What follows belongs to an exercise in optimizing a design on an open flow for small area; a production flow would make more cautious choices.
Function was checked by simulation only, so behaviour that the tests miss may differ from the original.
The series may have gaps, and a smaller design here may also do less where the tests do not look.

Figure 1. Placed standard cells (run 1).
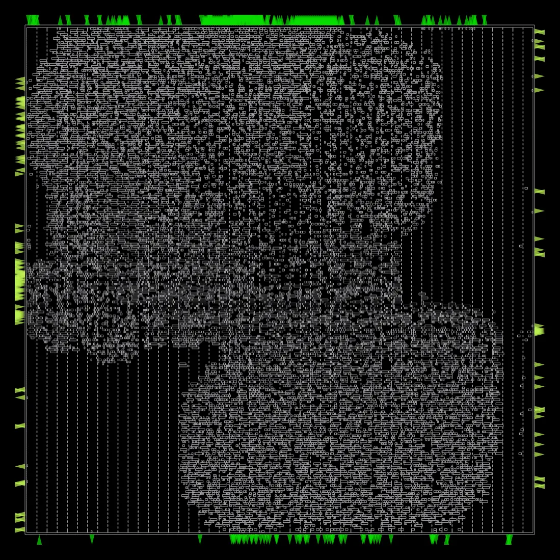
Figure 2. Clock tree branches (run 1).
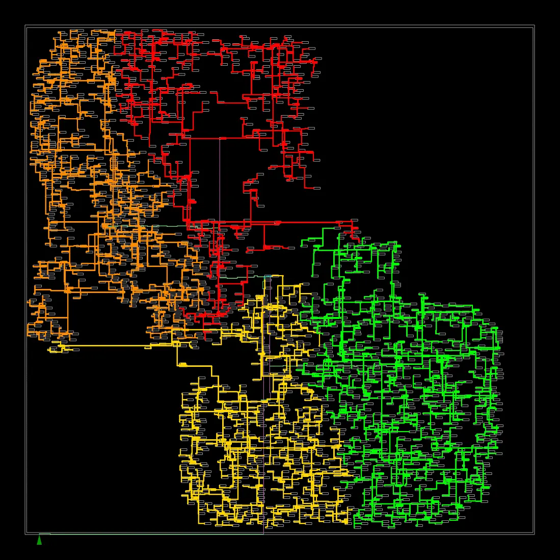
Figure 3. Wires at chosen ports, followed through buffers (run 1).
The bar under the picture is 200 microns long.
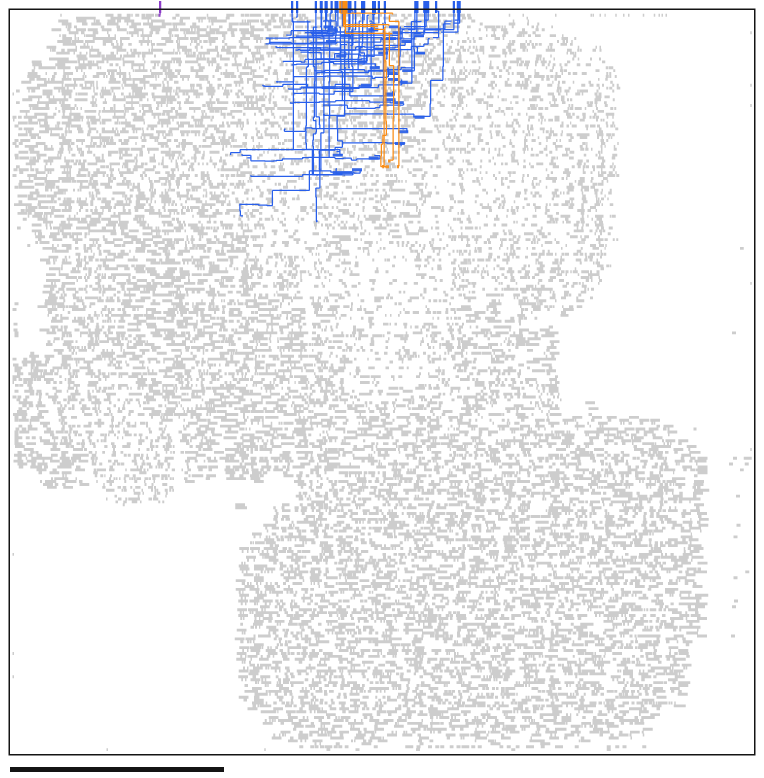
Figure 4. Signal wires on met3 (run 1).
Cells faint in the background.
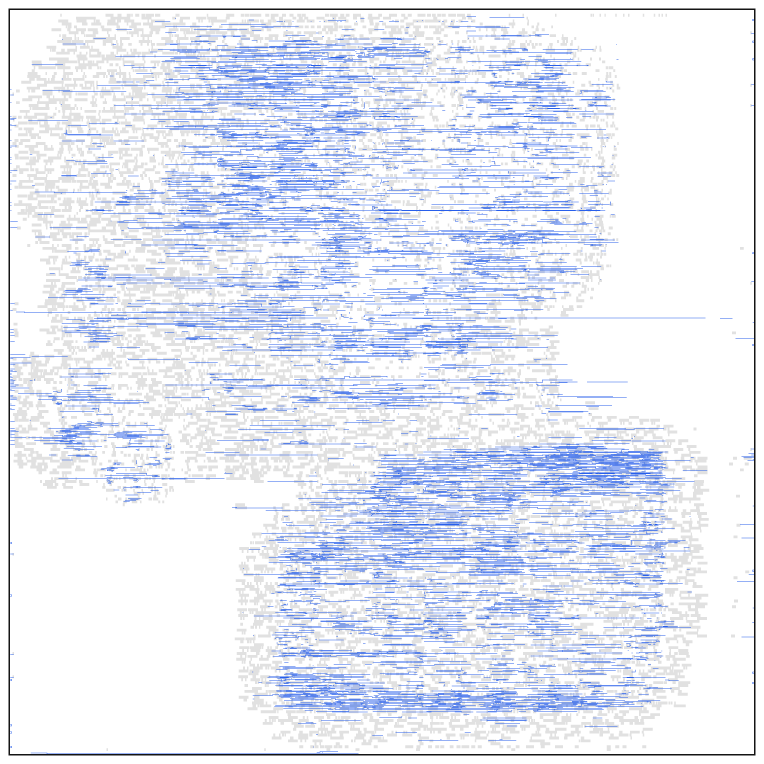
[flow/design.v]
package risc_v_core_pkg;
typedef enum logic [6:0] { 
    R_type        =   7'b0110011,
    load_type     =   7'b0000011,
    I_type        =   7'b0010011,
    jalr_type     =   7'b1100111,
    S_type        =   7'b0100011,
    B_type        =   7'b1100011,
    lui_type      =   7'b0110111,
    auipc_type    =   7'b0010111,
    J_type        =   7'b1101111,
    E_type        =   7'b1110011,
    Noop          =   7'b0000000,
    Atomic_type   =   7'b0101111
 }opcode_t ;    
typedef enum logic [1:0] {
    STATE0,
    STATE1,
    STATE2,
    STATE3
} fsm_state;
typedef enum logic [15:0] { 
    NOP,
    ADD,  SUB,  SLL,    SLT,  SLTU,
    XOR,  SRL,  SRA,    OR,   AND,
    ADDI, SLTI, SLTIU,  XORI, ORI,
    ANDI, SLLI, SRAI,   SRLI, 
    LB,   LH,   LW,     LBU,  LHU,
    JALR, 
    SB,   SH,   SW,     
    BEQ,  BNE,  BLT,    BGE,  BLTU,
    BGEU,
    LUI,  AUIPC,
    JAL,
    ECALL, EBREAK,
    MUL, MULH, MULHSU, MULHU, DIV, DIVU, REM, REMU,
    LR_W,   SC_W, AMOSWAP, AMOADD, AMOOR, AMOXOR, AMOAND, AMOMAX, AMOMINI,
    AMOMINU, AMOMAXU,
    INVALID
  } instr_name_t;
typedef logic [4:0] rs1_addr_t;
typedef logic [4:0] rs2_addr_t;
typedef logic [4:0] rd_addr_t;
typedef logic [2:0] funct3_t;
typedef logic [4:0] funct5_t;
typedef logic [6:0] funct7_t;
typedef logic [11:0]  imm_I_t;
typedef logic [11:0]  imm_S_t;
typedef logic [12:0]  imm_B_t;
typedef logic [31:0]  imm_U_t;
typedef logic [20:0]  imm_J_t;
typedef struct packed {
  instr_name_t  instr_name;
  opcode_t      opcode    ;
  funct3_t      funct3    ;
  funct5_t      funct5    ;
  rs1_addr_t    rs1_addr  ;
  rs2_addr_t    rs2_addr  ;
  rd_addr_t     rd_addr   ;
  funct7_t      funct7    ;
  imm_I_t       imm_I     ;
  imm_S_t       imm_S     ;
  imm_B_t       imm_B     ;
  imm_U_t       imm_U     ;
  imm_J_t       imm_J     ;
} instruction_t;
typedef logic         one_bit_t;
typedef logic [1:0]   two_bit_t;
typedef struct packed {
    one_bit_t amo_stall ;
    two_bit_t ALUSrcA   ;
    two_bit_t ALUSrcB   ;
    two_bit_t ALUOp     ;
    one_bit_t MemRead   ;
    one_bit_t MemWrite  ;
    one_bit_t regfile_rd_addr_sel   ;
    one_bit_t RegWrite  ;
    one_bit_t MemtoReg  ;
    one_bit_t dmem_wr_data_sel      ;
    two_bit_t is_sc_reg_wr         ;
}amo_controls_t;
endpackage
module adder (
  input   [31:0]  a,b,
  output  [31:0]  c
);
  assign  c = a + b;
endmodule
module m_PC_selector(
input	csr_new_pc_req,
input	exe_new_pc_req,
input	wfi_req,
input[31:0]	csr_new_pc,
input[31:0]	pc_plus_4,
input[31:0]	pc_ff,       
input[31:0]	exe_new_pc,
output reg[31:0] pc_next
);
always_comb begin
    pc_next = (pc_plus_4);
    case (1'b1)
        csr_new_pc_req : begin
            pc_next = csr_new_pc;
        end
        wfi_req        : begin
            pc_next = csr_new_pc;  
        end
        exe_new_pc_req : begin
            pc_next = exe_new_pc;  
        end
        default        : begin       end
    endcase
end	
endmodule
module register_en
#(
  parameter width       = 32,  
  parameter Default_val = 0
)(
  input       clk, 
  input       reset, 
  input       en,
  input       flush,
  input       [width-1:0] d,
  output reg  [width-1:0] q
);
  always@(posedge clk or posedge reset )
  begin
  	if(reset)
  		q <= Default_val;
  	else if(flush)
  	 	q <= Default_val;
  	else if(en)
  		q <= d;
  end
endmodule
module register
#(
  parameter width       = 32,  
  parameter Default_val = 0
)(
  input       clk, 
  input       reset, 
  input       flush,
  input       [width-1:0] d,
  output reg  [width-1:0] q
);
  always@(posedge clk or posedge reset )
  begin
  	if(reset)
  		q <= Default_val;
  	else if(flush)
  	 	q <= Default_val;
  	else
  		q <= d;
  end
endmodule
import risc_v_core_pkg::*;
module c_controller
(
  input             clk,
  input             reset, 
  input      [31:0] instruction_in,
  input      [31:0] PC_jump_addr, 
  input             PCSrc, 
  input             PCWrite,
  input  logic      atomic_,
  input  logic      amo_stall,
  output reg [31:0] instruction_out,
  output reg        pc_disable,
  output reg        compressed,
  output risc_v_core_pkg::fsm_state  comp_state
);
  reg  [15:0] inst_comp;
  wire [1 :0]  op, op1;
  wire [2 :0] funct3;
  reg  [31:0] instruction_reg;
  wire [2 :0] r_d;
  wire [4 :0] rd;
  wire [9 :0] nzuimm;
  wire [4 :0] x1;
  wire [4 :0] x2;
  wire [2 :0] r_s1;
  wire [4 :0] rs1;
  wire [6 :0] load_imm;
  wire [6 :0] store_imm;
  wire [5 :0] addi_imm;
  wire [4 :0] rs1_ci;
  wire [4 :0] rd_ci;
  wire [11:0] jal_imm;
  wire [9 :0] addi16sp_imm;
  wire [2 :0] r_s2;
  wire [4 :0] rs2;
  wire [8 :0] branch_imm;
  wire [7 :0] lwsp_imm;
  wire [4 :0] rs2_cr;
  wire [7 :0] swsp_imm;
  risc_v_core_pkg::fsm_state   p_state;
  risc_v_core_pkg::fsm_state   n_state;
  reg  [1 :0] register; 
  wire [31:0] nop;
  reg  [31:0] PC_jump_addr_reg;
  wire [31:0] jump_addr;
  reg         PCSrc_reg;
  logic       ato_stall;
  logic       ato_stall_reg;
  assign op1           = instruction_in[1:0];
  assign op            = inst_comp[1:0];
  assign funct3        = inst_comp[15:13];
  assign r_d           = inst_comp[4:2];
  assign rd            = r_d + 8;
  assign nzuimm        = {inst_comp[10:7],inst_comp[12:11],inst_comp[5],inst_comp[6],2'b0};
  assign x2            = 5'd2;
  assign x1            = 5'd1;
  assign r_s1          = inst_comp[9:7];
  assign rs1           = r_s1 + 8;
  assign r_s2          = inst_comp[4:2];
  assign rs2           = r_s2 + 8;
  assign load_imm      = {inst_comp[5],inst_comp[12:10],inst_comp[6],2'b0};
  assign store_imm     = {inst_comp[5],inst_comp[12:10],inst_comp[6],2'b0};
  assign addi_imm      = {inst_comp[12],inst_comp[6:2]};
  assign rs1_ci        = inst_comp[11:7];
  assign rd_ci         = inst_comp[11:7];
  assign jal_imm       = {inst_comp[12],inst_comp[8],inst_comp[10:9],inst_comp[6],inst_comp[7],inst_comp[2],inst_comp[11],inst_comp[5:3],1'b0};
  assign addi16sp_imm  = {inst_comp[12],inst_comp[4:3],inst_comp[5],inst_comp[2],inst_comp[6],4'b0};
  assign branch_imm    = {inst_comp[12],inst_comp[6:5],inst_comp[2],inst_comp[11:10],inst_comp[4:3],1'b0};
  assign lwsp_imm      = {inst_comp[3:2],inst_comp[12],inst_comp[6:4],2'b0};
  assign rs2_cr        = inst_comp[6:2];
  assign swsp_imm      = {inst_comp[8:7],inst_comp[12:9],2'b0};
  assign comp_state    = p_state; 
  assign nop           = {instruction_in[15:0],instruction_reg[31:16]};
  assign jump_addr     = {PC_jump_addr_reg[31:1],1'b0};
  always@(posedge clk or posedge reset)
  begin
      if(reset)
          instruction_reg <= 32'b0;
      else if(!pc_disable & PCWrite & !amo_stall)
          instruction_reg <= instruction_in;
  end
  always@(posedge clk or posedge reset)
  begin
      if(reset)begin
          PCSrc_reg         <= 1'b0;
          PC_jump_addr_reg  <= 32'd0;
      end
      else begin 
          PCSrc_reg         <=  PCSrc; 
          PC_jump_addr_reg  <= PC_jump_addr;
      end
  end
  always@(*)
  begin
    instruction_out = 32'b0;
    if(!compressed) begin
        if(register==2'd0)
              instruction_out = instruction_in;
        else if(register==2'd1)
              instruction_out = {instruction_in[15:0],instruction_reg[31:16]};
        else if(register==2'd2)
              instruction_out = instruction_reg;
        else if(register==2'd3)
              instruction_out = 32'd0;
    end
    else if (compressed)
        begin
        case(op)
        2'b00  : case(funct3)
                  3'b000     : instruction_out = {2'b0, nzuimm, x2, 3'b0, rd, 7'b0010011};
                  3'b010     : instruction_out = {5'b0, load_imm, rs1, 3'b010, rd, 7'b0000011};
                  3'b110     : instruction_out = {5'b0, store_imm[6:5], rs2, rs1, 3'b010, store_imm[4:0], 7'b0100011}; 
                  default    : instruction_out = 32'b0;
        endcase
        2'b01  : case(funct3)
                  3'b000     :  if(inst_comp[11:7]==5'b0)
                                      instruction_out = 32'b0;   
                                else  instruction_out = {{6{addi_imm[5]}}, addi_imm, rd_ci, 3'b000, rd_ci, 7'b0010011};   
                  3'b001     :  instruction_out = { jal_imm[11], jal_imm[10:1], jal_imm[11], {8{jal_imm[11]}}, x1, 7'b1101111}; 
                  3'b010     :  instruction_out = {{6{addi_imm[5]}}, addi_imm, 5'b0, 3'b000, rd_ci, 7'b0010011};  
                  3'b011     :  if(inst_comp[11:7]==5'd2)
                                      instruction_out = {{2{addi16sp_imm[9]}}, addi16sp_imm, x2, 3'b000, x2, 7'b0010011};   
                                else  instruction_out = {{14{addi_imm[5]}}, addi_imm, rd_ci, 7'b0110111};  					        
                  3'b100     :  if(inst_comp[11:10]==2'b00)
                                      instruction_out = {7'b0, addi_imm[4:0], rs1, 3'b101, rs1, 7'b0010011};  			  
                                else if(inst_comp[11:10]==2'b01)
                                       instruction_out = {7'b0100000, addi_imm[4:0], rs1, 3'b101, rs1, 7'b0010011};   
                                else if(inst_comp[11:10]==2'b10)
                                       instruction_out = {{6{addi_imm[5]}}, addi_imm, rs1, 3'b111, rs1, 7'b0010011};  
                                else if(inst_comp[11:10]==2'b11) begin
                                          if(inst_comp[12]==1'b0 && inst_comp[6:5]==2'b00)
                                              instruction_out = {7'b0100000, rs2, rs1, 3'b000, rs1, 7'b0110011}; 		  
                                          else if(inst_comp[12]==1'b0 && inst_comp[6:5]==2'b01)
                                              instruction_out = {7'b0000000, rs2, rs1, 3'b100, rs1, 7'b0110011};      
                                          else if(inst_comp[12]==1'b0 && inst_comp[6:5]==2'b10)
                                              instruction_out = {7'b0000000, rs2, rs1, 3'b110, rs1, 7'b0110011};      
                                          else if(inst_comp[12]==1'b0 && inst_comp[6:5]==2'b11)
                                              instruction_out = {7'b0000000, rs2, rs1, 3'b111, rs1, 7'b0110011};      
                                end
                  3'b101     :   instruction_out = { jal_imm[11], jal_imm[10:1], jal_imm[11], {8{jal_imm[11]}}, 5'b0, 7'b1101111}; 
                  3'b110     :   instruction_out = {{3{branch_imm[8]}}, branch_imm[8:5], 5'b0, rs1, 3'b000, branch_imm[4:1], branch_imm[8], 7'b1100011}; 
                  3'b111     :   instruction_out = {{3{branch_imm[8]}}, branch_imm[8:5], 5'b0, rs1, 3'b001, branch_imm[4:1], branch_imm[8], 7'b1100011}; 
                  default    :   instruction_out = 32'b0;
        endcase
        2'b10  : case(funct3)
                  3'b000     :  instruction_out = {7'b0, addi_imm[4:0], rd_ci, 3'b001, rd_ci, 7'b0010011};
                  3'b010     :  instruction_out = {4'b0, lwsp_imm, x2, 3'b010, rd_ci, 7'b0000011};				
                  3'b100     :  if(inst_comp[12]==1'b0) begin
                                        if(rs1_ci != 5'b0 && rs2_cr == 5'b0)
                                              instruction_out = {12'b0, rs1_ci, 3'b000, 5'b0, 7'b1100111};  			     
                                        else if(rs1_ci != 5'b0 && rs2_cr != 5'b0)
                                              instruction_out = {7'b0, rs2_cr, 5'b0, 3'b000, rs1_ci, 7'b0110011};      
                                        end
                                else  begin
                                        if(rs1_ci == 5'b0 && rs2_cr == 5'b0)
                                              instruction_out = {11'b0, 1'b1, 5'b0, 3'b0, 5'b0, 7'b1110011};          
                                        else if(rs1_ci != 5'b0 && rs2_cr == 5'b0)
                                              instruction_out = {12'b0, rs1_ci, 3'b000, x1, 7'b1100111};              
                                        else if(rs1_ci != 5'b0 && rs2_cr != 5'b0)
                                              instruction_out = {7'b0, rs2_cr, rs1_ci, 3'b000, rs1_ci, 7'b0110011};   
                                      end
                  3'b110     :  instruction_out = {4'b0, swsp_imm[7:5], rs2_cr, x2, 3'b010, swsp_imm[4:0], 7'b0100011}; 
                  default    :  instruction_out = 32'b0;
        endcase
        default:   instruction_out = 32'b0;
        endcase
        end
  end
  always @(*)
    begin
    n_state = p_state;
    case (p_state)
        STATE0  :   if (op1 == 2'b11 | instruction_in == 32'b0)begin
                        if(PCSrc_reg) begin
                            if(jump_addr % 4 ==0)
                                n_state = STATE0;
                            else 
                                n_state = STATE3;
                        end
                        else n_state    = STATE0;
                    end
                    else if (op1 == 2'b10| op1 == 2'b01| op1 == 2'b00 ) begin
                        if(PCSrc_reg) begin
                            if(jump_addr % 4 ==0)
                                n_state = STATE0;
                            else
                                n_state = STATE3;
                        end
                        else n_state    = STATE1;
                    end
        STATE1  :   if (instruction_reg[17:16] == 2'b11 | nop == 32'b0)begin
                        if(PCSrc_reg) begin
                            if(jump_addr % 4 ==0)
                                n_state = STATE0;
                            else 
                                n_state = STATE3;
                        end
                        else n_state    = STATE1;
                    end
                    else begin
                        if(PCSrc_reg) begin
                            if(jump_addr % 4 ==0)
                                n_state = STATE0;
                            else 
                                n_state = STATE3;
                        end
                        else n_state    = STATE2;
                    end
        STATE2  :   if (instruction_reg[1:0] == 2'b11 | instruction_reg == 32'b0)begin
                        if(PCSrc_reg) begin
                            if(jump_addr % 4 ==0)
                                n_state = STATE0;
                            else
                                n_state = STATE3;
                        end
                        else n_state    = STATE2;
                    end
                    else begin
                        if(PCSrc_reg) begin
                            if(jump_addr % 4 ==0)
                                n_state = STATE0;
                            else
                                n_state = STATE3;
                        end
                        else n_state    = STATE1;
                    end
        STATE3  :   if (instruction_in[17:16] == 2'b11 || instruction_in[31:16] == 16'b0) begin
                    n_state    = STATE1;
                    end
                    else begin
                    n_state    = STATE0;
                    end
        default :   begin n_state = STATE0; end
	  endcase
	end
  always @(*)
    begin
    pc_disable = 1'b0;
    compressed = 1'b0;
    register   = 2'd0;
    inst_comp  = 16'b0;
    case (p_state)
        STATE0  :   if (op1 == 2'b11 | instruction_in == 32'b0)begin
                    compressed = 1'b0;
                    register   = 2'd0;
                    end
                    else if (op1 == 2'b10| op1 == 2'b01| op1 == 2'b00 ) begin
                    compressed  = 1'b1;
                    register    = 2'd0;
                    inst_comp   = instruction_in[15:0];
                    end
        STATE1  :   if (instruction_reg[17:16] == 2'b11 | nop == 32'b0)begin
                    compressed = 1'b0;
                    register   = 2'd1;
                    end
                    else begin
                    compressed = 1'b1;
                    register   = 2'd0;
                    inst_comp  = instruction_reg[31:16];
                    end
        STATE2  :   if (instruction_reg[1:0] == 2'b11 | instruction_reg == 32'b0)begin
                    compressed  = 1'b0;
                    register    = 2'd2;
                    end
                    else begin
                    compressed = 1'b1;
                    register   = 2'd0;
                    inst_comp  = instruction_reg[15:0];
                    if (PCSrc | PCSrc_reg ) 
                      pc_disable = 1'b0;
                    else
                      pc_disable = 1'b1;
                    end
        STATE3  :   if (instruction_in[17:16] == 2'b11 || instruction_in[31:16] == 16'b0) begin
                    compressed = 1'b0;
                    register   = 2'd3;
                    end
                    else begin
                    compressed = 1'b1;
                    register   = 2'd0;
                    inst_comp  = instruction_in[31:16];
                    end
        default :   begin compressed = 1'b0; register = 2'd0; inst_comp = 16'b0; pc_disable = 1'b0; end
	  endcase
	end
  assign ato_stall = (PCSrc_reg)?1'b0:atomic_;
  always@(posedge clk or posedge reset)
  begin
      if(reset)
          p_state <= STATE0;
      else if(ato_stall)
          p_state <= p_state; 
      else if (PCWrite)
          p_state <= n_state;
  end
  always_ff @(posedge clk or posedge reset) begin
    if(reset) begin 
      ato_stall_reg <= 0;
    end
    else  
      begin 
        ato_stall_reg <= ato_stall;
      end
  end
endmodule
import risc_v_core_pkg::*;
module dummy_PC
(
  input             clk,
  input             reset,
  input             enable,
  input      [31:0] instruction,
  input             PCSrc,
  input             PCWrite,
  input      [31:0] PC_jump_addr,
  input   risc_v_core_pkg::fsm_state p_state,
  output reg [31:0] dummy_pc
);
  wire [31:0] nop;
  reg  [31:0] pc_next;
  reg  [31:0] instruction_dec;
  reg  [31:0] PC_jump_addr_reg;
  reg  PC_disable;
  reg  PCSrc_reg;
  always_ff @(posedge clk or posedge reset)
  begin
      if(reset)begin
          PCSrc_reg         <= 1'b0;
          PC_jump_addr_reg  <= 32'd0;
      end
      else begin
        if(enable) begin
          PCSrc_reg         <= PCSrc; 
          PC_jump_addr_reg  <= PC_jump_addr;
        end
        else begin 
          PCSrc_reg         <= PCSrc_reg;
          PC_jump_addr_reg  <= PC_jump_addr_reg;
        end
      end
  end
  always_ff @( posedge clk or posedge reset) 
  begin 
      if(reset)
          instruction_dec 	<= 32'd0; 
      else if(enable) begin 
        if(!PC_disable & PCWrite)
          instruction_dec   <= instruction;
        else 
          instruction_dec   <= instruction_dec;
      end
      else 
        instruction_dec   <= instruction_dec;
  end
  assign nop = {instruction[15:0],instruction_dec[31:16]};
  always@(*) begin
    pc_next = dummy_pc;
    PC_disable = 0;
    case (p_state)
        STATE0  :   if (PCSrc_reg) begin
                        pc_next = {PC_jump_addr_reg[31:1],1'b0};
                    end
                    else if (PCWrite == 1'b0) 
                        pc_next = pc_next;
                    else if (instruction[1:0] == 2'b11 | instruction == 32'b0)begin 
                        pc_next = dummy_pc + 4;
                    end
                    else if (instruction[1:0] == 2'b10| instruction[1:0] == 2'b01| instruction[1:0] == 2'b00 ) begin
                        pc_next = dummy_pc + 2;
                    end
        STATE1  :   if (PCSrc_reg) begin
                        pc_next = {PC_jump_addr_reg[31:1],1'b0};
                    end
                    else if (PCWrite == 1'b0) 
                        pc_next = pc_next;
                    else if (instruction_dec[17:16] == 2'b11  | nop == 32'b0) begin
                        pc_next = dummy_pc + 4; 
                    end
                    else begin
                        pc_next = dummy_pc + 2;
                    end
        STATE2  :   if (PCSrc_reg) begin
                        pc_next = {PC_jump_addr_reg[31:1],1'b0};
                    end
                    else if (PCWrite == 1'b0) 
                        pc_next = pc_next;
                    else if (instruction_dec[1:0] == 2'b11  | instruction_dec == 32'b0)begin
                        pc_next = dummy_pc + 4;
                    end
                    else begin
                        pc_next = dummy_pc + 2;
                        PC_disable = 1;
                    end
        STATE3  :   if (PCSrc_reg) begin
                        pc_next = {PC_jump_addr_reg[31:1],1'b0};
                    end
                    else if (PCWrite == 1'b0) 
                        pc_next = pc_next;
                    else if (instruction[17:16] == 2'b11 | instruction[31:16] == 16'b0)begin 
                        pc_next = pc_next;
                    end
                    else begin
                        pc_next = dummy_pc + 2;
                    end
        default :   begin pc_next = dummy_pc; PC_disable = 0; end
	  endcase
  end
  always_ff @( posedge clk or posedge reset)
  begin
      if(reset)
          dummy_pc <= 32'h80000000;
      else if(enable)
          dummy_pc <= pc_next;
      else 
        dummy_pc   <= dummy_pc;
  end
endmodule
module	m_exc_gen(
input 		clk,
input       rst, 
input			[31:0]instruction,   
input 		[31:0]pc,
input			csr_new_pc_req,  
input 		exe_new_pc_req,  
input 		wfi_req,         
input 		if_stall,		 
input 		i_page_fault,    
output 		   exc_req_o,
output  [3:0]  exc_code_o
);
logic		pc_misaligned;
logic		exc_req_ff , exc_req_next;
logic		[3:0]exc_code_ff , exc_code_next;
parameter EXC_CODE_NO_EXCEPTION    = 4'd14;
parameter EXC_CODE_INSTR_MISALIGN  = 4'd0 ;
parameter EXC_CODE_INST_PAGE_FAULT = 4'd12;
assign pc_misaligned = pc[1] | pc[0];  
always_ff @(posedge clk) begin	 
    if (rst) begin
        exc_req_ff  <= '0; 
        exc_code_ff <= EXC_CODE_NO_EXCEPTION;
    end else begin
        exc_req_ff  <= exc_req_next;
        exc_code_ff <= exc_code_next;
    end
end
always_comb begin
exc_req_next   = exc_req_ff;
exc_code_next  = exc_code_ff;
    if (csr_new_pc_req | exe_new_pc_req | wfi_req | (~if_stall & exc_req_ff)) begin    
        exc_req_next  = 1'b0;
        exc_code_next = EXC_CODE_NO_EXCEPTION;
    end else if (pc_misaligned) begin
        exc_req_next  = 1'b1;
        exc_code_next = EXC_CODE_INSTR_MISALIGN; 
    end else if (i_page_fault & ~exc_req_ff) begin
        exc_req_next   = 1'b1;
        exc_code_next  = EXC_CODE_INST_PAGE_FAULT; 
    end 
end
assign exc_req_o  = exc_req_next;
assign exc_code_o = exc_code_next;
endmodule
module m_hazard_detection_unit_v3(
	input logic clk,
	input logic rst,
	input [4:0] ID_EX_rd, 
	input [4:0] IF_ID_rs1, 
	input [4:0] IF_ID_rs2,
	input       ID_EX_memread,
	input [6:0] opcode,
	input		exe_pc_req_i,	 
	input		csr_pc_req_i,
	input 	wfi_req_i,
   input    irq_flush_i,
	input logic csr_rd_req_i,
	input logic lsu_req,
	input logic lsu_ack,
	output		exe_pc_req_o,
	output		csr_pc_req_o,
	output		wfi_req_o,
	output reg  	PCWrite, 	  
	output reg  	IF_Dwrite,   	 
	output logic 	ID_EXEwrite,	 
	output logic 	EXE_MEMwrite,	 
	output reg  	hazard_out,	  
	output logic  flush_IF_ID,
	output logic  flush_ID_EXE,
	output logic  flush_EXE_MEM,
	output logic  flush_MEM_WB,
	output logic  PC_changed,
	output logic  lsu_flush_o
);
  parameter Load = 7'b0000011;
  logic 	ld_use_hazard;
  logic  lsu_stall_ff, lsu_stall_next;
  logic	lsu_flush;
  logic  serve_exe_pc_req;
	assign lsu_flush = csr_pc_req_i | wfi_req_i;  
	assign ld_use_hazard = ( ID_EX_memread && ( ID_EX_rd==IF_ID_rs1 || (ID_EX_rd==IF_ID_rs2 && opcode!=Load)) ) & ~(lsu_req  );  
	assign serve_exe_pc_req = exe_pc_req_i & ~(ld_use_hazard | lsu_stall_next);  
	assign exe_pc_req_o = serve_exe_pc_req;
	assign csr_pc_req_o = csr_pc_req_i;
	assign wfi_req_o 	= wfi_req_i;
	assign PC_changed = serve_exe_pc_req | csr_pc_req_i;	 
		assign PCWrite      = ~(ld_use_hazard | lsu_stall_next);
		assign IF_Dwrite    = ~(ld_use_hazard | lsu_stall_next);
		assign ID_EXEwrite  = ~lsu_stall_next;
		assign EXE_MEMwrite = ~lsu_stall_next;  			    
		assign hazard_out   = ld_use_hazard;   
		assign flush_IF_ID   = serve_exe_pc_req | csr_pc_req_i | wfi_req_i;
		assign flush_ID_EXE  = serve_exe_pc_req | csr_pc_req_i | wfi_req_i;
		assign flush_EXE_MEM = lsu_flush;   
		assign flush_MEM_WB  =  irq_flush_i;   
	always_ff @(posedge clk)
	begin
		    if (rst | lsu_flush) begin
				  lsu_stall_ff <= '0;
			 end else begin
				  lsu_stall_ff <= lsu_stall_next;
			 end
	end
	always_comb 
	begin
			 lsu_stall_next = lsu_stall_ff; 
			 if (lsu_ack) begin
				  lsu_stall_next = 1'b0;
			 end else if (lsu_req) begin                         
				  lsu_stall_next = 1'b1; 
			 end   
	end
	assign lsu_flush_o= lsu_flush;
endmodule
module mux
#(
	parameter width = 32
)(
	input  [width-1:0] a,
	input  [width-1:0] b,
	input              s, 
	output [width-1:0] c
);
	assign c = (s) ? b : a ;
endmodule
module register_file
#(
	parameter DATA_WIDTH=32, 
	parameter ADDR_WIDTH=5
)(
	input                     we, 
	input                     clk,
	input                     rst,
	input [(DATA_WIDTH-1):0]  write_data,
	input [(ADDR_WIDTH-1):0]  rs1,
	input [(ADDR_WIDTH-1):0]  rs2,
	input [(ADDR_WIDTH-1):0]  rd,
	output [(DATA_WIDTH-1):0] read_data1, 
	output [(DATA_WIDTH-1):0] read_data2,
	output  [32:0]		  reg_x10,
	output  [32:0]		  reg_x11
);
	reg      [DATA_WIDTH-1:0] ram[2**ADDR_WIDTH-1:0];  
	integer  i;                                        
  assign read_data1 = (we && rd==rs1 && rd!=0) ? write_data: ram[rs1];
  assign read_data2 = (we && rd==rs2 && rd!=0) ? write_data: ram[rs2];
  always @ (posedge clk, posedge rst)
	begin
		if(rst) begin
		  for (i=0; i< 2**ADDR_WIDTH; i=i+1)
		    ram[i] <= 32'd0;
		end
		else if (we & rd!=0)
		  ram[rd] <= write_data;
	end
	assign reg_x10 = ram[10];
	assign reg_x11 = ram[11];
endmodule
module Imm_Gen 
(
  input      [31:0] Inst_In,
  output reg [31:0] Imm_Out
);
  wire [6:0]opcode;
  assign opcode = Inst_In[6:0];
  always@(*)
  begin
    case(opcode)
      7'b0100011 : Imm_Out = {{20{Inst_In[31]}},Inst_In[31:25],Inst_In[11:7]};
      7'b1100011 : Imm_Out = {{20{Inst_In[31]}}, Inst_In[7], Inst_In[30:25], Inst_In[11:8], 1'b0};
      7'b1101111 : Imm_Out = {{12{Inst_In[31]}}, Inst_In[19:12], Inst_In[20], Inst_In[30:21], 1'b0};
      7'b0010111 : Imm_Out = {Inst_In[31:12], 12'b0};
      7'b0110111 : Imm_Out = {Inst_In[31:12], 12'b0};
		7'b1110011 : Imm_Out = {27'b0,Inst_In[19:15]};
      default    : Imm_Out = {{20{Inst_In[31]}},Inst_In[31:20]};
    endcase
  end
endmodule
module m_control_unit_ZICSR(
  input       [6:0] Op,
  input       [2:0] funct3,
  input       [6:0] funct7,
  input 	  [4:0] funct5,
  input 	  [1:0] priv_mode,
  output reg  [1:0] ALUOp, 
  output reg  [1:0] ALUSrcA, 
  output reg  [1:0] ALUSrcB,
  output reg  [5:0] Branch,
  output reg        RegWrite, 
  output reg  [1:0] MemtoReg, 
  output reg        MemRead, 
  output reg        MemWrite, 
  output reg        jal,
  output reg        jalr, 
  output reg        valid,
  output logic      dmem_addr_sel,                
  input 	   			exc_req_if2id,				 
  input					exc_code_if_id,
  output reg [1:0]	csr_ops,
  output reg [2:0] 	sys_ops,
  output reg		 	exc_req,
  output reg [3:0]	exc_code
);
    parameter R_type  = 7'b0110011, I_type = 7'b0010011, Load_type = 7'b0000011;
    parameter St_type = 7'b0100011, B_type = 7'b1100011, J_type    = 7'b1101111;
    parameter lui_type = 7'b0110111, auipc = 7'b0010111, JALR_Type = 7'b1100111;
    parameter Noop = 7'b0000000;
	parameter system = 7'b1110011; 
	parameter csr_ops_none  = 2'b00;
	parameter csr_ops_write = 2'b01;
	parameter csr_ops_set	= 2'b10;
	parameter csr_ops_clear = 2'b11;
	parameter SYS_OPS_NONE = 3'b000;
	parameter SYS_OPS_SRET = 3'b001;
	parameter SYS_OPS_WFI =  3'b010;
	parameter SYS_OPS_MRET = 3'b011;
	parameter SYS_OPS_SFENCE_VMA = 3'b100;
	parameter  EXC_CODE_ECALL_UMODE = 4'd8;      
   parameter  EXC_CODE_ECALL_SMODE = 4'd9;      
   parameter  EXC_CODE_ECALL_MMODE = 4'd11;     
	parameter  EXC_CODE_BREAKPOINT  = 4'd3;      
	parameter  EXC_CODE_ILLEGAL_INSTR = 4'd2;      
	parameter PRIV_MODE_M = 2'b11;
   parameter PRIV_MODE_S = 2'b01;
   parameter PRIV_MODE_U = 2'b00;
	logic illegal_instr;	 
  always@(*)
  begin
    valid   = 1'b1;
    ALUSrcA = 2'b00;
    ALUSrcB = 2'b00;
    MemtoReg= 2'b00;
    RegWrite= 1'b0;
    MemRead = 1'b0;
    MemWrite= 1'b0;
    Branch  = 6'b000000;
    ALUOp   = 2'b00;
    jal     = 1'b0;
    jalr    = 1'b0;
    dmem_addr_sel = 1'b1;            
	csr_ops = 2'b00;
	sys_ops = '0;
	exc_req =  0;
	exc_code ='0;
	illegal_instr=0; 
    case(Op)
      R_type : begin
        ALUSrcA  = 2'b00;
        ALUSrcB  = 2'b00;
        MemtoReg = 2'b00;
        RegWrite = 1'b1;
        MemRead  = 1'b0;
        MemWrite = 1'b0;
        Branch   = 6'b000000;
        ALUOp    = 2'b10;
        jal      = 1'b0;
        jalr     = 1'b0;
      end
      I_type : begin
        ALUSrcA  = 2'b00;
        ALUSrcB  = 2'b01;
        MemtoReg = 2'b00;
        RegWrite = 1'b1;
        MemRead  = 1'b0;
        MemWrite = 1'b0;
        Branch   = 6'b000000;
        ALUOp    = 2'b10;
        jal      = 1'b0;
        jalr     = 1'b0;
      end
      Load_type : begin
        ALUSrcA  = 2'b00;
        ALUSrcB  = 2'b01;
        MemtoReg = 2'b01;
        RegWrite = 1'b1;
        MemRead  = 1'b1;
        MemWrite = 1'b0;
        Branch   = 6'b000000;
        ALUOp    = 2'b00;
        jal      = 1'b0;
        jalr     = 1'b0;
      end
      St_type : begin
        ALUSrcA  = 2'b00;
        ALUSrcB  = 2'b01; 
        MemtoReg = 2'b00;
        RegWrite = 1'b0;
        MemRead  = 1'b0;
        MemWrite = 1'b1;
        Branch   = 6'b000000;
        ALUOp    = 2'b00;
        jal      = 1'b0;
        jalr     = 1'b0;
      end         
      J_type : begin
        ALUSrcA   = 2'b01;
        ALUSrcB   = 2'b10;
        MemtoReg  = 2'b00;
        RegWrite  = 1'b1;
        MemRead   = 1'b0;
        MemWrite  = 1'b0;
        Branch    = 6'b000000;
        ALUOp     = 2'b00;
        jal       = 1'b1;
        jalr      = 1'b0;
      end
      JALR_Type : begin
        ALUSrcA   = 2'b01;
        ALUSrcB   = 2'b10;
        MemtoReg  = 2'b00;
        RegWrite  = 1'b1;
        MemRead   = 1'b0;
        MemWrite  = 1'b0;
        Branch    = 6'b000000;
        ALUOp     = 2'b00;
        jal       = 1'b0;
        jalr      = 1'b1;
      end
      lui_type : begin
        ALUSrcA   = 2'b10;
        ALUSrcB   = 2'b01;
        MemtoReg  = 2'b00;
        RegWrite  = 1'b1;
        MemRead   = 1'b0;
        MemWrite  = 1'b0;
        Branch    = 6'b000000;
        ALUOp     = 2'b00;
        jal       = 1'b0;
        jalr      = 1'b0;
      end
      auipc : begin
        ALUSrcA   = 2'b01;
        ALUSrcB   = 2'b01;
        MemtoReg  = 2'b00;
        RegWrite  = 1'b1;
        MemRead   = 1'b0;
        MemWrite  = 1'b0;
        Branch    = 6'b000000;
        ALUOp     = 2'b00;
        jal       = 1'b0;
        jalr      = 1'b0;
      end
      B_type : begin
              dmem_addr_sel = 1'b1;
        case(funct3)
          3'd0 : begin
            ALUSrcA   = 2'b00;
            ALUSrcB   = 2'b00;
            MemtoReg  = 2'b00;
            RegWrite  = 1'b0;
            MemRead   = 1'b0;
            MemWrite  = 1'b0;
            Branch    = 6'b000001;
            ALUOp     = 2'b01;
            jal       = 1'b0;
            jalr      = 1'b0;
          end
          3'd1 : begin
            ALUSrcA   = 2'b00;
            ALUSrcB   = 2'b00;
            MemtoReg  = 2'b00;
            RegWrite  = 1'b0;
            MemRead   = 1'b0;
            MemWrite  = 1'b0;
            Branch    = 6'b000010;
            ALUOp     = 2'b01;
            jal       = 1'b0;
            jalr      = 1'b0;
          end
          3'd4 : begin
            ALUSrcA   = 2'b00;
            ALUSrcB   = 2'b00;
            MemtoReg  = 2'b00;
            RegWrite  = 1'b0;
            MemRead   = 1'b0;
            MemWrite  = 1'b0;
            Branch    = 6'b000100;
            ALUOp     = 2'b01;
            jal       = 1'b0;
            jalr      = 1'b0;
          end
          3'd5 : begin
            ALUSrcA   = 2'b00;
            ALUSrcB   = 2'b00;
            MemtoReg  = 2'b00;
            RegWrite  = 1'b0;
            MemRead   = 1'b0;
            MemWrite  = 1'b0;
            Branch    = 6'b001000;
            ALUOp     = 2'b01;
            jal       = 1'b0;
            jalr      = 1'b0;
          end
          3'd6 : begin
            ALUSrcA   = 2'b00;
            ALUSrcB   = 2'b00;
            MemtoReg  = 2'b00;
            RegWrite  = 1'b0;
            MemRead   = 1'b0;
            MemWrite  = 1'b0;
            Branch    = 6'b010000;
            ALUOp     = 2'b01;
            jal       = 1'b0;
            jalr      = 1'b0;
          end
          3'd7 : begin
            ALUSrcA   = 2'b00;
            ALUSrcB   = 2'b00;
            MemtoReg  = 2'b00;
            RegWrite  = 1'b0;
            MemRead   = 1'b0;
            MemWrite  = 1'b0;
            Branch    = 6'b100000;
            ALUOp     = 2'b01;
            jal       = 1'b0;
            jalr      = 1'b0;
          end
			 default:begin 
			 end
        endcase
      end
      Noop : begin
        ALUSrcA   = 2'b00;
        ALUSrcB   = 2'b00;
        MemtoReg  = 2'b00;
        RegWrite  = 1'b0;
        MemRead   = 1'b0;
        MemWrite  = 1'b0;
        Branch    = 6'b000000;
        ALUOp     = 2'b00;
        jal       = 1'b0;
        jalr      = 1'b0;
      end
	  system: begin     
		case(funct3)
			3'b001 : begin               
				ALUSrcA   = 2'b00;  
				ALUSrcB   = 2'b11;  
				RegWrite  = 1'b1;
				ALUOp     = 2'b00;
				csr_ops	  = csr_ops_write;   
				MemtoReg  = 2'b10;  
            end
			3'b010 : begin               
				ALUSrcA   = 2'b00;  
				ALUSrcB   = 2'b11;  
				RegWrite  = 1'b1;
				ALUOp     = 2'b00;
				csr_ops	  = csr_ops_set;   
				MemtoReg  = 2'b10;  
			end
			3'b011 : begin              
				ALUSrcA   = 2'b00;  
				ALUSrcB   = 2'b11;  
				RegWrite  = 1'b1;
				ALUOp     = 2'b00;
				csr_ops	  = csr_ops_clear;   
				MemtoReg  = 2'b10;  
			end
			3'b101 : begin              
				ALUSrcA   = 2'b10;  
				ALUSrcB   = 2'b01;  
				RegWrite  = 1'b1;
				ALUOp     = 2'b00;
				csr_ops	  = csr_ops_write;   
				MemtoReg  = 2'b10;  
			end
			3'b110 : begin              
				ALUSrcA   = 2'b10;  
				ALUSrcB   = 2'b01;  
				RegWrite  = 1'b1;
				ALUOp     = 2'b00;
				csr_ops	  = csr_ops_set;   
				MemtoReg  = 2'b10;  
			end
			3'b111 : begin              
				ALUSrcA   = 2'b10;  
				ALUSrcB   = 2'b01;  
				RegWrite  = 1'b1;
				ALUOp     = 2'b00;
				csr_ops	  = csr_ops_clear;   
				MemtoReg  = 2'b10;  
			end	
			3'b000 : begin
				case(funct7)
					7'b0000000: begin
						case(funct5)
							5'b00000 : begin   
								exc_req  = 1'b1;
                                exc_code = EXC_CODE_ECALL_MMODE;
								 case (priv_mode)
												PRIV_MODE_M: exc_code = EXC_CODE_ECALL_MMODE;
                                    PRIV_MODE_S: exc_code = EXC_CODE_ECALL_SMODE;
                                    PRIV_MODE_U: exc_code = EXC_CODE_ECALL_UMODE;
												default: 	; 
                                  endcase
							end
							5'b00001 : begin   
                                exc_req  = 1'b1;
                                exc_code = EXC_CODE_BREAKPOINT;
                            end
                            default : illegal_instr  =  1'b1;
						endcase
					end
					7'b0001000: begin
						case (funct5)
                            5'b00010 : begin   
                                sys_ops    = SYS_OPS_SRET;
                            end
                            5'b00101 : begin   
                                sys_ops    = SYS_OPS_WFI;  
                            end
                            default : illegal_instr  =  1'b1; 
                        endcase  
					end
					7'b0011000: begin
						sys_ops    = SYS_OPS_MRET;   
					end
					7'b0001001: begin
						sys_ops    = SYS_OPS_SFENCE_VMA;  
					end
					default: illegal_instr = 1'b1;
				endcase  
			end
			default: illegal_instr = 1'b1;
		endcase  
	  end  
      default : begin
        ALUSrcA = 2'b00; MemtoReg = 1'b0; MemRead = 1'b0; Branch = 6'b000000;
        ALUSrcB = 2'b00; RegWrite = 1'b0; MemWrite= 1'b0; ALUOp  = 2'b00;
        jal = 1'b0;      jalr = 1'b0;     valid = 1'b1; dmem_addr_sel = 1'b1;
      end
      endcase
	   if(illegal_instr | exc_req_if2id)  begin
		ALUSrcA   = 2'b00;
        ALUSrcB   = 2'b00;
        MemtoReg  = 1'b0;
        RegWrite  = 1'b0;
        MemRead   = 1'b0;
        MemWrite  = 1'b0;
        Branch    = 6'b000000;
        ALUOp     = 2'b00;
        jal       = 1'b0;
        jalr      = 1'b0;
		exc_req     = 1'b1;
		 if (exc_req_if2id) begin 	 
			 exc_code = exc_code_if_id; 
		 end else begin
			 exc_code    = EXC_CODE_ILLEGAL_INSTR;
		 end
	   end
  end
endmodule
import risc_v_core_pkg::*;
module amo_control_unit(
		input	  clk,
		input	  reset,
    input   [31:0]  instruction,
    output logic lr_sc_w_inst,
    output logic is_atomic,
    output logic atomic_,
    output logic lr_w_inst_reg,
    output logic sc_w_inst_reg,
    output logic amo_stall,
    output logic [1:0] ALUSrcA,
    output logic [1:0] ALUSrcB,
    output logic [1:0] ALUOp,
    output logic MemRead,
    output logic MemWrite,
    output logic regfile_rd_addr_sel,
    output logic RegWrite,
    output logic MemtoReg,
    output logic dmem_wr_data_sel,
    output logic dmem_addr_sel,
    output logic [1:0] is_sc_reg_wr
		);
	logic   [1:0]	    state;
	logic   [1:0]	    next_state;
  logic             is_atomic_reg;
  logic             is_atomic_reg2;
  logic   [4:0]     amo_inst_for_state_3;
  logic             lr_w_inst;
  logic             sc_w_inst;
  logic   [31:0]    Instruction_reg; 
	parameter	idle_state	    =	2'b00;           
	parameter	lr_sc_state	    =	2'b01;           
	parameter	amo_ins_state	  =	2'b10;           
  parameter amo_ins_state_2 = 2'b11;           
  assign lr_w_inst  =   (instruction[6:0] == 7'b0101111 & instruction[14:12] == 3'd2 & instruction[31:27] == 5'd2) ? 1:0;
  assign sc_w_inst  =   (instruction[6:0] == 7'b0101111 & instruction[14:12] == 3'd2 & instruction[31:27] == 5'd3) ? 1:0;
  assign is_atomic  =   ((instruction[6:0] == 7'b0101111) & (instruction[14:12] == 3'd2) & (instruction[31:27] != 5'd2) & (instruction[31:27] != 5'd3)) ? 1:0;
  assign amo_inst   =   instruction[31:27];      
  assign amo_inst_for_state_3 = Instruction_reg[31:27];    
  assign atomic_ = ((Instruction_reg[6:0] == 7'b0101111) & (Instruction_reg[14:12] == 3'd2) & (Instruction_reg[31:27] != 5'd2) & (Instruction_reg[31:27] != 5'd3)) ? 1:0;
  assign lr_sc_w_inst = lr_w_inst | sc_w_inst;
  parameter amoswap =  5'd1;
  parameter amoor   =  5'd8;
  parameter amoxor  =  5'd4;
  parameter amoand  =  5'd12; 
  parameter amomax  =  5'd20;
  parameter amomini =  5'd16;
  parameter amoadd  =  5'd0;
  parameter amominu =  5'd24;
  parameter amomaxu =  5'd28;
    always_ff @(posedge clk or posedge reset) begin
      if(reset) begin 
        lr_w_inst_reg   <= 0;
        sc_w_inst_reg   <= 0;
        Instruction_reg <= 0;
      end
      else begin  
        lr_w_inst_reg   <=  lr_w_inst;
        sc_w_inst_reg   <=  sc_w_inst;
        Instruction_reg <=  instruction;
      end
    end
	always @ (*) begin 
    case (state)
    idle_state:         begin 
                        if(is_atomic)
                          next_state = amo_ins_state;           
                        else if(lr_w_inst | sc_w_inst)
                          next_state = lr_sc_state;             
                        else
                          next_state = idle_state;              
                        end
    amo_ins_state:      begin 
                        next_state = amo_ins_state_2;
                        end 
    amo_ins_state_2:    begin 
                        if(is_atomic)
                          next_state = amo_ins_state;         
                        else if(lr_w_inst | sc_w_inst)
                          next_state = lr_sc_state;           
                        else
                          next_state = idle_state;            
                        end 
    lr_sc_state:        begin 
                        if(is_atomic)
                          next_state = amo_ins_state;           
                        else if(lr_w_inst | sc_w_inst)
                          next_state = lr_sc_state;             
                        else
                          next_state = idle_state;              
                        end
    default:            begin 
                        next_state = idle_state;             
                        end     
    endcase
  end
		always @ (posedge clk or posedge reset) begin 
			if(reset) begin 
				state           <= idle_state;
        is_atomic_reg   <= 0;
        is_atomic_reg2  <= 0;
      end
			else begin  
				state           <= next_state;
        is_atomic_reg   <= is_atomic;
        is_atomic_reg2  <= is_atomic_reg;
      end
		end
    always @ (*)  begin 
      ALUSrcA  = 2'b00;            
      ALUSrcB = 2'd0;              
      ALUOp    = 2'b10;            
      MemRead  = 1'b0;             
      RegWrite = 1'b0;             
      MemtoReg = 1'b0;             
      is_sc_reg_wr = 2'd0;        
      regfile_rd_addr_sel = 1'b0;  
      dmem_wr_data_sel = 1'b0;     
      amo_stall = 1'b0;            
      MemWrite = 1'b0;             
      dmem_addr_sel = 0;           
    if(is_atomic  | atomic_ | lr_w_inst_reg | sc_w_inst_reg) begin 
      case (state)
        idle_state:       begin 
                          if(!lr_sc_w_inst)
                            amo_stall = 1;
                          else 
                            amo_stall = 0;
        end
        lr_sc_state:      begin 
                          dmem_addr_sel = 1;           
                          if(next_state == amo_ins_state)
                              amo_stall = 1;
                            else  
                              amo_stall = 0;
                          if(lr_w_inst_reg) begin
                            ALUSrcA = 2'b00;               
                            ALUSrcB = 2'd3;                
                            ALUOp = 2'b11;                 
                            MemRead = 1'b1;                
                            MemWrite  = 1'b0;              
                            regfile_rd_addr_sel = 1'b0;    
                            MemtoReg = 1'b1;               
                            RegWrite = 1'b1;               
                          end
                          else begin
                            ALUSrcA = 2'b00;               
                            ALUSrcB = 2'd3;                
                            ALUOp = 2'b11;                 
                            MemRead = 1'b0;                
                            regfile_rd_addr_sel = 1'b0;    
                            RegWrite = 1'b1;               
                            is_sc_reg_wr = 2'd1;       
                          end
        end
        amo_ins_state:    begin 
                          dmem_addr_sel = 1;           
                          case(amo_inst)
                            amoswap:      begin         
                                          ALUSrcA  = 2'b00;            
                                          ALUSrcB  = 2'd3;              
                                          ALUOp    = 2'b0;            
                                          MemRead  = 1'b1;             
                                          RegWrite = 1'b1;             
                                          MemtoReg = 1'b1;             
                                          is_sc_reg_wr = 2'd0;        
                                          end
                            amoadd:       begin
                                          ALUSrcA  = 2'b00;            
                                          ALUSrcB = 2'd3;              
                                          ALUOp    = 2'b0;            
                                          MemRead  = 1'b1;             
                                          MemtoReg = 1'b1;             
                                          is_sc_reg_wr = 2'd0;        
                                          RegWrite = 1'b1;             
                                          end
                            amoor:       begin
                                          ALUSrcA  = 2'b00;            
                                          ALUSrcB = 2'd3;              
                                          ALUOp    = 2'b0;            
                                          MemRead  = 1'b1;             
                                          MemtoReg = 1'b1;             
                                          is_sc_reg_wr = 2'd0;        
                                          RegWrite = 1'b1;             
                                          end
                            amoxor:       begin
                                          ALUSrcA  = 2'b00;            
                                          ALUSrcB = 2'd3;              
                                          ALUOp    = 2'b0;            
                                          MemRead  = 1'b1;             
                                          MemtoReg = 1'b1;             
                                          is_sc_reg_wr = 2'd0;        
                                          RegWrite = 1'b1;             
                                          end
                            amoand:       begin
                                          ALUSrcA  = 2'b00;            
                                          ALUSrcB = 2'd3;              
                                          ALUOp    = 2'b0;            
                                          MemRead  = 1'b1;             
                                          MemtoReg = 1'b1;             
                                          is_sc_reg_wr = 2'd0;        
                                          RegWrite = 1'b1;             
                                          end
                            amomax:       begin
                                          ALUSrcA  = 2'b00;            
                                          ALUSrcB = 2'd3;              
                                          ALUOp    = 2'b0;            
                                          MemRead  = 1'b1;             
                                          MemtoReg = 1'b1;             
                                          is_sc_reg_wr = 2'd0;        
                                          RegWrite = 1'b1;             
                                          end
                            amomini:       begin
                                          ALUSrcA  = 2'b00;            
                                          ALUSrcB = 2'd3;              
                                          ALUOp    = 2'b0;            
                                          MemRead  = 1'b1;             
                                          MemtoReg = 1'b1;             
                                          is_sc_reg_wr = 2'd0;        
                                          RegWrite = 1'b1;             
                                          end
                            amominu:      begin 
                                          ALUSrcA  = 2'b00;            
                                          ALUSrcB = 2'd3;              
                                          ALUOp    = 2'b0;            
                                          MemRead  = 1'b1;             
                                          MemtoReg = 1'b1;             
                                          is_sc_reg_wr = 2'd0;        
                                          RegWrite = 1'b1;             
                            end
                            amomaxu:      begin 
                                          ALUSrcA  = 2'b00;            
                                          ALUSrcB = 2'd3;              
                                          ALUOp    = 2'b0;            
                                          MemRead  = 1'b1;             
                                          MemtoReg = 1'b1;             
                                          is_sc_reg_wr = 2'd0;        
                                          RegWrite = 1'b1;             
                            end
                            default:      begin 
                                          ALUSrcA  = 2'b00;            
                                          ALUSrcB = 2'd0;              
                                          ALUOp    = 2'b0;            
                                          MemRead  = 1'b0;             
                                          RegWrite = 1'b0;             
                                          MemtoReg = 1'b0;             
                                          is_sc_reg_wr = 2'd0;        
                                          regfile_rd_addr_sel = 1'b0;  
                                          dmem_wr_data_sel = 1'b0;     
                                          dmem_addr_sel = 0;           
                            end
                          endcase
                          end
        amo_ins_state_2:    begin 
                            dmem_addr_sel = 0;           
                            if(next_state == amo_ins_state)
                              amo_stall = 1;
                            else  
                              amo_stall = 0;
                            case(amo_inst_for_state_3) 
                              amoswap:      begin
                                            ALUSrcA  = 2'd3;             
                                            ALUSrcB = 2'd3;              
                                            ALUOp    = 2'b11;            
                                            MemWrite = 1'b1;             
                                            dmem_wr_data_sel = 1'b0;     
                                            end
                              amoadd:       begin
                                            ALUSrcA  = 2'd3;             
                                            ALUSrcB  = 2'b00;            
                                            ALUOp    = 2'b11;            
                                            MemWrite = 1'b1;             
                                            dmem_wr_data_sel = 1'b1;     
                                            end
                              amoand:       begin
                                            ALUSrcA  = 2'd3;             
                                            ALUSrcB  = 2'b00;            
                                            ALUOp    = 2'b11;            
                                            MemWrite = 1'b1;             
                                            dmem_wr_data_sel = 1'b1;     
                                            end
                              amoor:       begin
                                            ALUSrcA  = 2'd3;             
                                            ALUSrcB  = 2'b00;            
                                            ALUOp    = 2'b11;            
                                            MemWrite = 1'b1;             
                                            dmem_wr_data_sel = 1'b1;     
                                            end
                              amoxor:       begin
                                            ALUSrcA  = 2'd3;             
                                            ALUSrcB  = 2'b00;            
                                            ALUOp    = 2'b11;            
                                            MemWrite = 1'b1;             
                                            dmem_wr_data_sel = 1'b1;     
                                            end
                              amomax:       begin
                                            ALUSrcA  = 2'd3;             
                                            ALUSrcB  = 2'b00;            
                                            ALUOp    = 2'b11;            
                                            MemWrite = 1'b1;             
                                            dmem_wr_data_sel = 1'b1;     
                                            end
                              amomini:       begin
                                            ALUSrcA  = 2'd3;             
                                            ALUSrcB  = 2'b00;            
                                            ALUOp    = 2'b11;            
                                            MemWrite = 1'b1;             
                                            dmem_wr_data_sel = 1'b1;     
                                            end
                              amominu:      begin 
                                            ALUSrcA  = 2'd3;             
                                            ALUSrcB  = 2'b00;            
                                            ALUOp    = 2'b11;            
                                            MemWrite = 1'b1;             
                                            dmem_wr_data_sel = 1'b1;     
                              end
                              amomaxu:      begin 
                                            ALUSrcA  = 2'd3;             
                                            ALUSrcB  = 2'b00;            
                                            ALUOp    = 2'b11;            
                                            MemWrite = 1'b1;             
                                            dmem_wr_data_sel = 1'b1;     
                              end
                              default:      begin 
                                            ALUSrcA  = 2'b00;            
                                            ALUSrcB = 2'd0;              
                                            ALUOp    = 2'b10;            
                                            MemRead  = 1'b0;             
                                            RegWrite = 1'b0;             
                                            MemtoReg = 1'b0;             
                                            is_sc_reg_wr = 2'd0;        
                                            regfile_rd_addr_sel = 1'b0;  
                                            dmem_wr_data_sel = 1'b0;     
                                            amo_stall = 1'b0;            
                                            MemWrite = 1'b0;             
                              end
                            endcase
                            end 
        default:    begin 
                    ALUSrcA  = 2'b00;            
                    ALUSrcB = 2'd0;              
                    ALUOp    = 2'b10;            
                    MemRead  = 1'b0;             
                    RegWrite = 1'b0;             
                    MemtoReg = 1'b0;             
                    is_sc_reg_wr = 2'd0;        
                    regfile_rd_addr_sel = 1'b0;  
                    dmem_wr_data_sel = 1'b0;     
                    amo_stall = 1'b0;            
                    MemWrite = 1'b0;             
                    dmem_addr_sel = 0;           
        end 
      endcase
    end
    end
endmodule 
module forwarding_unit(
  input      [4:0] rs1, 
  input      [4:0] rs2, 
  input      [4:0] EX_MEM_rd, 
  input      [4:0] MEM_WB_rd,
  input            EX_MEM_regwrite, 
  input            MEM_WB_regwrite,
  input            is_atomic,
  input            sc_w_inst_EX_MEM,
  input            sc_w_inst_MEM_WB,
  input            reserved,
  input		 [6:0]instruction_in,
  output reg [2:0] forward_A, 
  output reg [2:0] forward_B
);
	always@(*)
	begin
		forward_B = 3'b000;
    if(sc_w_inst_EX_MEM && EX_MEM_rd!=5'b0 && EX_MEM_rd==rs1)
      forward_A = 3'b011;      
		else if(EX_MEM_regwrite==1'b1 && EX_MEM_rd!=5'b0 && EX_MEM_rd==rs1 && !sc_w_inst_EX_MEM) 
			begin      
				if(instruction_in == 7'b1110011)
					forward_A = 3'b100;
				else
					forward_A = 3'b010;
			end
		else if(MEM_WB_regwrite==1'b1 && MEM_WB_rd!=5'b0 && MEM_WB_rd==rs1 )  
			forward_A = 3'b001;
		else 	forward_A = 3'b000;									                           
    if(sc_w_inst_EX_MEM && EX_MEM_rd!=5'b0 && EX_MEM_rd==rs2)
      forward_A = 3'b011;
    else if(EX_MEM_regwrite==1'b1 && EX_MEM_rd!=5'b0 && EX_MEM_rd==rs2 && !is_atomic && !sc_w_inst_EX_MEM) begin      
			if(instruction_in[6:0] == 7'b1110011)
				forward_A = 3'b100;
			else
				forward_B = 3'b010;
			end
		else if(MEM_WB_regwrite==1'b1 && MEM_WB_rd!=5'b0 && MEM_WB_rd==rs2 )  
			forward_B = 3'b001;
		else  forward_B = 3'b000;								                             
	end
endmodule
module mux_5x1
#(
  parameter width = 32
)(
  input      [width-1:0] a,
  input      [width-1:0] b,
  input      [width-1:0] c,
  input      [width-1:0] d,
  input      [width-1:0] e,
  input      [      2:0] s,
  output reg [width-1:0] q 
);
  always@(*)
  begin
  	case(s)
  	3'b000: q = a;
  	3'b001: q = b;
  	3'b010: q = c;
   3'b011: q = d;
   3'b100: q = e;
  	default: q = {width{1'b0}};
  	endcase
  end
endmodule
module mux_3x1
#(
  parameter width = 32
)(
  input      [width-1:0] a,
  input      [width-1:0] b,
  input      [width-1:0] c,
  input      [      1:0] s,
  output reg [width-1:0] q 
);
  always@(*)
  begin
  	case(s)
  	2'b00: q = a;
  	2'b01: q = b;
  	2'b10: q = c;
  	default: q = {width{1'b0}};
  	endcase
  end
endmodule
module mux_4x1
#(
  parameter width = 32
)(
  input      [width-1:0] a,
  input      [width-1:0] b,
  input      [width-1:0] c,
  input      [width-1:0] d,
  input      [      1:0] s,
  output reg [width-1:0] q 
);
  always@(*)
  begin
  	case(s)
  	2'b00: q = a;
  	2'b01: q = b;
  	2'b10: q = c;
    2'b11: q = d;
  	default: q = {width{1'b0}};
  	endcase
  end
endmodule
module ALUControl(
  input       [1:0] ALUOp,
  input       [2:0] funct3,
  input       [6:0] funct7,
  input       [4:0] funct5,
  input       [6:0] OP,
  output reg  [4:0] ALUCtl
);
  always@(*)
  begin
  ALUCtl = 5'b00000; 
  case(ALUOp)
  2'b00 : ALUCtl = 5'b00010;    
  2'b01 : ALUCtl = 5'b00110;    
  2'b10 : if (OP == 7'b0010011)
          begin
          case(funct3)
          3'b000 : ALUCtl = 5'b00010;    
          3'b010 : ALUCtl = 5'b01000;    
          3'b011 : ALUCtl = 5'b00111;    
          3'b100 : ALUCtl = 5'b01001;    
          3'b110 : ALUCtl = 5'b00001;    
          3'b111 : ALUCtl = 5'b00000;    
          3'b001 : ALUCtl = 5'b00011;    
          3'b101 : case(funct7)
                   7'b0000000 : ALUCtl = 5'b00100;    
                   7'b0100000 : ALUCtl = 5'b00101;    
                   default    : ALUCtl = 5'b00000;
                   endcase
          default : ALUCtl = 5'b00000;  
          endcase
          end
          else 
          begin
          case(funct7)
          7'b0000000 : case(funct3)
                       3'b000 : ALUCtl = 5'b00010;    
                       3'b001 : ALUCtl = 5'b00011;    
                       3'b010 : ALUCtl = 5'b01000;    
                       3'b011 : ALUCtl = 5'b00111;    
                       3'b100 : ALUCtl = 5'b01001;    
                       3'b101 : ALUCtl = 5'b00100;    
                       3'b110 : ALUCtl = 5'b00001;    
                       3'b111 : ALUCtl = 5'b00000;    
                       default : ALUCtl = 5'b00000;  
                       endcase
          7'b0100000 : case(funct3)
                       3'b000 : ALUCtl = 5'b00110;    
                       3'b101 : ALUCtl = 5'b00101;    
                       default : ALUCtl = 5'b00000;
                       endcase
          7'b0000001 : case(funct3)
                       3'b000 : ALUCtl = 5'd11;       
                       3'b001 : ALUCtl = 5'd12;       
                       3'b010 : ALUCtl = 5'd13;       
                       3'b011 : ALUCtl = 5'd14;       
                       3'b100 : ALUCtl = 5'd15;       
                       3'b101 : ALUCtl = 5'd16;       
                       3'b110 : ALUCtl = 5'd17;       
                       3'b111 : ALUCtl = 5'd18;       
                       default : ALUCtl = 5'b00000;  
                       endcase
          default    : ALUCtl = 5'b00000; 
          endcase
          end
  2'b11 : begin
          case(funct5)
            5'h00, 5'h01, 5'h03, 5'h02:     ALUCtl = 5'b00010;    
            5'h0c:                          ALUCtl = 5'b00000;    
            5'h08:                          ALUCtl = 5'b00001;     
            5'h04:                          ALUCtl = 5'b01001;     
            5'h14:                          ALUCtl = 5'd19;        
            5'h10:                          ALUCtl = 5'd20;        
            5'd28:                          ALUCtl = 5'd21;        
            5'd24:                          ALUCtl = 5'd22;        
            default:                        ALUCtl = 5'b00010;
          endcase
  end
  default : ALUCtl = 5'b00000; 
  endcase				
  end 
endmodule
module ALU (
  input      [4:0] ALUctl,
  input      [31:0] A,
  input      [31:0] B,
  output reg [31:0] ALUOut,
  output            Zero,
  output            n_zero,
  output            less_than,
  output            greater_than,
  output            less_than_u,
  output            greater_than_u
);
wire [4:0]shamt; 
  assign Zero           = (ALUOut==0);  
  assign n_zero         = (ALUOut!=0)  ? 1 : 0;  
  assign less_than      = ($signed(A) < $signed(B)) ? 1 : 0;  
  assign greater_than   = ($signed(A)>$signed(B) | $signed(A)==$signed(B)) ? 1 : 0;  
  assign less_than_u    = (A < B)      ? 1 : 0;  
  assign greater_than_u = (A>B | A==B) ? 1 : 0;  
  assign shamt = B[4:0]; 
  always @(*) 
  begin
    ALUOut = 32'd0; 
    case (ALUctl)
    0: ALUOut  = A & B;
    1: ALUOut  = A | B;
    2: ALUOut  = A + B;
    6: ALUOut  = A - B;
    7: ALUOut  = (A < B) ? 1 : 0;  
    10: ALUOut = ~(A | B);  
    9: ALUOut  = A ^ B;  
    3: ALUOut  = A << shamt;  
    4: ALUOut  = A >> shamt;  
    5: ALUOut  = $signed(A) >>> shamt;  
    8: ALUOut  = $signed(A) < $signed(B) ? 1 : 0;  
    19: ALUOut = ($signed(A) < $signed(B)) ? $signed(B): $signed(A);       
    20: ALUOut = ($signed(A) < $signed(B)) ? $signed(A): $signed(B);       
    21: ALUOut = (A < B) ? B: A;                                           
    22: ALUOut = (A < B) ? A: B;                                           
    default: ALUOut = 0;  
    endcase
  end
endmodule
module m_csr_RWChecker(
input		[31:0]instruction, 	 
input		[31:0]immediate, 		 
input		[1:0]csr_ops,
input       RegWrite_id2exe,
output reg	csr_rd_req,
output reg	csr_wr_req,
output reg	RegWrite 		 
);
parameter CSR_OPS_NONE  = 2'b00;
parameter CSR_OPS_WRITE = 2'b01;
parameter CSR_OPS_SET	= 2'b10;
parameter CSR_OPS_CLEAR = 2'b11;
logic	[4:0]rd_addr ;
logic	[4:0]rs1_addr;
assign  rd_addr  = instruction[11:7] ;
assign  rs1_addr = instruction[19:15];
always_comb begin
    case (csr_ops)
        CSR_OPS_WRITE  : begin
            csr_rd_req = |rd_addr;
            csr_wr_req = 1'b1;
        end
        CSR_OPS_SET,
        CSR_OPS_CLEAR  : begin
            csr_rd_req = |rd_addr;		
            csr_wr_req = 1'b1;
        end
        default : begin
            csr_rd_req = 1'b0;
            csr_wr_req = 1'b0;
        end
    endcase
end
assign RegWrite  = (|csr_ops) ? (|rd_addr) : RegWrite_id2exe;   
endmodule
module store_unit(
  input       [2:0] func3,
  input       [1:0] dmem_address,
  output reg  [3:0] byte_en
);
  always@(*)
  begin
    case(func3)
      3'd0 : begin
        case(dmem_address)
          2'd0    : byte_en = 4'b0001;
          2'd1    : byte_en = 4'b0010;
          2'd2    : byte_en = 4'b0100;
          2'd3    : byte_en = 4'b1000;
          default : byte_en = 4'b0001;
        endcase
      end
      3'd1 : begin
        case(dmem_address)
          2'd0    : byte_en = 4'b0011;
          2'd2    : byte_en = 4'b1100;
          default : byte_en = 4'b0011;
        endcase
      end
      3'd2 : byte_en = 4'b1111;
      default : byte_en = 4'b1111;
    endcase
  end
endmodule
module reservation_file
#(
	parameter DATA_WIDTH=6, 
	parameter ADDR_WIDTH=2
)(
	input                           clk,
	input                           rst,
  input   [31:0]                  instruction,   
  output  logic                   reserved          
);
	reg      [DATA_WIDTH-1:0] ram[2**ADDR_WIDTH-1:0];  
	integer  i;                                        
  logic         we;
  logic [4:0]   comp_addr;
  logic [5:0]   compare_data;
  logic [5:0]   write_data;
  assign we         =   (instruction[6:0] == 7'b0101111 & instruction[14:12] == 3'd2 & instruction[31:27] == 5'd2) ? 1:0;                
  assign read_en1   =   (instruction[6:0] == 7'b0101111 & instruction[14:12] == 3'd2 & instruction[31:27] == 5'd3) ? 1:0;          
  assign comp_addr  =   instruction[19:15];
  assign read_en2   =   (instruction[6:0] ==  7'b0100011) ? 1:0;  
  assign read_en    =   read_en1 | read_en2;
  assign compare_data = {1'b1,comp_addr};
  assign write_data   = {1'b1,comp_addr};                   
  always @ (*) begin 
    reserved = 0;
    if(read_en) begin 
      if(ram[0] == compare_data) begin 
        reserved  = 1;
      end
      else if(ram[1] == compare_data) begin
        reserved  = 1;
      end
      else if(ram[2] == compare_data) begin
        reserved  = 1;
      end
      else if(ram[3] == compare_data) begin
        reserved  = 1;
      end
      else 
        reserved = 0;
    end
  end
  always @ (posedge clk, posedge rst)
	begin
		if(rst) begin                       
		  for (i=0; i< 2**ADDR_WIDTH; i=i+1)
		    ram[i] <= 6'd0;
		end
    else if(read_en) begin               
      if(ram[0] == compare_data)
        ram[0] <= 6'd0;
      else if(ram[1] == compare_data)
        ram[1] <= 6'd0;
      else if(ram[2] == compare_data)
        ram[2] <= 6'd0;
      else if(ram[2] == compare_data)
        ram[3] <= 6'd0;
    end
		else if (we) begin 
      if(ram[0][DATA_WIDTH-1] == 0 )           
		    ram[0] <= write_data;
      else if (ram[1][DATA_WIDTH-1] == 0) 
        ram[1] <= write_data;
      else if (ram[2][DATA_WIDTH-1] == 0) 
        ram[2] <= write_data;
      else
        ram[3] <= write_data;       
    end
	end
endmodule
module m_lsu(
input logic[31:0] alu_result,
input logic[31:0] write_data,
input logic mem_rd,
input logic mem_wr,
input logic[3:0] byte_enable_in,
input logic [21:0] satp_ppn,
input logic	 en_vaddr,
input logic	 mxr,
input logic  tlb_flush,
input logic  en_ld_st_vaddr,
input logic  dcache_flush,
input logic	 sum,
input logic[1:0]  priv_mode,  
input logic[31:0] dbus_rdata,
input logic	dbus_ack,
input logic ld_page_fault,
input logic st_page_fault,
input logic[31:0] d_paddr,
input logic d_hit,
input logic  hzd2lsu_lsu_flush,
output logic[31:0] lsu2csr_dbus_addr,
output logic lsu2csr_ld_page_fault,
output logic lsu2csr_st_page_fault,
output logic lsu2csr_dcache_flush_or_ack,
output logic lsu_req,
output logic lsu_ack,
output logic[31:0] r_data,
output logic  		lsu2mmu_satp_ppn,
output logic  		lsu2mmu_en_vaddr,
output logic  		lsu2mmu_mxr,
output logic  		lsu2mmu_tlb_flush,
output logic  		lsu2mmu_lsu_flush,
output logic  		lsu2mmu_en_ld_st_vaddr,
output logic  		lsu2mmu_dcache_flush,
output logic  		lsu2mmu_sum,
output logic[1:0] lsu2mmu_priv_mode,  
output logic[31:0] lsu2mmu_d_vaddr,
output logic      lsu2mmu_d_req,
output logic      lsu2mmu_st_req,
output logic[31:0] dbus_addr,				 
output logic 		 lsu2dbus_ld_req,
output logic[3:0]	 lsu2dbus_byte_enable,
output logic 		 lsu2dbus_st_req,
output logic[31:0] lsu2dbus_W_data		 
);
logic dcache_flush_req;
assign lsu2csr_dbus_addr = alu_result;    
assign lsu2csr_ld_page_fault = ld_page_fault;	 
assign lsu2csr_st_page_fault = st_page_fault;	 
assign lsu2csr_dcache_flush_or_ack = dbus_ack;   
assign  lsu2mmu_satp_ppn		= satp_ppn;
assign  lsu2mmu_en_vaddr		= en_vaddr;
assign  lsu2mmu_mxr				= mxr;
assign  lsu2mmu_tlb_flush		= tlb_flush; 
assign  lsu2mmu_en_ld_st_vaddr=en_ld_st_vaddr; 
assign  lsu2mmu_dcache_flush 	= dcache_flush; 
assign  lsu2mmu_sum 				= sum;	    
assign  lsu2mmu_priv_mode		= priv_mode; 
assign  lsu2mmu_lsu_flush		= hzd2lsu_lsu_flush;	 
assign  lsu2mmu_d_vaddr 		= alu_result;  
assign  lsu2mmu_d_req         = mem_rd | mem_wr; 
assign  lsu2mmu_st_req        = mem_wr;	 
assign dcache_flush_req = dcache_flush;  
assign  lsu_req = mem_wr|mem_rd|dcache_flush_req;
assign  lsu_ack = dbus_ack;
assign lsu2dbus_W_data  = write_data; 		 
assign dbus_addr 			= d_paddr;			 
assign lsu2dbus_ld_req  = mem_rd & d_hit;  
assign lsu2dbus_st_req  = mem_wr & d_hit;  
assign lsu2dbus_byte_enable = byte_enable_in;
assign r_data = dbus_rdata;
endmodule
module load_unit
(
  input      [31:0] data_in_load,
  input      [ 2:0] func3,
  input      [ 1:0] addr,
  output reg [31:0] data_out_load
);
  always@(*)
  begin
    case(func3)
      3'd0    : begin
        case(addr)
          2'd0    : data_out_load <= {{24{data_in_load[7 ]}}, data_in_load[ 7: 0]};
          2'd1    : data_out_load <= {{24{data_in_load[15]}}, data_in_load[15: 8]};
          2'd2    : data_out_load <= {{24{data_in_load[23]}}, data_in_load[23:16]};
          2'd3    : data_out_load <= {{24{data_in_load[31]}}, data_in_load[31:24]};
          default : data_out_load <= {{24{data_in_load[7 ]}}, data_in_load[ 7: 0]};
        endcase
      end
      3'd1    : begin
        case(addr)
          2'd0    : data_out_load <= {{16{data_in_load[15]}}, data_in_load[15: 0]};
          2'd2    : data_out_load <= {{16{data_in_load[31]}}, data_in_load[31:16]};
          default : data_out_load <= {{16{data_in_load[15]}}, data_in_load[15: 0]};
        endcase
      end
      3'd2    : data_out_load <= data_in_load;
      3'd4    : begin
        case(addr)
          2'd0    : data_out_load <= {24'b0, data_in_load[ 7: 0]};
          2'd1    : data_out_load <= {24'b0, data_in_load[15: 8]};
          2'd2    : data_out_load <= {24'b0, data_in_load[23:16]};
          2'd3    : data_out_load <= {24'b0, data_in_load[31:24]};
          default : data_out_load <= {24'b0, data_in_load[ 7: 0]};
        endcase
      end
      3'd5    : begin
        case(addr)
          2'd0    : data_out_load <= {16'b0, data_in_load[15: 0]};
          2'd2    : data_out_load <= {16'b0, data_in_load[31:16]};
          default : data_out_load <= {16'b0, data_in_load[15: 0]};
        endcase
      end
      default : data_out_load <= data_in_load;
    endcase
  end
endmodule
import risc_v_core_pkg::*;
module m_RISCV32I_ZICSR
(
  input                clk_in                ,
  input                rst_in                ,
  output	logic			  i_kill						,			 
  output logic[31:0]	  i_vaddr					,
  output logic			  icache_flush				,
  input 	logic			  i_page_fault				,
  input  logic[31:0]   instruction_in					,
  input logic[31:0]    dbus_rdata_in			,
  input logic			  dbus_ack_in				,
  output logic[31:0]  dbus_addr_o				,				 
  output logic 		 dbus_ld_req_o				,
  output logic 		 dbus_st_req_o				,
  output logic[31:0]  dbus_W_data_o				,				 
  output logic[3:0]	 dbus_byte_en				,
  input logic 			  ld_page_fault_in		,
  input logic 			  st_page_fault_in		,
  input logic[31:0] 	  d_paddr_in				,
  input logic 			  d_hit_in					,
  	output logic  		 satp_ppn_o					,
	output logic  		 en_vaddr_o					,
	output logic  		 mxr_o						,
	output logic  		 tlb_flush_o				,
	output logic  		 lsu_flush_o				,
	output logic  		 en_ld_st_vaddr_o			,
	output logic  		 dcache_flush_o			,
	output logic  		 sum_o						,
	output logic[1:0]  priv_mode_o				, 				 
	output logic[31:0] d_vaddr_o					,
	output logic       d_req_o						,
	output logic       st_req_o,
	output logic [31:0]	reg_x10,
	output logic [31:0]	reg_x11,
	output logic [31:0]	reg_mcause,
	output logic [31:0]	reg_mepc,
	output logic [31:0]	reg_mtval
);
      wire [31:0] PCout_plus4;		
		wire [31:0] pc_selector_out;	
		wire 			exc_req_if2id;	
		wire [3:0]	exc_code_if2id;
      wire [31:0] PC_out; 
      wire [31:0] inst_mem_out;
      reg  [31:0] PC_out_reg;
		wire 			exc_req_out;
		wire [3:0]	exc_code_out;
		wire			exe_pc_req_fb2if;		 
		wire			csr_pc_reqid_fb2if;	 
		wire			wfi_req_fb2if;			 
		wire			lsu_req_lsu2hzd;		 
		wire			lsu_ack_lsu2hzd;		 
		wire 			irq_flush_lsu;			 
		assign irq_flush_lsu = 1'b0;	 
		wire        PCWrite; 
      wire        IF_Dwrite; 
		wire			ID_EXEwrite;			 
		wire			EXE_MEMwrite;			 
      wire        hazard_out;
		wire			flush_IF_ID;			 
		wire			flush_ID_EXE;			 
		wire			flush_EXE_MEM;			 
		wire			flush_MEM_WB;			 
		wire			PC_changed;				 
		wire			lsu_flush_hzd2lsu;	 
      reg         hazard_out_reg; 
      reg         IF_Dwrite_reg;
      reg         PCSrc_reg;
      wire [31:0] PC_out_IF_ID; 
      wire [31:0] inst_out_IF_ID;
      wire [31:0] rs1_out; 
      wire [31:0] rs2_out; 
      wire [31:0] rd_regfile;
      wire [31:0] inst_out_imm; 
      wire        RegWrite; 
      wire        MemtoReg; 
      wire        MemRead; 
      wire        MemWrite; 
      wire        jal; 
      wire        jalr;
      wire [1:0]  ALUOp; 
      wire [1:0]  ALUSrcA; 
      wire [1:0]  ALUSrcB;
      wire [5:0]  Branch;
      wire        valid;
		wire [1:0]	csr_ops;					 
		wire [2:0] 	sys_ops;					 
		wire			exc_req_out_cntrl;	 
		wire [3:0]	exc_code_out_cntrl;	 
      wire [33:0] cntrl_out; 				 
		wire [3:0]	exc_code_out_IF_ID;
		wire 			exc_req_out_IF_ID;
      wire [31:0] PC_out_ID_EX; 
      wire [31:0] inst_out_ID_EX;
      wire [31:0] imm_out_ID_EX;
      wire [33:0] cntrl_out_ID_EX;
      wire [31:0] rs1_out_ID_EX;
      wire [31:0] rs2_out_ID_EX;
      wire [31:0] mux_out_jump;
      wire [31:0] jump_addr;
      wire [2 :0] forwardA; 
      wire [2 :0] forwardB;
      wire [31:0] rs1_forwarded;
      wire [31:0] rs2_forwarded;
      wire [31:0] alu_input_A;
      wire [31:0] alu_input_B;
      wire [4 :0] alu_contrl;
      wire [31:0] alu_result;
      wire zero; 
      wire nzero; 
      wire less; 
      wire greater; 
      wire lessun; 
      wire greaterun;
      wire a_n_d_1, a_n_d_2, a_n_d_3, a_n_d_4, a_n_d_5, a_n_d_6;
      wire PCSrc; 
		wire	csr_rd_req;
		wire	csr_wr_req;
		wire	reg_write_exe;
      wire [3:0] byte_en;
      wire [31:0] data_mem_out;
      wire [33:0] cntrl_out_Ex_MEM;
      wire [31:0] alu_result_EX_MEM;
      wire [31:0] inst_out_EX_MEM;
		logic [31:0] PC_out_EX_MEM;
      wire [31:0] dmem_wr_data;
		logic       dmem_addr_sel;
		wire			csr_rd_req_EX_MEM;
		wire			csr_wr_req_EX_MEM;
			wire [31:0]	pc_new_csr2if_fb;
			wire [1:0]  priv_mode_csr2id_fb;
			wire [31:0] rdata_csr2wb;	
			wire 			wfi_req_csr2hzd;
			wire			csr_pc_req_csr2hzd;
			wire			csr_read_req_csr2hzd;
			wire			irq_flush_mem2wb_csr2hzd;
		   wire [21:0]	satp_ppn_csr2lsu;   
			wire        en_vaddr_csr2lsu;
			wire			en_ld_st_vaddr_csr2lsu;
			wire			mxr_csr2lsu; 
			wire			lsu_flush_csr2lsu;  
			wire			tlb_flush_csr2lsu;
			wire	      dcache_flush_csr2lsu;
			wire 			sum_csr2lsu;
			wire [1:0]  priv_mode_csr2lsu;   
			wire[31:0] dbus_addr_lsu2csr;
			wire ld_page_fault_lsu2csr;
			wire st_page_fault_lsu2csr;
			wire dcache_flush_or_ack_lsu2csr;
      wire [33:0] cntrl_out_MEM_WB;
      wire [31:0] dataout_MEM_WB;
      wire [31:0] alu_result_MEM_WB;
      wire [31:0] inst_out_MEM_WB; 
      wire [31:0] load_store_unit_out;
      wire  [31:0]  regfile_write_data; 
      logic [31:0]  regfile_wr_data_final;
    wire [31:0] inst_out_comp;
    wire        pc_disable;
	 risc_v_core_pkg::fsm_state   comp_state;
    wire [31:0] mux_jump_out;
    wire [31:0] dummypc;
    reg  [31:0] dummy_pc_ifid; 
    reg  [31:0] dummy_pc_idex; 
    reg  [31:0] dummy_pc_exmem; 
    reg  [31:0] dummy_pc_memwb;
    reg         compressed; 
    reg         compressed1; 
    reg         compressed2; 
    wire        regfile_rd_addr_sel;
    wire        dmem_wr_data_sel;
    logic       reserved;
    wire [31:0]   rs2_out_MEM_WB; 
    logic         amo_stall ;
    logic [1:0]   amo_ALUSrcA   ;
    logic [1:0]   amo_ALUSrcB   ;
    logic [1:0]   amo_ALUOp     ;
    logic         amo_MemRead   ;
    logic         amo_MemWrite  ;
    logic         amo_regfile_rd_addr_sel;
    logic         amo_RegWrite  ;
    logic         amo_MemtoReg  ;
    logic         amo_dmem_wr_data_sel;
    logic [1:0]   amo_is_sc_reg_wr;
    logic         is_atomic;
    logic [33:0]  cntrl_out_normal;
    logic         is_atomic_reg;
    logic         is_atomic_reg2;
    logic         is_atomic_reg3;
    logic         amo_stall_reg;
    logic         atomic_;
    logic         lr_w_inst_reg;
    logic         sc_w_inst_reg;
    logic         sc_w_inst_reg2;
    logic         lr_sc_w_inst_reg;
    logic         reserved_reg;
    logic         reserved_reg2;
    logic [31:0]  rs2_forwarded_reg;
    logic         amo_dmem_addr_sel;
    logic         dmem_addr_sel_reg;
    logic         sc_w_inst_EX_MEM;
    logic         sc_w_inst_MEM_WB;
    logic         atomic_stall;
    logic         PCSrc_reg2;
    logic         atomic_stall_2;
    adder pc_adder(
      .a(PC_out     ),
      .b(32'd4      ),
      .c(PCout_plus4)
    );
	 m_PC_selector selector(
	 	.csr_new_pc_req(csr_pc_reqid_fb2if),
		.exe_new_pc_req(exe_pc_req_fb2if),
		.wfi_req(wfi_req_fb2if),
		.csr_new_pc(pc_new_csr2if_fb),
		.pc_plus_4(PCout_plus4),
		.pc_ff(PC_out),      
		.exe_new_pc(jump_addr),
		.pc_next(pc_selector_out)
	 );
    register_en   
    #(
      .Default_val(32'h00000000)  
    )  PC (  
        .clk  (clk_in                ), 
        .reset(rst_in                ),
        .en   (PCWrite & ~pc_disable & !atomic_stall ),
        .flush(1'b0                  ),
        .d    (pc_selector_out),             
        .q    (PC_out                )
    );
	assign i_vaddr = PC_out;
	assign i_kill = csr_pc_reqid_fb2if | exe_pc_req_fb2if;
    always@(posedge clk_in or posedge rst_in)
    begin
      if (rst_in)
          PC_out_reg <= 32'b0;
      else PC_out_reg <= PC_out;        
    end
    c_controller		compr(					
      .clk            (clk_in         ),
      .reset          (rst_in         ),
      .instruction_in (instruction_in   ),					 
      .PCWrite        (PCWrite        ),
      .atomic_        (is_atomic        ),
      .amo_stall      (atomic_stall),
      .instruction_out(inst_out_comp  ),
      .pc_disable     (pc_disable     ),
      .compressed     (compressed     ),
      .PCSrc          (PC_changed          ),	 
      .PC_jump_addr   (jump_addr      ),			 
      .comp_state     (comp_state     )
	  );
    dummy_PC dummy_PC_inst(
      .clk          (clk_in           ),
      .reset        (rst_in           ),
      .enable       (!atomic_stall),       
      .instruction  (instruction_in     ), 			 
      .PCWrite      (PCWrite          ),
      .PCSrc        (PC_changed            ),
      .PC_jump_addr (jump_addr        ),			 
      .p_state      (comp_state       ),        
      .dummy_pc     (dummypc          )
	);
  assign atomic_stall = (PCSrc_reg) ? 0 : amo_stall;
    always@(posedge clk_in or posedge rst_in)
    begin
      if(rst_in)begin 
        dummy_pc_ifid  <= 32'd0;
        dummy_pc_idex  <= 32'd0;
        dummy_pc_exmem <= 32'd0;
        dummy_pc_memwb <= 32'd0;
        end
      else begin
        dummy_pc_ifid  <= dummypc;
        dummy_pc_idex  <= dummy_pc_ifid;
        dummy_pc_exmem <= dummy_pc_idex;
        dummy_pc_memwb <= dummy_pc_exmem;
        end
    end
    always@(posedge clk_in or posedge rst_in) 
    begin
      if(rst_in)
           PCSrc_reg <= 1'b0;
      else PCSrc_reg <= PC_changed;
    end
	 m_exc_gen exc_gen(
	.clk(clk_in),
	.rst(rst_in), 
	.instruction(instruction_in),
	.pc(PC_out_reg),																				 
	.csr_new_pc_req(csr_pc_reqid_fb2if),  
	.exe_new_pc_req(exe_pc_req_fb2if),  
	.wfi_req(wfi_req_fb2if),         
	.if_stall(IF_Dwrite),		 
	.i_page_fault(i_page_fault),    
	.exc_req_o(exc_req_out),
	.exc_code_o(exc_code_out)
	 );
	register_en #(1)	IF_ID_exc_req(					 
		.clk   (clk_in            ), 
      .reset (rst_in            ),
      .flush (flush_IF_ID|PC_changed | PCSrc_reg ),  
      .en    (IF_Dwrite_reg     ), 
      .d     (exc_req_out        ),
      .q     (exc_req_out_IF_ID  )
	);
		register_en #(4)	IF_ID_exc_code(					 
		.clk   (clk_in            ), 
      .reset (rst_in            ),
      .flush (flush_IF_ID| PC_changed | PCSrc_reg ),  
      .en    (IF_Dwrite_reg     ), 
      .d     (exc_code_out        ),
      .q     (exc_code_out_IF_ID  )
	);
    m_hazard_detection_unit_v3 hazard_unit(	
	 .clk(clk_in),
	 .rst(rst_in),
	.ID_EX_rd	(inst_out_IF_ID[11:7]), 
	.IF_ID_rs1	(inst_out_comp[19:15]), 
	.IF_ID_rs2	(inst_out_comp[24:20]),
	.ID_EX_memread(MemRead | (amo_MemRead && lr_w_inst_reg)),
	.opcode (inst_out_comp[6:0]  ),
	.exe_pc_req_i(PCSrc),	 
	.csr_pc_req_i(csr_pc_req_csr2hzd),
	.wfi_req_i(wfi_req_csr2hzd),
	.irq_flush_i(irq_flush_lsu),
	.csr_rd_req_i(csr_read_req_csr2hzd),
	.lsu_req(lsu_req_lsu2hzd),
	.lsu_ack(lsu_ack_lsu2hzd),
	.exe_pc_req_o(exe_pc_req_fb2if),
	.csr_pc_req_o(csr_pc_reqid_fb2if),
	.wfi_req_o(wfi_req_fb2if),
	.PCWrite(PCWrite), 	  
	.IF_Dwrite(IF_Dwrite),    
	.ID_EXEwrite(ID_EXEwrite),
	.EXE_MEMwrite(EXE_MEMwrite),
	.hazard_out(hazard_out),  
	.flush_IF_ID(flush_IF_ID),
	.flush_ID_EXE(flush_ID_EXE),
	.flush_EXE_MEM(flush_EXE_MEM),
	.flush_MEM_WB(flush_MEM_WB),
	.PC_changed(PC_changed),
	.lsu_flush_o(lsu_flush_hzd2lsu)
  );
    always@(posedge clk_in or posedge rst_in)
    begin
      if (rst_in) begin
          hazard_out_reg <= 1'b0;
          IF_Dwrite_reg  <= 1'b0;
          PCSrc_reg2     <= 0;
      end
      else begin
        hazard_out_reg <= hazard_out;
        IF_Dwrite_reg  <= IF_Dwrite;
        PCSrc_reg2     <= PCSrc_reg;
      end
    end
    register_en IF_ID_pcout(
      .clk   (clk_in            ), 
      .reset (rst_in            ),
      .flush ( flush_IF_ID | PC_changed | PCSrc_reg ),  
      .en    (IF_Dwrite_reg     ), 
      .d     (PC_out_reg        ),
      .q     (PC_out_IF_ID      )
    );
    register_en IF_ID_instout(
      .clk   (clk_in            ), 
      .reset (rst_in            ), 
      .flush ( flush_IF_ID | PC_changed | PCSrc_reg ),  
      .en    (IF_Dwrite_reg  & atomic_stall_2  ),  
      .d     (inst_out_comp     ),
      .q     (inst_out_IF_ID    )
    );
    assign atomic_stall_2 = (PCSrc_reg2) ? 1:!amo_stall_reg;
    mux mux_rd_regfile(
      .a(inst_out_MEM_WB[11:7]),     
      .b(inst_out_MEM_WB[24:20]),    
      .s(cntrl_out_MEM_WB[22]),     
      .c(rd_regfile)
    );
    register_file reg_file(
      .write_data (regfile_wr_data_final ), 
      .rs1        (inst_out_IF_ID[19:15] ),  
      .rs2        (inst_out_IF_ID[24:20] ),   
      .rd         (inst_out_MEM_WB[11:7] ),     
      .we         (cntrl_out_MEM_WB[1]   ),    
      .clk        (clk_in                ), 
      .rst        (rst_in                ),
      .read_data1 (rs1_out               ), 
      .read_data2 (rs2_out               ),
		.reg_x10		(reg_x10					  ),
		.reg_x11		(reg_x11					  )
  );
    Imm_Gen imm_gen(
      .Inst_In    (inst_out_IF_ID        ),      
      .Imm_Out    (inst_out_imm          )
  );
  m_control_unit_ZICSR control_unit2(
  .Op(inst_out_IF_ID[6:0]   ),
  .funct3(inst_out_IF_ID[14:12] ),
  .funct7(inst_out_IF_ID[31:25] ),
  .funct5(inst_out_IF_ID[31:25] ),		 
  .priv_mode(priv_mode_csr2id_fb),
  .ALUOp (ALUOp                 ), 
  .ALUSrcA (ALUSrcA               ), 
  .ALUSrcB(ALUSrcB               ),
  .Branch(Branch                ),
  .RegWrite(RegWrite              ), 
  .MemtoReg(MemtoReg              ), 
  .MemRead(MemRead               ), 
  .MemWrite(MemWrite              ), 
  .jal (jal                   ),
  .jalr(jalr                  ), 
  .valid(valid                 ),
  .dmem_addr_sel(dmem_addr_sel),                
  .exc_req_if2id(exc_req_out_IF_ID),				 
  .exc_code_if_id(exc_code_out_IF_ID),
  .csr_ops(csr_ops),
  .sys_ops(sys_ops),
  .exc_req(exc_req_out_cntrl),
  .exc_code(exc_code_out_cntrl)
);
    amo_control_unit amo_control_unit_inst(
        .clk(clk_in),
        .reset(rst_in),
        .instruction(inst_out_comp),   
        .lr_sc_w_inst(lr_sc_w_inst),
        .is_atomic(is_atomic),
        .atomic_(atomic_),
        .lr_w_inst_reg(lr_w_inst_reg),
        .sc_w_inst_reg(sc_w_inst_reg),
        .amo_stall(amo_stall),
        .ALUSrcA(amo_ALUSrcA),
        .ALUSrcB(amo_ALUSrcB),  
        .ALUOp(amo_ALUOp),   
        .MemRead(amo_MemRead),
        .MemWrite(amo_MemWrite),
        .regfile_rd_addr_sel(amo_regfile_rd_addr_sel),  
        .RegWrite(amo_RegWrite),
        .MemtoReg(amo_MemtoReg),
        .dmem_wr_data_sel(amo_dmem_wr_data_sel),  
        .dmem_addr_sel(amo_dmem_addr_sel),  
        .is_sc_reg_wr(amo_is_sc_reg_wr)
    );
    mux #(34) control_signals(						 
      .a({csr_ops[1:0],sys_ops[2:0],exc_req_out_cntrl,exc_code_out_cntrl[3:0],dmem_addr_sel,amo_regfile_rd_addr_sel,amo_stall,amo_is_sc_reg_wr[1:0],amo_dmem_wr_data_sel,ALUOp[1:0], ALUSrcA[1:0], ALUSrcB[1:0], jalr, Branch[5:0], jal, MemRead, MemWrite, RegWrite, MemtoReg }), 
      .b(34'd0), 
      .s(hazard_out_reg ), 	 
      .c(cntrl_out_normal)
  );
    always_ff @(posedge clk_in or posedge rst_in) begin
      if(rst_in) begin
        is_atomic_reg <= 0;
        lr_sc_w_inst_reg  <= 0;
        amo_stall_reg <= 0;
        dmem_addr_sel_reg <= 0;
        is_atomic_reg2    <= 0;
        is_atomic_reg3    <= 0;
      end
      else begin 
        is_atomic_reg <= is_atomic;
        amo_stall_reg <= amo_stall;
        lr_sc_w_inst_reg <= lr_sc_w_inst;
        dmem_addr_sel_reg <=  dmem_addr_sel;
        is_atomic_reg2  <= is_atomic_reg;
        is_atomic_reg3    <= is_atomic_reg2;
      end 
    end
    mux #(34) final_controls(
      .a(cntrl_out_normal),
      .b({csr_ops[1:0],sys_ops[2:0],exc_req_out_cntrl,exc_code_out_cntrl[3:0],amo_dmem_addr_sel,amo_regfile_rd_addr_sel,amo_stall,amo_is_sc_reg_wr[1:0],amo_dmem_wr_data_sel,amo_ALUOp[1:0], amo_ALUSrcA[1:0],amo_ALUSrcB[1:0],jalr,Branch[5:0],jal,amo_MemRead,amo_MemWrite,amo_RegWrite,amo_MemtoReg}),
      .s(is_atomic_reg | cntrl_out_ID_EX[21] | lr_sc_w_inst_reg),
      .c(cntrl_out)
    );
    register_en ID_EX_pcout(
      .clk   (clk_in                ), 
      .reset (rst_in                ),
      .flush (flush_ID_EXE ),    
		.en    (ID_EXEwrite),
      .d     (PC_out_IF_ID          ), 
      .q     (PC_out_ID_EX          )
    );
    register_en ID_EX_instout(
      .clk   (clk_in                ), 
      .reset (rst_in                ), 
      .flush (flush_ID_EXE ),         
		.en    (ID_EXEwrite),
      .d     (inst_out_IF_ID        ),   
      .q     (inst_out_ID_EX        )
    );
    register_en ID_EX_imm(
      .clk   (clk_in                ), 
      .reset (rst_in                ), 
      .flush (flush_ID_EXE          ), 
		.en    (ID_EXEwrite),
      .d     (inst_out_imm          ), 
      .q     (imm_out_ID_EX         )
    );
    register_en #(34) ID_EX_controls(
      .clk   (clk_in                ), 
      .reset (rst_in                ), 
      .flush (flush_ID_EXE                 ), 
		.en    (ID_EXEwrite),
      .d     (cntrl_out             ),
      .q     (cntrl_out_ID_EX       )
    );
    register_en ID_EX_rs1out(
      .clk   (clk_in                ), 
      .reset (rst_in                ), 
      .flush (flush_ID_EXE                 ), 
		.en    (ID_EXEwrite),
      .d     (rs1_out               ), 
      .q     (rs1_out_ID_EX         )
    );
    register_en ID_EX_rs2out(
      .clk   (clk_in                ), 
      .reset (rst_in                ), 
      .flush (flush_ID_EXE                 ), 
		.en    (ID_EXEwrite),
      .d     (rs2_out               ), 
      .q     (rs2_out_ID_EX         )
    );
    mux jump(
      .a     (dummy_pc_idex         ), 
      .b     (rs1_forwarded         ),   
      .s     (cntrl_out_ID_EX[11]   ),  
      .c     (mux_out_jump          )
    );
    adder ADDJump_imm(
      .a     (mux_out_jump          ),
      .b     (imm_out_ID_EX         ),
      .c     (jump_addr             )
    );
    forwarding_unit forwarding_unit(
      .rs1            (inst_out_ID_EX[19:15]), 
      .rs2            (inst_out_ID_EX[24:20]), 
      .EX_MEM_rd      (inst_out_EX_MEM[11:7]), 
      .MEM_WB_rd      (inst_out_MEM_WB[11:7]),
      .EX_MEM_regwrite(cntrl_out_Ex_MEM[1]  ),   
      .MEM_WB_regwrite(cntrl_out_MEM_WB[1]  ),   
      .is_atomic      (is_atomic_reg3       ),
      .sc_w_inst_EX_MEM(sc_w_inst_EX_MEM    ),
      .sc_w_inst_MEM_WB(sc_w_inst_MEM_WB    ),
      .reserved       (reserved             ),
		.instruction_in (inst_out_EX_MEM[6:0]	  ),	 
      .forward_A      (forwardA             ), 
      .forward_B      (forwardB             )
    );
    mux_5x1 mux_rs1(
      .a     (rs1_out_ID_EX         ),  
      .b     (regfile_write_data    ),  
      .c     (alu_result_EX_MEM     ),  
      .d     ((reserved_reg) ? 0:1  ),   
		.e		 (rdata_csr2wb				),
      .s     (forwardA              ), 
      .q     (rs1_forwarded         )
    );
    mux_5x1 mux_rs2(
      .a     (rs2_out_ID_EX         ),  
      .b     (regfile_write_data    ),  
      .c     (alu_result_EX_MEM     ),  
      .d     ((reserved_reg) ? 0:1  ),
		.e		 ( rdata_csr2wb			),
      .s     (forwardB              ),  
      .q     (rs2_forwarded         )
    );
	  always@(posedge clk_in or posedge rst_in)			
	  begin
      if(rst_in)begin 
          compressed1       <= 1'b0;
          compressed2       <= 1'b0;
          sc_w_inst_reg2    <= 0;  
          sc_w_inst_EX_MEM  <= 0;    
          sc_w_inst_MEM_WB  <= 0;
      end
      else begin
          compressed1       <= compressed;
          compressed2       <= compressed1;
          sc_w_inst_reg2    <= sc_w_inst_reg;       
          sc_w_inst_EX_MEM  <= sc_w_inst_reg2;    
          sc_w_inst_MEM_WB  <= sc_w_inst_EX_MEM;  
      end
	  end
	  mux comp_jump (
      .a	(32'd4          ),
      .b	(32'd2          ), 
      .s	(compressed2    ), 
      .c	(mux_jump_out   )
	  );
    mux_4x1 mux_ALU_A(
      .a     (rs1_forwarded         ), 
      .b     (dummy_pc_idex         ), 
      .c     (32'd0                 ),
      .d     (data_mem_out          ),   
      .s     (cntrl_out_ID_EX[15:14]),   
      .q     (alu_input_A           )
    );
    mux_4x1 mux_ALU_B(
      .a     (rs2_forwarded         ), 
      .b     (imm_out_ID_EX         ), 
      .c     (mux_jump_out          ),
      .d     (32'd0                 ),     
      .s     (cntrl_out_ID_EX[13:12]),   
      .q     (alu_input_B           )
    );
    ALUControl alu_control(
      .ALUOp          (cntrl_out_ID_EX[17:16]), 
      .funct3         (inst_out_ID_EX[14:12] ), 
      .funct7         (inst_out_ID_EX[31:25] ),
      .funct5         (inst_out_ID_EX[31:27] ),   
      .OP             (inst_out_ID_EX[6:0]   ),
      .ALUCtl         (alu_contrl            )
    );
    ALU alu (
      .ALUctl         (alu_contrl            ), 
      .A              (alu_input_A           ), 
      .B              (alu_input_B           ), 
      .ALUOut         (alu_result            ), 
      .Zero           (zero                  ),
      .n_zero         (nzero                 ),
      .less_than      (less                  ),
      .greater_than   (greater               ),
      .less_than_u    (lessun                ),
      .greater_than_u (greaterun             )
    );
	 m_csr_RWChecker csr_rw_checker(
		.instruction(inst_out_ID_EX), 	
		.immediate(imm_out_ID_EX), 		
		.csr_ops(cntrl_out_ID_EX[33:32]),
		.RegWrite_id2exe(cntrl_out_ID_EX[1]),
		.csr_rd_req(csr_rd_req),
		.csr_wr_req(csr_wr_req),
		.RegWrite(reg_write_exe) 		 
);
    assign a_n_d_1 = zero       & cntrl_out_ID_EX[5];  
    assign a_n_d_2 = nzero      & cntrl_out_ID_EX[6];  
    assign a_n_d_3 = less       & cntrl_out_ID_EX[7];  
    assign a_n_d_4 = greater    & cntrl_out_ID_EX[8];  
    assign a_n_d_5 = lessun     & cntrl_out_ID_EX[9];  
    assign a_n_d_6 = greaterun  & cntrl_out_ID_EX[10]; 
    assign PCSrc = a_n_d_1 | a_n_d_2 |a_n_d_3 |a_n_d_4 |a_n_d_5 |a_n_d_6 | cntrl_out_ID_EX[11] | cntrl_out_ID_EX[4];
    store_unit store_unit(
      .func3       (inst_out_ID_EX[14:12] ),
      .dmem_address(alu_result[1:0]       ), 
      .byte_en     (byte_en               )
    );
  always_ff @(posedge clk_in or posedge rst_in) begin
    if(rst_in)
      rs2_forwarded_reg <= 0;
    else  
      rs2_forwarded_reg <= rs2_forwarded;
  end
    mux dmem_wr_mux(
      .a(rs2_forwarded),  
      .b(alu_result),
      .s(cntrl_out_ID_EX[18]),   
      .c(dmem_wr_data)
    );
    reservation_file  reserve_file(
          .clk(clk_in),
          .rst(rst_in),
          .instruction(inst_out_ID_EX),
          .reserved(reserved)
    );
    register_en #(34) EX_MEM_controls(
      .clk   (clk_in               ), 
      .reset (rst_in               ), 
		.en	(EXE_MEMwrite),
		.flush(flush_EXE_MEM),
      .d     ({cntrl_out_ID_EX[33:2],reg_write_exe ,cntrl_out_ID_EX[0]} ),
      .q     (cntrl_out_Ex_MEM     )
    );
    register_en EX_MEM_ALU(
      .clk   (clk_in               ), 
      .reset (rst_in               ), 
		.en	(EXE_MEMwrite),
		.flush(flush_EXE_MEM),
      .d     (alu_result           ), 
      .q     (alu_result_EX_MEM    )
    );
    register_en EX_MEM_instout(
      .clk   (clk_in               ), 
      .reset (rst_in               ), 
				.en(EXE_MEMwrite),
		.flush(flush_EXE_MEM),
      .d     (inst_out_ID_EX       ), 
      .q     (inst_out_EX_MEM      )
    );
	 register_en #(1) EX_MEM_csr_rd_req(
      .clk   (clk_in               ), 
      .reset (rst_in               ), 
				.en(EXE_MEMwrite),
		.flush(flush_EXE_MEM),
      .d     (csr_rd_req      ), 
      .q     (csr_rd_req_EX_MEM      )
    );
	 register_en #(1) EX_MEM_csr_wr_req(
      .clk   (clk_in               ), 
      .reset (rst_in               ), 
				.en(EXE_MEMwrite),
		.flush(flush_EXE_MEM),
      .d     (csr_wr_req      ), 
      .q     (csr_wr_req_EX_MEM      )
    );
	  register_en EX_MEM_pcout(
      .clk   (clk_in                ), 
      .reset (rst_in                ),		
		.en(EXE_MEMwrite),
		.flush(flush_EXE_MEM),		
      .d     (PC_out_ID_EX          ), 
      .q     (PC_out_EX_MEM)
    );
	 m_lsu lsu(			
		.alu_result((cntrl_out_ID_EX[23]) ? alu_result : alu_result_EX_MEM),
		.write_data(dmem_wr_data),
		.mem_rd(cntrl_out_ID_EX[3]),
		.mem_wr(reserved | cntrl_out_ID_EX[2]),
		.byte_enable_in(byte_en),
		.satp_ppn(satp_ppn_csr2lsu),
		.en_vaddr(en_vaddr_csr2lsu),
		.mxr(mxr_csr2lsu),
		.tlb_flush(tlb_flush_csr2lsu),
		.en_ld_st_vaddr(en_ld_st_vaddr_csr2lsu),
		.dcache_flush(dcache_flush_csr2lsu),
		.sum(sum_csr2lsu),
		.priv_mode(priv_mode_csr2lsu),
		.dbus_rdata(dbus_rdata_in),
		.dbus_ack(dbus_ack_in),
		.ld_page_fault(ld_page_fault_in),
		.st_page_fault(st_page_fault_in),
		.d_paddr(d_paddr_in),
		.d_hit(d_hit_in),
		.hzd2lsu_lsu_flush(lsu_flush_hzd2lsu),    
		.lsu2csr_dbus_addr(dbus_addr_lsu2csr),
		.lsu2csr_ld_page_fault(ld_page_fault_lsu2csr),
		.lsu2csr_st_page_fault(st_page_fault_lsu2csr),
		.lsu2csr_dcache_flush_or_ack(dcache_flush_or_ack_lsu2csr),
		.lsu_req(lsu_req_lsu2hzd),					 
		.lsu_ack(lsu_ack_lsu2hzd),
		.r_data(data_mem_out),				 
		.lsu2mmu_satp_ppn(satp_ppn_o),	 
		.lsu2mmu_en_vaddr(en_vaddr_o),
		.lsu2mmu_mxr(mxr_o),
		.lsu2mmu_tlb_flush(tlb_flush_o),
		.lsu2mmu_lsu_flush(lsu_flush_o),
		.lsu2mmu_en_ld_st_vaddr(en_ld_st_vaddr_o),
		.lsu2mmu_dcache_flush(dcache_flush_o),
		.lsu2mmu_sum(sum_o),
		.lsu2mmu_priv_mode(priv_mode_o),
		.lsu2mmu_d_vaddr(d_vaddr_o),
		.lsu2mmu_d_req(d_req_o),
		.lsu2mmu_st_req(st_req_o),
		.dbus_addr(dbus_addr_o),						 
		.lsu2dbus_ld_req(dbus_ld_req_o),
		.lsu2dbus_byte_enable(dbus_byte_en),
		.lsu2dbus_st_req(dbus_st_req_o),
		.lsu2dbus_W_data(dbus_W_data_o)
	 );
	 m_csr_new csr(
		.rst(rst_in),
		.clk(clk_in),
		.csr_ops_in(cntrl_out_Ex_MEM[33:32]),			 
		.sys_ops_in(cntrl_out_Ex_MEM[31:29]),			 
		.exc_req_in(cntrl_out_Ex_MEM[28]),
		.irq_req_in('0),											 
		.csr_rd_req_in(csr_rd_req_EX_MEM),
		.csr_wr_req_in(csr_wr_req_EX_MEM),
		.fence_i_req_in('0),    					 
		.csr_addr_in(inst_out_EX_MEM[31:20]),		 
		.pc_in(PC_out_EX_MEM),
		.instr_in(inst_out_EX_MEM),
		.csr_wdata_in(alu_result_EX_MEM),      
		.exc_code_in(cntrl_out_Ex_MEM[27:24]),		 
		.instr_flushed_in('0),							 
		.pipe_stall_in('0),			 
		.timer_val_low_in('0), 
		.timer_val_high_in('0),  
		.csr_mhartid_in('0),                           
		.ext_irq_in('0),  
		.timer_irq_in('0),  
		.soft_irq_in('0),
		.uart_irq_in('0),   
		.dbus_addr_in(dbus_addr_lsu2csr),
		.ld_page_fault_in(ld_page_fault_lsu2csr),
		.st_page_fault_in(st_page_fault_lsu2csr),
		.pc_next_in('0),
		.dcache_flush_ack_in(dcache_flush_or_ack_lsu2csr),
		.csr_rdata_o(rdata_csr2wb),  
		.new_pc_req_o(csr_pc_req_csr2hzd), 
		.irq_flush_lsu_o(irq_flush_mem2wb_csr2hzd),
		.wfi_req_o(wfi_req_csr2hzd ),						 
		.csr_read_req_o(csr_read_req_csr2hzd),
		.priv_mode_o(priv_mode_csr2id_fb),
		.pc_new_o(pc_new_csr2if_fb),	
		.icache_flush_o(icache_flush),
		.satp_ppn(satp_ppn_csr2lsu),   
		.en_vaddr(en_vaddr_csr2lsu),
		.mxr(mxr_csr2lsu),
		.tlb_flush(tlb_flush_csr2lsu),
		.en_ld_st_vaddr(en_ld_st_vaddr_csr2lsu),
		.dcache_flush(dcache_flush_csr2lsu),
		.sum(sum_csr2lsu),
		.priv_mode_to_lsu(priv_mode_csr2lsu),
		.lsu_flush(),									 
		.mcause_o(reg_mcause),
		.mepc_o(reg_mepc),
		.mtval_o(reg_mtval)
	 );
	wire[31:0] csr_rdata_MEM_WB;
	wire csr_rd_req_MEM_WB;
	wire[31:0] regfile_write_data2;
	 register #(1)  MEM_WB_csr_rd_req(
      .clk   (clk_in               ), 
      .reset (rst_in               ), 
		.flush (flush_MEM_WB),
      .d     (csr_rd_req_EX_MEM       ), 
      .q     (csr_rd_req_MEM_WB      )
    );
    register #(34) MEM_WB_controls(
      .clk   (clk_in               ), 
      .reset (rst_in               ), 
		.flush(flush_MEM_WB),
      .d     (cntrl_out_Ex_MEM),
      .q     (cntrl_out_MEM_WB     )		 
    );
    register #(32) csr_rdata_reg(
      .clk   (clk_in               ), 
      .reset (rst_in               ), 
		.flush(flush_MEM_WB),
      .d     (rdata_csr2wb),
      .q     (csr_rdata_MEM_WB     )
    );
    register MEM_WB_datamem(
      .clk   (clk_in               ), 
      .reset (rst_in               ), 
		.flush (flush_MEM_WB         ),
      .d     (data_mem_out         ), 	 
      .q     (dataout_MEM_WB       )
    );
    register MEM_WB_ALU(
      .clk   (clk_in               ), 
      .reset (rst_in               ), 
		.flush (flush_MEM_WB			  ),
      .d     (alu_result_EX_MEM    ), 
      .q     (alu_result_MEM_WB    )
    );
    register MEM_WB_instout(
      .clk   (clk_in               ), 
      .reset (rst_in               ), 
		.flush(flush_MEM_WB),
      .d     (inst_out_EX_MEM      ), 
      .q     (inst_out_MEM_WB      )
    );
    load_unit load_unit(
      .data_in_load (dataout_MEM_WB        ), 
      .func3        (inst_out_MEM_WB[14:12]),  
      .addr         (alu_result_MEM_WB[1:0]),  
      .data_out_load(load_store_unit_out   )
    );
    mux write_back(
      .a     (alu_result_MEM_WB    ),  
      .b     (load_store_unit_out  ),  
      .s     (cntrl_out_MEM_WB[0]  ),  
      .c     (regfile_write_data   )
    );
	   mux write_back2(
      .a     (regfile_write_data    ),  
      .b     (csr_rdata_MEM_WB      ),  
      .s     (csr_rd_req_MEM_WB ),  
      .c     (regfile_write_data2   )
    );
    always_ff @(posedge clk_in or posedge rst_in) begin
      if(rst_in) begin 
        reserved_reg <= 0;
        reserved_reg2 <= 0;
        end
      else begin 
        reserved_reg <= reserved; 
        reserved_reg2 <= reserved_reg;
        end
      end
    mux_4x1 final_write_back(
      .a(regfile_write_data2),        
      .b((reserved_reg2) ? 32'd0: 32'd1),                     
      .c(32'd1),                     
      .d(rs2_out_MEM_WB),
      .s(cntrl_out_MEM_WB[20:19]),  
      .q(regfile_wr_data_final)                           
    );
  wire [31:0] rs1_out_EX_MEM; 
  wire [31:0] rs2_out_EX_MEM;  
  wire [31:0] rs1_out_MEM_WB; 
  wire [31:0] PC_out_MEM_WB;
  reg valid_ie;
  reg valid_dmem;
  reg valid_wback;
  register EX_MEM_rs1out(
    .clk  (clk_in        ), 
    .flush(1'b0          ),
    .reset(rst_in        ), 
    .d    (rs1_out_ID_EX ), 
    .q    (rs1_out_EX_MEM)
  );
  register EX_MEM_rs2out(
    .clk  (clk_in        ), 
    .flush(1'b0          ),
    .reset(rst_in        ), 
    .d    (rs2_out_ID_EX ), 
    .q    (rs2_out_EX_MEM)
  );
  register MEM_WB_rs1out(
    .clk  (clk_in        ), 
    .flush(1'b0          ),
    .reset(rst_in        ),  
    .d    (rs1_out_EX_MEM), 
    .q    (rs1_out_MEM_WB)
  );
  register MEM_WB_rs2out(
    .clk  (clk_in        ), 
    .flush(1'b0          ),
    .reset(rst_in        ),  
    .d    (rs2_out_EX_MEM),
    .q    (rs2_out_MEM_WB)			 
  );
  register MEM_WB_pcout(
    .clk  (clk_in        ), 
    .flush(1'b0          ),
    .reset(rst_in        ), 
    .d    (PC_out_EX_MEM ), 
    .q    (PC_out_MEM_WB )
  );
  always @ (posedge clk_in , posedge rst_in)
  begin
    if(rst_in)
    begin
      valid_ie<=0;
      valid_dmem<=0;
      valid_wback<=0;
    end
    else
    begin
      valid_ie<=valid;
      valid_dmem<=valid_ie;
      valid_wback<=valid_dmem;
    end
  end
endmodule
    parameter int unsigned EXC_CODE_WIDTH = 4;
    parameter logic [EXC_CODE_WIDTH-1:0] EXC_CODE_INSTR_MISALIGN        = 4'd0;   
    parameter logic [EXC_CODE_WIDTH-1:0] EXC_CODE_INSTR_ACCESS_FAULT    = 4'd1;   
    parameter logic [EXC_CODE_WIDTH-1:0] EXC_CODE_ILLEGAL_INSTR         = 4'd2;   
    parameter logic [EXC_CODE_WIDTH-1:0] EXC_CODE_BREAKPOINT            = 4'd3;   
    parameter logic [EXC_CODE_WIDTH-1:0] EXC_CODE_LD_ADDR_MISALIGN      = 4'd4;   
    parameter logic [EXC_CODE_WIDTH-1:0] EXC_CODE_LD_ACCESS_FAULT       = 4'd5;   
    parameter logic [EXC_CODE_WIDTH-1:0] EXC_CODE_ST_ADDR_MISALIGN      = 4'd6;   
    parameter logic [EXC_CODE_WIDTH-1:0] EXC_CODE_ST_ACCESS_FAULT       = 4'd7;   
    parameter logic [EXC_CODE_WIDTH-1:0] EXC_CODE_ECALL_UMODE           = 4'd8;   
    parameter logic [EXC_CODE_WIDTH-1:0] EXC_CODE_ECALL_SMODE           = 4'd9;   
    parameter logic [EXC_CODE_WIDTH-1:0] EXC_CODE_ECALL_MMODE           = 4'd11;  
    parameter logic [EXC_CODE_WIDTH-1:0] EXC_CODE_INST_PAGE_FAULT       = 4'd12;  
    parameter logic [EXC_CODE_WIDTH-1:0] EXC_CODE_LD_PAGE_FAULT         = 4'd13;  
    parameter logic [EXC_CODE_WIDTH-1:0] EXC_CODE_NO_EXCEPTION          = 4'd14;  
    parameter logic [EXC_CODE_WIDTH-1:0] EXC_CODE_ST_PAGE_FAULT         = 4'd15;  
localparam int unsigned IRQ_CODE_WIDTH = 4;
typedef enum logic [IRQ_CODE_WIDTH-1:0] {
    IRQ_CODE_NONE       = 4'd0,
    IRQ_CODE_S_SOFTWARE = 4'd1,      
    IRQ_CODE_M_SOFTWARE = 4'd3,      
    IRQ_CODE_S_TIMER    = 4'd5,      
    IRQ_CODE_M_TIMER    = 4'd7,      
    IRQ_CODE_S_EXTERNAL = 4'd9,      
    IRQ_CODE_M_EXTERNAL = 4'd11      
} type_irq_code_e;
    parameter logic [11:0] CSR_ADDR_MVENDORID    = 12'hF11;
    parameter logic [11:0] CSR_ADDR_MARCHID      = 12'hF12;
    parameter logic [11:0] CSR_ADDR_MIMPID       = 12'hF13;
    parameter logic [11:0] CSR_ADDR_MHARTID      = 12'hF14;
    parameter logic [11:0] CSR_ADDR_MSTATUS      = 12'h300;   
    parameter logic [11:0] CSR_ADDR_MISA         = 12'h301;   
    parameter logic [11:0] CSR_ADDR_MEDELEG      = 12'h302;   
    parameter logic [11:0] CSR_ADDR_MIDELEG      = 12'h303;   
    parameter logic [11:0] CSR_ADDR_MIE          = 12'h304;   
    parameter logic [11:0] CSR_ADDR_MTVEC        = 12'h305;   
    parameter logic [11:0] CSR_ADDR_MCOUNTEREN   = 12'h306;   
    parameter logic [11:0] CSR_ADDR_MSTATUSH     = 12'h310;   
    parameter logic [11:0] CSR_ADDR_MSCRATCH     = 12'h340;   
    parameter logic [11:0] CSR_ADDR_MEPC         = 12'h341;   
    parameter logic [11:0] CSR_ADDR_MCAUSE       = 12'h342;   
    parameter logic [11:0] CSR_ADDR_MTVAL        = 12'h343;   
    parameter logic [11:0] CSR_ADDR_MIP          = 12'h344;   
    parameter logic [11:0] CSR_ADDR_SSTATUS      = 12'h100;
    parameter logic [11:0] CSR_ADDR_SIE          = 12'h104;
    parameter logic [11:0] CSR_ADDR_STVEC        = 12'h105;
    parameter logic [11:0] CSR_ADDR_SCOUNTEREN   = 12'h106;
    parameter logic [11:0] CSR_ADDR_SSCRATCH     = 12'h140;
    parameter logic [11:0] CSR_ADDR_SEPC         = 12'h141;
    parameter logic [11:0] CSR_ADDR_SCAUSE       = 12'h142;
    parameter logic [11:0] CSR_ADDR_STVAL        = 12'h143;
    parameter logic [11:0] CSR_ADDR_SIP          = 12'h144;
    parameter logic [11:0] CSR_ADDR_SATP         = 12'h180;
    parameter logic [11:0] CSR_ADDR_PMPCFG0      = 12'h3A0;
    parameter logic [11:0] CSR_ADDR_PMPADDR0     = 12'h3B0;
    parameter logic [11:0] CSR_ADDR_PMPADDR1     = 12'h3B1;
    parameter logic [11:0] CSR_ADDR_PMPADDR2     = 12'h3B2;
    parameter logic [11:0] CSR_ADDR_PMPADDR3     = 12'h3B3;
    parameter logic [11:0] CSR_ADDR_MCYCLE       = 12'hB00;
    parameter logic [11:0] CSR_ADDR_MINSTRET     = 12'hB02;
    parameter logic [11:0] CSR_ADDR_MHPMCOUNTER3 = 12'hB03;
    parameter logic [11:0] CSR_ADDR_MINSTRETH    = 12'hB82;
    parameter logic [11:0] CSR_ADDR_MCYCLEH      = 12'hB80;
    parameter logic [11:0] CSR_ADDR_MHPMCOUNTER3H = 12'hB83;
    parameter logic [11:0] CSR_ADDR_MCOUNTINHIBIT = 12'h320;
    parameter logic [11:0] CSR_ADDR_CYCLE        = 12'hC00;
    parameter logic [11:0] CSR_ADDR_TIME         = 12'hC01;
    parameter logic [11:0] CSR_ADDR_INSTRET      = 12'hC02;
    parameter logic [11:0] CSR_ADDR_CYCLEH       = 12'hC80;
    parameter logic [11:0] CSR_ADDR_TIMEH        = 12'hC81;
    parameter logic [11:0] CSR_ADDR_INSTRETH     = 12'hC82;
parameter logic [1:0] PRIV_MODE_M = 2'b11;   
parameter logic [1:0] PRIV_MODE_S = 2'b01;   
parameter logic [1:0] PRIV_MODE_U = 2'b00;   
 typedef struct packed {
    logic              sd;      
    logic [7:0]        wpri3;   
    logic              tsr;     
    logic              tw;      
    logic              tvm;     
    logic              mxr;     
    logic              sum;     
    logic              mprv;    
    logic [1:0]        xs;      
    logic [1:0]        fs;      
    logic [1:0]   	  mpp;     
    logic [1:0]        vs;      
    logic              spp;     
    logic              mpie;    
    logic              ube;     
    logic              spie;    
    logic              wpri2;   
    logic              mie;     
    logic              wpri1;   
    logic              sie;     
    logic              wpri0;   
} type_status_reg_s;
localparam int unsigned CSR_MTVEC_BASE_ALIGN_VECTOR = 6;
localparam int unsigned CSR_MTVEC_BASE_ALIGN_DIRECT = 2;
localparam int unsigned MODE_BIT = 0;
localparam int unsigned CSR_STVEC_BASE_ALIGN_VECTOR = 6;
localparam int unsigned CSR_STVEC_BASE_ALIGN_DIRECT = 2;
localparam int unsigned S_SOFT_INT_IDX  = 1;
localparam int unsigned M_SOFT_INT_IDX  = 3;
localparam int unsigned S_TIMER_INT_IDX = 5;
localparam int unsigned M_TIMER_INT_IDX = 7;
localparam int unsigned S_EXT_INT_IDX   = 9;
localparam int unsigned M_EXT_INT_IDX   = 11;
localparam logic [32-1:0] MIE_SSIP = 1 << S_SOFT_INT_IDX;
localparam logic [32-1:0] MIE_MSIP = 1 << M_SOFT_INT_IDX;
localparam logic [32-1:0] MIE_STIP = 1 << S_TIMER_INT_IDX;
localparam logic [32-1:0] MIE_MTIP = 1 << M_TIMER_INT_IDX;
localparam logic [32-1:0] MIE_SEIP = 1 << S_EXT_INT_IDX;
localparam logic [32-1:0] MIE_MEIP = 1 << M_EXT_INT_IDX;
localparam logic [32-1:0] MIE_MASK = MIE_SSIP | MIE_STIP | MIE_SEIP | MIE_MSIP | MIE_MTIP | MIE_MEIP;
localparam logic [32-1:0] MIP_MASK = MIE_MASK;
localparam logic [32-1:0] SIE_MASK = MIE_SSIP | MIE_STIP | MIE_SEIP;
localparam logic [32-1:0] SIP_MASK = SIE_MASK;
localparam logic [32-1:0] SIE_SSIP = MIE_SSIP;
localparam logic [32-1:0] SIP_SSIP = SIE_SSIP;
localparam logic [32-1:0] STATUS_SIE  = 'h00000002;
localparam logic [32-1:0] STATUS_SPIE = 'h00000020;
localparam logic [32-1:0] STATUS_UBE  = 'h00000040;
localparam logic [32-1:0] STATUS_SPP  = 'h00000100;
localparam logic [32-1:0] STATUS_VS   = 'h00000600;
localparam logic [32-1:0] STATUS_FS   = 'h00006000;
localparam logic [32-1:0] STATUS_XS   = 'h00018000;
localparam logic [32-1:0] STATUS_SUM  = 'h00040000;
localparam logic [32-1:0] STATUS_MXR  = 'h00080000;
localparam logic [32-1:0] STATUS_SD   = 'h80000000;
localparam logic [32-1:0] SSTATUS_READ_MASK  = STATUS_SIE | STATUS_SPIE
                                                | STATUS_UBE | STATUS_SPP
                                                | STATUS_VS  | STATUS_FS
                                                | STATUS_XS  | STATUS_SUM
                                                | STATUS_MXR | STATUS_SD;
localparam logic [32-1:0] SSTATUS_WRITE_MASK = STATUS_SIE | STATUS_SPIE
                                                | STATUS_SPP | STATUS_FS
                                                | STATUS_SUM | STATUS_MXR;
localparam logic [32-1:0] SATP_ASID_MASK  = 'h803FFFFF;
localparam SATP_MODE_WIDTH = 1;
localparam SATP_ASID_WIDTH = 9;
localparam SATP_PPN_WIDTH  = 22;
localparam MODE_SV32       = 1;
typedef struct packed {
    logic [SATP_MODE_WIDTH-1:0] mode;
    logic [SATP_ASID_WIDTH-1:0] asid;
    logic [SATP_PPN_WIDTH-1:0]  ppn;
} type_satp_reg_s;
localparam TVEC_MODE_WIDTH = 2;
localparam TVEC_BASE_WIDTH = 30;
typedef struct packed {
    logic [TVEC_BASE_WIDTH-1:0] base;
    logic [TVEC_MODE_WIDTH-1:0] mode;
} type_tvec_reg_s;
typedef struct packed {
    logic [14:0]                warl7;    
    logic                       uart;
    logic [3:0]                 warl6;
    logic                       meie;     
    logic                       warl5;
    logic                       seie;     
    logic                       warl4;
    logic                       mtie;     
    logic                       warl3;
    logic                       stie;     
    logic                       warl2;
    logic                       msie;     
    logic                       warl1;
    logic                       ssie;     
    logic                       warl0;
} type_mie_reg_s;
typedef struct packed {
    logic [14:0]                warl7;    
    logic                       uart;
    logic [3:0]                 warl6;
    logic                       meip;     
    logic                       warl5;
    logic                       seip;     
    logic                       warl4;
    logic                       mtip;     
    logic                       warl3;
    logic                       stip;     
    logic                       warl2;
    logic                       msip;     
    logic                       warl1;
    logic                       ssip;     
    logic                       warl0;
} type_mip_reg_s;
typedef struct packed {
    logic [14:0]                warl10;    
    logic                       uart;
    logic [3:0]                 warl9;
    logic                       warl8;   
    logic                       warl7;
    logic                       seie;     
    logic                       warl6;
    logic                       warl5;    
    logic                       warl4;
    logic                       stie;     
    logic                       warl3;
    logic                       warl2;    
    logic                       warl1;
    logic                       ssie;     
    logic                       warl0;
} type_sie_reg_s;
typedef struct packed {
    logic [14:0]                warl10;    
    logic                       uart;
    logic [3:0]                 warl9;
    logic                       warl8;   
    logic                       warl7;
    logic                       seip;     
    logic                       warl6;
    logic                       warl5;    
    logic                       warl4;
    logic                       stip;     
    logic                       warl3;
    logic                       warl2;    
    logic                       warl1;
    logic                       ssip;     
    logic                       warl0;
} type_sip_reg_s;
typedef struct packed {
    logic [27:0]               warl1;
    logic                       hpm3;
    logic                       ir;
    logic                       warl0;
    logic                       cy;
} type_mcountinhibit_reg_s;
    parameter logic [2:0] SYS_OPS_NONE       = 3'b000;   
    parameter logic [2:0] SYS_OPS_SFENCE_VMA = 3'b001;   
    parameter logic [2:0] SYS_OPS_SRET       = 3'b010;   
    parameter logic [2:0] SYS_OPS_MRET       = 3'b011;   
    parameter logic [2:0] SYS_OPS_WFI        = 3'b100;   
    parameter logic [1:0] CSR_OPS_NONE  = 2'b00;   
    parameter logic [1:0] CSR_OPS_WRITE = 2'b01;   
    parameter logic [1:0] CSR_OPS_SET   = 2'b10;   
    parameter logic [1:0] CSR_OPS_CLEAR = 2'b11;   
typedef enum logic {
    CSR_OPR_REG = '0,        
    CSR_OPR_IMM              
} type_csr_opr_sel_e;
typedef enum logic [2:0] {
    LD_OPS_NONE = '0,
    LD_OPS_LB,
    LD_OPS_LBU,
    LD_OPS_LH,
    LD_OPS_LHU,
    LD_OPS_LW
} type_ld_ops_e;
typedef enum logic [1:0] {
    ST_OPS_NONE = '0,
    ST_OPS_SB,
    ST_OPS_SH,
    ST_OPS_SW
} type_st_ops_e;
typedef struct packed {
type_ld_ops_e                    ld_ops;
type_st_ops_e                    st_ops;
logic                            ld_page_fault;
logic                            st_page_fault;
logic                            dcache_flush_ack; 
}type_LSU_to_CSR_ctrl;
typedef struct packed {   
logic [32-1:0]                dbus_addr;
logic [32-1:0]                pc_next; 
}type_LSU_to_CSR_data;
typedef struct packed {                            
logic [32-1:0]           satp_ppn;  
logic                            en_vaddr;
logic                            en_ld_st_vaddr;
logic                            mxr; 
logic                            lsu_flush;  
logic                            tlb_flush;
logic                            dcache_flush;
} type_CSR_to_LSU_data;
module m_csr_new (
input logic rst,
input logic clk,
input [1:0]							csr_ops_in,			 
input [2:0]							sys_ops_in,			 
input									exc_req_in,
input									irq_req_in,
input                         csr_rd_req_in,
input                         csr_wr_req_in,
input                         fence_i_req_in,
input [11:0]						csr_addr_in,		 
input [31:0] 						pc_in,
input [31:0]						instr_in,
input [31:0]						csr_wdata_in,
input [3:0]							exc_code_in,		 
input								   instr_flushed_in,
input									 pipe_stall_in,
input [31:0]                timer_val_low_in, 
input [31:0]                timer_val_high_in,  
input [31:0]                	 csr_mhartid_in,                           
input [1:0]                      ext_irq_in,  
input                            timer_irq_in,  
input                            soft_irq_in,
input                            uart_irq_in,   
input [31:0]							dbus_addr_in,
input logic								ld_page_fault_in,
input logic								st_page_fault_in,
input logic[31:0]						pc_next_in,		 
input logic 							dcache_flush_ack_in,
output reg [32-1:0]                	csr_rdata_o,  
output logic                          new_pc_req_o, 
output logic                          irq_flush_lsu_o,
output logic                          wfi_req_o,
output                                csr_read_req_o,
output logic[1:0]						priv_mode_o,
output logic [31:0]                pc_new_o,
output logic							  icache_flush_o,
output logic  			satp_ppn,
output logic		   en_vaddr,
output logic			mxr,
output logic  			tlb_flush,
output logic  			en_ld_st_vaddr,
output logic  			dcache_flush,
output logic	 		sum,
output logic[1:0]  	priv_mode_to_lsu,  
output logic 			lsu_flush,		 
output logic [32 -1 : 0]						mcause_o,
output logic [32 -1 : 0]						mepc_o,
output logic [32 -1 : 0]						mtval_o
);
		logic [32-1:0]                csr_rdata; 		 
		logic                            csr_rd_exc_req;  
		logic[1:0]                 priv_mode_ff, priv_mode_next;  
		logic[1:0]                 trap_priv_mode;  
		logic [32-1:0]                csr_mcycle_ff,  csr_mcycle_next;
		logic [32-1:0]                csr_mcycleh_ff,  csr_mcycleh_next;
		logic [32-1:0]                csr_minstret_ff,  csr_minstret_next;
		logic [32-1:0]                csr_minstreth_ff,  csr_minstreth_next;
		logic [32-1:0]                csr_mcounteren_ff,  csr_mcounteren_next;
		type_mcountinhibit_reg_s         csr_mcountinhibit_ff,  csr_mcountinhibit_next; 
		type_status_reg_s                csr_mstatus_ff,  csr_mstatus_next;
		logic [32-1:0]                csr_medeleg_ff,  csr_medeleg_next;
		logic [32-1:0]                csr_mideleg_ff,  csr_mideleg_next;
		type_mie_reg_s                   csr_mie_ff,      csr_mie_next;
		type_tvec_reg_s                  csr_mtvec_ff,    csr_mtvec_next;
		logic [32-1:0]                csr_mscratch_ff, csr_mscratch_next;
		logic [32-1:0]                csr_mepc_ff,     csr_mepc_next;
		logic [32-1:0]                csr_mcause_ff,   csr_mcause_next;
		logic [32-1:0]                csr_mtval_ff,    csr_mtval_next;
		type_mip_reg_s                   csr_mip_ff,      csr_mip_next;
		type_tvec_reg_s                  csr_stvec_ff,    csr_stvec_next; 
		logic [32-1:0]                csr_sscratch_ff, csr_sscratch_next;
		logic [32-1:0]                csr_sepc_ff,     csr_sepc_next;
		logic [32-1:0]                csr_scause_ff,   csr_scause_next;
		logic [32-1:0]                csr_stval_ff,    csr_stval_next;
		type_satp_reg_s                  csr_satp_ff,     csr_satp_next;
		logic [32-1:0]                csr_scounteren_ff,  csr_scounteren_next;
		type_irq_code_e             irq_code;   
		logic 		is_m_irq_req;				 
		logic		meip_irq_req,	mtip_irq_req ,msip_irq_req;  
		logic 		m_mode_global_ie; 	 
		logic 		irq_req_sync;			 
		logic 		irq_delegated_req;	 
		logic			serve_m_irq_req;   	 
		logic 		is_s_irq_req;				 
		logic 		seip_irq_req,	stip_irq_req ,ssip_irq_req; 
		logic			s_mode_global_ie;
		logic 	   serve_s_irq_req;
		logic		   ext_irq0_ff;
		logic		   ext_irq1_ff;
		logic			timer_irq_ff;
		logic[3:0] 					exc_code;			
		logic 						ld_pf_exc_req;
		logic							st_pf_exc_req;
		logic						i_pf_exc_req ;
		logic						csr_exc_req;
		logic  					csr_wr_exc_req;
		logic						csr_satp_exc_req;
		logic						ld_misalign_exc_req;		 
		logic						st_misalign_exc_req;		 
		logic						exc_req;
		logic						serve_m_exc_req;
		logic						serve_s_exc_req;
		logic						exc_delegated_req;
		logic 		sret_req;
		logic 		mret_req;
		logic			wfi_req;
		logic			sfence_vma_req;
		logic 		fence_i_req;		 
		logic			serve_mret_pc_req;   
		logic 		serve_sret_pc_req;  
		logic [32-1:0]  		m_mode_new_pc;			 
		logic [32-1:0] 		s_mode_new_pc;
		logic       serve_m_mode_pc_req;	 
		logic       serve_s_mode_pc_req;
		logic			icache_flush_req;  
		logic 		csr_vaddr_iflush_req; 
		logic       wfi_ff , wfi_next;	 
		logic [32-1:0]     csr_wdata; 		 
		logic                            csr_mcycle_wr_flag;
		logic                            csr_mcycleh_wr_flag;
		logic                            csr_minstret_wr_flag;
		logic                            csr_minstreth_wr_flag;
		logic                            csr_mcounteren_wr_flag;
		logic                            csr_mcountinhibit_wr_flag;
		logic                            csr_mstatus_wr_flag;
		logic                            csr_medeleg_wr_flag;
		logic                            csr_mideleg_wr_flag;
		logic                            csr_mie_wr_flag;
		logic                            csr_mtvec_wr_flag;
		logic                            csr_mscratch_wr_flag;
		logic                            csr_mepc_wr_flag;
		logic                            csr_mcause_wr_flag;
		logic                            csr_mtval_wr_flag;
		logic                            csr_mip_wr_flag;
		logic                            csr_sstatus_wr_flag;
		logic                            csr_sscratch_wr_flag;
		logic                            csr_sie_wr_flag;
		logic                            csr_stvec_wr_flag;
		logic                            csr_sepc_wr_flag;
		logic                            csr_scause_wr_flag;
		logic                            csr_stval_wr_flag;
		logic                            csr_sip_wr_flag;
		logic                            csr_satp_wr_flag;
		logic                            csr_scounteren_wr_flag;	
		logic is_not_ecall;
		logic is_not_ebreak;
		logic csr_minstret_inc;
		logic pipe_stall_flush;   
		logic en_ld_st_vaddr_ff , en_ld_st_vaddr_next;  
		logic[31:0]							ld_st_addr;
		logic [6:0] 						opcode;
		assign ld_st_addr = dbus_addr_in;
	always_comb begin
		  ld_misalign_exc_req = 1'b0;
		  st_misalign_exc_req = 1'b0;
		  opcode = instr_in[6:0];    
		  case (opcode)
			 7'b0000011: begin   
				case (instr_in[14:12])   
				  3'b000: ;  
				  3'b001: begin  
					 if (ld_st_addr[0] != 1'b0)
						ld_misalign_exc_req = 1'b1;
				  end
				  3'b010: begin  
					 if (ld_st_addr[1:0] != 2'b00)
						ld_misalign_exc_req = 1'b1;
				  end
				  3'b100: ;  
				  3'b101: begin  
					 if (ld_st_addr[0] != 1'b0)
						ld_misalign_exc_req = 1'b1;
				  end
				  default: ;
				endcase
			 end
			 7'b0100011: begin   
				case (instr_in[14:12])   
				  3'b000: ;  
				  3'b001: begin  
					 if (ld_st_addr[0] != 1'b0)
						st_misalign_exc_req = 1'b1;
				  end
				  3'b010: begin  
					 if (ld_st_addr[1:0] != 2'b00)
						st_misalign_exc_req = 1'b1;
				  end
				  default: ;
				endcase
			 end
			 default: ;
  endcase
end
	assign icache_flush_req    =  fence_i_req & dcache_flush_ack_in;	 
	assign csr_vaddr_iflush_req =  csr_satp_wr_flag | icache_flush_req;  
	assign icache_flush_o = icache_flush_req;
always_comb begin
	csr_rdata = {32{1'b1}};
	csr_rd_exc_req = 1'b0;
	if(csr_rd_req_in  | csr_wr_req_in  ) begin  
		case(csr_addr_in)
			CSR_ADDR_MVENDORID: begin
				if(priv_mode_ff !== PRIV_MODE_M)
					begin
						csr_rd_exc_req  = 1'b1; 
					end
				else	
					begin
						csr_rdata =	32'b1111_0000_1111_0000_1111_0000_1111_0000;;
					end
										end
			CSR_ADDR_MARCHID:	  begin
				if(priv_mode_ff !== PRIV_MODE_M)
						begin
							csr_rd_exc_req  = 1'b1; 
						end
					else	
						begin
							csr_rdata =	32'b0000_0000_0000_0000_0000_0000_0000_0000;;
						end
									  end
			CSR_ADDR_MHARTID:	  begin
				if(priv_mode_ff !== PRIV_MODE_M)
						begin
							csr_rd_exc_req  = 1'b1; 
						end
					else	
						begin
							csr_rdata =	'0;
						end
										end
			 CSR_ADDR_MSTATUS:	  begin
				if(priv_mode_ff !== PRIV_MODE_M)
						begin
							csr_rd_exc_req  = 1'b1; 
						end
					else	
						begin
							csr_rdata =	csr_mstatus_ff;
						end
										end
			 CSR_ADDR_MISA:	     begin
				if(priv_mode_ff !== PRIV_MODE_M)
						begin
							csr_rd_exc_req  = 1'b1; 
						end
					else	
						begin
							csr_rdata =	32'b0000_0000_0000_0000_0000_0000_0000_0000;;
						end
										end
			 CSR_ADDR_MEDELEG:	  begin
				if(priv_mode_ff !== PRIV_MODE_M)
						begin
							csr_rd_exc_req  = 1'b1; 
						end
					else	
						begin
							csr_rdata =	csr_medeleg_ff;
						end
										end
			 CSR_ADDR_MIDELEG:	  begin
				if(priv_mode_ff !== PRIV_MODE_M)
						begin
							csr_rd_exc_req  = 1'b1; 
						end
					else	
						begin
							csr_rdata =	csr_mideleg_ff;
						end
										end
			 CSR_ADDR_MIE:	  		  begin
				if(priv_mode_ff !== PRIV_MODE_M)
						begin
							csr_rd_exc_req  = 1'b1; 
						end
					else	
						begin
							csr_rdata =	csr_mie_ff;
						end
										end
			 CSR_ADDR_MTVEC:	 	  begin
				if(priv_mode_ff !== PRIV_MODE_M)
						begin
							csr_rd_exc_req  = 1'b1; 
						end
					else	
						begin
							csr_rdata =	csr_mtvec_ff;
						end
										end
			 CSR_ADDR_MSCRATCH:	  begin
				if(priv_mode_ff !== PRIV_MODE_M)
						begin
							csr_rd_exc_req  = 1'b1; 
						end
					else	
						begin
							csr_rdata =	csr_mscratch_ff;
						end
										end
		    CSR_ADDR_MEPC:	  	  begin
				if(priv_mode_ff !== PRIV_MODE_M)
						begin
							csr_rd_exc_req  = 1'b1; 
						end
					else	
						begin
							csr_rdata =	csr_mepc_ff;
						end
										end
			 CSR_ADDR_MCAUSE:	  	  begin
				if(priv_mode_ff !== PRIV_MODE_M)
						begin
							csr_rd_exc_req  = 1'b1; 
						end
					else	
						begin
							csr_rdata =	csr_mcause_ff;
						end
										end
			 CSR_ADDR_MTVAL:	     begin
				if(priv_mode_ff !== PRIV_MODE_M)
						begin
							csr_rd_exc_req  = 1'b1; 
						end
					else	
						begin
							csr_rdata =	csr_mtval_ff;
						end
										end
			 CSR_ADDR_MIP:	  		  begin
				if(priv_mode_ff !== PRIV_MODE_M)
						begin
							csr_rd_exc_req  = 1'b1; 
						end
					else	
						begin
							csr_rdata =	csr_mip_ff;
						end
										end
			  CSR_ADDR_SSTATUS:	  begin
				if(priv_mode_ff !== PRIV_MODE_M && priv_mode_ff !== PRIV_MODE_S )
						begin
							csr_rd_exc_req  = 1'b1; 
						end
					else	
						begin
							csr_rdata =	(csr_mstatus_ff & SSTATUS_READ_MASK);
						end
										end
			  CSR_ADDR_SIE:	  	  begin
				if(priv_mode_ff !== PRIV_MODE_M && priv_mode_ff !== PRIV_MODE_S )
						begin
							csr_rd_exc_req  = 1'b1; 
						end
					else	
						begin
							csr_rdata =	csr_mie_ff & SIE_MASK;
						end
										end
			  CSR_ADDR_SSCRATCH:	  begin
				if(priv_mode_ff !== PRIV_MODE_M && priv_mode_ff !== PRIV_MODE_S )
						begin
							csr_rd_exc_req  = 1'b1; 
						end
					else	
						begin
							csr_rdata =	csr_sscratch_ff;
						end
										end
			  CSR_ADDR_STVEC:	  	  begin
				if(priv_mode_ff !== PRIV_MODE_M && priv_mode_ff !== PRIV_MODE_S )
						begin
							csr_rd_exc_req  = 1'b1; 
						end
					else	
						begin
							csr_rdata =	csr_stvec_ff;
						end
										end
			  CSR_ADDR_SCAUSE:	  begin
				if(priv_mode_ff !== PRIV_MODE_M && priv_mode_ff !== PRIV_MODE_S )
						begin
							csr_rd_exc_req  = 1'b1; 
						end
					else	
						begin
							csr_rdata =	csr_scause_ff;
						end
										end
		     CSR_ADDR_STVAL:	  	  begin
				if(priv_mode_ff !== PRIV_MODE_M && priv_mode_ff !== PRIV_MODE_S )
						begin
							csr_rd_exc_req  = 1'b1; 
						end
					else	
						begin
							csr_rdata =	csr_stval_ff;
						end
										end
			  CSR_ADDR_SEPC:	  	  begin
				if(priv_mode_ff !== PRIV_MODE_M && priv_mode_ff !== PRIV_MODE_S )
						begin
							csr_rd_exc_req  = 1'b1; 
						end
					else	
						begin
							csr_rdata =	csr_sepc_ff;
						end
										end
			  CSR_ADDR_SIP:	  	  begin
				if(priv_mode_ff !== PRIV_MODE_M && priv_mode_ff !== PRIV_MODE_S )
						begin
							csr_rd_exc_req  = 1'b1; 
						end
					else	
						begin
							csr_rdata =csr_mip_ff & SIP_MASK;
						end
										end
			  CSR_ADDR_SCOUNTEREN: begin
				if(priv_mode_ff !== PRIV_MODE_M && priv_mode_ff !== PRIV_MODE_S )
						begin
							csr_rd_exc_req  = 1'b1; 
						end
					else	
						begin
							csr_rdata =csr_scounteren_ff;
						end
										end
			  CSR_ADDR_SATP:	  	  begin
				if( ( (priv_mode_ff == PRIV_MODE_S) && csr_mstatus_ff.tvm ) || (priv_mode_ff == PRIV_MODE_U) )
						begin
							csr_rd_exc_req  = 1'b1; 
						end
					else	
						begin
							csr_rdata =csr_satp_ff;
						end
										end
			  default :				  
			  begin
			   csr_rd_exc_req  = 1'b1; 
				csr_rdata = '0;
				end
		endcase
	end  
end
always_ff @(posedge rst, posedge clk) begin
    if (rst) begin
        ext_irq0_ff  <= 1'b0;
        ext_irq1_ff  <= 1'b0; 
        timer_irq_ff <= 1'b0; 
    end else begin
        ext_irq0_ff  <= ext_irq_in[0];
        ext_irq1_ff  <= ext_irq_in[1];
        timer_irq_ff <= timer_irq_in;
    end
end
assign meip_irq_req  = csr_mie_ff.meie && csr_mip_next.meip; 		
assign mtip_irq_req  = csr_mip_next.mtip & csr_mie_ff.mtie;
assign msip_irq_req  = csr_mip_next.msip & csr_mie_ff.msie;
assign seip_irq_req = csr_mip_ff.seip & csr_mie_ff.seie;
assign stip_irq_req = csr_mip_ff.stip & csr_mie_ff.stie;
assign ssip_irq_req = csr_mip_ff.ssip & csr_mie_ff.ssie; 
always_comb begin
    irq_code = type_irq_code_e'(IRQ_CODE_NONE);
    case (1'b1)
        meip_irq_req: irq_code = type_irq_code_e'(IRQ_CODE_M_EXTERNAL);
        msip_irq_req: irq_code = type_irq_code_e'(IRQ_CODE_M_SOFTWARE);
        mtip_irq_req: irq_code = type_irq_code_e'(IRQ_CODE_M_TIMER);
        seip_irq_req: irq_code = type_irq_code_e'(IRQ_CODE_S_EXTERNAL);
        ssip_irq_req: irq_code = type_irq_code_e'(IRQ_CODE_S_SOFTWARE);
        stip_irq_req: irq_code = type_irq_code_e'(IRQ_CODE_S_TIMER);
    endcase
end
assign is_m_irq_req = meip_irq_req | mtip_irq_req | msip_irq_req;
assign is_s_irq_req = seip_irq_req | stip_irq_req | ssip_irq_req;
assign m_mode_global_ie = ((priv_mode_ff == PRIV_MODE_M) & csr_mstatus_ff.mie) | (priv_mode_ff != PRIV_MODE_M);
assign irq_delegated_req = csr_mideleg_ff[irq_code]; 
assign serve_m_irq_req = (is_m_irq_req | is_s_irq_req)  & m_mode_global_ie & ~irq_delegated_req;
assign s_mode_global_ie = ((priv_mode_ff == PRIV_MODE_S) & csr_mstatus_ff.sie) | (priv_mode_ff == PRIV_MODE_U);
assign serve_s_irq_req   =  is_s_irq_req & s_mode_global_ie & irq_delegated_req;
assign irq_flush_lsu_o = serve_m_irq_req | serve_s_irq_req;
assign csr_exc_req     = csr_rd_exc_req | csr_wr_exc_req | csr_satp_exc_req;  
assign ld_pf_exc_req   = ld_page_fault_in;
assign st_pf_exc_req   = st_page_fault_in;  
assign i_pf_exc_req    = exc_req_in & (exc_code_in == EXC_CODE_INST_PAGE_FAULT);  
assign exc_req         = exc_req_in | csr_exc_req | ld_pf_exc_req | st_pf_exc_req | ld_misalign_exc_req  | st_misalign_exc_req;
always_comb begin
    exc_code = EXC_CODE_NO_EXCEPTION;
    case (1'b1)
        exc_req_in 					  : exc_code = exc_code_in;
        csr_exc_req          		  : exc_code = EXC_CODE_ILLEGAL_INSTR;
        ld_pf_exc_req        		  : exc_code = EXC_CODE_LD_PAGE_FAULT;
        st_pf_exc_req        		  : exc_code = EXC_CODE_ST_PAGE_FAULT;
        ld_misalign_exc_req        : exc_code = EXC_CODE_LD_ADDR_MISALIGN;
        st_misalign_exc_req        : exc_code = EXC_CODE_ST_ADDR_MISALIGN;
    endcase
end
assign exc_delegated_req =  csr_medeleg_ff[exc_code];
assign serve_m_exc_req   = (exc_req && ~exc_delegated_req) || (exc_req && exc_delegated_req && (priv_mode_ff == PRIV_MODE_M));
assign serve_s_exc_req   = (exc_req & exc_delegated_req) && (priv_mode_ff != PRIV_MODE_M);  
always_comb
	begin
		trap_priv_mode = PRIV_MODE_M;
		if( (irq_delegated_req && ~serve_m_irq_req) || (exc_delegated_req && ~serve_m_exc_req) )
			begin
				trap_priv_mode = (priv_mode_ff == PRIV_MODE_M) ? PRIV_MODE_M : PRIV_MODE_S;
			end
	end
always_comb begin
		sret_req       = 1'b0;
		mret_req       = 1'b0;
		wfi_req        = 1'b0;
		sfence_vma_req = 1'b0;
		case(sys_ops_in)
		SYS_OPS_SRET       : sret_req       = 1'b1;
        SYS_OPS_MRET       : mret_req       = 1'b1;
        SYS_OPS_WFI        : wfi_req        = 1'b1;
        SYS_OPS_SFENCE_VMA : sfence_vma_req = 1'b1;
        default            : begin  end 
		endcase
	end
assign serve_mret_pc_req = mret_req & ~serve_m_exc_req & ~serve_m_irq_req;
assign serve_m_mode_pc_req = serve_mret_pc_req || serve_m_exc_req || serve_m_irq_req;
always_comb begin
	if(serve_mret_pc_req)
		begin
			m_mode_new_pc = csr_mepc_ff;	 
		end
	else
		begin
			if(csr_mtvec_ff.mode[0])
				begin
					case(1'b1)
						serve_m_exc_req:	m_mode_new_pc = {csr_mtvec_ff.base , 2'd0};
						serve_m_irq_req:	m_mode_new_pc = {csr_mtvec_ff.base[(TVEC_BASE_WIDTH-1):IRQ_CODE_WIDTH],irq_code,2'd0};
						default			:	m_mode_new_pc = {csr_mtvec_ff.base , 2'd0};
					endcase
				end
			else
				begin
					m_mode_new_pc =  {csr_mtvec_ff.base , 2'd0};
				end
		end
	end
assign serve_sret_pc_req = sret_req & ~serve_s_exc_req & ~serve_s_irq_req;
assign serve_s_mode_pc_req = serve_sret_pc_req || serve_s_exc_req || serve_s_irq_req;
always_comb begin
	if(serve_sret_pc_req)
		begin
			s_mode_new_pc = csr_sepc_ff;	 
		end
	else
		begin
			if(csr_stvec_ff.mode[0])
				begin
					case(1'b1)
						serve_s_exc_req:	s_mode_new_pc = {csr_stvec_ff.base , 2'd0};
						serve_s_irq_req:	s_mode_new_pc = {csr_stvec_ff.base[(TVEC_BASE_WIDTH-1):IRQ_CODE_WIDTH],irq_code,2'd0};
						default			:	s_mode_new_pc = {csr_stvec_ff.base , 2'd0};
					endcase
				end
			else
				begin
					s_mode_new_pc =  {csr_stvec_ff.base , 2'd0};
				end
		end
	end
always_ff @ (posedge rst , posedge clk)
	begin
		if(rst)begin
			wfi_ff<= 1'b0;
		end
		else begin
			wfi_ff<= wfi_next;	
		end
	end
always_comb 
	begin
		wfi_next = wfi_ff;
		if(serve_m_irq_req || serve_s_irq_req)
			begin
				wfi_next = 1'b0;
			end
		else if(wfi_req)
			begin
				wfi_next = 1'b1;
			end
	end
always_comb 
	begin
		 csr_wr_exc_req             = 1'b0;
						 csr_mcycle_wr_flag         = 1'b0;
						 csr_mcycleh_wr_flag        = 1'b0;
						 csr_minstret_wr_flag       = 1'b0;
						 csr_minstreth_wr_flag      = 1'b0;
						 csr_mcounteren_wr_flag     = 1'b0;
						 csr_mcountinhibit_wr_flag  = 1'b0;
						 csr_mstatus_wr_flag        = 1'b0;
						 csr_medeleg_wr_flag        = 1'b0;
						 csr_mideleg_wr_flag        = 1'b0; 
						 csr_mie_wr_flag            = 1'b0;
						 csr_mtvec_wr_flag          = 1'b0;
						 csr_mscratch_wr_flag       = 1'b0;
						 csr_mepc_wr_flag           = 1'b0;
						 csr_mcause_wr_flag         = 1'b0;
						 csr_mtval_wr_flag          = 1'b0;
						 csr_mip_wr_flag            = 1'b0;
						 csr_sscratch_wr_flag       = 1'b0;
						 csr_sstatus_wr_flag        = 1'b0;
						 csr_sie_wr_flag            = 1'b0;
						 csr_stvec_wr_flag          = 1'b0;
						 csr_sepc_wr_flag           = 1'b0;
						 csr_scause_wr_flag         = 1'b0;
						 csr_stval_wr_flag          = 1'b0;
						 csr_sip_wr_flag            = 1'b0;
						 csr_satp_wr_flag           = 1'b0;
						 csr_scounteren_wr_flag     = 1'b0;
		if(csr_wr_req_in)	 
			begin
				case(csr_addr_in)
						CSR_ADDR_MCYCLE         : csr_mcycle_wr_flag         = 1'b1;
						CSR_ADDR_MCYCLEH        : csr_mcycleh_wr_flag        = 1'b1;
						CSR_ADDR_MINSTRET       : csr_minstret_wr_flag       = 1'b1;
						CSR_ADDR_MINSTRETH      : csr_minstreth_wr_flag      = 1'b1;
						CSR_ADDR_MCOUNTEREN     : csr_mcounteren_wr_flag     = 1'b1;
						CSR_ADDR_MCOUNTINHIBIT  : csr_mcountinhibit_wr_flag  = 1'b1;
						CSR_ADDR_MSTATUS        : csr_mstatus_wr_flag  = 1'b1;
						CSR_ADDR_MEDELEG        : csr_medeleg_wr_flag  = 1'b1;
						CSR_ADDR_MIDELEG        : csr_mideleg_wr_flag  = 1'b1; 
						CSR_ADDR_MIE            : csr_mie_wr_flag      = 1'b1;
						CSR_ADDR_MTVEC          : csr_mtvec_wr_flag    = 1'b1;
						CSR_ADDR_MSCRATCH       : csr_mscratch_wr_flag = 1'b1;
						CSR_ADDR_MEPC           : csr_mepc_wr_flag     = 1'b1;
						CSR_ADDR_MCAUSE         : csr_mcause_wr_flag   = 1'b1;
						CSR_ADDR_MTVAL          : csr_mtval_wr_flag    = 1'b1;
						CSR_ADDR_MIP            : csr_mip_wr_flag      = 1'b1;  	
						CSR_ADDR_SSTATUS        : csr_sstatus_wr_flag    = 1'b1;
						CSR_ADDR_SSCRATCH       : csr_sscratch_wr_flag   = 1'b1;
						CSR_ADDR_SIE            : csr_sie_wr_flag        = 1'b1;
						CSR_ADDR_STVEC          : csr_stvec_wr_flag      = 1'b1; 
						CSR_ADDR_SEPC           : csr_sepc_wr_flag       = 1'b1;
						CSR_ADDR_STVAL          : csr_stval_wr_flag      = 1'b1;
						CSR_ADDR_SIP            : csr_sip_wr_flag        = 1'b1;
						CSR_ADDR_SATP           : csr_satp_wr_flag       = 1'b1; 
						CSR_ADDR_SCOUNTEREN     : csr_scounteren_wr_flag = 1'b1;
						default:
							begin
								csr_wr_exc_req  = 1'b1;  
							end
				endcase
			end
	end
always_comb begin
    case (csr_ops_in)
        CSR_OPS_WRITE  : csr_wdata =  csr_wdata_in;
        CSR_OPS_SET    : csr_wdata =  csr_wdata_in | csr_rdata;
        CSR_OPS_CLEAR  : csr_wdata = ~csr_wdata_in & csr_rdata;
        default        : csr_wdata = '0;
    endcase
end
			always_ff @(posedge rst, posedge clk) 
				begin
					if (rst) 
						begin
						  csr_mstatus_ff <= {32{1'b0}}; 
						  priv_mode_ff   <= PRIV_MODE_M;
						end 
					else 
						begin
						  csr_mstatus_ff <= csr_mstatus_next;
						  priv_mode_ff   <= priv_mode_next;
						end
				end
			always_comb
				begin
					csr_mstatus_next = csr_mstatus_ff;
					priv_mode_next   = priv_mode_ff;
					case(1'b1)
						serve_m_exc_req, serve_m_irq_req :
							begin
								csr_mstatus_next.mie  = 1'b0;     				  
								csr_mstatus_next.mpie = csr_mstatus_ff.mie;    
								csr_mstatus_next.mpp  = priv_mode_ff;          
								priv_mode_next        = trap_priv_mode;
							end
						serve_s_exc_req, serve_s_irq_req :
							begin
								csr_mstatus_next.sie  = 1'b0;     				  
								csr_mstatus_next.spie = csr_mstatus_ff.sie;    
								csr_mstatus_next.spp  = priv_mode_ff[0];          
								priv_mode_next        = trap_priv_mode;
							end
						mret_req:
							begin
								csr_mstatus_next.mie  = csr_mstatus_ff.mpie;  
								priv_mode_next        = csr_mstatus_ff.mpp;   
								csr_mstatus_next.mpie = 1'b0;                 
								csr_mstatus_next.mpp  = PRIV_MODE_U;			
							end
						sret_req:
							begin
								csr_mstatus_next.sie  = csr_mstatus_ff.spie;  
								priv_mode_next        = {1'b0, csr_mstatus_ff.spp};   
								csr_mstatus_next.spie = 1'b0;                 
								csr_mstatus_next.spp  = 1'b0;			
							end
						csr_mstatus_wr_flag:
							begin
								 csr_mstatus_next = csr_wdata;
							end
						csr_sstatus_wr_flag:
							begin
								csr_mstatus_next = (csr_mstatus_ff & ~{SSTATUS_WRITE_MASK}) | {(csr_wdata & SSTATUS_WRITE_MASK)};
							end
					endcase
				end
			always_ff @(posedge rst, posedge clk) 
				begin
					 if (rst) begin
						  csr_medeleg_ff <= '0;
					 end else begin
						  csr_medeleg_ff <= csr_medeleg_next;
					 end
				end
			always_comb
				begin
					csr_medeleg_next = csr_medeleg_ff;
					if (csr_medeleg_wr_flag) 
						begin
							csr_medeleg_next = csr_wdata; 
						end  
				end
			always_ff @(posedge rst, posedge clk) 
				begin
					 if (rst) begin
						  csr_mideleg_ff <= '0;
					 end else begin
						  csr_mideleg_ff <= csr_mideleg_next;
					 end
				end
			always_comb 
				begin 
					csr_mideleg_next = csr_mideleg_ff;
					if (csr_mideleg_wr_flag) 
						begin
							csr_mideleg_next = csr_wdata; 
						end        
				end
			always_ff @(posedge rst, posedge clk) 
				begin
					 if (rst) begin
						  csr_mie_ff <= '0;
					 end else begin
						  csr_mie_ff <= csr_mie_next;
					 end
				end
			always_comb  
				begin   
					 csr_mie_next = csr_mie_ff;
					 if (csr_mie_wr_flag) begin
						  csr_mie_next = (csr_wdata & MIE_MASK);   
					 end else if (csr_sie_wr_flag) begin
						  csr_mie_next = (csr_wdata & csr_mideleg_ff) | (csr_mie_ff & ~csr_mideleg_ff);  
					 end 
				end
			always_ff @(posedge rst, posedge clk) 
				begin
					if (rst)
						begin
					  csr_mtvec_ff <= '0;
						end 
					else 
						begin
						  csr_mtvec_ff <= csr_mtvec_next;
						end
				end
			 always_comb
				begin
					csr_mtvec_next = csr_mtvec_ff;
					if(csr_mtvec_wr_flag)
						begin
							if(csr_wdata[MODE_BIT]) 
								begin
									csr_mtvec_next = {csr_wdata[(32-1):CSR_MTVEC_BASE_ALIGN_VECTOR],
															{(CSR_MTVEC_BASE_ALIGN_VECTOR-1){1'b0}},
															csr_wdata[MODE_BIT]};
								end
							else
								begin
									csr_mtvec_next = {csr_wdata[(32-1):CSR_MTVEC_BASE_ALIGN_DIRECT], 
															{(CSR_MTVEC_BASE_ALIGN_DIRECT-1){1'b0}}, 
															 csr_wdata[MODE_BIT]}; 
								end
						end
				end
			always_ff @(posedge rst, posedge clk) 
				begin
					if (rst)
						begin
					  csr_mcause_ff <= {32{1'b0}};
						end 
					else 
						begin
						  csr_mcause_ff <= csr_mcause_next;
						end
				end
				always_comb
					begin
						csr_mcause_next = csr_mcause_ff;
						case(1'b1)
							serve_m_exc_req:
								begin
									csr_mcause_next = {1'b0 ,{32 - EXC_CODE_WIDTH-1{1'b0}} ,exc_code};
								end
							serve_m_irq_req:
								begin
									csr_mcause_next = {1'b1 ,{32 - EXC_CODE_WIDTH-1{1'b0}} ,irq_code};
								end
							csr_mcause_wr_flag:
								begin
									csr_mcause_next = {csr_wdata[32-1], {32-EXC_CODE_WIDTH-1{1'b0}}, csr_wdata[EXC_CODE_WIDTH-1:0]};  
								end
							default:
								begin
								end
						endcase
					end
			always_ff @(posedge rst, posedge clk) 
				begin
					if (rst)
						begin
					  csr_mepc_ff <= {32{1'b0}};
						end 
					else 
						begin
						  csr_mepc_ff <= csr_mepc_next;
						end
				end		
			always_comb
				begin
					csr_mepc_next = csr_mepc_ff;
					case(1'b1)
						serve_m_irq_req:
							begin
								csr_mepc_next = pc_in;  
							end
						serve_m_exc_req:
							begin
								csr_mepc_next = pc_in;	 
							end
						csr_mepc_wr_flag:
							begin						
								csr_mepc_next = {csr_wdata[32-1:2], 2'b00};
							end
						default:
							begin
							end
					endcase
				end
		logic[32-1:0]   sip_mask;
			always_ff @(posedge rst, posedge clk) 
				begin
					if (rst)
						begin
					  csr_mip_ff <= {32{1'b0}};
						end 
					else 
						begin
						  csr_mip_ff <= csr_mip_next;
						end
				end	
			always_comb
				begin
					csr_mip_next = csr_mip_ff;
					sip_mask     = '0;
					csr_mip_next.meip = ext_irq0_ff;
					csr_mip_next.seip = ext_irq1_ff;
					csr_mip_next.mtip = timer_irq_ff;
					csr_mip_next.msip = '0;  
					if(csr_mip_wr_flag)
						begin
							csr_mip_next = (csr_wdata & MIP_MASK) | (csr_mip_ff & ~MIP_MASK);  
						end
					else if(csr_sip_wr_flag)
						begin
							sip_mask     = SIP_MASK & csr_mideleg_ff;   
							csr_mip_next = (csr_wdata & SIP_MASK) | (csr_mip_ff & ~SIP_MASK);
						end
				end
			always_ff @(posedge rst, posedge clk)   
				begin
					if (rst)
						begin
					  csr_mscratch_ff <= {32{1'b0}};
						end 
					else 
						begin
						  csr_mscratch_ff <= csr_mscratch_next;
						end
				end	
			always_comb
				begin
				if (csr_mscratch_wr_flag) 
					begin
						csr_mscratch_next = csr_wdata;
					end 
				else 
					begin
						csr_mscratch_next = csr_mscratch_ff;
					end
				end
			always_ff @(posedge rst, posedge clk) 
					begin
						if (rst)
							begin
						  csr_mtval_ff <= {32{1'b0}};
							end 
						else 
							begin
							  csr_mtval_ff <= csr_mtval_next;
							end
					end	
		always_comb				 
				begin
					case(1'b1)
						(serve_m_exc_req & (ld_misalign_exc_req | st_misalign_exc_req)):  
							begin
								csr_mtval_next = dbus_addr_in;  
							end
						(serve_m_exc_req & csr_exc_req):		 
							begin
								csr_mtval_next = instr_in;  
							end
						(serve_m_exc_req & (ld_pf_exc_req | st_pf_exc_req)):	 
							begin
								csr_mtval_next = dbus_addr_in;  
							end
						(serve_m_exc_req & i_pf_exc_req):	 
							begin
								csr_mtval_next = pc_in;	 
							end
						(serve_m_irq_req):						 
							begin
								csr_mtval_next = '0;
							end
						(csr_mtval_wr_flag):						 
							begin
								csr_mtval_next = csr_wdata;
							end
						default:										 
							begin
								csr_mtval_next = csr_mtval_ff;
							end
					endcase
				end
			always_ff @(posedge rst, posedge clk) 
					begin
						if (rst)
							begin
								csr_mcycle_ff <= {32{1'b0}};
							end 
						else 
							begin
							   csr_mcycle_ff <= csr_mcycle_next;
							end
					end
			always_comb
					begin
					if(csr_mcycle_wr_flag)
						begin
							csr_mcycle_next = csr_wdata; 
						end
					else if(~csr_mcountinhibit_ff.cy)
						begin
							csr_mcycle_next = csr_mcycle_ff + 1'b1;
						end
					else
						begin
							csr_mcycle_next = csr_mcycle_ff;
						end
					end
			always_ff @(posedge rst, posedge clk) 
				begin
					if (rst)
						begin
							csr_mcycleh_ff <= {32{1'b0}};
						end 
					else 
						begin
							csr_mcycleh_ff <= csr_mcycleh_next;
						end
				end
			always_comb
				begin
					if(csr_mcycleh_wr_flag)
						begin
							csr_mcycleh_next = csr_wdata; 
						end
					else if((&csr_mcycle_ff) & (~csr_mcountinhibit_ff.cy))
						begin
						   csr_mcycleh_next = csr_mcycleh_ff + 1'b1;  						
						end
					else
						begin
							 csr_mcycleh_next = csr_mcycleh_ff;
						end
				end
			assign pipe_stall_flush = instr_flushed_in | pipe_stall_in;	 
			always_ff @(posedge rst, posedge clk) 
				begin
					if (rst)
						begin
							csr_minstret_ff <= {32{1'b0}};
						end 
					else 
						begin
							csr_minstret_ff <= csr_minstret_next;
						end
				end
			always_comb
				begin
					is_not_ecall  =  ~(exc_code_in[3] & ~exc_code_in[2]);  
					is_not_ebreak = (exc_code_in != EXC_CODE_BREAKPOINT);
					csr_minstret_inc = (~csr_mcountinhibit_ff.ir) & (~(pipe_stall_flush | (exc_req & is_not_ecall & is_not_ebreak)));
					 if (csr_minstret_wr_flag) 
						 begin
							csr_minstret_next = csr_wdata; 
						 end
					 else if(csr_minstret_inc)
						 begin
							csr_minstret_next = csr_minstret_ff + 1'b1; 
						 end
					 else
						 begin
							csr_minstret_next = csr_minstret_ff;
						 end
				end
				always_ff @(posedge rst, posedge clk) 
					begin
						if (rst)
							begin
								csr_minstreth_ff <= {32{1'b0}};
							end 
						else 
							begin
								csr_minstreth_ff <= csr_minstreth_next;
							end
					end
				always_comb
					begin
						if (csr_minstreth_wr_flag) 
							begin
								csr_minstreth_next = csr_wdata; 
						   end
						else if((&csr_minstret_ff) & csr_minstret_inc)
							begin
								csr_minstreth_next = csr_minstreth_ff + 1'b1;  
							end
						else
							begin
								csr_minstreth_next = csr_minstreth_ff;
							end
					end
				always_ff @(posedge rst, posedge clk) 
					begin
						 if (rst) 
							begin
							  csr_mcounteren_ff <= '0;
							end 
						 else 
							begin
							  csr_mcounteren_ff <= csr_mcounteren_next;
							end
					end
				always_comb 
					begin 
					 csr_mcounteren_next = csr_mcounteren_ff; 
					 if (csr_mcounteren_wr_flag) 
						begin
						  csr_mcounteren_next = csr_wdata; 
						end      
					end
					always_ff @(posedge rst, posedge clk) 
						begin
							 if (rst) 
								begin
								  csr_mcountinhibit_ff <= '0;
								end 
							 else 
								begin
								  csr_mcountinhibit_ff <= csr_mcountinhibit_next;
							 end
						end
					always_comb 
						begin 
							 csr_mcountinhibit_next = csr_mcountinhibit_ff; 
							 if (csr_mcountinhibit_wr_flag) 
								begin
								  csr_mcountinhibit_next = csr_wdata; 
								end      
						end
assign pc_new_o = serve_m_mode_pc_req ? m_mode_new_pc:
												serve_s_mode_pc_req ? s_mode_new_pc:
												csr_vaddr_iflush_req? pc_next_in:
												32'hFFFFFFFF;
assign priv_mode_o = priv_mode_ff;	
assign new_pc_req_o = serve_m_mode_pc_req || serve_s_mode_pc_req || csr_vaddr_iflush_req; 
assign wfi_req_o 	= wfi_next ;  
assign csr_read_req_o = csr_rd_req_in;
assign satp_ppn = csr_satp_next.ppn;
assign en_vaddr = ((csr_satp_next.mode == MODE_SV32) && (priv_mode_next != PRIV_MODE_M))? 1'b1 : 1'b0;  
assign mxr = csr_mstatus_ff.mxr;
assign tlb_flush = sfence_vma_req;
assign en_ld_st_vaddr = en_ld_st_vaddr_next;
assign dcache_flush   = fence_i_req;
assign lsu_flush= new_pc_req_o | wfi_req_o;		 
assign sum = csr_mstatus_ff.sum;
assign priv_mode_to_lsu = priv_mode_ff;
assign csr_rdata_o = csr_rd_req_in? csr_rdata : '0;
assign mcause_o = csr_mcause_ff;
assign mtval_o = csr_mtval_ff;
assign mepc_o = csr_mepc_ff;
assign csr_stvec_ff        = '0;
assign csr_sscratch_ff     = '0;
assign csr_sepc_ff         = '0;
assign csr_scause_ff       = '0;
assign csr_stval_ff        = '0;
assign csr_satp_ff         = '0;
assign csr_satp_next       = '0;
assign csr_scounteren_ff   = '0;
assign csr_satp_exc_req    = 1'b0;
assign fence_i_req         = 1'b0;
assign en_ld_st_vaddr_next = 1'b0;
endmodule
[flow/config.mk]
export PLATFORM = sky130hd
export DESIGN_NAME = m_RISCV32I_ZICSR
export DESIGN_NICKNAME = m_RISCV32I_ZICSR
export VERILOG_FILES = /design/flow/design.v
export SDC_FILE = /design/flow/constraint.sdc
export NUM_CORES = 4
export LEC_CHECK = 0
export CAP_MARGIN = 20
export CORE_MARGIN = 2
export CORE_UTILIZATION = 25
export PLACE_DENSITY = 0.45
export SLEW_MARGIN = 20
[flow/constraint.sdc]
create_clock -name core_clock -period 25.0 [get_ports {clk_in}]
set_input_delay 5.0000 -clock core_clock [delete_from_list [all_inputs] [get_ports {clk_in}]]
set_output_delay 5.0000 -clock core_clock [all_outputs]
set_load 0.01 [all_outputs]
[flow/run.sh]
#!/bin/bash
# synth_recipe.tcl (not shown) runs the flow's synth.tcl, then flattens the netlist and writes it again
# the make line also repeats each setting of config.mk as NAME=value (left out here)
make -C /OpenROAD-flow-scripts/flow DESIGN_CONFIG=/design/flow/config.mk WORK_HOME=/design/flow/orfs CLKGATE_MAP_FILE= SYNTH_SCRIPT=/design/flow/synth_recipe.tcl finish
==> reports/metrics.csv, run 1 <==
stage;metric;value;unit
final_layout;final_cell_mix;nand2_1, dfrtp_1, o21ai_0;
placement;dp_cells;19583;
outcome;outcome;finished clean;
synthesis;yosysMostFrequentCell;nand2_1;
floorplanning;rows;253;
critical_path;start_kind;primary input;
synthesis;avgSynthCellArea;8.67;sq um
floorplanning;die_h;694;microns
global_routing;grt_use_total;31.6;%
placement;gp_congestion;1.07;
final_layout;fin_nets;13866;
critical_path;crit_slowest_cell;or3_1;
critical_path;cpMostUsedCell;clkdlybuf4s50_1;
critical_path;worstPathMaxFanout;13;
sta;setup_tns;0;ps
sta;fmax;48.7;MHz
final_layout;top_register;reg_file.ram;
synthesis;synth_top_family_by_area;compound AO/OA/AOI/OAI gates;
final_layout;largest_class;multi-input gates;
critical_path;cp-end-kind;output pin;
final_layout;final_common_cell;nand2_1;
synthesis;synth_mux_area_share;2.91;%
detailed_routing;wl_met2;322000;microns
global_routing;busiest_layer;met2;
synthesis;synthXorXnorAreaFrac;1.03;%
detailed_routing;drcViolationCount;0;
global_routing;grt_pass1_wl;1060000;microns
clocking;clk_pin_slew_worst_paths;60;ps
synthesis;yosysWarnings;50;
synthesis;synth_edf_count;0;
synthesis;ys_seq_area_share;43.8;%
final_layout;seq_share;37.5;%
detailed_routing;drt.antenna.violating_nets;0;
final_layout;area_share_nonclk_buffers;5.27;%
final_layout;largest_reg_flops;1024;
synthesis;ys_top_cells_by_area;dfrtp_1, o21ai_0, nand2_1, a22o_1, clkbuf_1;
detailed_routing;drt_first_pass_iters;13;
clocking;htree_levels;5;
final_layout;clock_buffers;365;
floorplanning;start_util;25.1;%
final_layout;clk_share;6.20;%
critical_path;max_stage_delay;740;ps
final_layout;synthToLayoutAreaGrowth;16.8;%
critical_path;crit_required;20000;ps
final_layout;multi_input_area_share;44.7;%
detailed_routing;drtIter0Drc;19634;
final_layout;multi_input_cells;10151;
clocking;cts-hold-fix-buffers;0;
detailed_routing;dr.max_layer_used;met5;
synthesis;netlist_instances;13739;
Notes on Figure 1 above:
Layout fillers: 50684
Core ar.: 475000 sq um
Finished Core Util: 29.3%

Notes on Figure 2 above:
clock sink total: 2084
num sequential: 2084
CTS root buf: clkbuf_16

Notes on Figure 3 above:
dbus_byte_en: shown in orange, bits 4, direction output, end cells 4, buffers 4, wire 781 microns. reg_mtval: shown in blue, bits 32, direction output, end cells 32, buffers 32, wire 5690 microns. icache_flush: shown in purple, bits 1, direction output, end cells 1, buffers 0, wire 3.60 microns.
I/O pin count: 411
number of port buffers: 314

Notes on Figure 4 above:
The layer holds 11% of the routed length. The layer carries 83.7 mm of wire. 2145 nets have wire on it. The wires run mostly horizontal.
via count: 124098
met3 Track Usage GR: 9.12%
WL final: 793000 microns

==> run 1: stage by stage <==
| step | utilization (%) | instance area (sq um) | setup WS (ps) |
|---|---|---|---|
| 4_1_cts | 29.3 | 139000 | 4930 |
| 6_report | 29.3 | 139000 | 4470 |
| 3_5_place_dp | 27.4 | 130000 | 4990 |
| 2_1_floorplan | - | 119000 | -15460 |
| 3_3_place_gp | 27.4 | 130000 | 4960 |
| 5_1_grt | 29.3 | 139000 | 4430 |
==> run 1: final timing paths <==
| check | to | slack [ps] | cells past startpoint |
|---|---|---|---|
| setup / recovery | i_kill | 4470 | 25 |
| hold / removal | dummy_pc_idex[26] | 330 | 0 |
| setup reg to reg | ID_EX_rs2out.q[9] | 10150 | 35 |
| hold reg to reg | dummy_pc_idex[26] | 330 | 0 |
| max in group asynchronous | reg_file.ram[19][10] | 15150 | 8 |
| min in group asynchronous | PC_out_reg[12] | 5090 | 2 |
Figure 5. Sequential cells grouped by signal name (run 1).
The bar under the picture is 200 microns long.
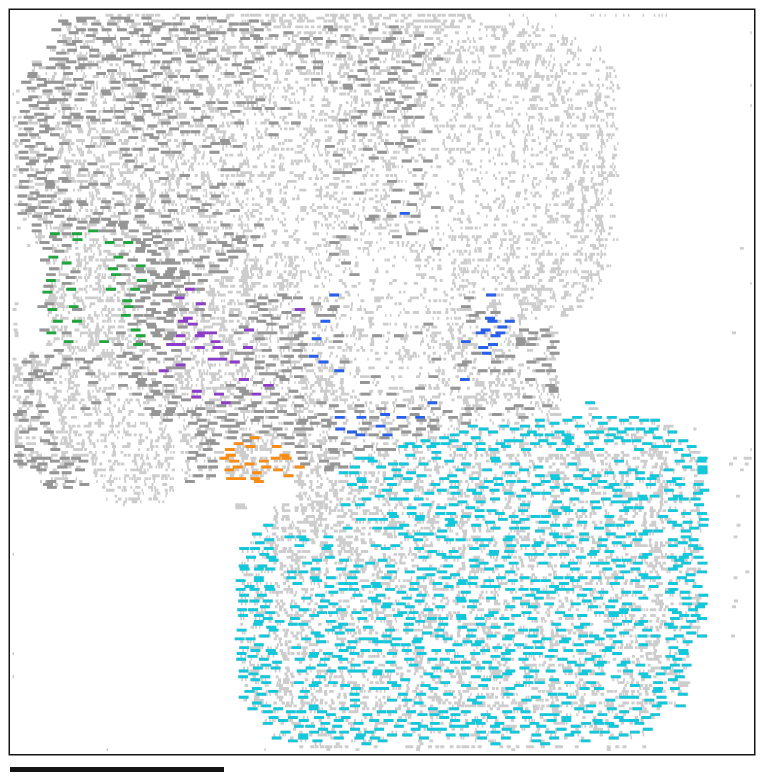

## Run 2: what changed since run 1
--- a/flow/design.v
+++ b/flow/design.v
@@ -86,3 +86,49 @@
 );
-  assign  c = a + b;
+  rca #(32) u_rca (.a(a), .b(b), .cin(1'b0), .s(c), .cout());
+endmodule
+module rca #(parameter W = 32) (
+  input  [W-1:0] a,
+  input  [W-1:0] b,
+  input          cin,
+  output [W-1:0] s,
+  output         cout
+);
+  wire [W:0] c;
+  assign c[0] = cin;
+  genvar i;
+  generate for (i = 0; i < W; i = i + 1) begin : B
+    wire p = a[i] ^ b[i];
+    assign s[i]   = p ^ c[i];
+    assign c[i+1] = (a[i] & b[i]) | (p & c[i]);
+  end endgenerate
+  assign cout = c[W];
+endmodule
+module bka #(parameter W = 32) (
+  input  [W-1:0] a,
+  input  [W-1:0] b,
+  input          cin,
+  output [W-1:0] s,
+  output         cout
+);
+  reg [W-1:0] G, P, p;
+  integer l, i;
+  always @(*) begin
+    p = a ^ b;
+    G = a & b;
+    G[0] = G[0] | (p[0] & cin);
+    P = p;
+    for (l = 0; (1 << (l + 1)) <= W; l = l + 1)
+      for (i = (1 << (l + 1)) - 1; i < W; i = i + (1 << (l + 1))) begin
+        G[i] = G[i] | (P[i] & G[i - (1 << l)]);
+        P[i] = P[i] & P[i - (1 << l)];
+      end
+    for (l = 15; l >= 0; l = l - 1)
+      if ((1 << (l + 1)) < W)
+        for (i = 3 * (1 << l) - 1; i < W; i = i + (1 << (l + 1))) begin
+          G[i] = G[i] | (P[i] & G[i - (1 << l)]);
+          P[i] = P[i] & P[i - (1 << l)];
+        end
+  end
+  assign s    = p ^ {G[W-2:0], cin};
+  assign cout = G[W-1];
 endmodule
@@ -117,3 +163,4 @@
   parameter width       = 32,  
-  parameter Default_val = 0
+  parameter Default_val = 0,
+  parameter SYNC_RST    = 0
 )(
@@ -126,11 +173,21 @@
 );
-  always@(posedge clk or posedge reset )
-  begin
-  	if(reset)
-  		q <= Default_val;
-  	else if(flush)
-  	 	q <= Default_val;
-  	else if(en)
-  		q <= d;
-  end
+  generate if (SYNC_RST) begin : G_SYNC
+    always@(posedge clk)
+    begin
+      if(reset | flush)
+        q <= Default_val;
+      else if(en)
+        q <= d;
+    end
+  end else begin : G_ASYNC
+    always@(posedge clk or posedge reset )
+    begin
+    	if(reset)
+    		q <= Default_val;
+    	else if(flush)
+    	 	q <= Default_val;
+    	else if(en)
+    		q <= d;
+    end
+  end endgenerate
 endmodule
@@ -139,3 +196,4 @@
   parameter width       = 32,  
-  parameter Default_val = 0
+  parameter Default_val = 0,
+  parameter NO_RST      = 0
 )(
@@ -147,11 +205,21 @@
 );
-  always@(posedge clk or posedge reset )
-  begin
-  	if(reset)
-  		q <= Default_val;
-  	else if(flush)
-  	 	q <= Default_val;
-  	else
-  		q <= d;
-  end
+  generate if (NO_RST) begin : G_NORST
+    always@(posedge clk)
+    begin
+      if(flush)
+        q <= Default_val;
+      else
+        q <= d;
+    end
+  end else begin : G_RST
+    always@(posedge clk or posedge reset )
+    begin
+    	if(reset)
+    		q <= Default_val;
+    	else if(flush)
+    	 	q <= Default_val;
+    	else
+    		q <= d;
+    end
+  end endgenerate
 endmodule
@@ -232,3 +300,3 @@
   assign jump_addr     = {PC_jump_addr_reg[31:1],1'b0};
-  always@(posedge clk or posedge reset)
+  always@(posedge clk)
   begin
@@ -444,3 +512,3 @@
   assign ato_stall = (PCSrc_reg)?1'b0:atomic_;
-  always@(posedge clk or posedge reset)
+  always@(posedge clk)
   begin
@@ -482,3 +550,3 @@
   reg  PCSrc_reg;
-  always_ff @(posedge clk or posedge reset)
+  always_ff @(posedge clk)
   begin
@@ -499,3 +567,3 @@
   end
-  always_ff @( posedge clk or posedge reset) 
+  always_ff @(posedge clk) 
   begin 
@@ -513,53 +581,25 @@
   assign nop = {instruction[15:0],instruction_dec[31:16]};
-  always@(*) begin
-    pc_next = dummy_pc;
-    PC_disable = 0;
+  wire four_0 = (instruction[1:0] == 2'b11) | (instruction == 32'b0);
+  wire four_1 = (instruction_dec[17:16] == 2'b11) | (nop == 32'b0);
+  wire four_2 = (instruction_dec[1:0] == 2'b11) | (instruction_dec == 32'b0);
+  wire hold_3 = (instruction[17:16] == 2'b11) | (instruction[31:16] == 16'b0);
+  reg  four, hold;
+  always @(*) begin
     case (p_state)
-        STATE0  :   if (PCSrc_reg) begin
-                        pc_next = {PC_jump_addr_reg[31:1],1'b0};
-                    end
-                    else if (PCWrite == 1'b0) 
-                        pc_next = pc_next;
-                    else if (instruction[1:0] == 2'b11 | instruction == 32'b0)begin 
-                        pc_next = dummy_pc + 4;
-                    end
-                    else if (instruction[1:0] == 2'b10| instruction[1:0] == 2'b01| instruction[1:0] == 2'b00 ) begin
-                        pc_next = dummy_pc + 2;
-                    end
-        STATE1  :   if (PCSrc_reg) begin
-                        pc_next = {PC_jump_addr_reg[31:1],1'b0};
-                    end
-                    else if (PCWrite == 1'b0) 
-                        pc_next = pc_next;
-                    else if (instruction_dec[17:16] == 2'b11  | nop == 32'b0) begin
-                        pc_next = dummy_pc + 4; 
-                    end
-                    else begin
-                        pc_next = dummy_pc + 2;
-                    end
-        STATE2  :   if (PCSrc_reg) begin
-                        pc_next = {PC_jump_addr_reg[31:1],1'b0};
-                    end
-                    else if (PCWrite == 1'b0) 
-                        pc_next = pc_next;
-                    else if (instruction_dec[1:0] == 2'b11  | instruction_dec == 32'b0)begin
-                        pc_next = dummy_pc + 4;
-                    end
-                    else begin
-                        pc_next = dummy_pc + 2;
-                        PC_disable = 1;
-                    end
-        STATE3  :   if (PCSrc_reg) begin
-                        pc_next = {PC_jump_addr_reg[31:1],1'b0};
-                    end
-                    else if (PCWrite == 1'b0) 
-                        pc_next = pc_next;
-                    else if (instruction[17:16] == 2'b11 | instruction[31:16] == 16'b0)begin 
-                        pc_next = pc_next;
-                    end
-                    else begin
-                        pc_next = dummy_pc + 2;
-                    end
-        default :   begin pc_next = dummy_pc; PC_disable = 0; end
-	  endcase
+      STATE0  : begin four = four_0; hold = 1'b0;   end
+      STATE1  : begin four = four_1; hold = 1'b0;   end
+      STATE2  : begin four = four_2; hold = 1'b0;   end
+      default : begin four = 1'b0;   hold = hold_3; end
+    endcase
+  end
+  wire [30:0] pc_inc;
+  rca #(31) u_inc (.a(dummy_pc[31:1]), .b({29'b0, four, ~four}), .cin(1'b0), .s(pc_inc), .cout());
+  always @(*) begin
+    if (PCSrc_reg)
+      pc_next = {PC_jump_addr_reg[31:1], 1'b0};
+    else if (!PCWrite | hold)
+      pc_next = dummy_pc;
+    else
+      pc_next = {pc_inc, dummy_pc[0]};
+    PC_disable = (p_state == STATE2) & !PCSrc_reg & PCWrite & !four_2;
   end
@@ -716,20 +756,36 @@
 	output [(DATA_WIDTH-1):0] read_data2,
-	output  [32:0]		  reg_x10,
-	output  [32:0]		  reg_x11
+	output [31:0]             reg_x10,
+	output [31:0]             reg_x11
 );
-	reg      [DATA_WIDTH-1:0] ram[2**ADDR_WIDTH-1:0];  
-	integer  i;                                        
-  assign read_data1 = (we && rd==rs1 && rd!=0) ? write_data: ram[rs1];
-  assign read_data2 = (we && rd==rs2 && rd!=0) ? write_data: ram[rs2];
-  always @ (posedge clk, posedge rst)
-	begin
-		if(rst) begin
-		  for (i=0; i< 2**ADDR_WIDTH; i=i+1)
-		    ram[i] <= 32'd0;
+	reg [31:0] ram [1:31];
+	reg [31:1] valid;
+	wire [31:0] sel1, sel2, wsel;
+	genvar g;
+	generate for (g = 1; g < 32; g = g + 1) begin : R
+		assign sel1[g] = (rs1 == g) & valid[g];
+		assign sel2[g] = (rs2 == g) & valid[g];
+		assign wsel[g] = we & (rd == g);
+		always @(posedge clk)
+			if (wsel[g]) ram[g] <= write_data;
+	end endgenerate
+	assign sel1[0] = 1'b0;
+	assign sel2[0] = 1'b0;
+	assign wsel[0] = 1'b0;
+	always @(posedge clk, posedge rst)
+		if (rst) valid <= 31'd0;
+		else     valid <= valid | wsel[31:1];
+	reg [31:0] r1, r2;
+	integer k;
+	always @(*) begin
+		r1 = 32'd0;
+		r2 = 32'd0;
+		for (k = 1; k < 32; k = k + 1) begin
+			r1 = r1 | ({32{sel1[k]}} & ram[k]);
+			r2 = r2 | ({32{sel2[k]}} & ram[k]);
 		end
-		else if (we & rd!=0)
-		  ram[rd] <= write_data;
 	end
-	assign reg_x10 = ram[10];
-	assign reg_x11 = ram[11];
+	assign read_data1 = (we && rd==rs1 && rd!=0) ? write_data : r1;
+	assign read_data2 = (we && rd==rs2 && rd!=0) ? write_data : r2;
+	assign reg_x10 = valid[10] ? ram[10] : 32'd0;
+	assign reg_x11 = valid[11] ? ram[11] : 32'd0;
 endmodule
@@ -1690,30 +1746,40 @@
 );
-wire [4:0]shamt; 
-  assign Zero           = (ALUOut==0);  
-  assign n_zero         = (ALUOut!=0)  ? 1 : 0;  
-  assign less_than      = ($signed(A) < $signed(B)) ? 1 : 0;  
-  assign greater_than   = ($signed(A)>$signed(B) | $signed(A)==$signed(B)) ? 1 : 0;  
-  assign less_than_u    = (A < B)      ? 1 : 0;  
-  assign greater_than_u = (A>B | A==B) ? 1 : 0;  
-  assign shamt = B[4:0]; 
-  always @(*) 
-  begin
-    ALUOut = 32'd0; 
+  wire [32:0] diff;
+  bka #(32) u_sub (.a(A), .b(~B), .cin(1'b1), .s(diff[31:0]), .cout(diff[32]));
+  wire        ltu  = ~diff[32];
+  wire        lts  = (A[31] ^ B[31]) ? A[31] : diff[31];
+  wire [31:0] sum;
+  bka #(32) u_add (.a(A), .b(B), .cin(1'b0), .s(sum), .cout());
+  wire        left = (ALUctl == 5'd3);
+  reg  [31:0] A_rev, sh_rev;
+  integer     i;
+  always @(*) for (i = 0; i < 32; i = i + 1) A_rev[i] = A[31-i];
+  wire [31:0] sh_in  = left ? A_rev : A;
+  wire        fill   = (ALUctl == 5'd5) & A[31];
+  wire [31:0] sh_out = $signed({fill, sh_in}) >>> B[4:0];
+  always @(*) for (i = 0; i < 32; i = i + 1) sh_rev[i] = sh_out[31-i];
+  assign Zero           = (ALUOut == 32'd0);
+  assign n_zero         = ~Zero;
+  assign less_than      = lts;
+  assign greater_than   = ~lts;
+  assign less_than_u    = ltu;
+  assign greater_than_u = ~ltu;
+  always @(*) begin
     case (ALUctl)
-    0: ALUOut  = A & B;
-    1: ALUOut  = A | B;
-    2: ALUOut  = A + B;
-    6: ALUOut  = A - B;
-    7: ALUOut  = (A < B) ? 1 : 0;  
-    10: ALUOut = ~(A | B);  
-    9: ALUOut  = A ^ B;  
-    3: ALUOut  = A << shamt;  
-    4: ALUOut  = A >> shamt;  
-    5: ALUOut  = $signed(A) >>> shamt;  
-    8: ALUOut  = $signed(A) < $signed(B) ? 1 : 0;  
-    19: ALUOut = ($signed(A) < $signed(B)) ? $signed(B): $signed(A);       
-    20: ALUOut = ($signed(A) < $signed(B)) ? $signed(A): $signed(B);       
-    21: ALUOut = (A < B) ? B: A;                                           
-    22: ALUOut = (A < B) ? A: B;                                           
-    default: ALUOut = 0;  
+    5'd0:  ALUOut = A & B;
+    5'd1:  ALUOut = A | B;
+    5'd2:  ALUOut = sum;
+    5'd3:  ALUOut = sh_rev;
+    5'd4:  ALUOut = sh_out;
+    5'd5:  ALUOut = sh_out;
+    5'd6:  ALUOut = diff[31:0];
+    5'd7:  ALUOut = {31'd0, ltu};
+    5'd8:  ALUOut = {31'd0, lts};
+    5'd9:  ALUOut = A ^ B;
+    5'd10: ALUOut = ~(A | B);
+    5'd19: ALUOut = lts ? B : A;
+    5'd20: ALUOut = lts ? A : B;
+    5'd21: ALUOut = ltu ? B : A;
+    5'd22: ALUOut = ltu ? A : B;
+    default: ALUOut = 32'd0;
     endcase
@@ -1828,3 +1894,3 @@
   end
-  always @ (posedge clk, posedge rst)
+  always @ (posedge clk)
 	begin
@@ -2138,3 +2204,6 @@
     wire [31:0] dummypc;
-    reg  [31:0] dummy_pc_ifid; 
+    wire [31:0] dummy_pc_ifid; 
+    reg         dummy_pc_ifid_31;
+    reg  [30:0] dummy_pc_ifid_lo;
+    assign      dummy_pc_ifid = {dummy_pc_ifid_31, dummy_pc_ifid_lo};
     reg  [31:0] dummy_pc_idex; 
@@ -2209,7 +2278,5 @@
 	assign i_kill = csr_pc_reqid_fb2if | exe_pc_req_fb2if;
-    always@(posedge clk_in or posedge rst_in)
+    always@(posedge clk_in)
     begin
-      if (rst_in)
-          PC_out_reg <= 32'b0;
-      else PC_out_reg <= PC_out;        
+      PC_out_reg <= PC_out;        
     end
@@ -2243,14 +2310,11 @@
     begin
-      if(rst_in)begin 
-        dummy_pc_ifid  <= 32'd0;
-        dummy_pc_idex  <= 32'd0;
-        dummy_pc_exmem <= 32'd0;
-        dummy_pc_memwb <= 32'd0;
-        end
-      else begin
-        dummy_pc_ifid  <= dummypc;
+      if(rst_in)
+        dummy_pc_ifid_31 <= 1'b0;
+      else
+        dummy_pc_ifid_31 <= dummypc[31];
+    end
+    always@(posedge clk_in)
+    begin
+        dummy_pc_ifid_lo <= dummypc[30:0];
         dummy_pc_idex  <= dummy_pc_ifid;
-        dummy_pc_exmem <= dummy_pc_idex;
-        dummy_pc_memwb <= dummy_pc_exmem;
-        end
     end
@@ -2275,3 +2339,3 @@
 	 );
-	register_en #(1)	IF_ID_exc_req(					 
+	register_en #(.width(1), .SYNC_RST(1))	IF_ID_exc_req(					 
 		.clk   (clk_in            ), 
@@ -2283,3 +2347,3 @@
 	);
-		register_en #(4)	IF_ID_exc_code(					 
+		register_en #(.width(4), .SYNC_RST(1))	IF_ID_exc_code(					 
 		.clk   (clk_in            ), 
@@ -2334,3 +2398,3 @@
     end
-    register_en IF_ID_pcout(
+    register_en #(.SYNC_RST(1)) IF_ID_pcout(
       .clk   (clk_in            ), 
@@ -2342,3 +2406,3 @@
     );
-    register_en IF_ID_instout(
+    register_en #(.SYNC_RST(1)) IF_ID_instout(
       .clk   (clk_in            ), 
@@ -2370,6 +2434,2 @@
   );
-    Imm_Gen imm_gen(
-      .Inst_In    (inst_out_IF_ID        ),      
-      .Imm_Out    (inst_out_imm          )
-  );
   m_control_unit_ZICSR control_unit2(
@@ -2451,3 +2511,3 @@
     );
-    register_en ID_EX_pcout(
+    register_en #(.SYNC_RST(1)) ID_EX_pcout(
       .clk   (clk_in                ), 
@@ -2459,3 +2519,3 @@
     );
-    register_en ID_EX_instout(
+    register_en #(.SYNC_RST(1)) ID_EX_instout(
       .clk   (clk_in                ), 
@@ -2467,11 +2527,7 @@
     );
-    register_en ID_EX_imm(
-      .clk   (clk_in                ), 
-      .reset (rst_in                ), 
-      .flush (flush_ID_EXE          ), 
-		.en    (ID_EXEwrite),
-      .d     (inst_out_imm          ), 
-      .q     (imm_out_ID_EX         )
-    );
-    register_en #(34) ID_EX_controls(
+    Imm_Gen imm_gen(
+      .Inst_In    (inst_out_ID_EX        ),      
+      .Imm_Out    (imm_out_ID_EX         )
+  );
+    register_en #(.width(34), .SYNC_RST(1)) ID_EX_controls(
       .clk   (clk_in                ), 
@@ -2483,3 +2539,3 @@
     );
-    register_en ID_EX_rs1out(
+    register_en #(.SYNC_RST(1)) ID_EX_rs1out(
       .clk   (clk_in                ), 
@@ -2491,3 +2547,3 @@
     );
-    register_en ID_EX_rs2out(
+    register_en #(.SYNC_RST(1)) ID_EX_rs2out(
       .clk   (clk_in                ), 
@@ -2641,3 +2697,3 @@
     );
-    register_en #(34) EX_MEM_controls(
+    register_en #(.width(34), .SYNC_RST(1)) EX_MEM_controls(
       .clk   (clk_in               ), 
@@ -2649,3 +2705,3 @@
     );
-    register_en EX_MEM_ALU(
+    register_en #(.SYNC_RST(1)) EX_MEM_ALU(
       .clk   (clk_in               ), 
@@ -2657,3 +2713,3 @@
     );
-    register_en EX_MEM_instout(
+    register_en #(.SYNC_RST(1)) EX_MEM_instout(
       .clk   (clk_in               ), 
@@ -2665,3 +2721,3 @@
     );
-	 register_en #(1) EX_MEM_csr_rd_req(
+	 register_en #(.width(1), .SYNC_RST(1)) EX_MEM_csr_rd_req(
       .clk   (clk_in               ), 
@@ -2673,3 +2729,3 @@
     );
-	 register_en #(1) EX_MEM_csr_wr_req(
+	 register_en #(.width(1), .SYNC_RST(1)) EX_MEM_csr_wr_req(
       .clk   (clk_in               ), 
@@ -2681,3 +2737,3 @@
     );
-	  register_en EX_MEM_pcout(
+	  register_en #(.SYNC_RST(1)) EX_MEM_pcout(
       .clk   (clk_in                ), 
@@ -2788,3 +2844,3 @@
 	wire[31:0] regfile_write_data2;
-	 register #(1)  MEM_WB_csr_rd_req(
+	 register #(.width(1), .NO_RST(1))  MEM_WB_csr_rd_req(
       .clk   (clk_in               ), 
@@ -2795,3 +2851,3 @@
     );
-    register #(34) MEM_WB_controls(
+    register #(.width(34), .NO_RST(1)) MEM_WB_controls(
       .clk   (clk_in               ), 
@@ -2802,3 +2858,3 @@
     );
-    register #(32) csr_rdata_reg(
+    register #(.width(32), .NO_RST(1)) csr_rdata_reg(
       .clk   (clk_in               ), 
@@ -2809,3 +2865,3 @@
     );
-    register MEM_WB_datamem(
+    register #(.NO_RST(1)) MEM_WB_datamem(
       .clk   (clk_in               ), 
@@ -2816,3 +2872,3 @@
     );
-    register MEM_WB_ALU(
+    register #(.NO_RST(1)) MEM_WB_ALU(
       .clk   (clk_in               ), 
@@ -2823,3 +2879,3 @@
     );
-    register MEM_WB_instout(
+    register #(.NO_RST(1)) MEM_WB_instout(
       .clk   (clk_in               ), 
@@ -3650,3 +3706,3 @@
 end
-always_ff @(posedge rst, posedge clk) begin
+always_ff @(posedge clk) begin
     if (rst) begin
@@ -3772,3 +3828,3 @@
 	end
-always_ff @ (posedge rst , posedge clk)
+always_ff @(posedge clk)
 	begin
@@ -3865,3 +3921,3 @@
 end
-			always_ff @(posedge rst, posedge clk) 
+			always_ff @(posedge clk) 
 				begin
@@ -3921,3 +3977,3 @@
 				end
-			always_ff @(posedge rst, posedge clk) 
+			always_ff @(posedge clk) 
 				begin
@@ -3937,3 +3993,3 @@
 				end
-			always_ff @(posedge rst, posedge clk) 
+			always_ff @(posedge clk) 
 				begin
@@ -3953,3 +4009,3 @@
 				end
-			always_ff @(posedge rst, posedge clk) 
+			always_ff @(posedge clk) 
 				begin
@@ -3970,3 +4026,3 @@
 				end
-			always_ff @(posedge rst, posedge clk) 
+			always_ff @(posedge clk) 
 				begin
@@ -4000,3 +4056,3 @@
 				end
-			always_ff @(posedge rst, posedge clk) 
+			always_ff @(posedge clk) 
 				begin
@@ -4032,3 +4088,3 @@
 					end
-			always_ff @(posedge rst, posedge clk) 
+			always_ff @(posedge clk) 
 				begin
@@ -4065,3 +4121,3 @@
 		logic[32-1:0]   sip_mask;
-			always_ff @(posedge rst, posedge clk) 
+			always_ff @(posedge clk) 
 				begin
@@ -4094,3 +4150,3 @@
 				end
-			always_ff @(posedge rst, posedge clk)   
+			always_ff @(posedge clk)   
 				begin
@@ -4116,3 +4172,3 @@
 				end
-			always_ff @(posedge rst, posedge clk) 
+			always_ff @(posedge clk) 
 					begin
@@ -4160,3 +4216,3 @@
 				end
-			always_ff @(posedge rst, posedge clk) 
+			always_ff @(posedge clk) 
 					begin
@@ -4186,3 +4242,3 @@
 					end
-			always_ff @(posedge rst, posedge clk) 
+			always_ff @(posedge clk) 
 				begin
@@ -4213,3 +4269,3 @@
 			assign pipe_stall_flush = instr_flushed_in | pipe_stall_in;	 
-			always_ff @(posedge rst, posedge clk) 
+			always_ff @(posedge clk) 
 				begin
@@ -4242,3 +4298,3 @@
 				end
-				always_ff @(posedge rst, posedge clk) 
+				always_ff @(posedge clk) 
 					begin
@@ -4268,3 +4324,3 @@
 					end
-				always_ff @(posedge rst, posedge clk) 
+				always_ff @(posedge clk) 
 					begin
@@ -4287,3 +4343,3 @@
 					end
-					always_ff @(posedge rst, posedge clk) 
+					always_ff @(posedge clk) 
 						begin
--- a/flow/config.mk
+++ b/flow/config.mk
@@ -9,3 +9,5 @@
 export CORE_MARGIN = 2
-export CORE_UTILIZATION = 25
+export CORE_UTILIZATION = 30
+export CTS_CLUSTER_DIAMETER = 60
+export CTS_CLUSTER_SIZE = 18
 export PLACE_DENSITY = 0.45
Figure 6. Sequential cells grouped by signal name (run 2).
The bar under the picture is 200 microns long.
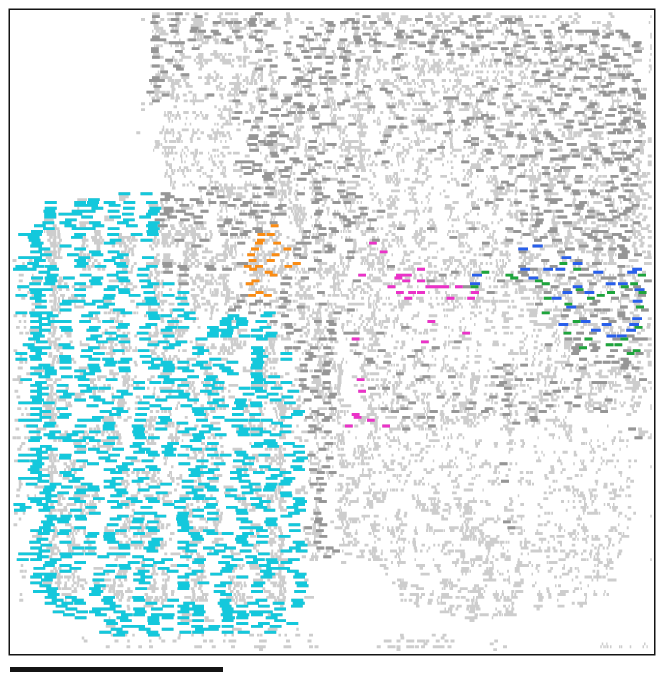
csr_rdata_reg.q: shown in magenta, sequential cells 32, where centre. reserve_file.ram: shown in orange, sequential cells 24, where centre. dummy_PC_inst.dummy_pc: shown in blue, sequential cells 31, where east. dummy_pc_ifid_lo: shown in green, sequential cells 30, where east. reg_file.ram: shown in cyan, sequential cells 992.
Seq area share: 41.6%
Finished Core Util: 34.8%

Figure 7. Clock tree branches (run 2).
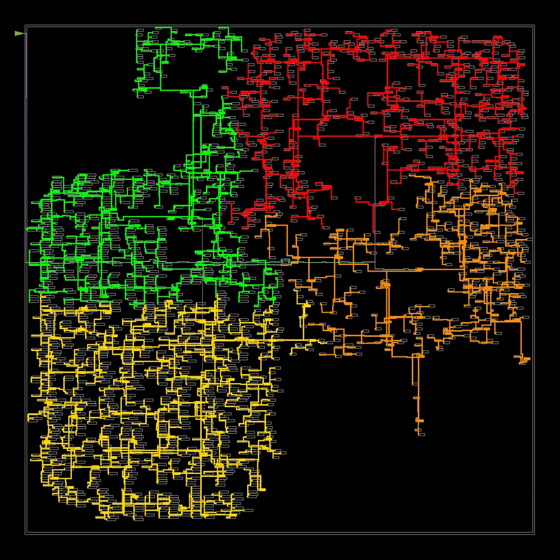
TritonCTS Buffers: 213
htree depth: 4
clock sink total: 2065

Figure 8. Signal wires on met3 (run 2).
Cells faint in the background.
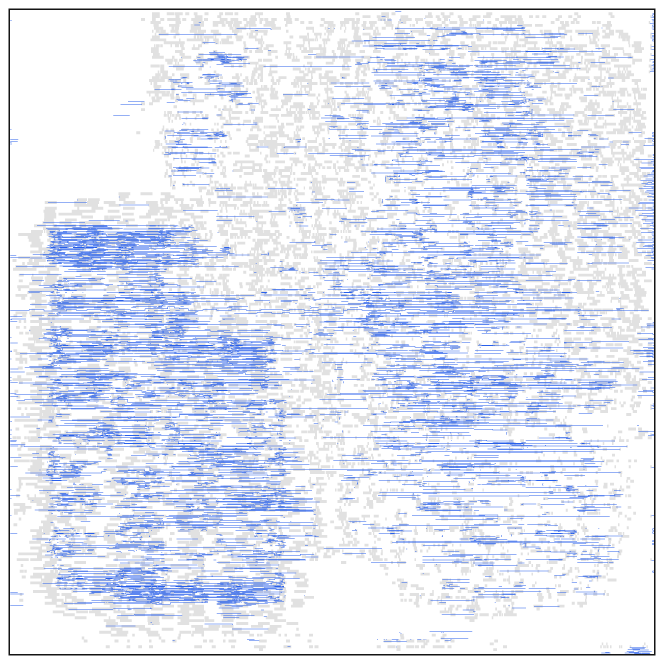
The wires run mostly horizontal. The layer carries 75.3 mm of wire. The longest straight run is 193 microns.

Figure 9. Wires at chosen ports, followed through buffers (run 2).
The bar under the picture is 200 microns long.
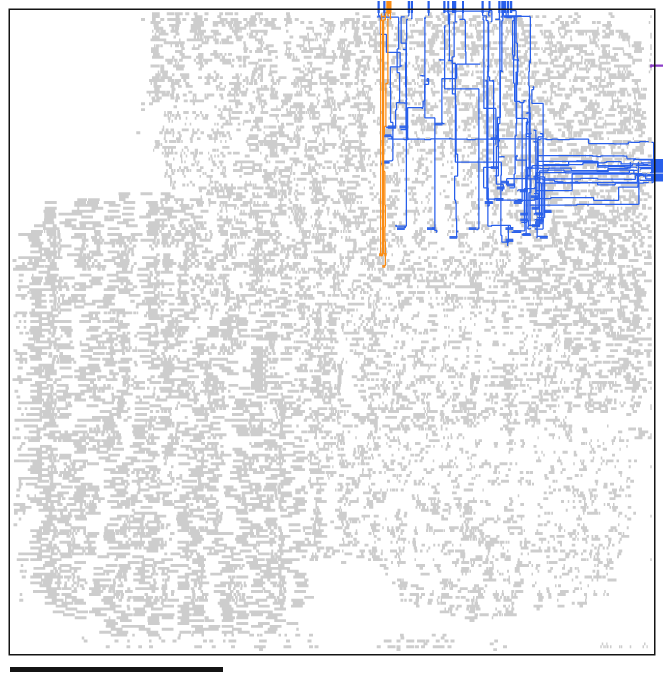
icache_flush: shown in purple, bits 1, direction output, end cells 1, buffers 0, wire 2.20 microns. reg_mtval: shown in blue, bits 32, direction output, end cells 32, buffers 32, wire 6830 microns. dbus_byte_en: shown in orange, bits 4, direction output, end cells 4, buffers 4, wire 949 microns.

==> run 2 against run 1 <==
Critical endpoint is now lsu_flush_o. Hold slack worse by 3.3 ps.
==> reports/metrics.csv, run 2 <==
stage;metric;value;unit
critical_path;cpMostUsedCell;inv_1;
detailed_routing;wl_met2;291000;microns
synthesis;netlist_instances;10923;
floorplanning;rows;220;
global_routing;grt_util_met3;8.45;%
detailed_routing;vias;105493;
synthesis;synthXorXnorAreaFrac;0.641;%
placement;post-place-ws;3800;ps
synthesis;ys_seq_area_share;48.2;%
detailed_routing;drcViolationCount;0;
sta;setup_tns;0;ps
outcome;outcome;finished clean;
critical_path;r2r-end;PC.q[31];
final_layout;synthToLayoutAreaGrowth;15.8;%
floorplanning;start_util;30.1;%
detailed_routing;drt.antenna.violating_nets;0;
detailed_routing;wirelength;687000;microns
global_routing;grt_use_total;36.2;%
placement;dpl_cell_area;117000;sq um
final_layout;final_cell_area;125000;sq um
final_layout;final_common_cell;nor2_1;
floorplanning;die_h;603;microns
synthesis;synth_mux_area_share;3.52;%
detailed_routing;drt_first_pass_iters;12;
synthesis;yosysWarnings;50;
final_layout;largest_reg_flops;992;
synthesis;ys_top_cells_by_area;edfxtp_1, dfxtp_1, nor2_1, a21oi_1, a22oi_1;
floorplanning;pin_count;411;
worst_hold_path;holdPathStages;0;
placement;dp_cells;15524;
final_layout;fillCellCount;36086;
critical_path;crit_slowest_cell;nor3_1;
final_layout;fin_nets;11306;
synthesis;synth_top_family_by_area;compound AO/OA/AOI/OAI gates;
critical_path;worstPathMaxFanout;11;
global_routing;grt_pass1_wl;904000;microns
critical_path;crit_family;compound AO/OA/AOI/OAI gates;
critical_path;crit_required;20000;ps
synthesis;synth_edf_count;992;
sta;fmax;46.6;MHz
clocking;clk_pin_slew_worst_paths;80;ps
critical_path;start_kind;primary input;
clocking;cts-hold-fix-buffers;0;
placement;gp_congestion;1.02;
critical_path;max_stage_delay;800;ps
critical_path;reg2regPathDepth;45;
detailed_routing;dr.max_layer_used;met5;
final_layout;top_register;reg_file.ram;
floorplanning;core_area;358000;sq um
final_layout;final_cell_mix;nor2_1, edfxtp_1, dfxtp_1;
sta;setup_ws;3550;ps
detailed_routing;drtIter0Drc;20720;
worst_hold_path;whs_endpoint;dummy_pc_idex[9];
critical_path;cp-end-kind;output pin;
global_routing;busiest_layer;met2;
synthesis;yosysMostFrequentCell;nor2_1;
run 2: cell types whose count changed in the layout (fill, tap and decap cells not counted), sizes merged, moves of 92 or more:
cell    before   now
o21ai     1841   322
dfxtp        3   943
a211oi     180   380
a22o       493   300
nor2       852  1105
dfrtp     2078   129
nand2     2186   921
edfxtp       0   992
clkbuf     366   240
mux2i      180   306
mux2       142    50
run 2: cell type report:
class	instances	share of cell area, %
sequential	2065	41.6
clock buffer	239	4.47
multi-input combinational	7677	41.4
tap	4773	4.79
antenna	16	0.0321
timing repair buffer	801	5.49
inverter	210	0.640
clock inverter	154	1.56
run 2: worst max-delay path by stage:
stage	start	endpoint	slack, ps	cells past startpoint
4_1_cts	dbus_rdata_in[10]	lsu_flush_o	3770	35
5_1_grt	dbus_rdata_in[10]	lsu_flush_o	3340	35
6_report	dbus_rdata_in[10]	lsu_flush_o	3550	35
3_3_place_gp	dbus_rdata_in[10]	lsu_flush_o	3930	35
3_5_place_dp	dbus_rdata_in[10]	lsu_flush_o	3800	35
2_1_floorplan	dbus_rdata_in[2]	i_kill	7890	36

## port drivers added, routing unchanged
Ports are ideal in the flow. The routed layouts listed here were re-timed in OpenROAD. Step 1, drivers: a clkbuf_16 drives clk_in and a buf_2 each remaining input, both assumed. Step 2 times the ports against the registers' clock, not the clock port: input delays grow and output delays shrink by t, the midpoint of the rising clock arrivals with the driver on. Three values: ideal, step 1, step 2; two values: the first two.
run | t, ns | setup slack, ns | worst setup path at the end | pins driven straight from the clock port
run 1 | 1.066 | 4.472 / 4.449 / 4.449 | input to output | 1
run 2 | 1.087 | 3.547 / 3.524 / 3.524 | input to output | 1
After both steps every run listed still meets setup and hold.
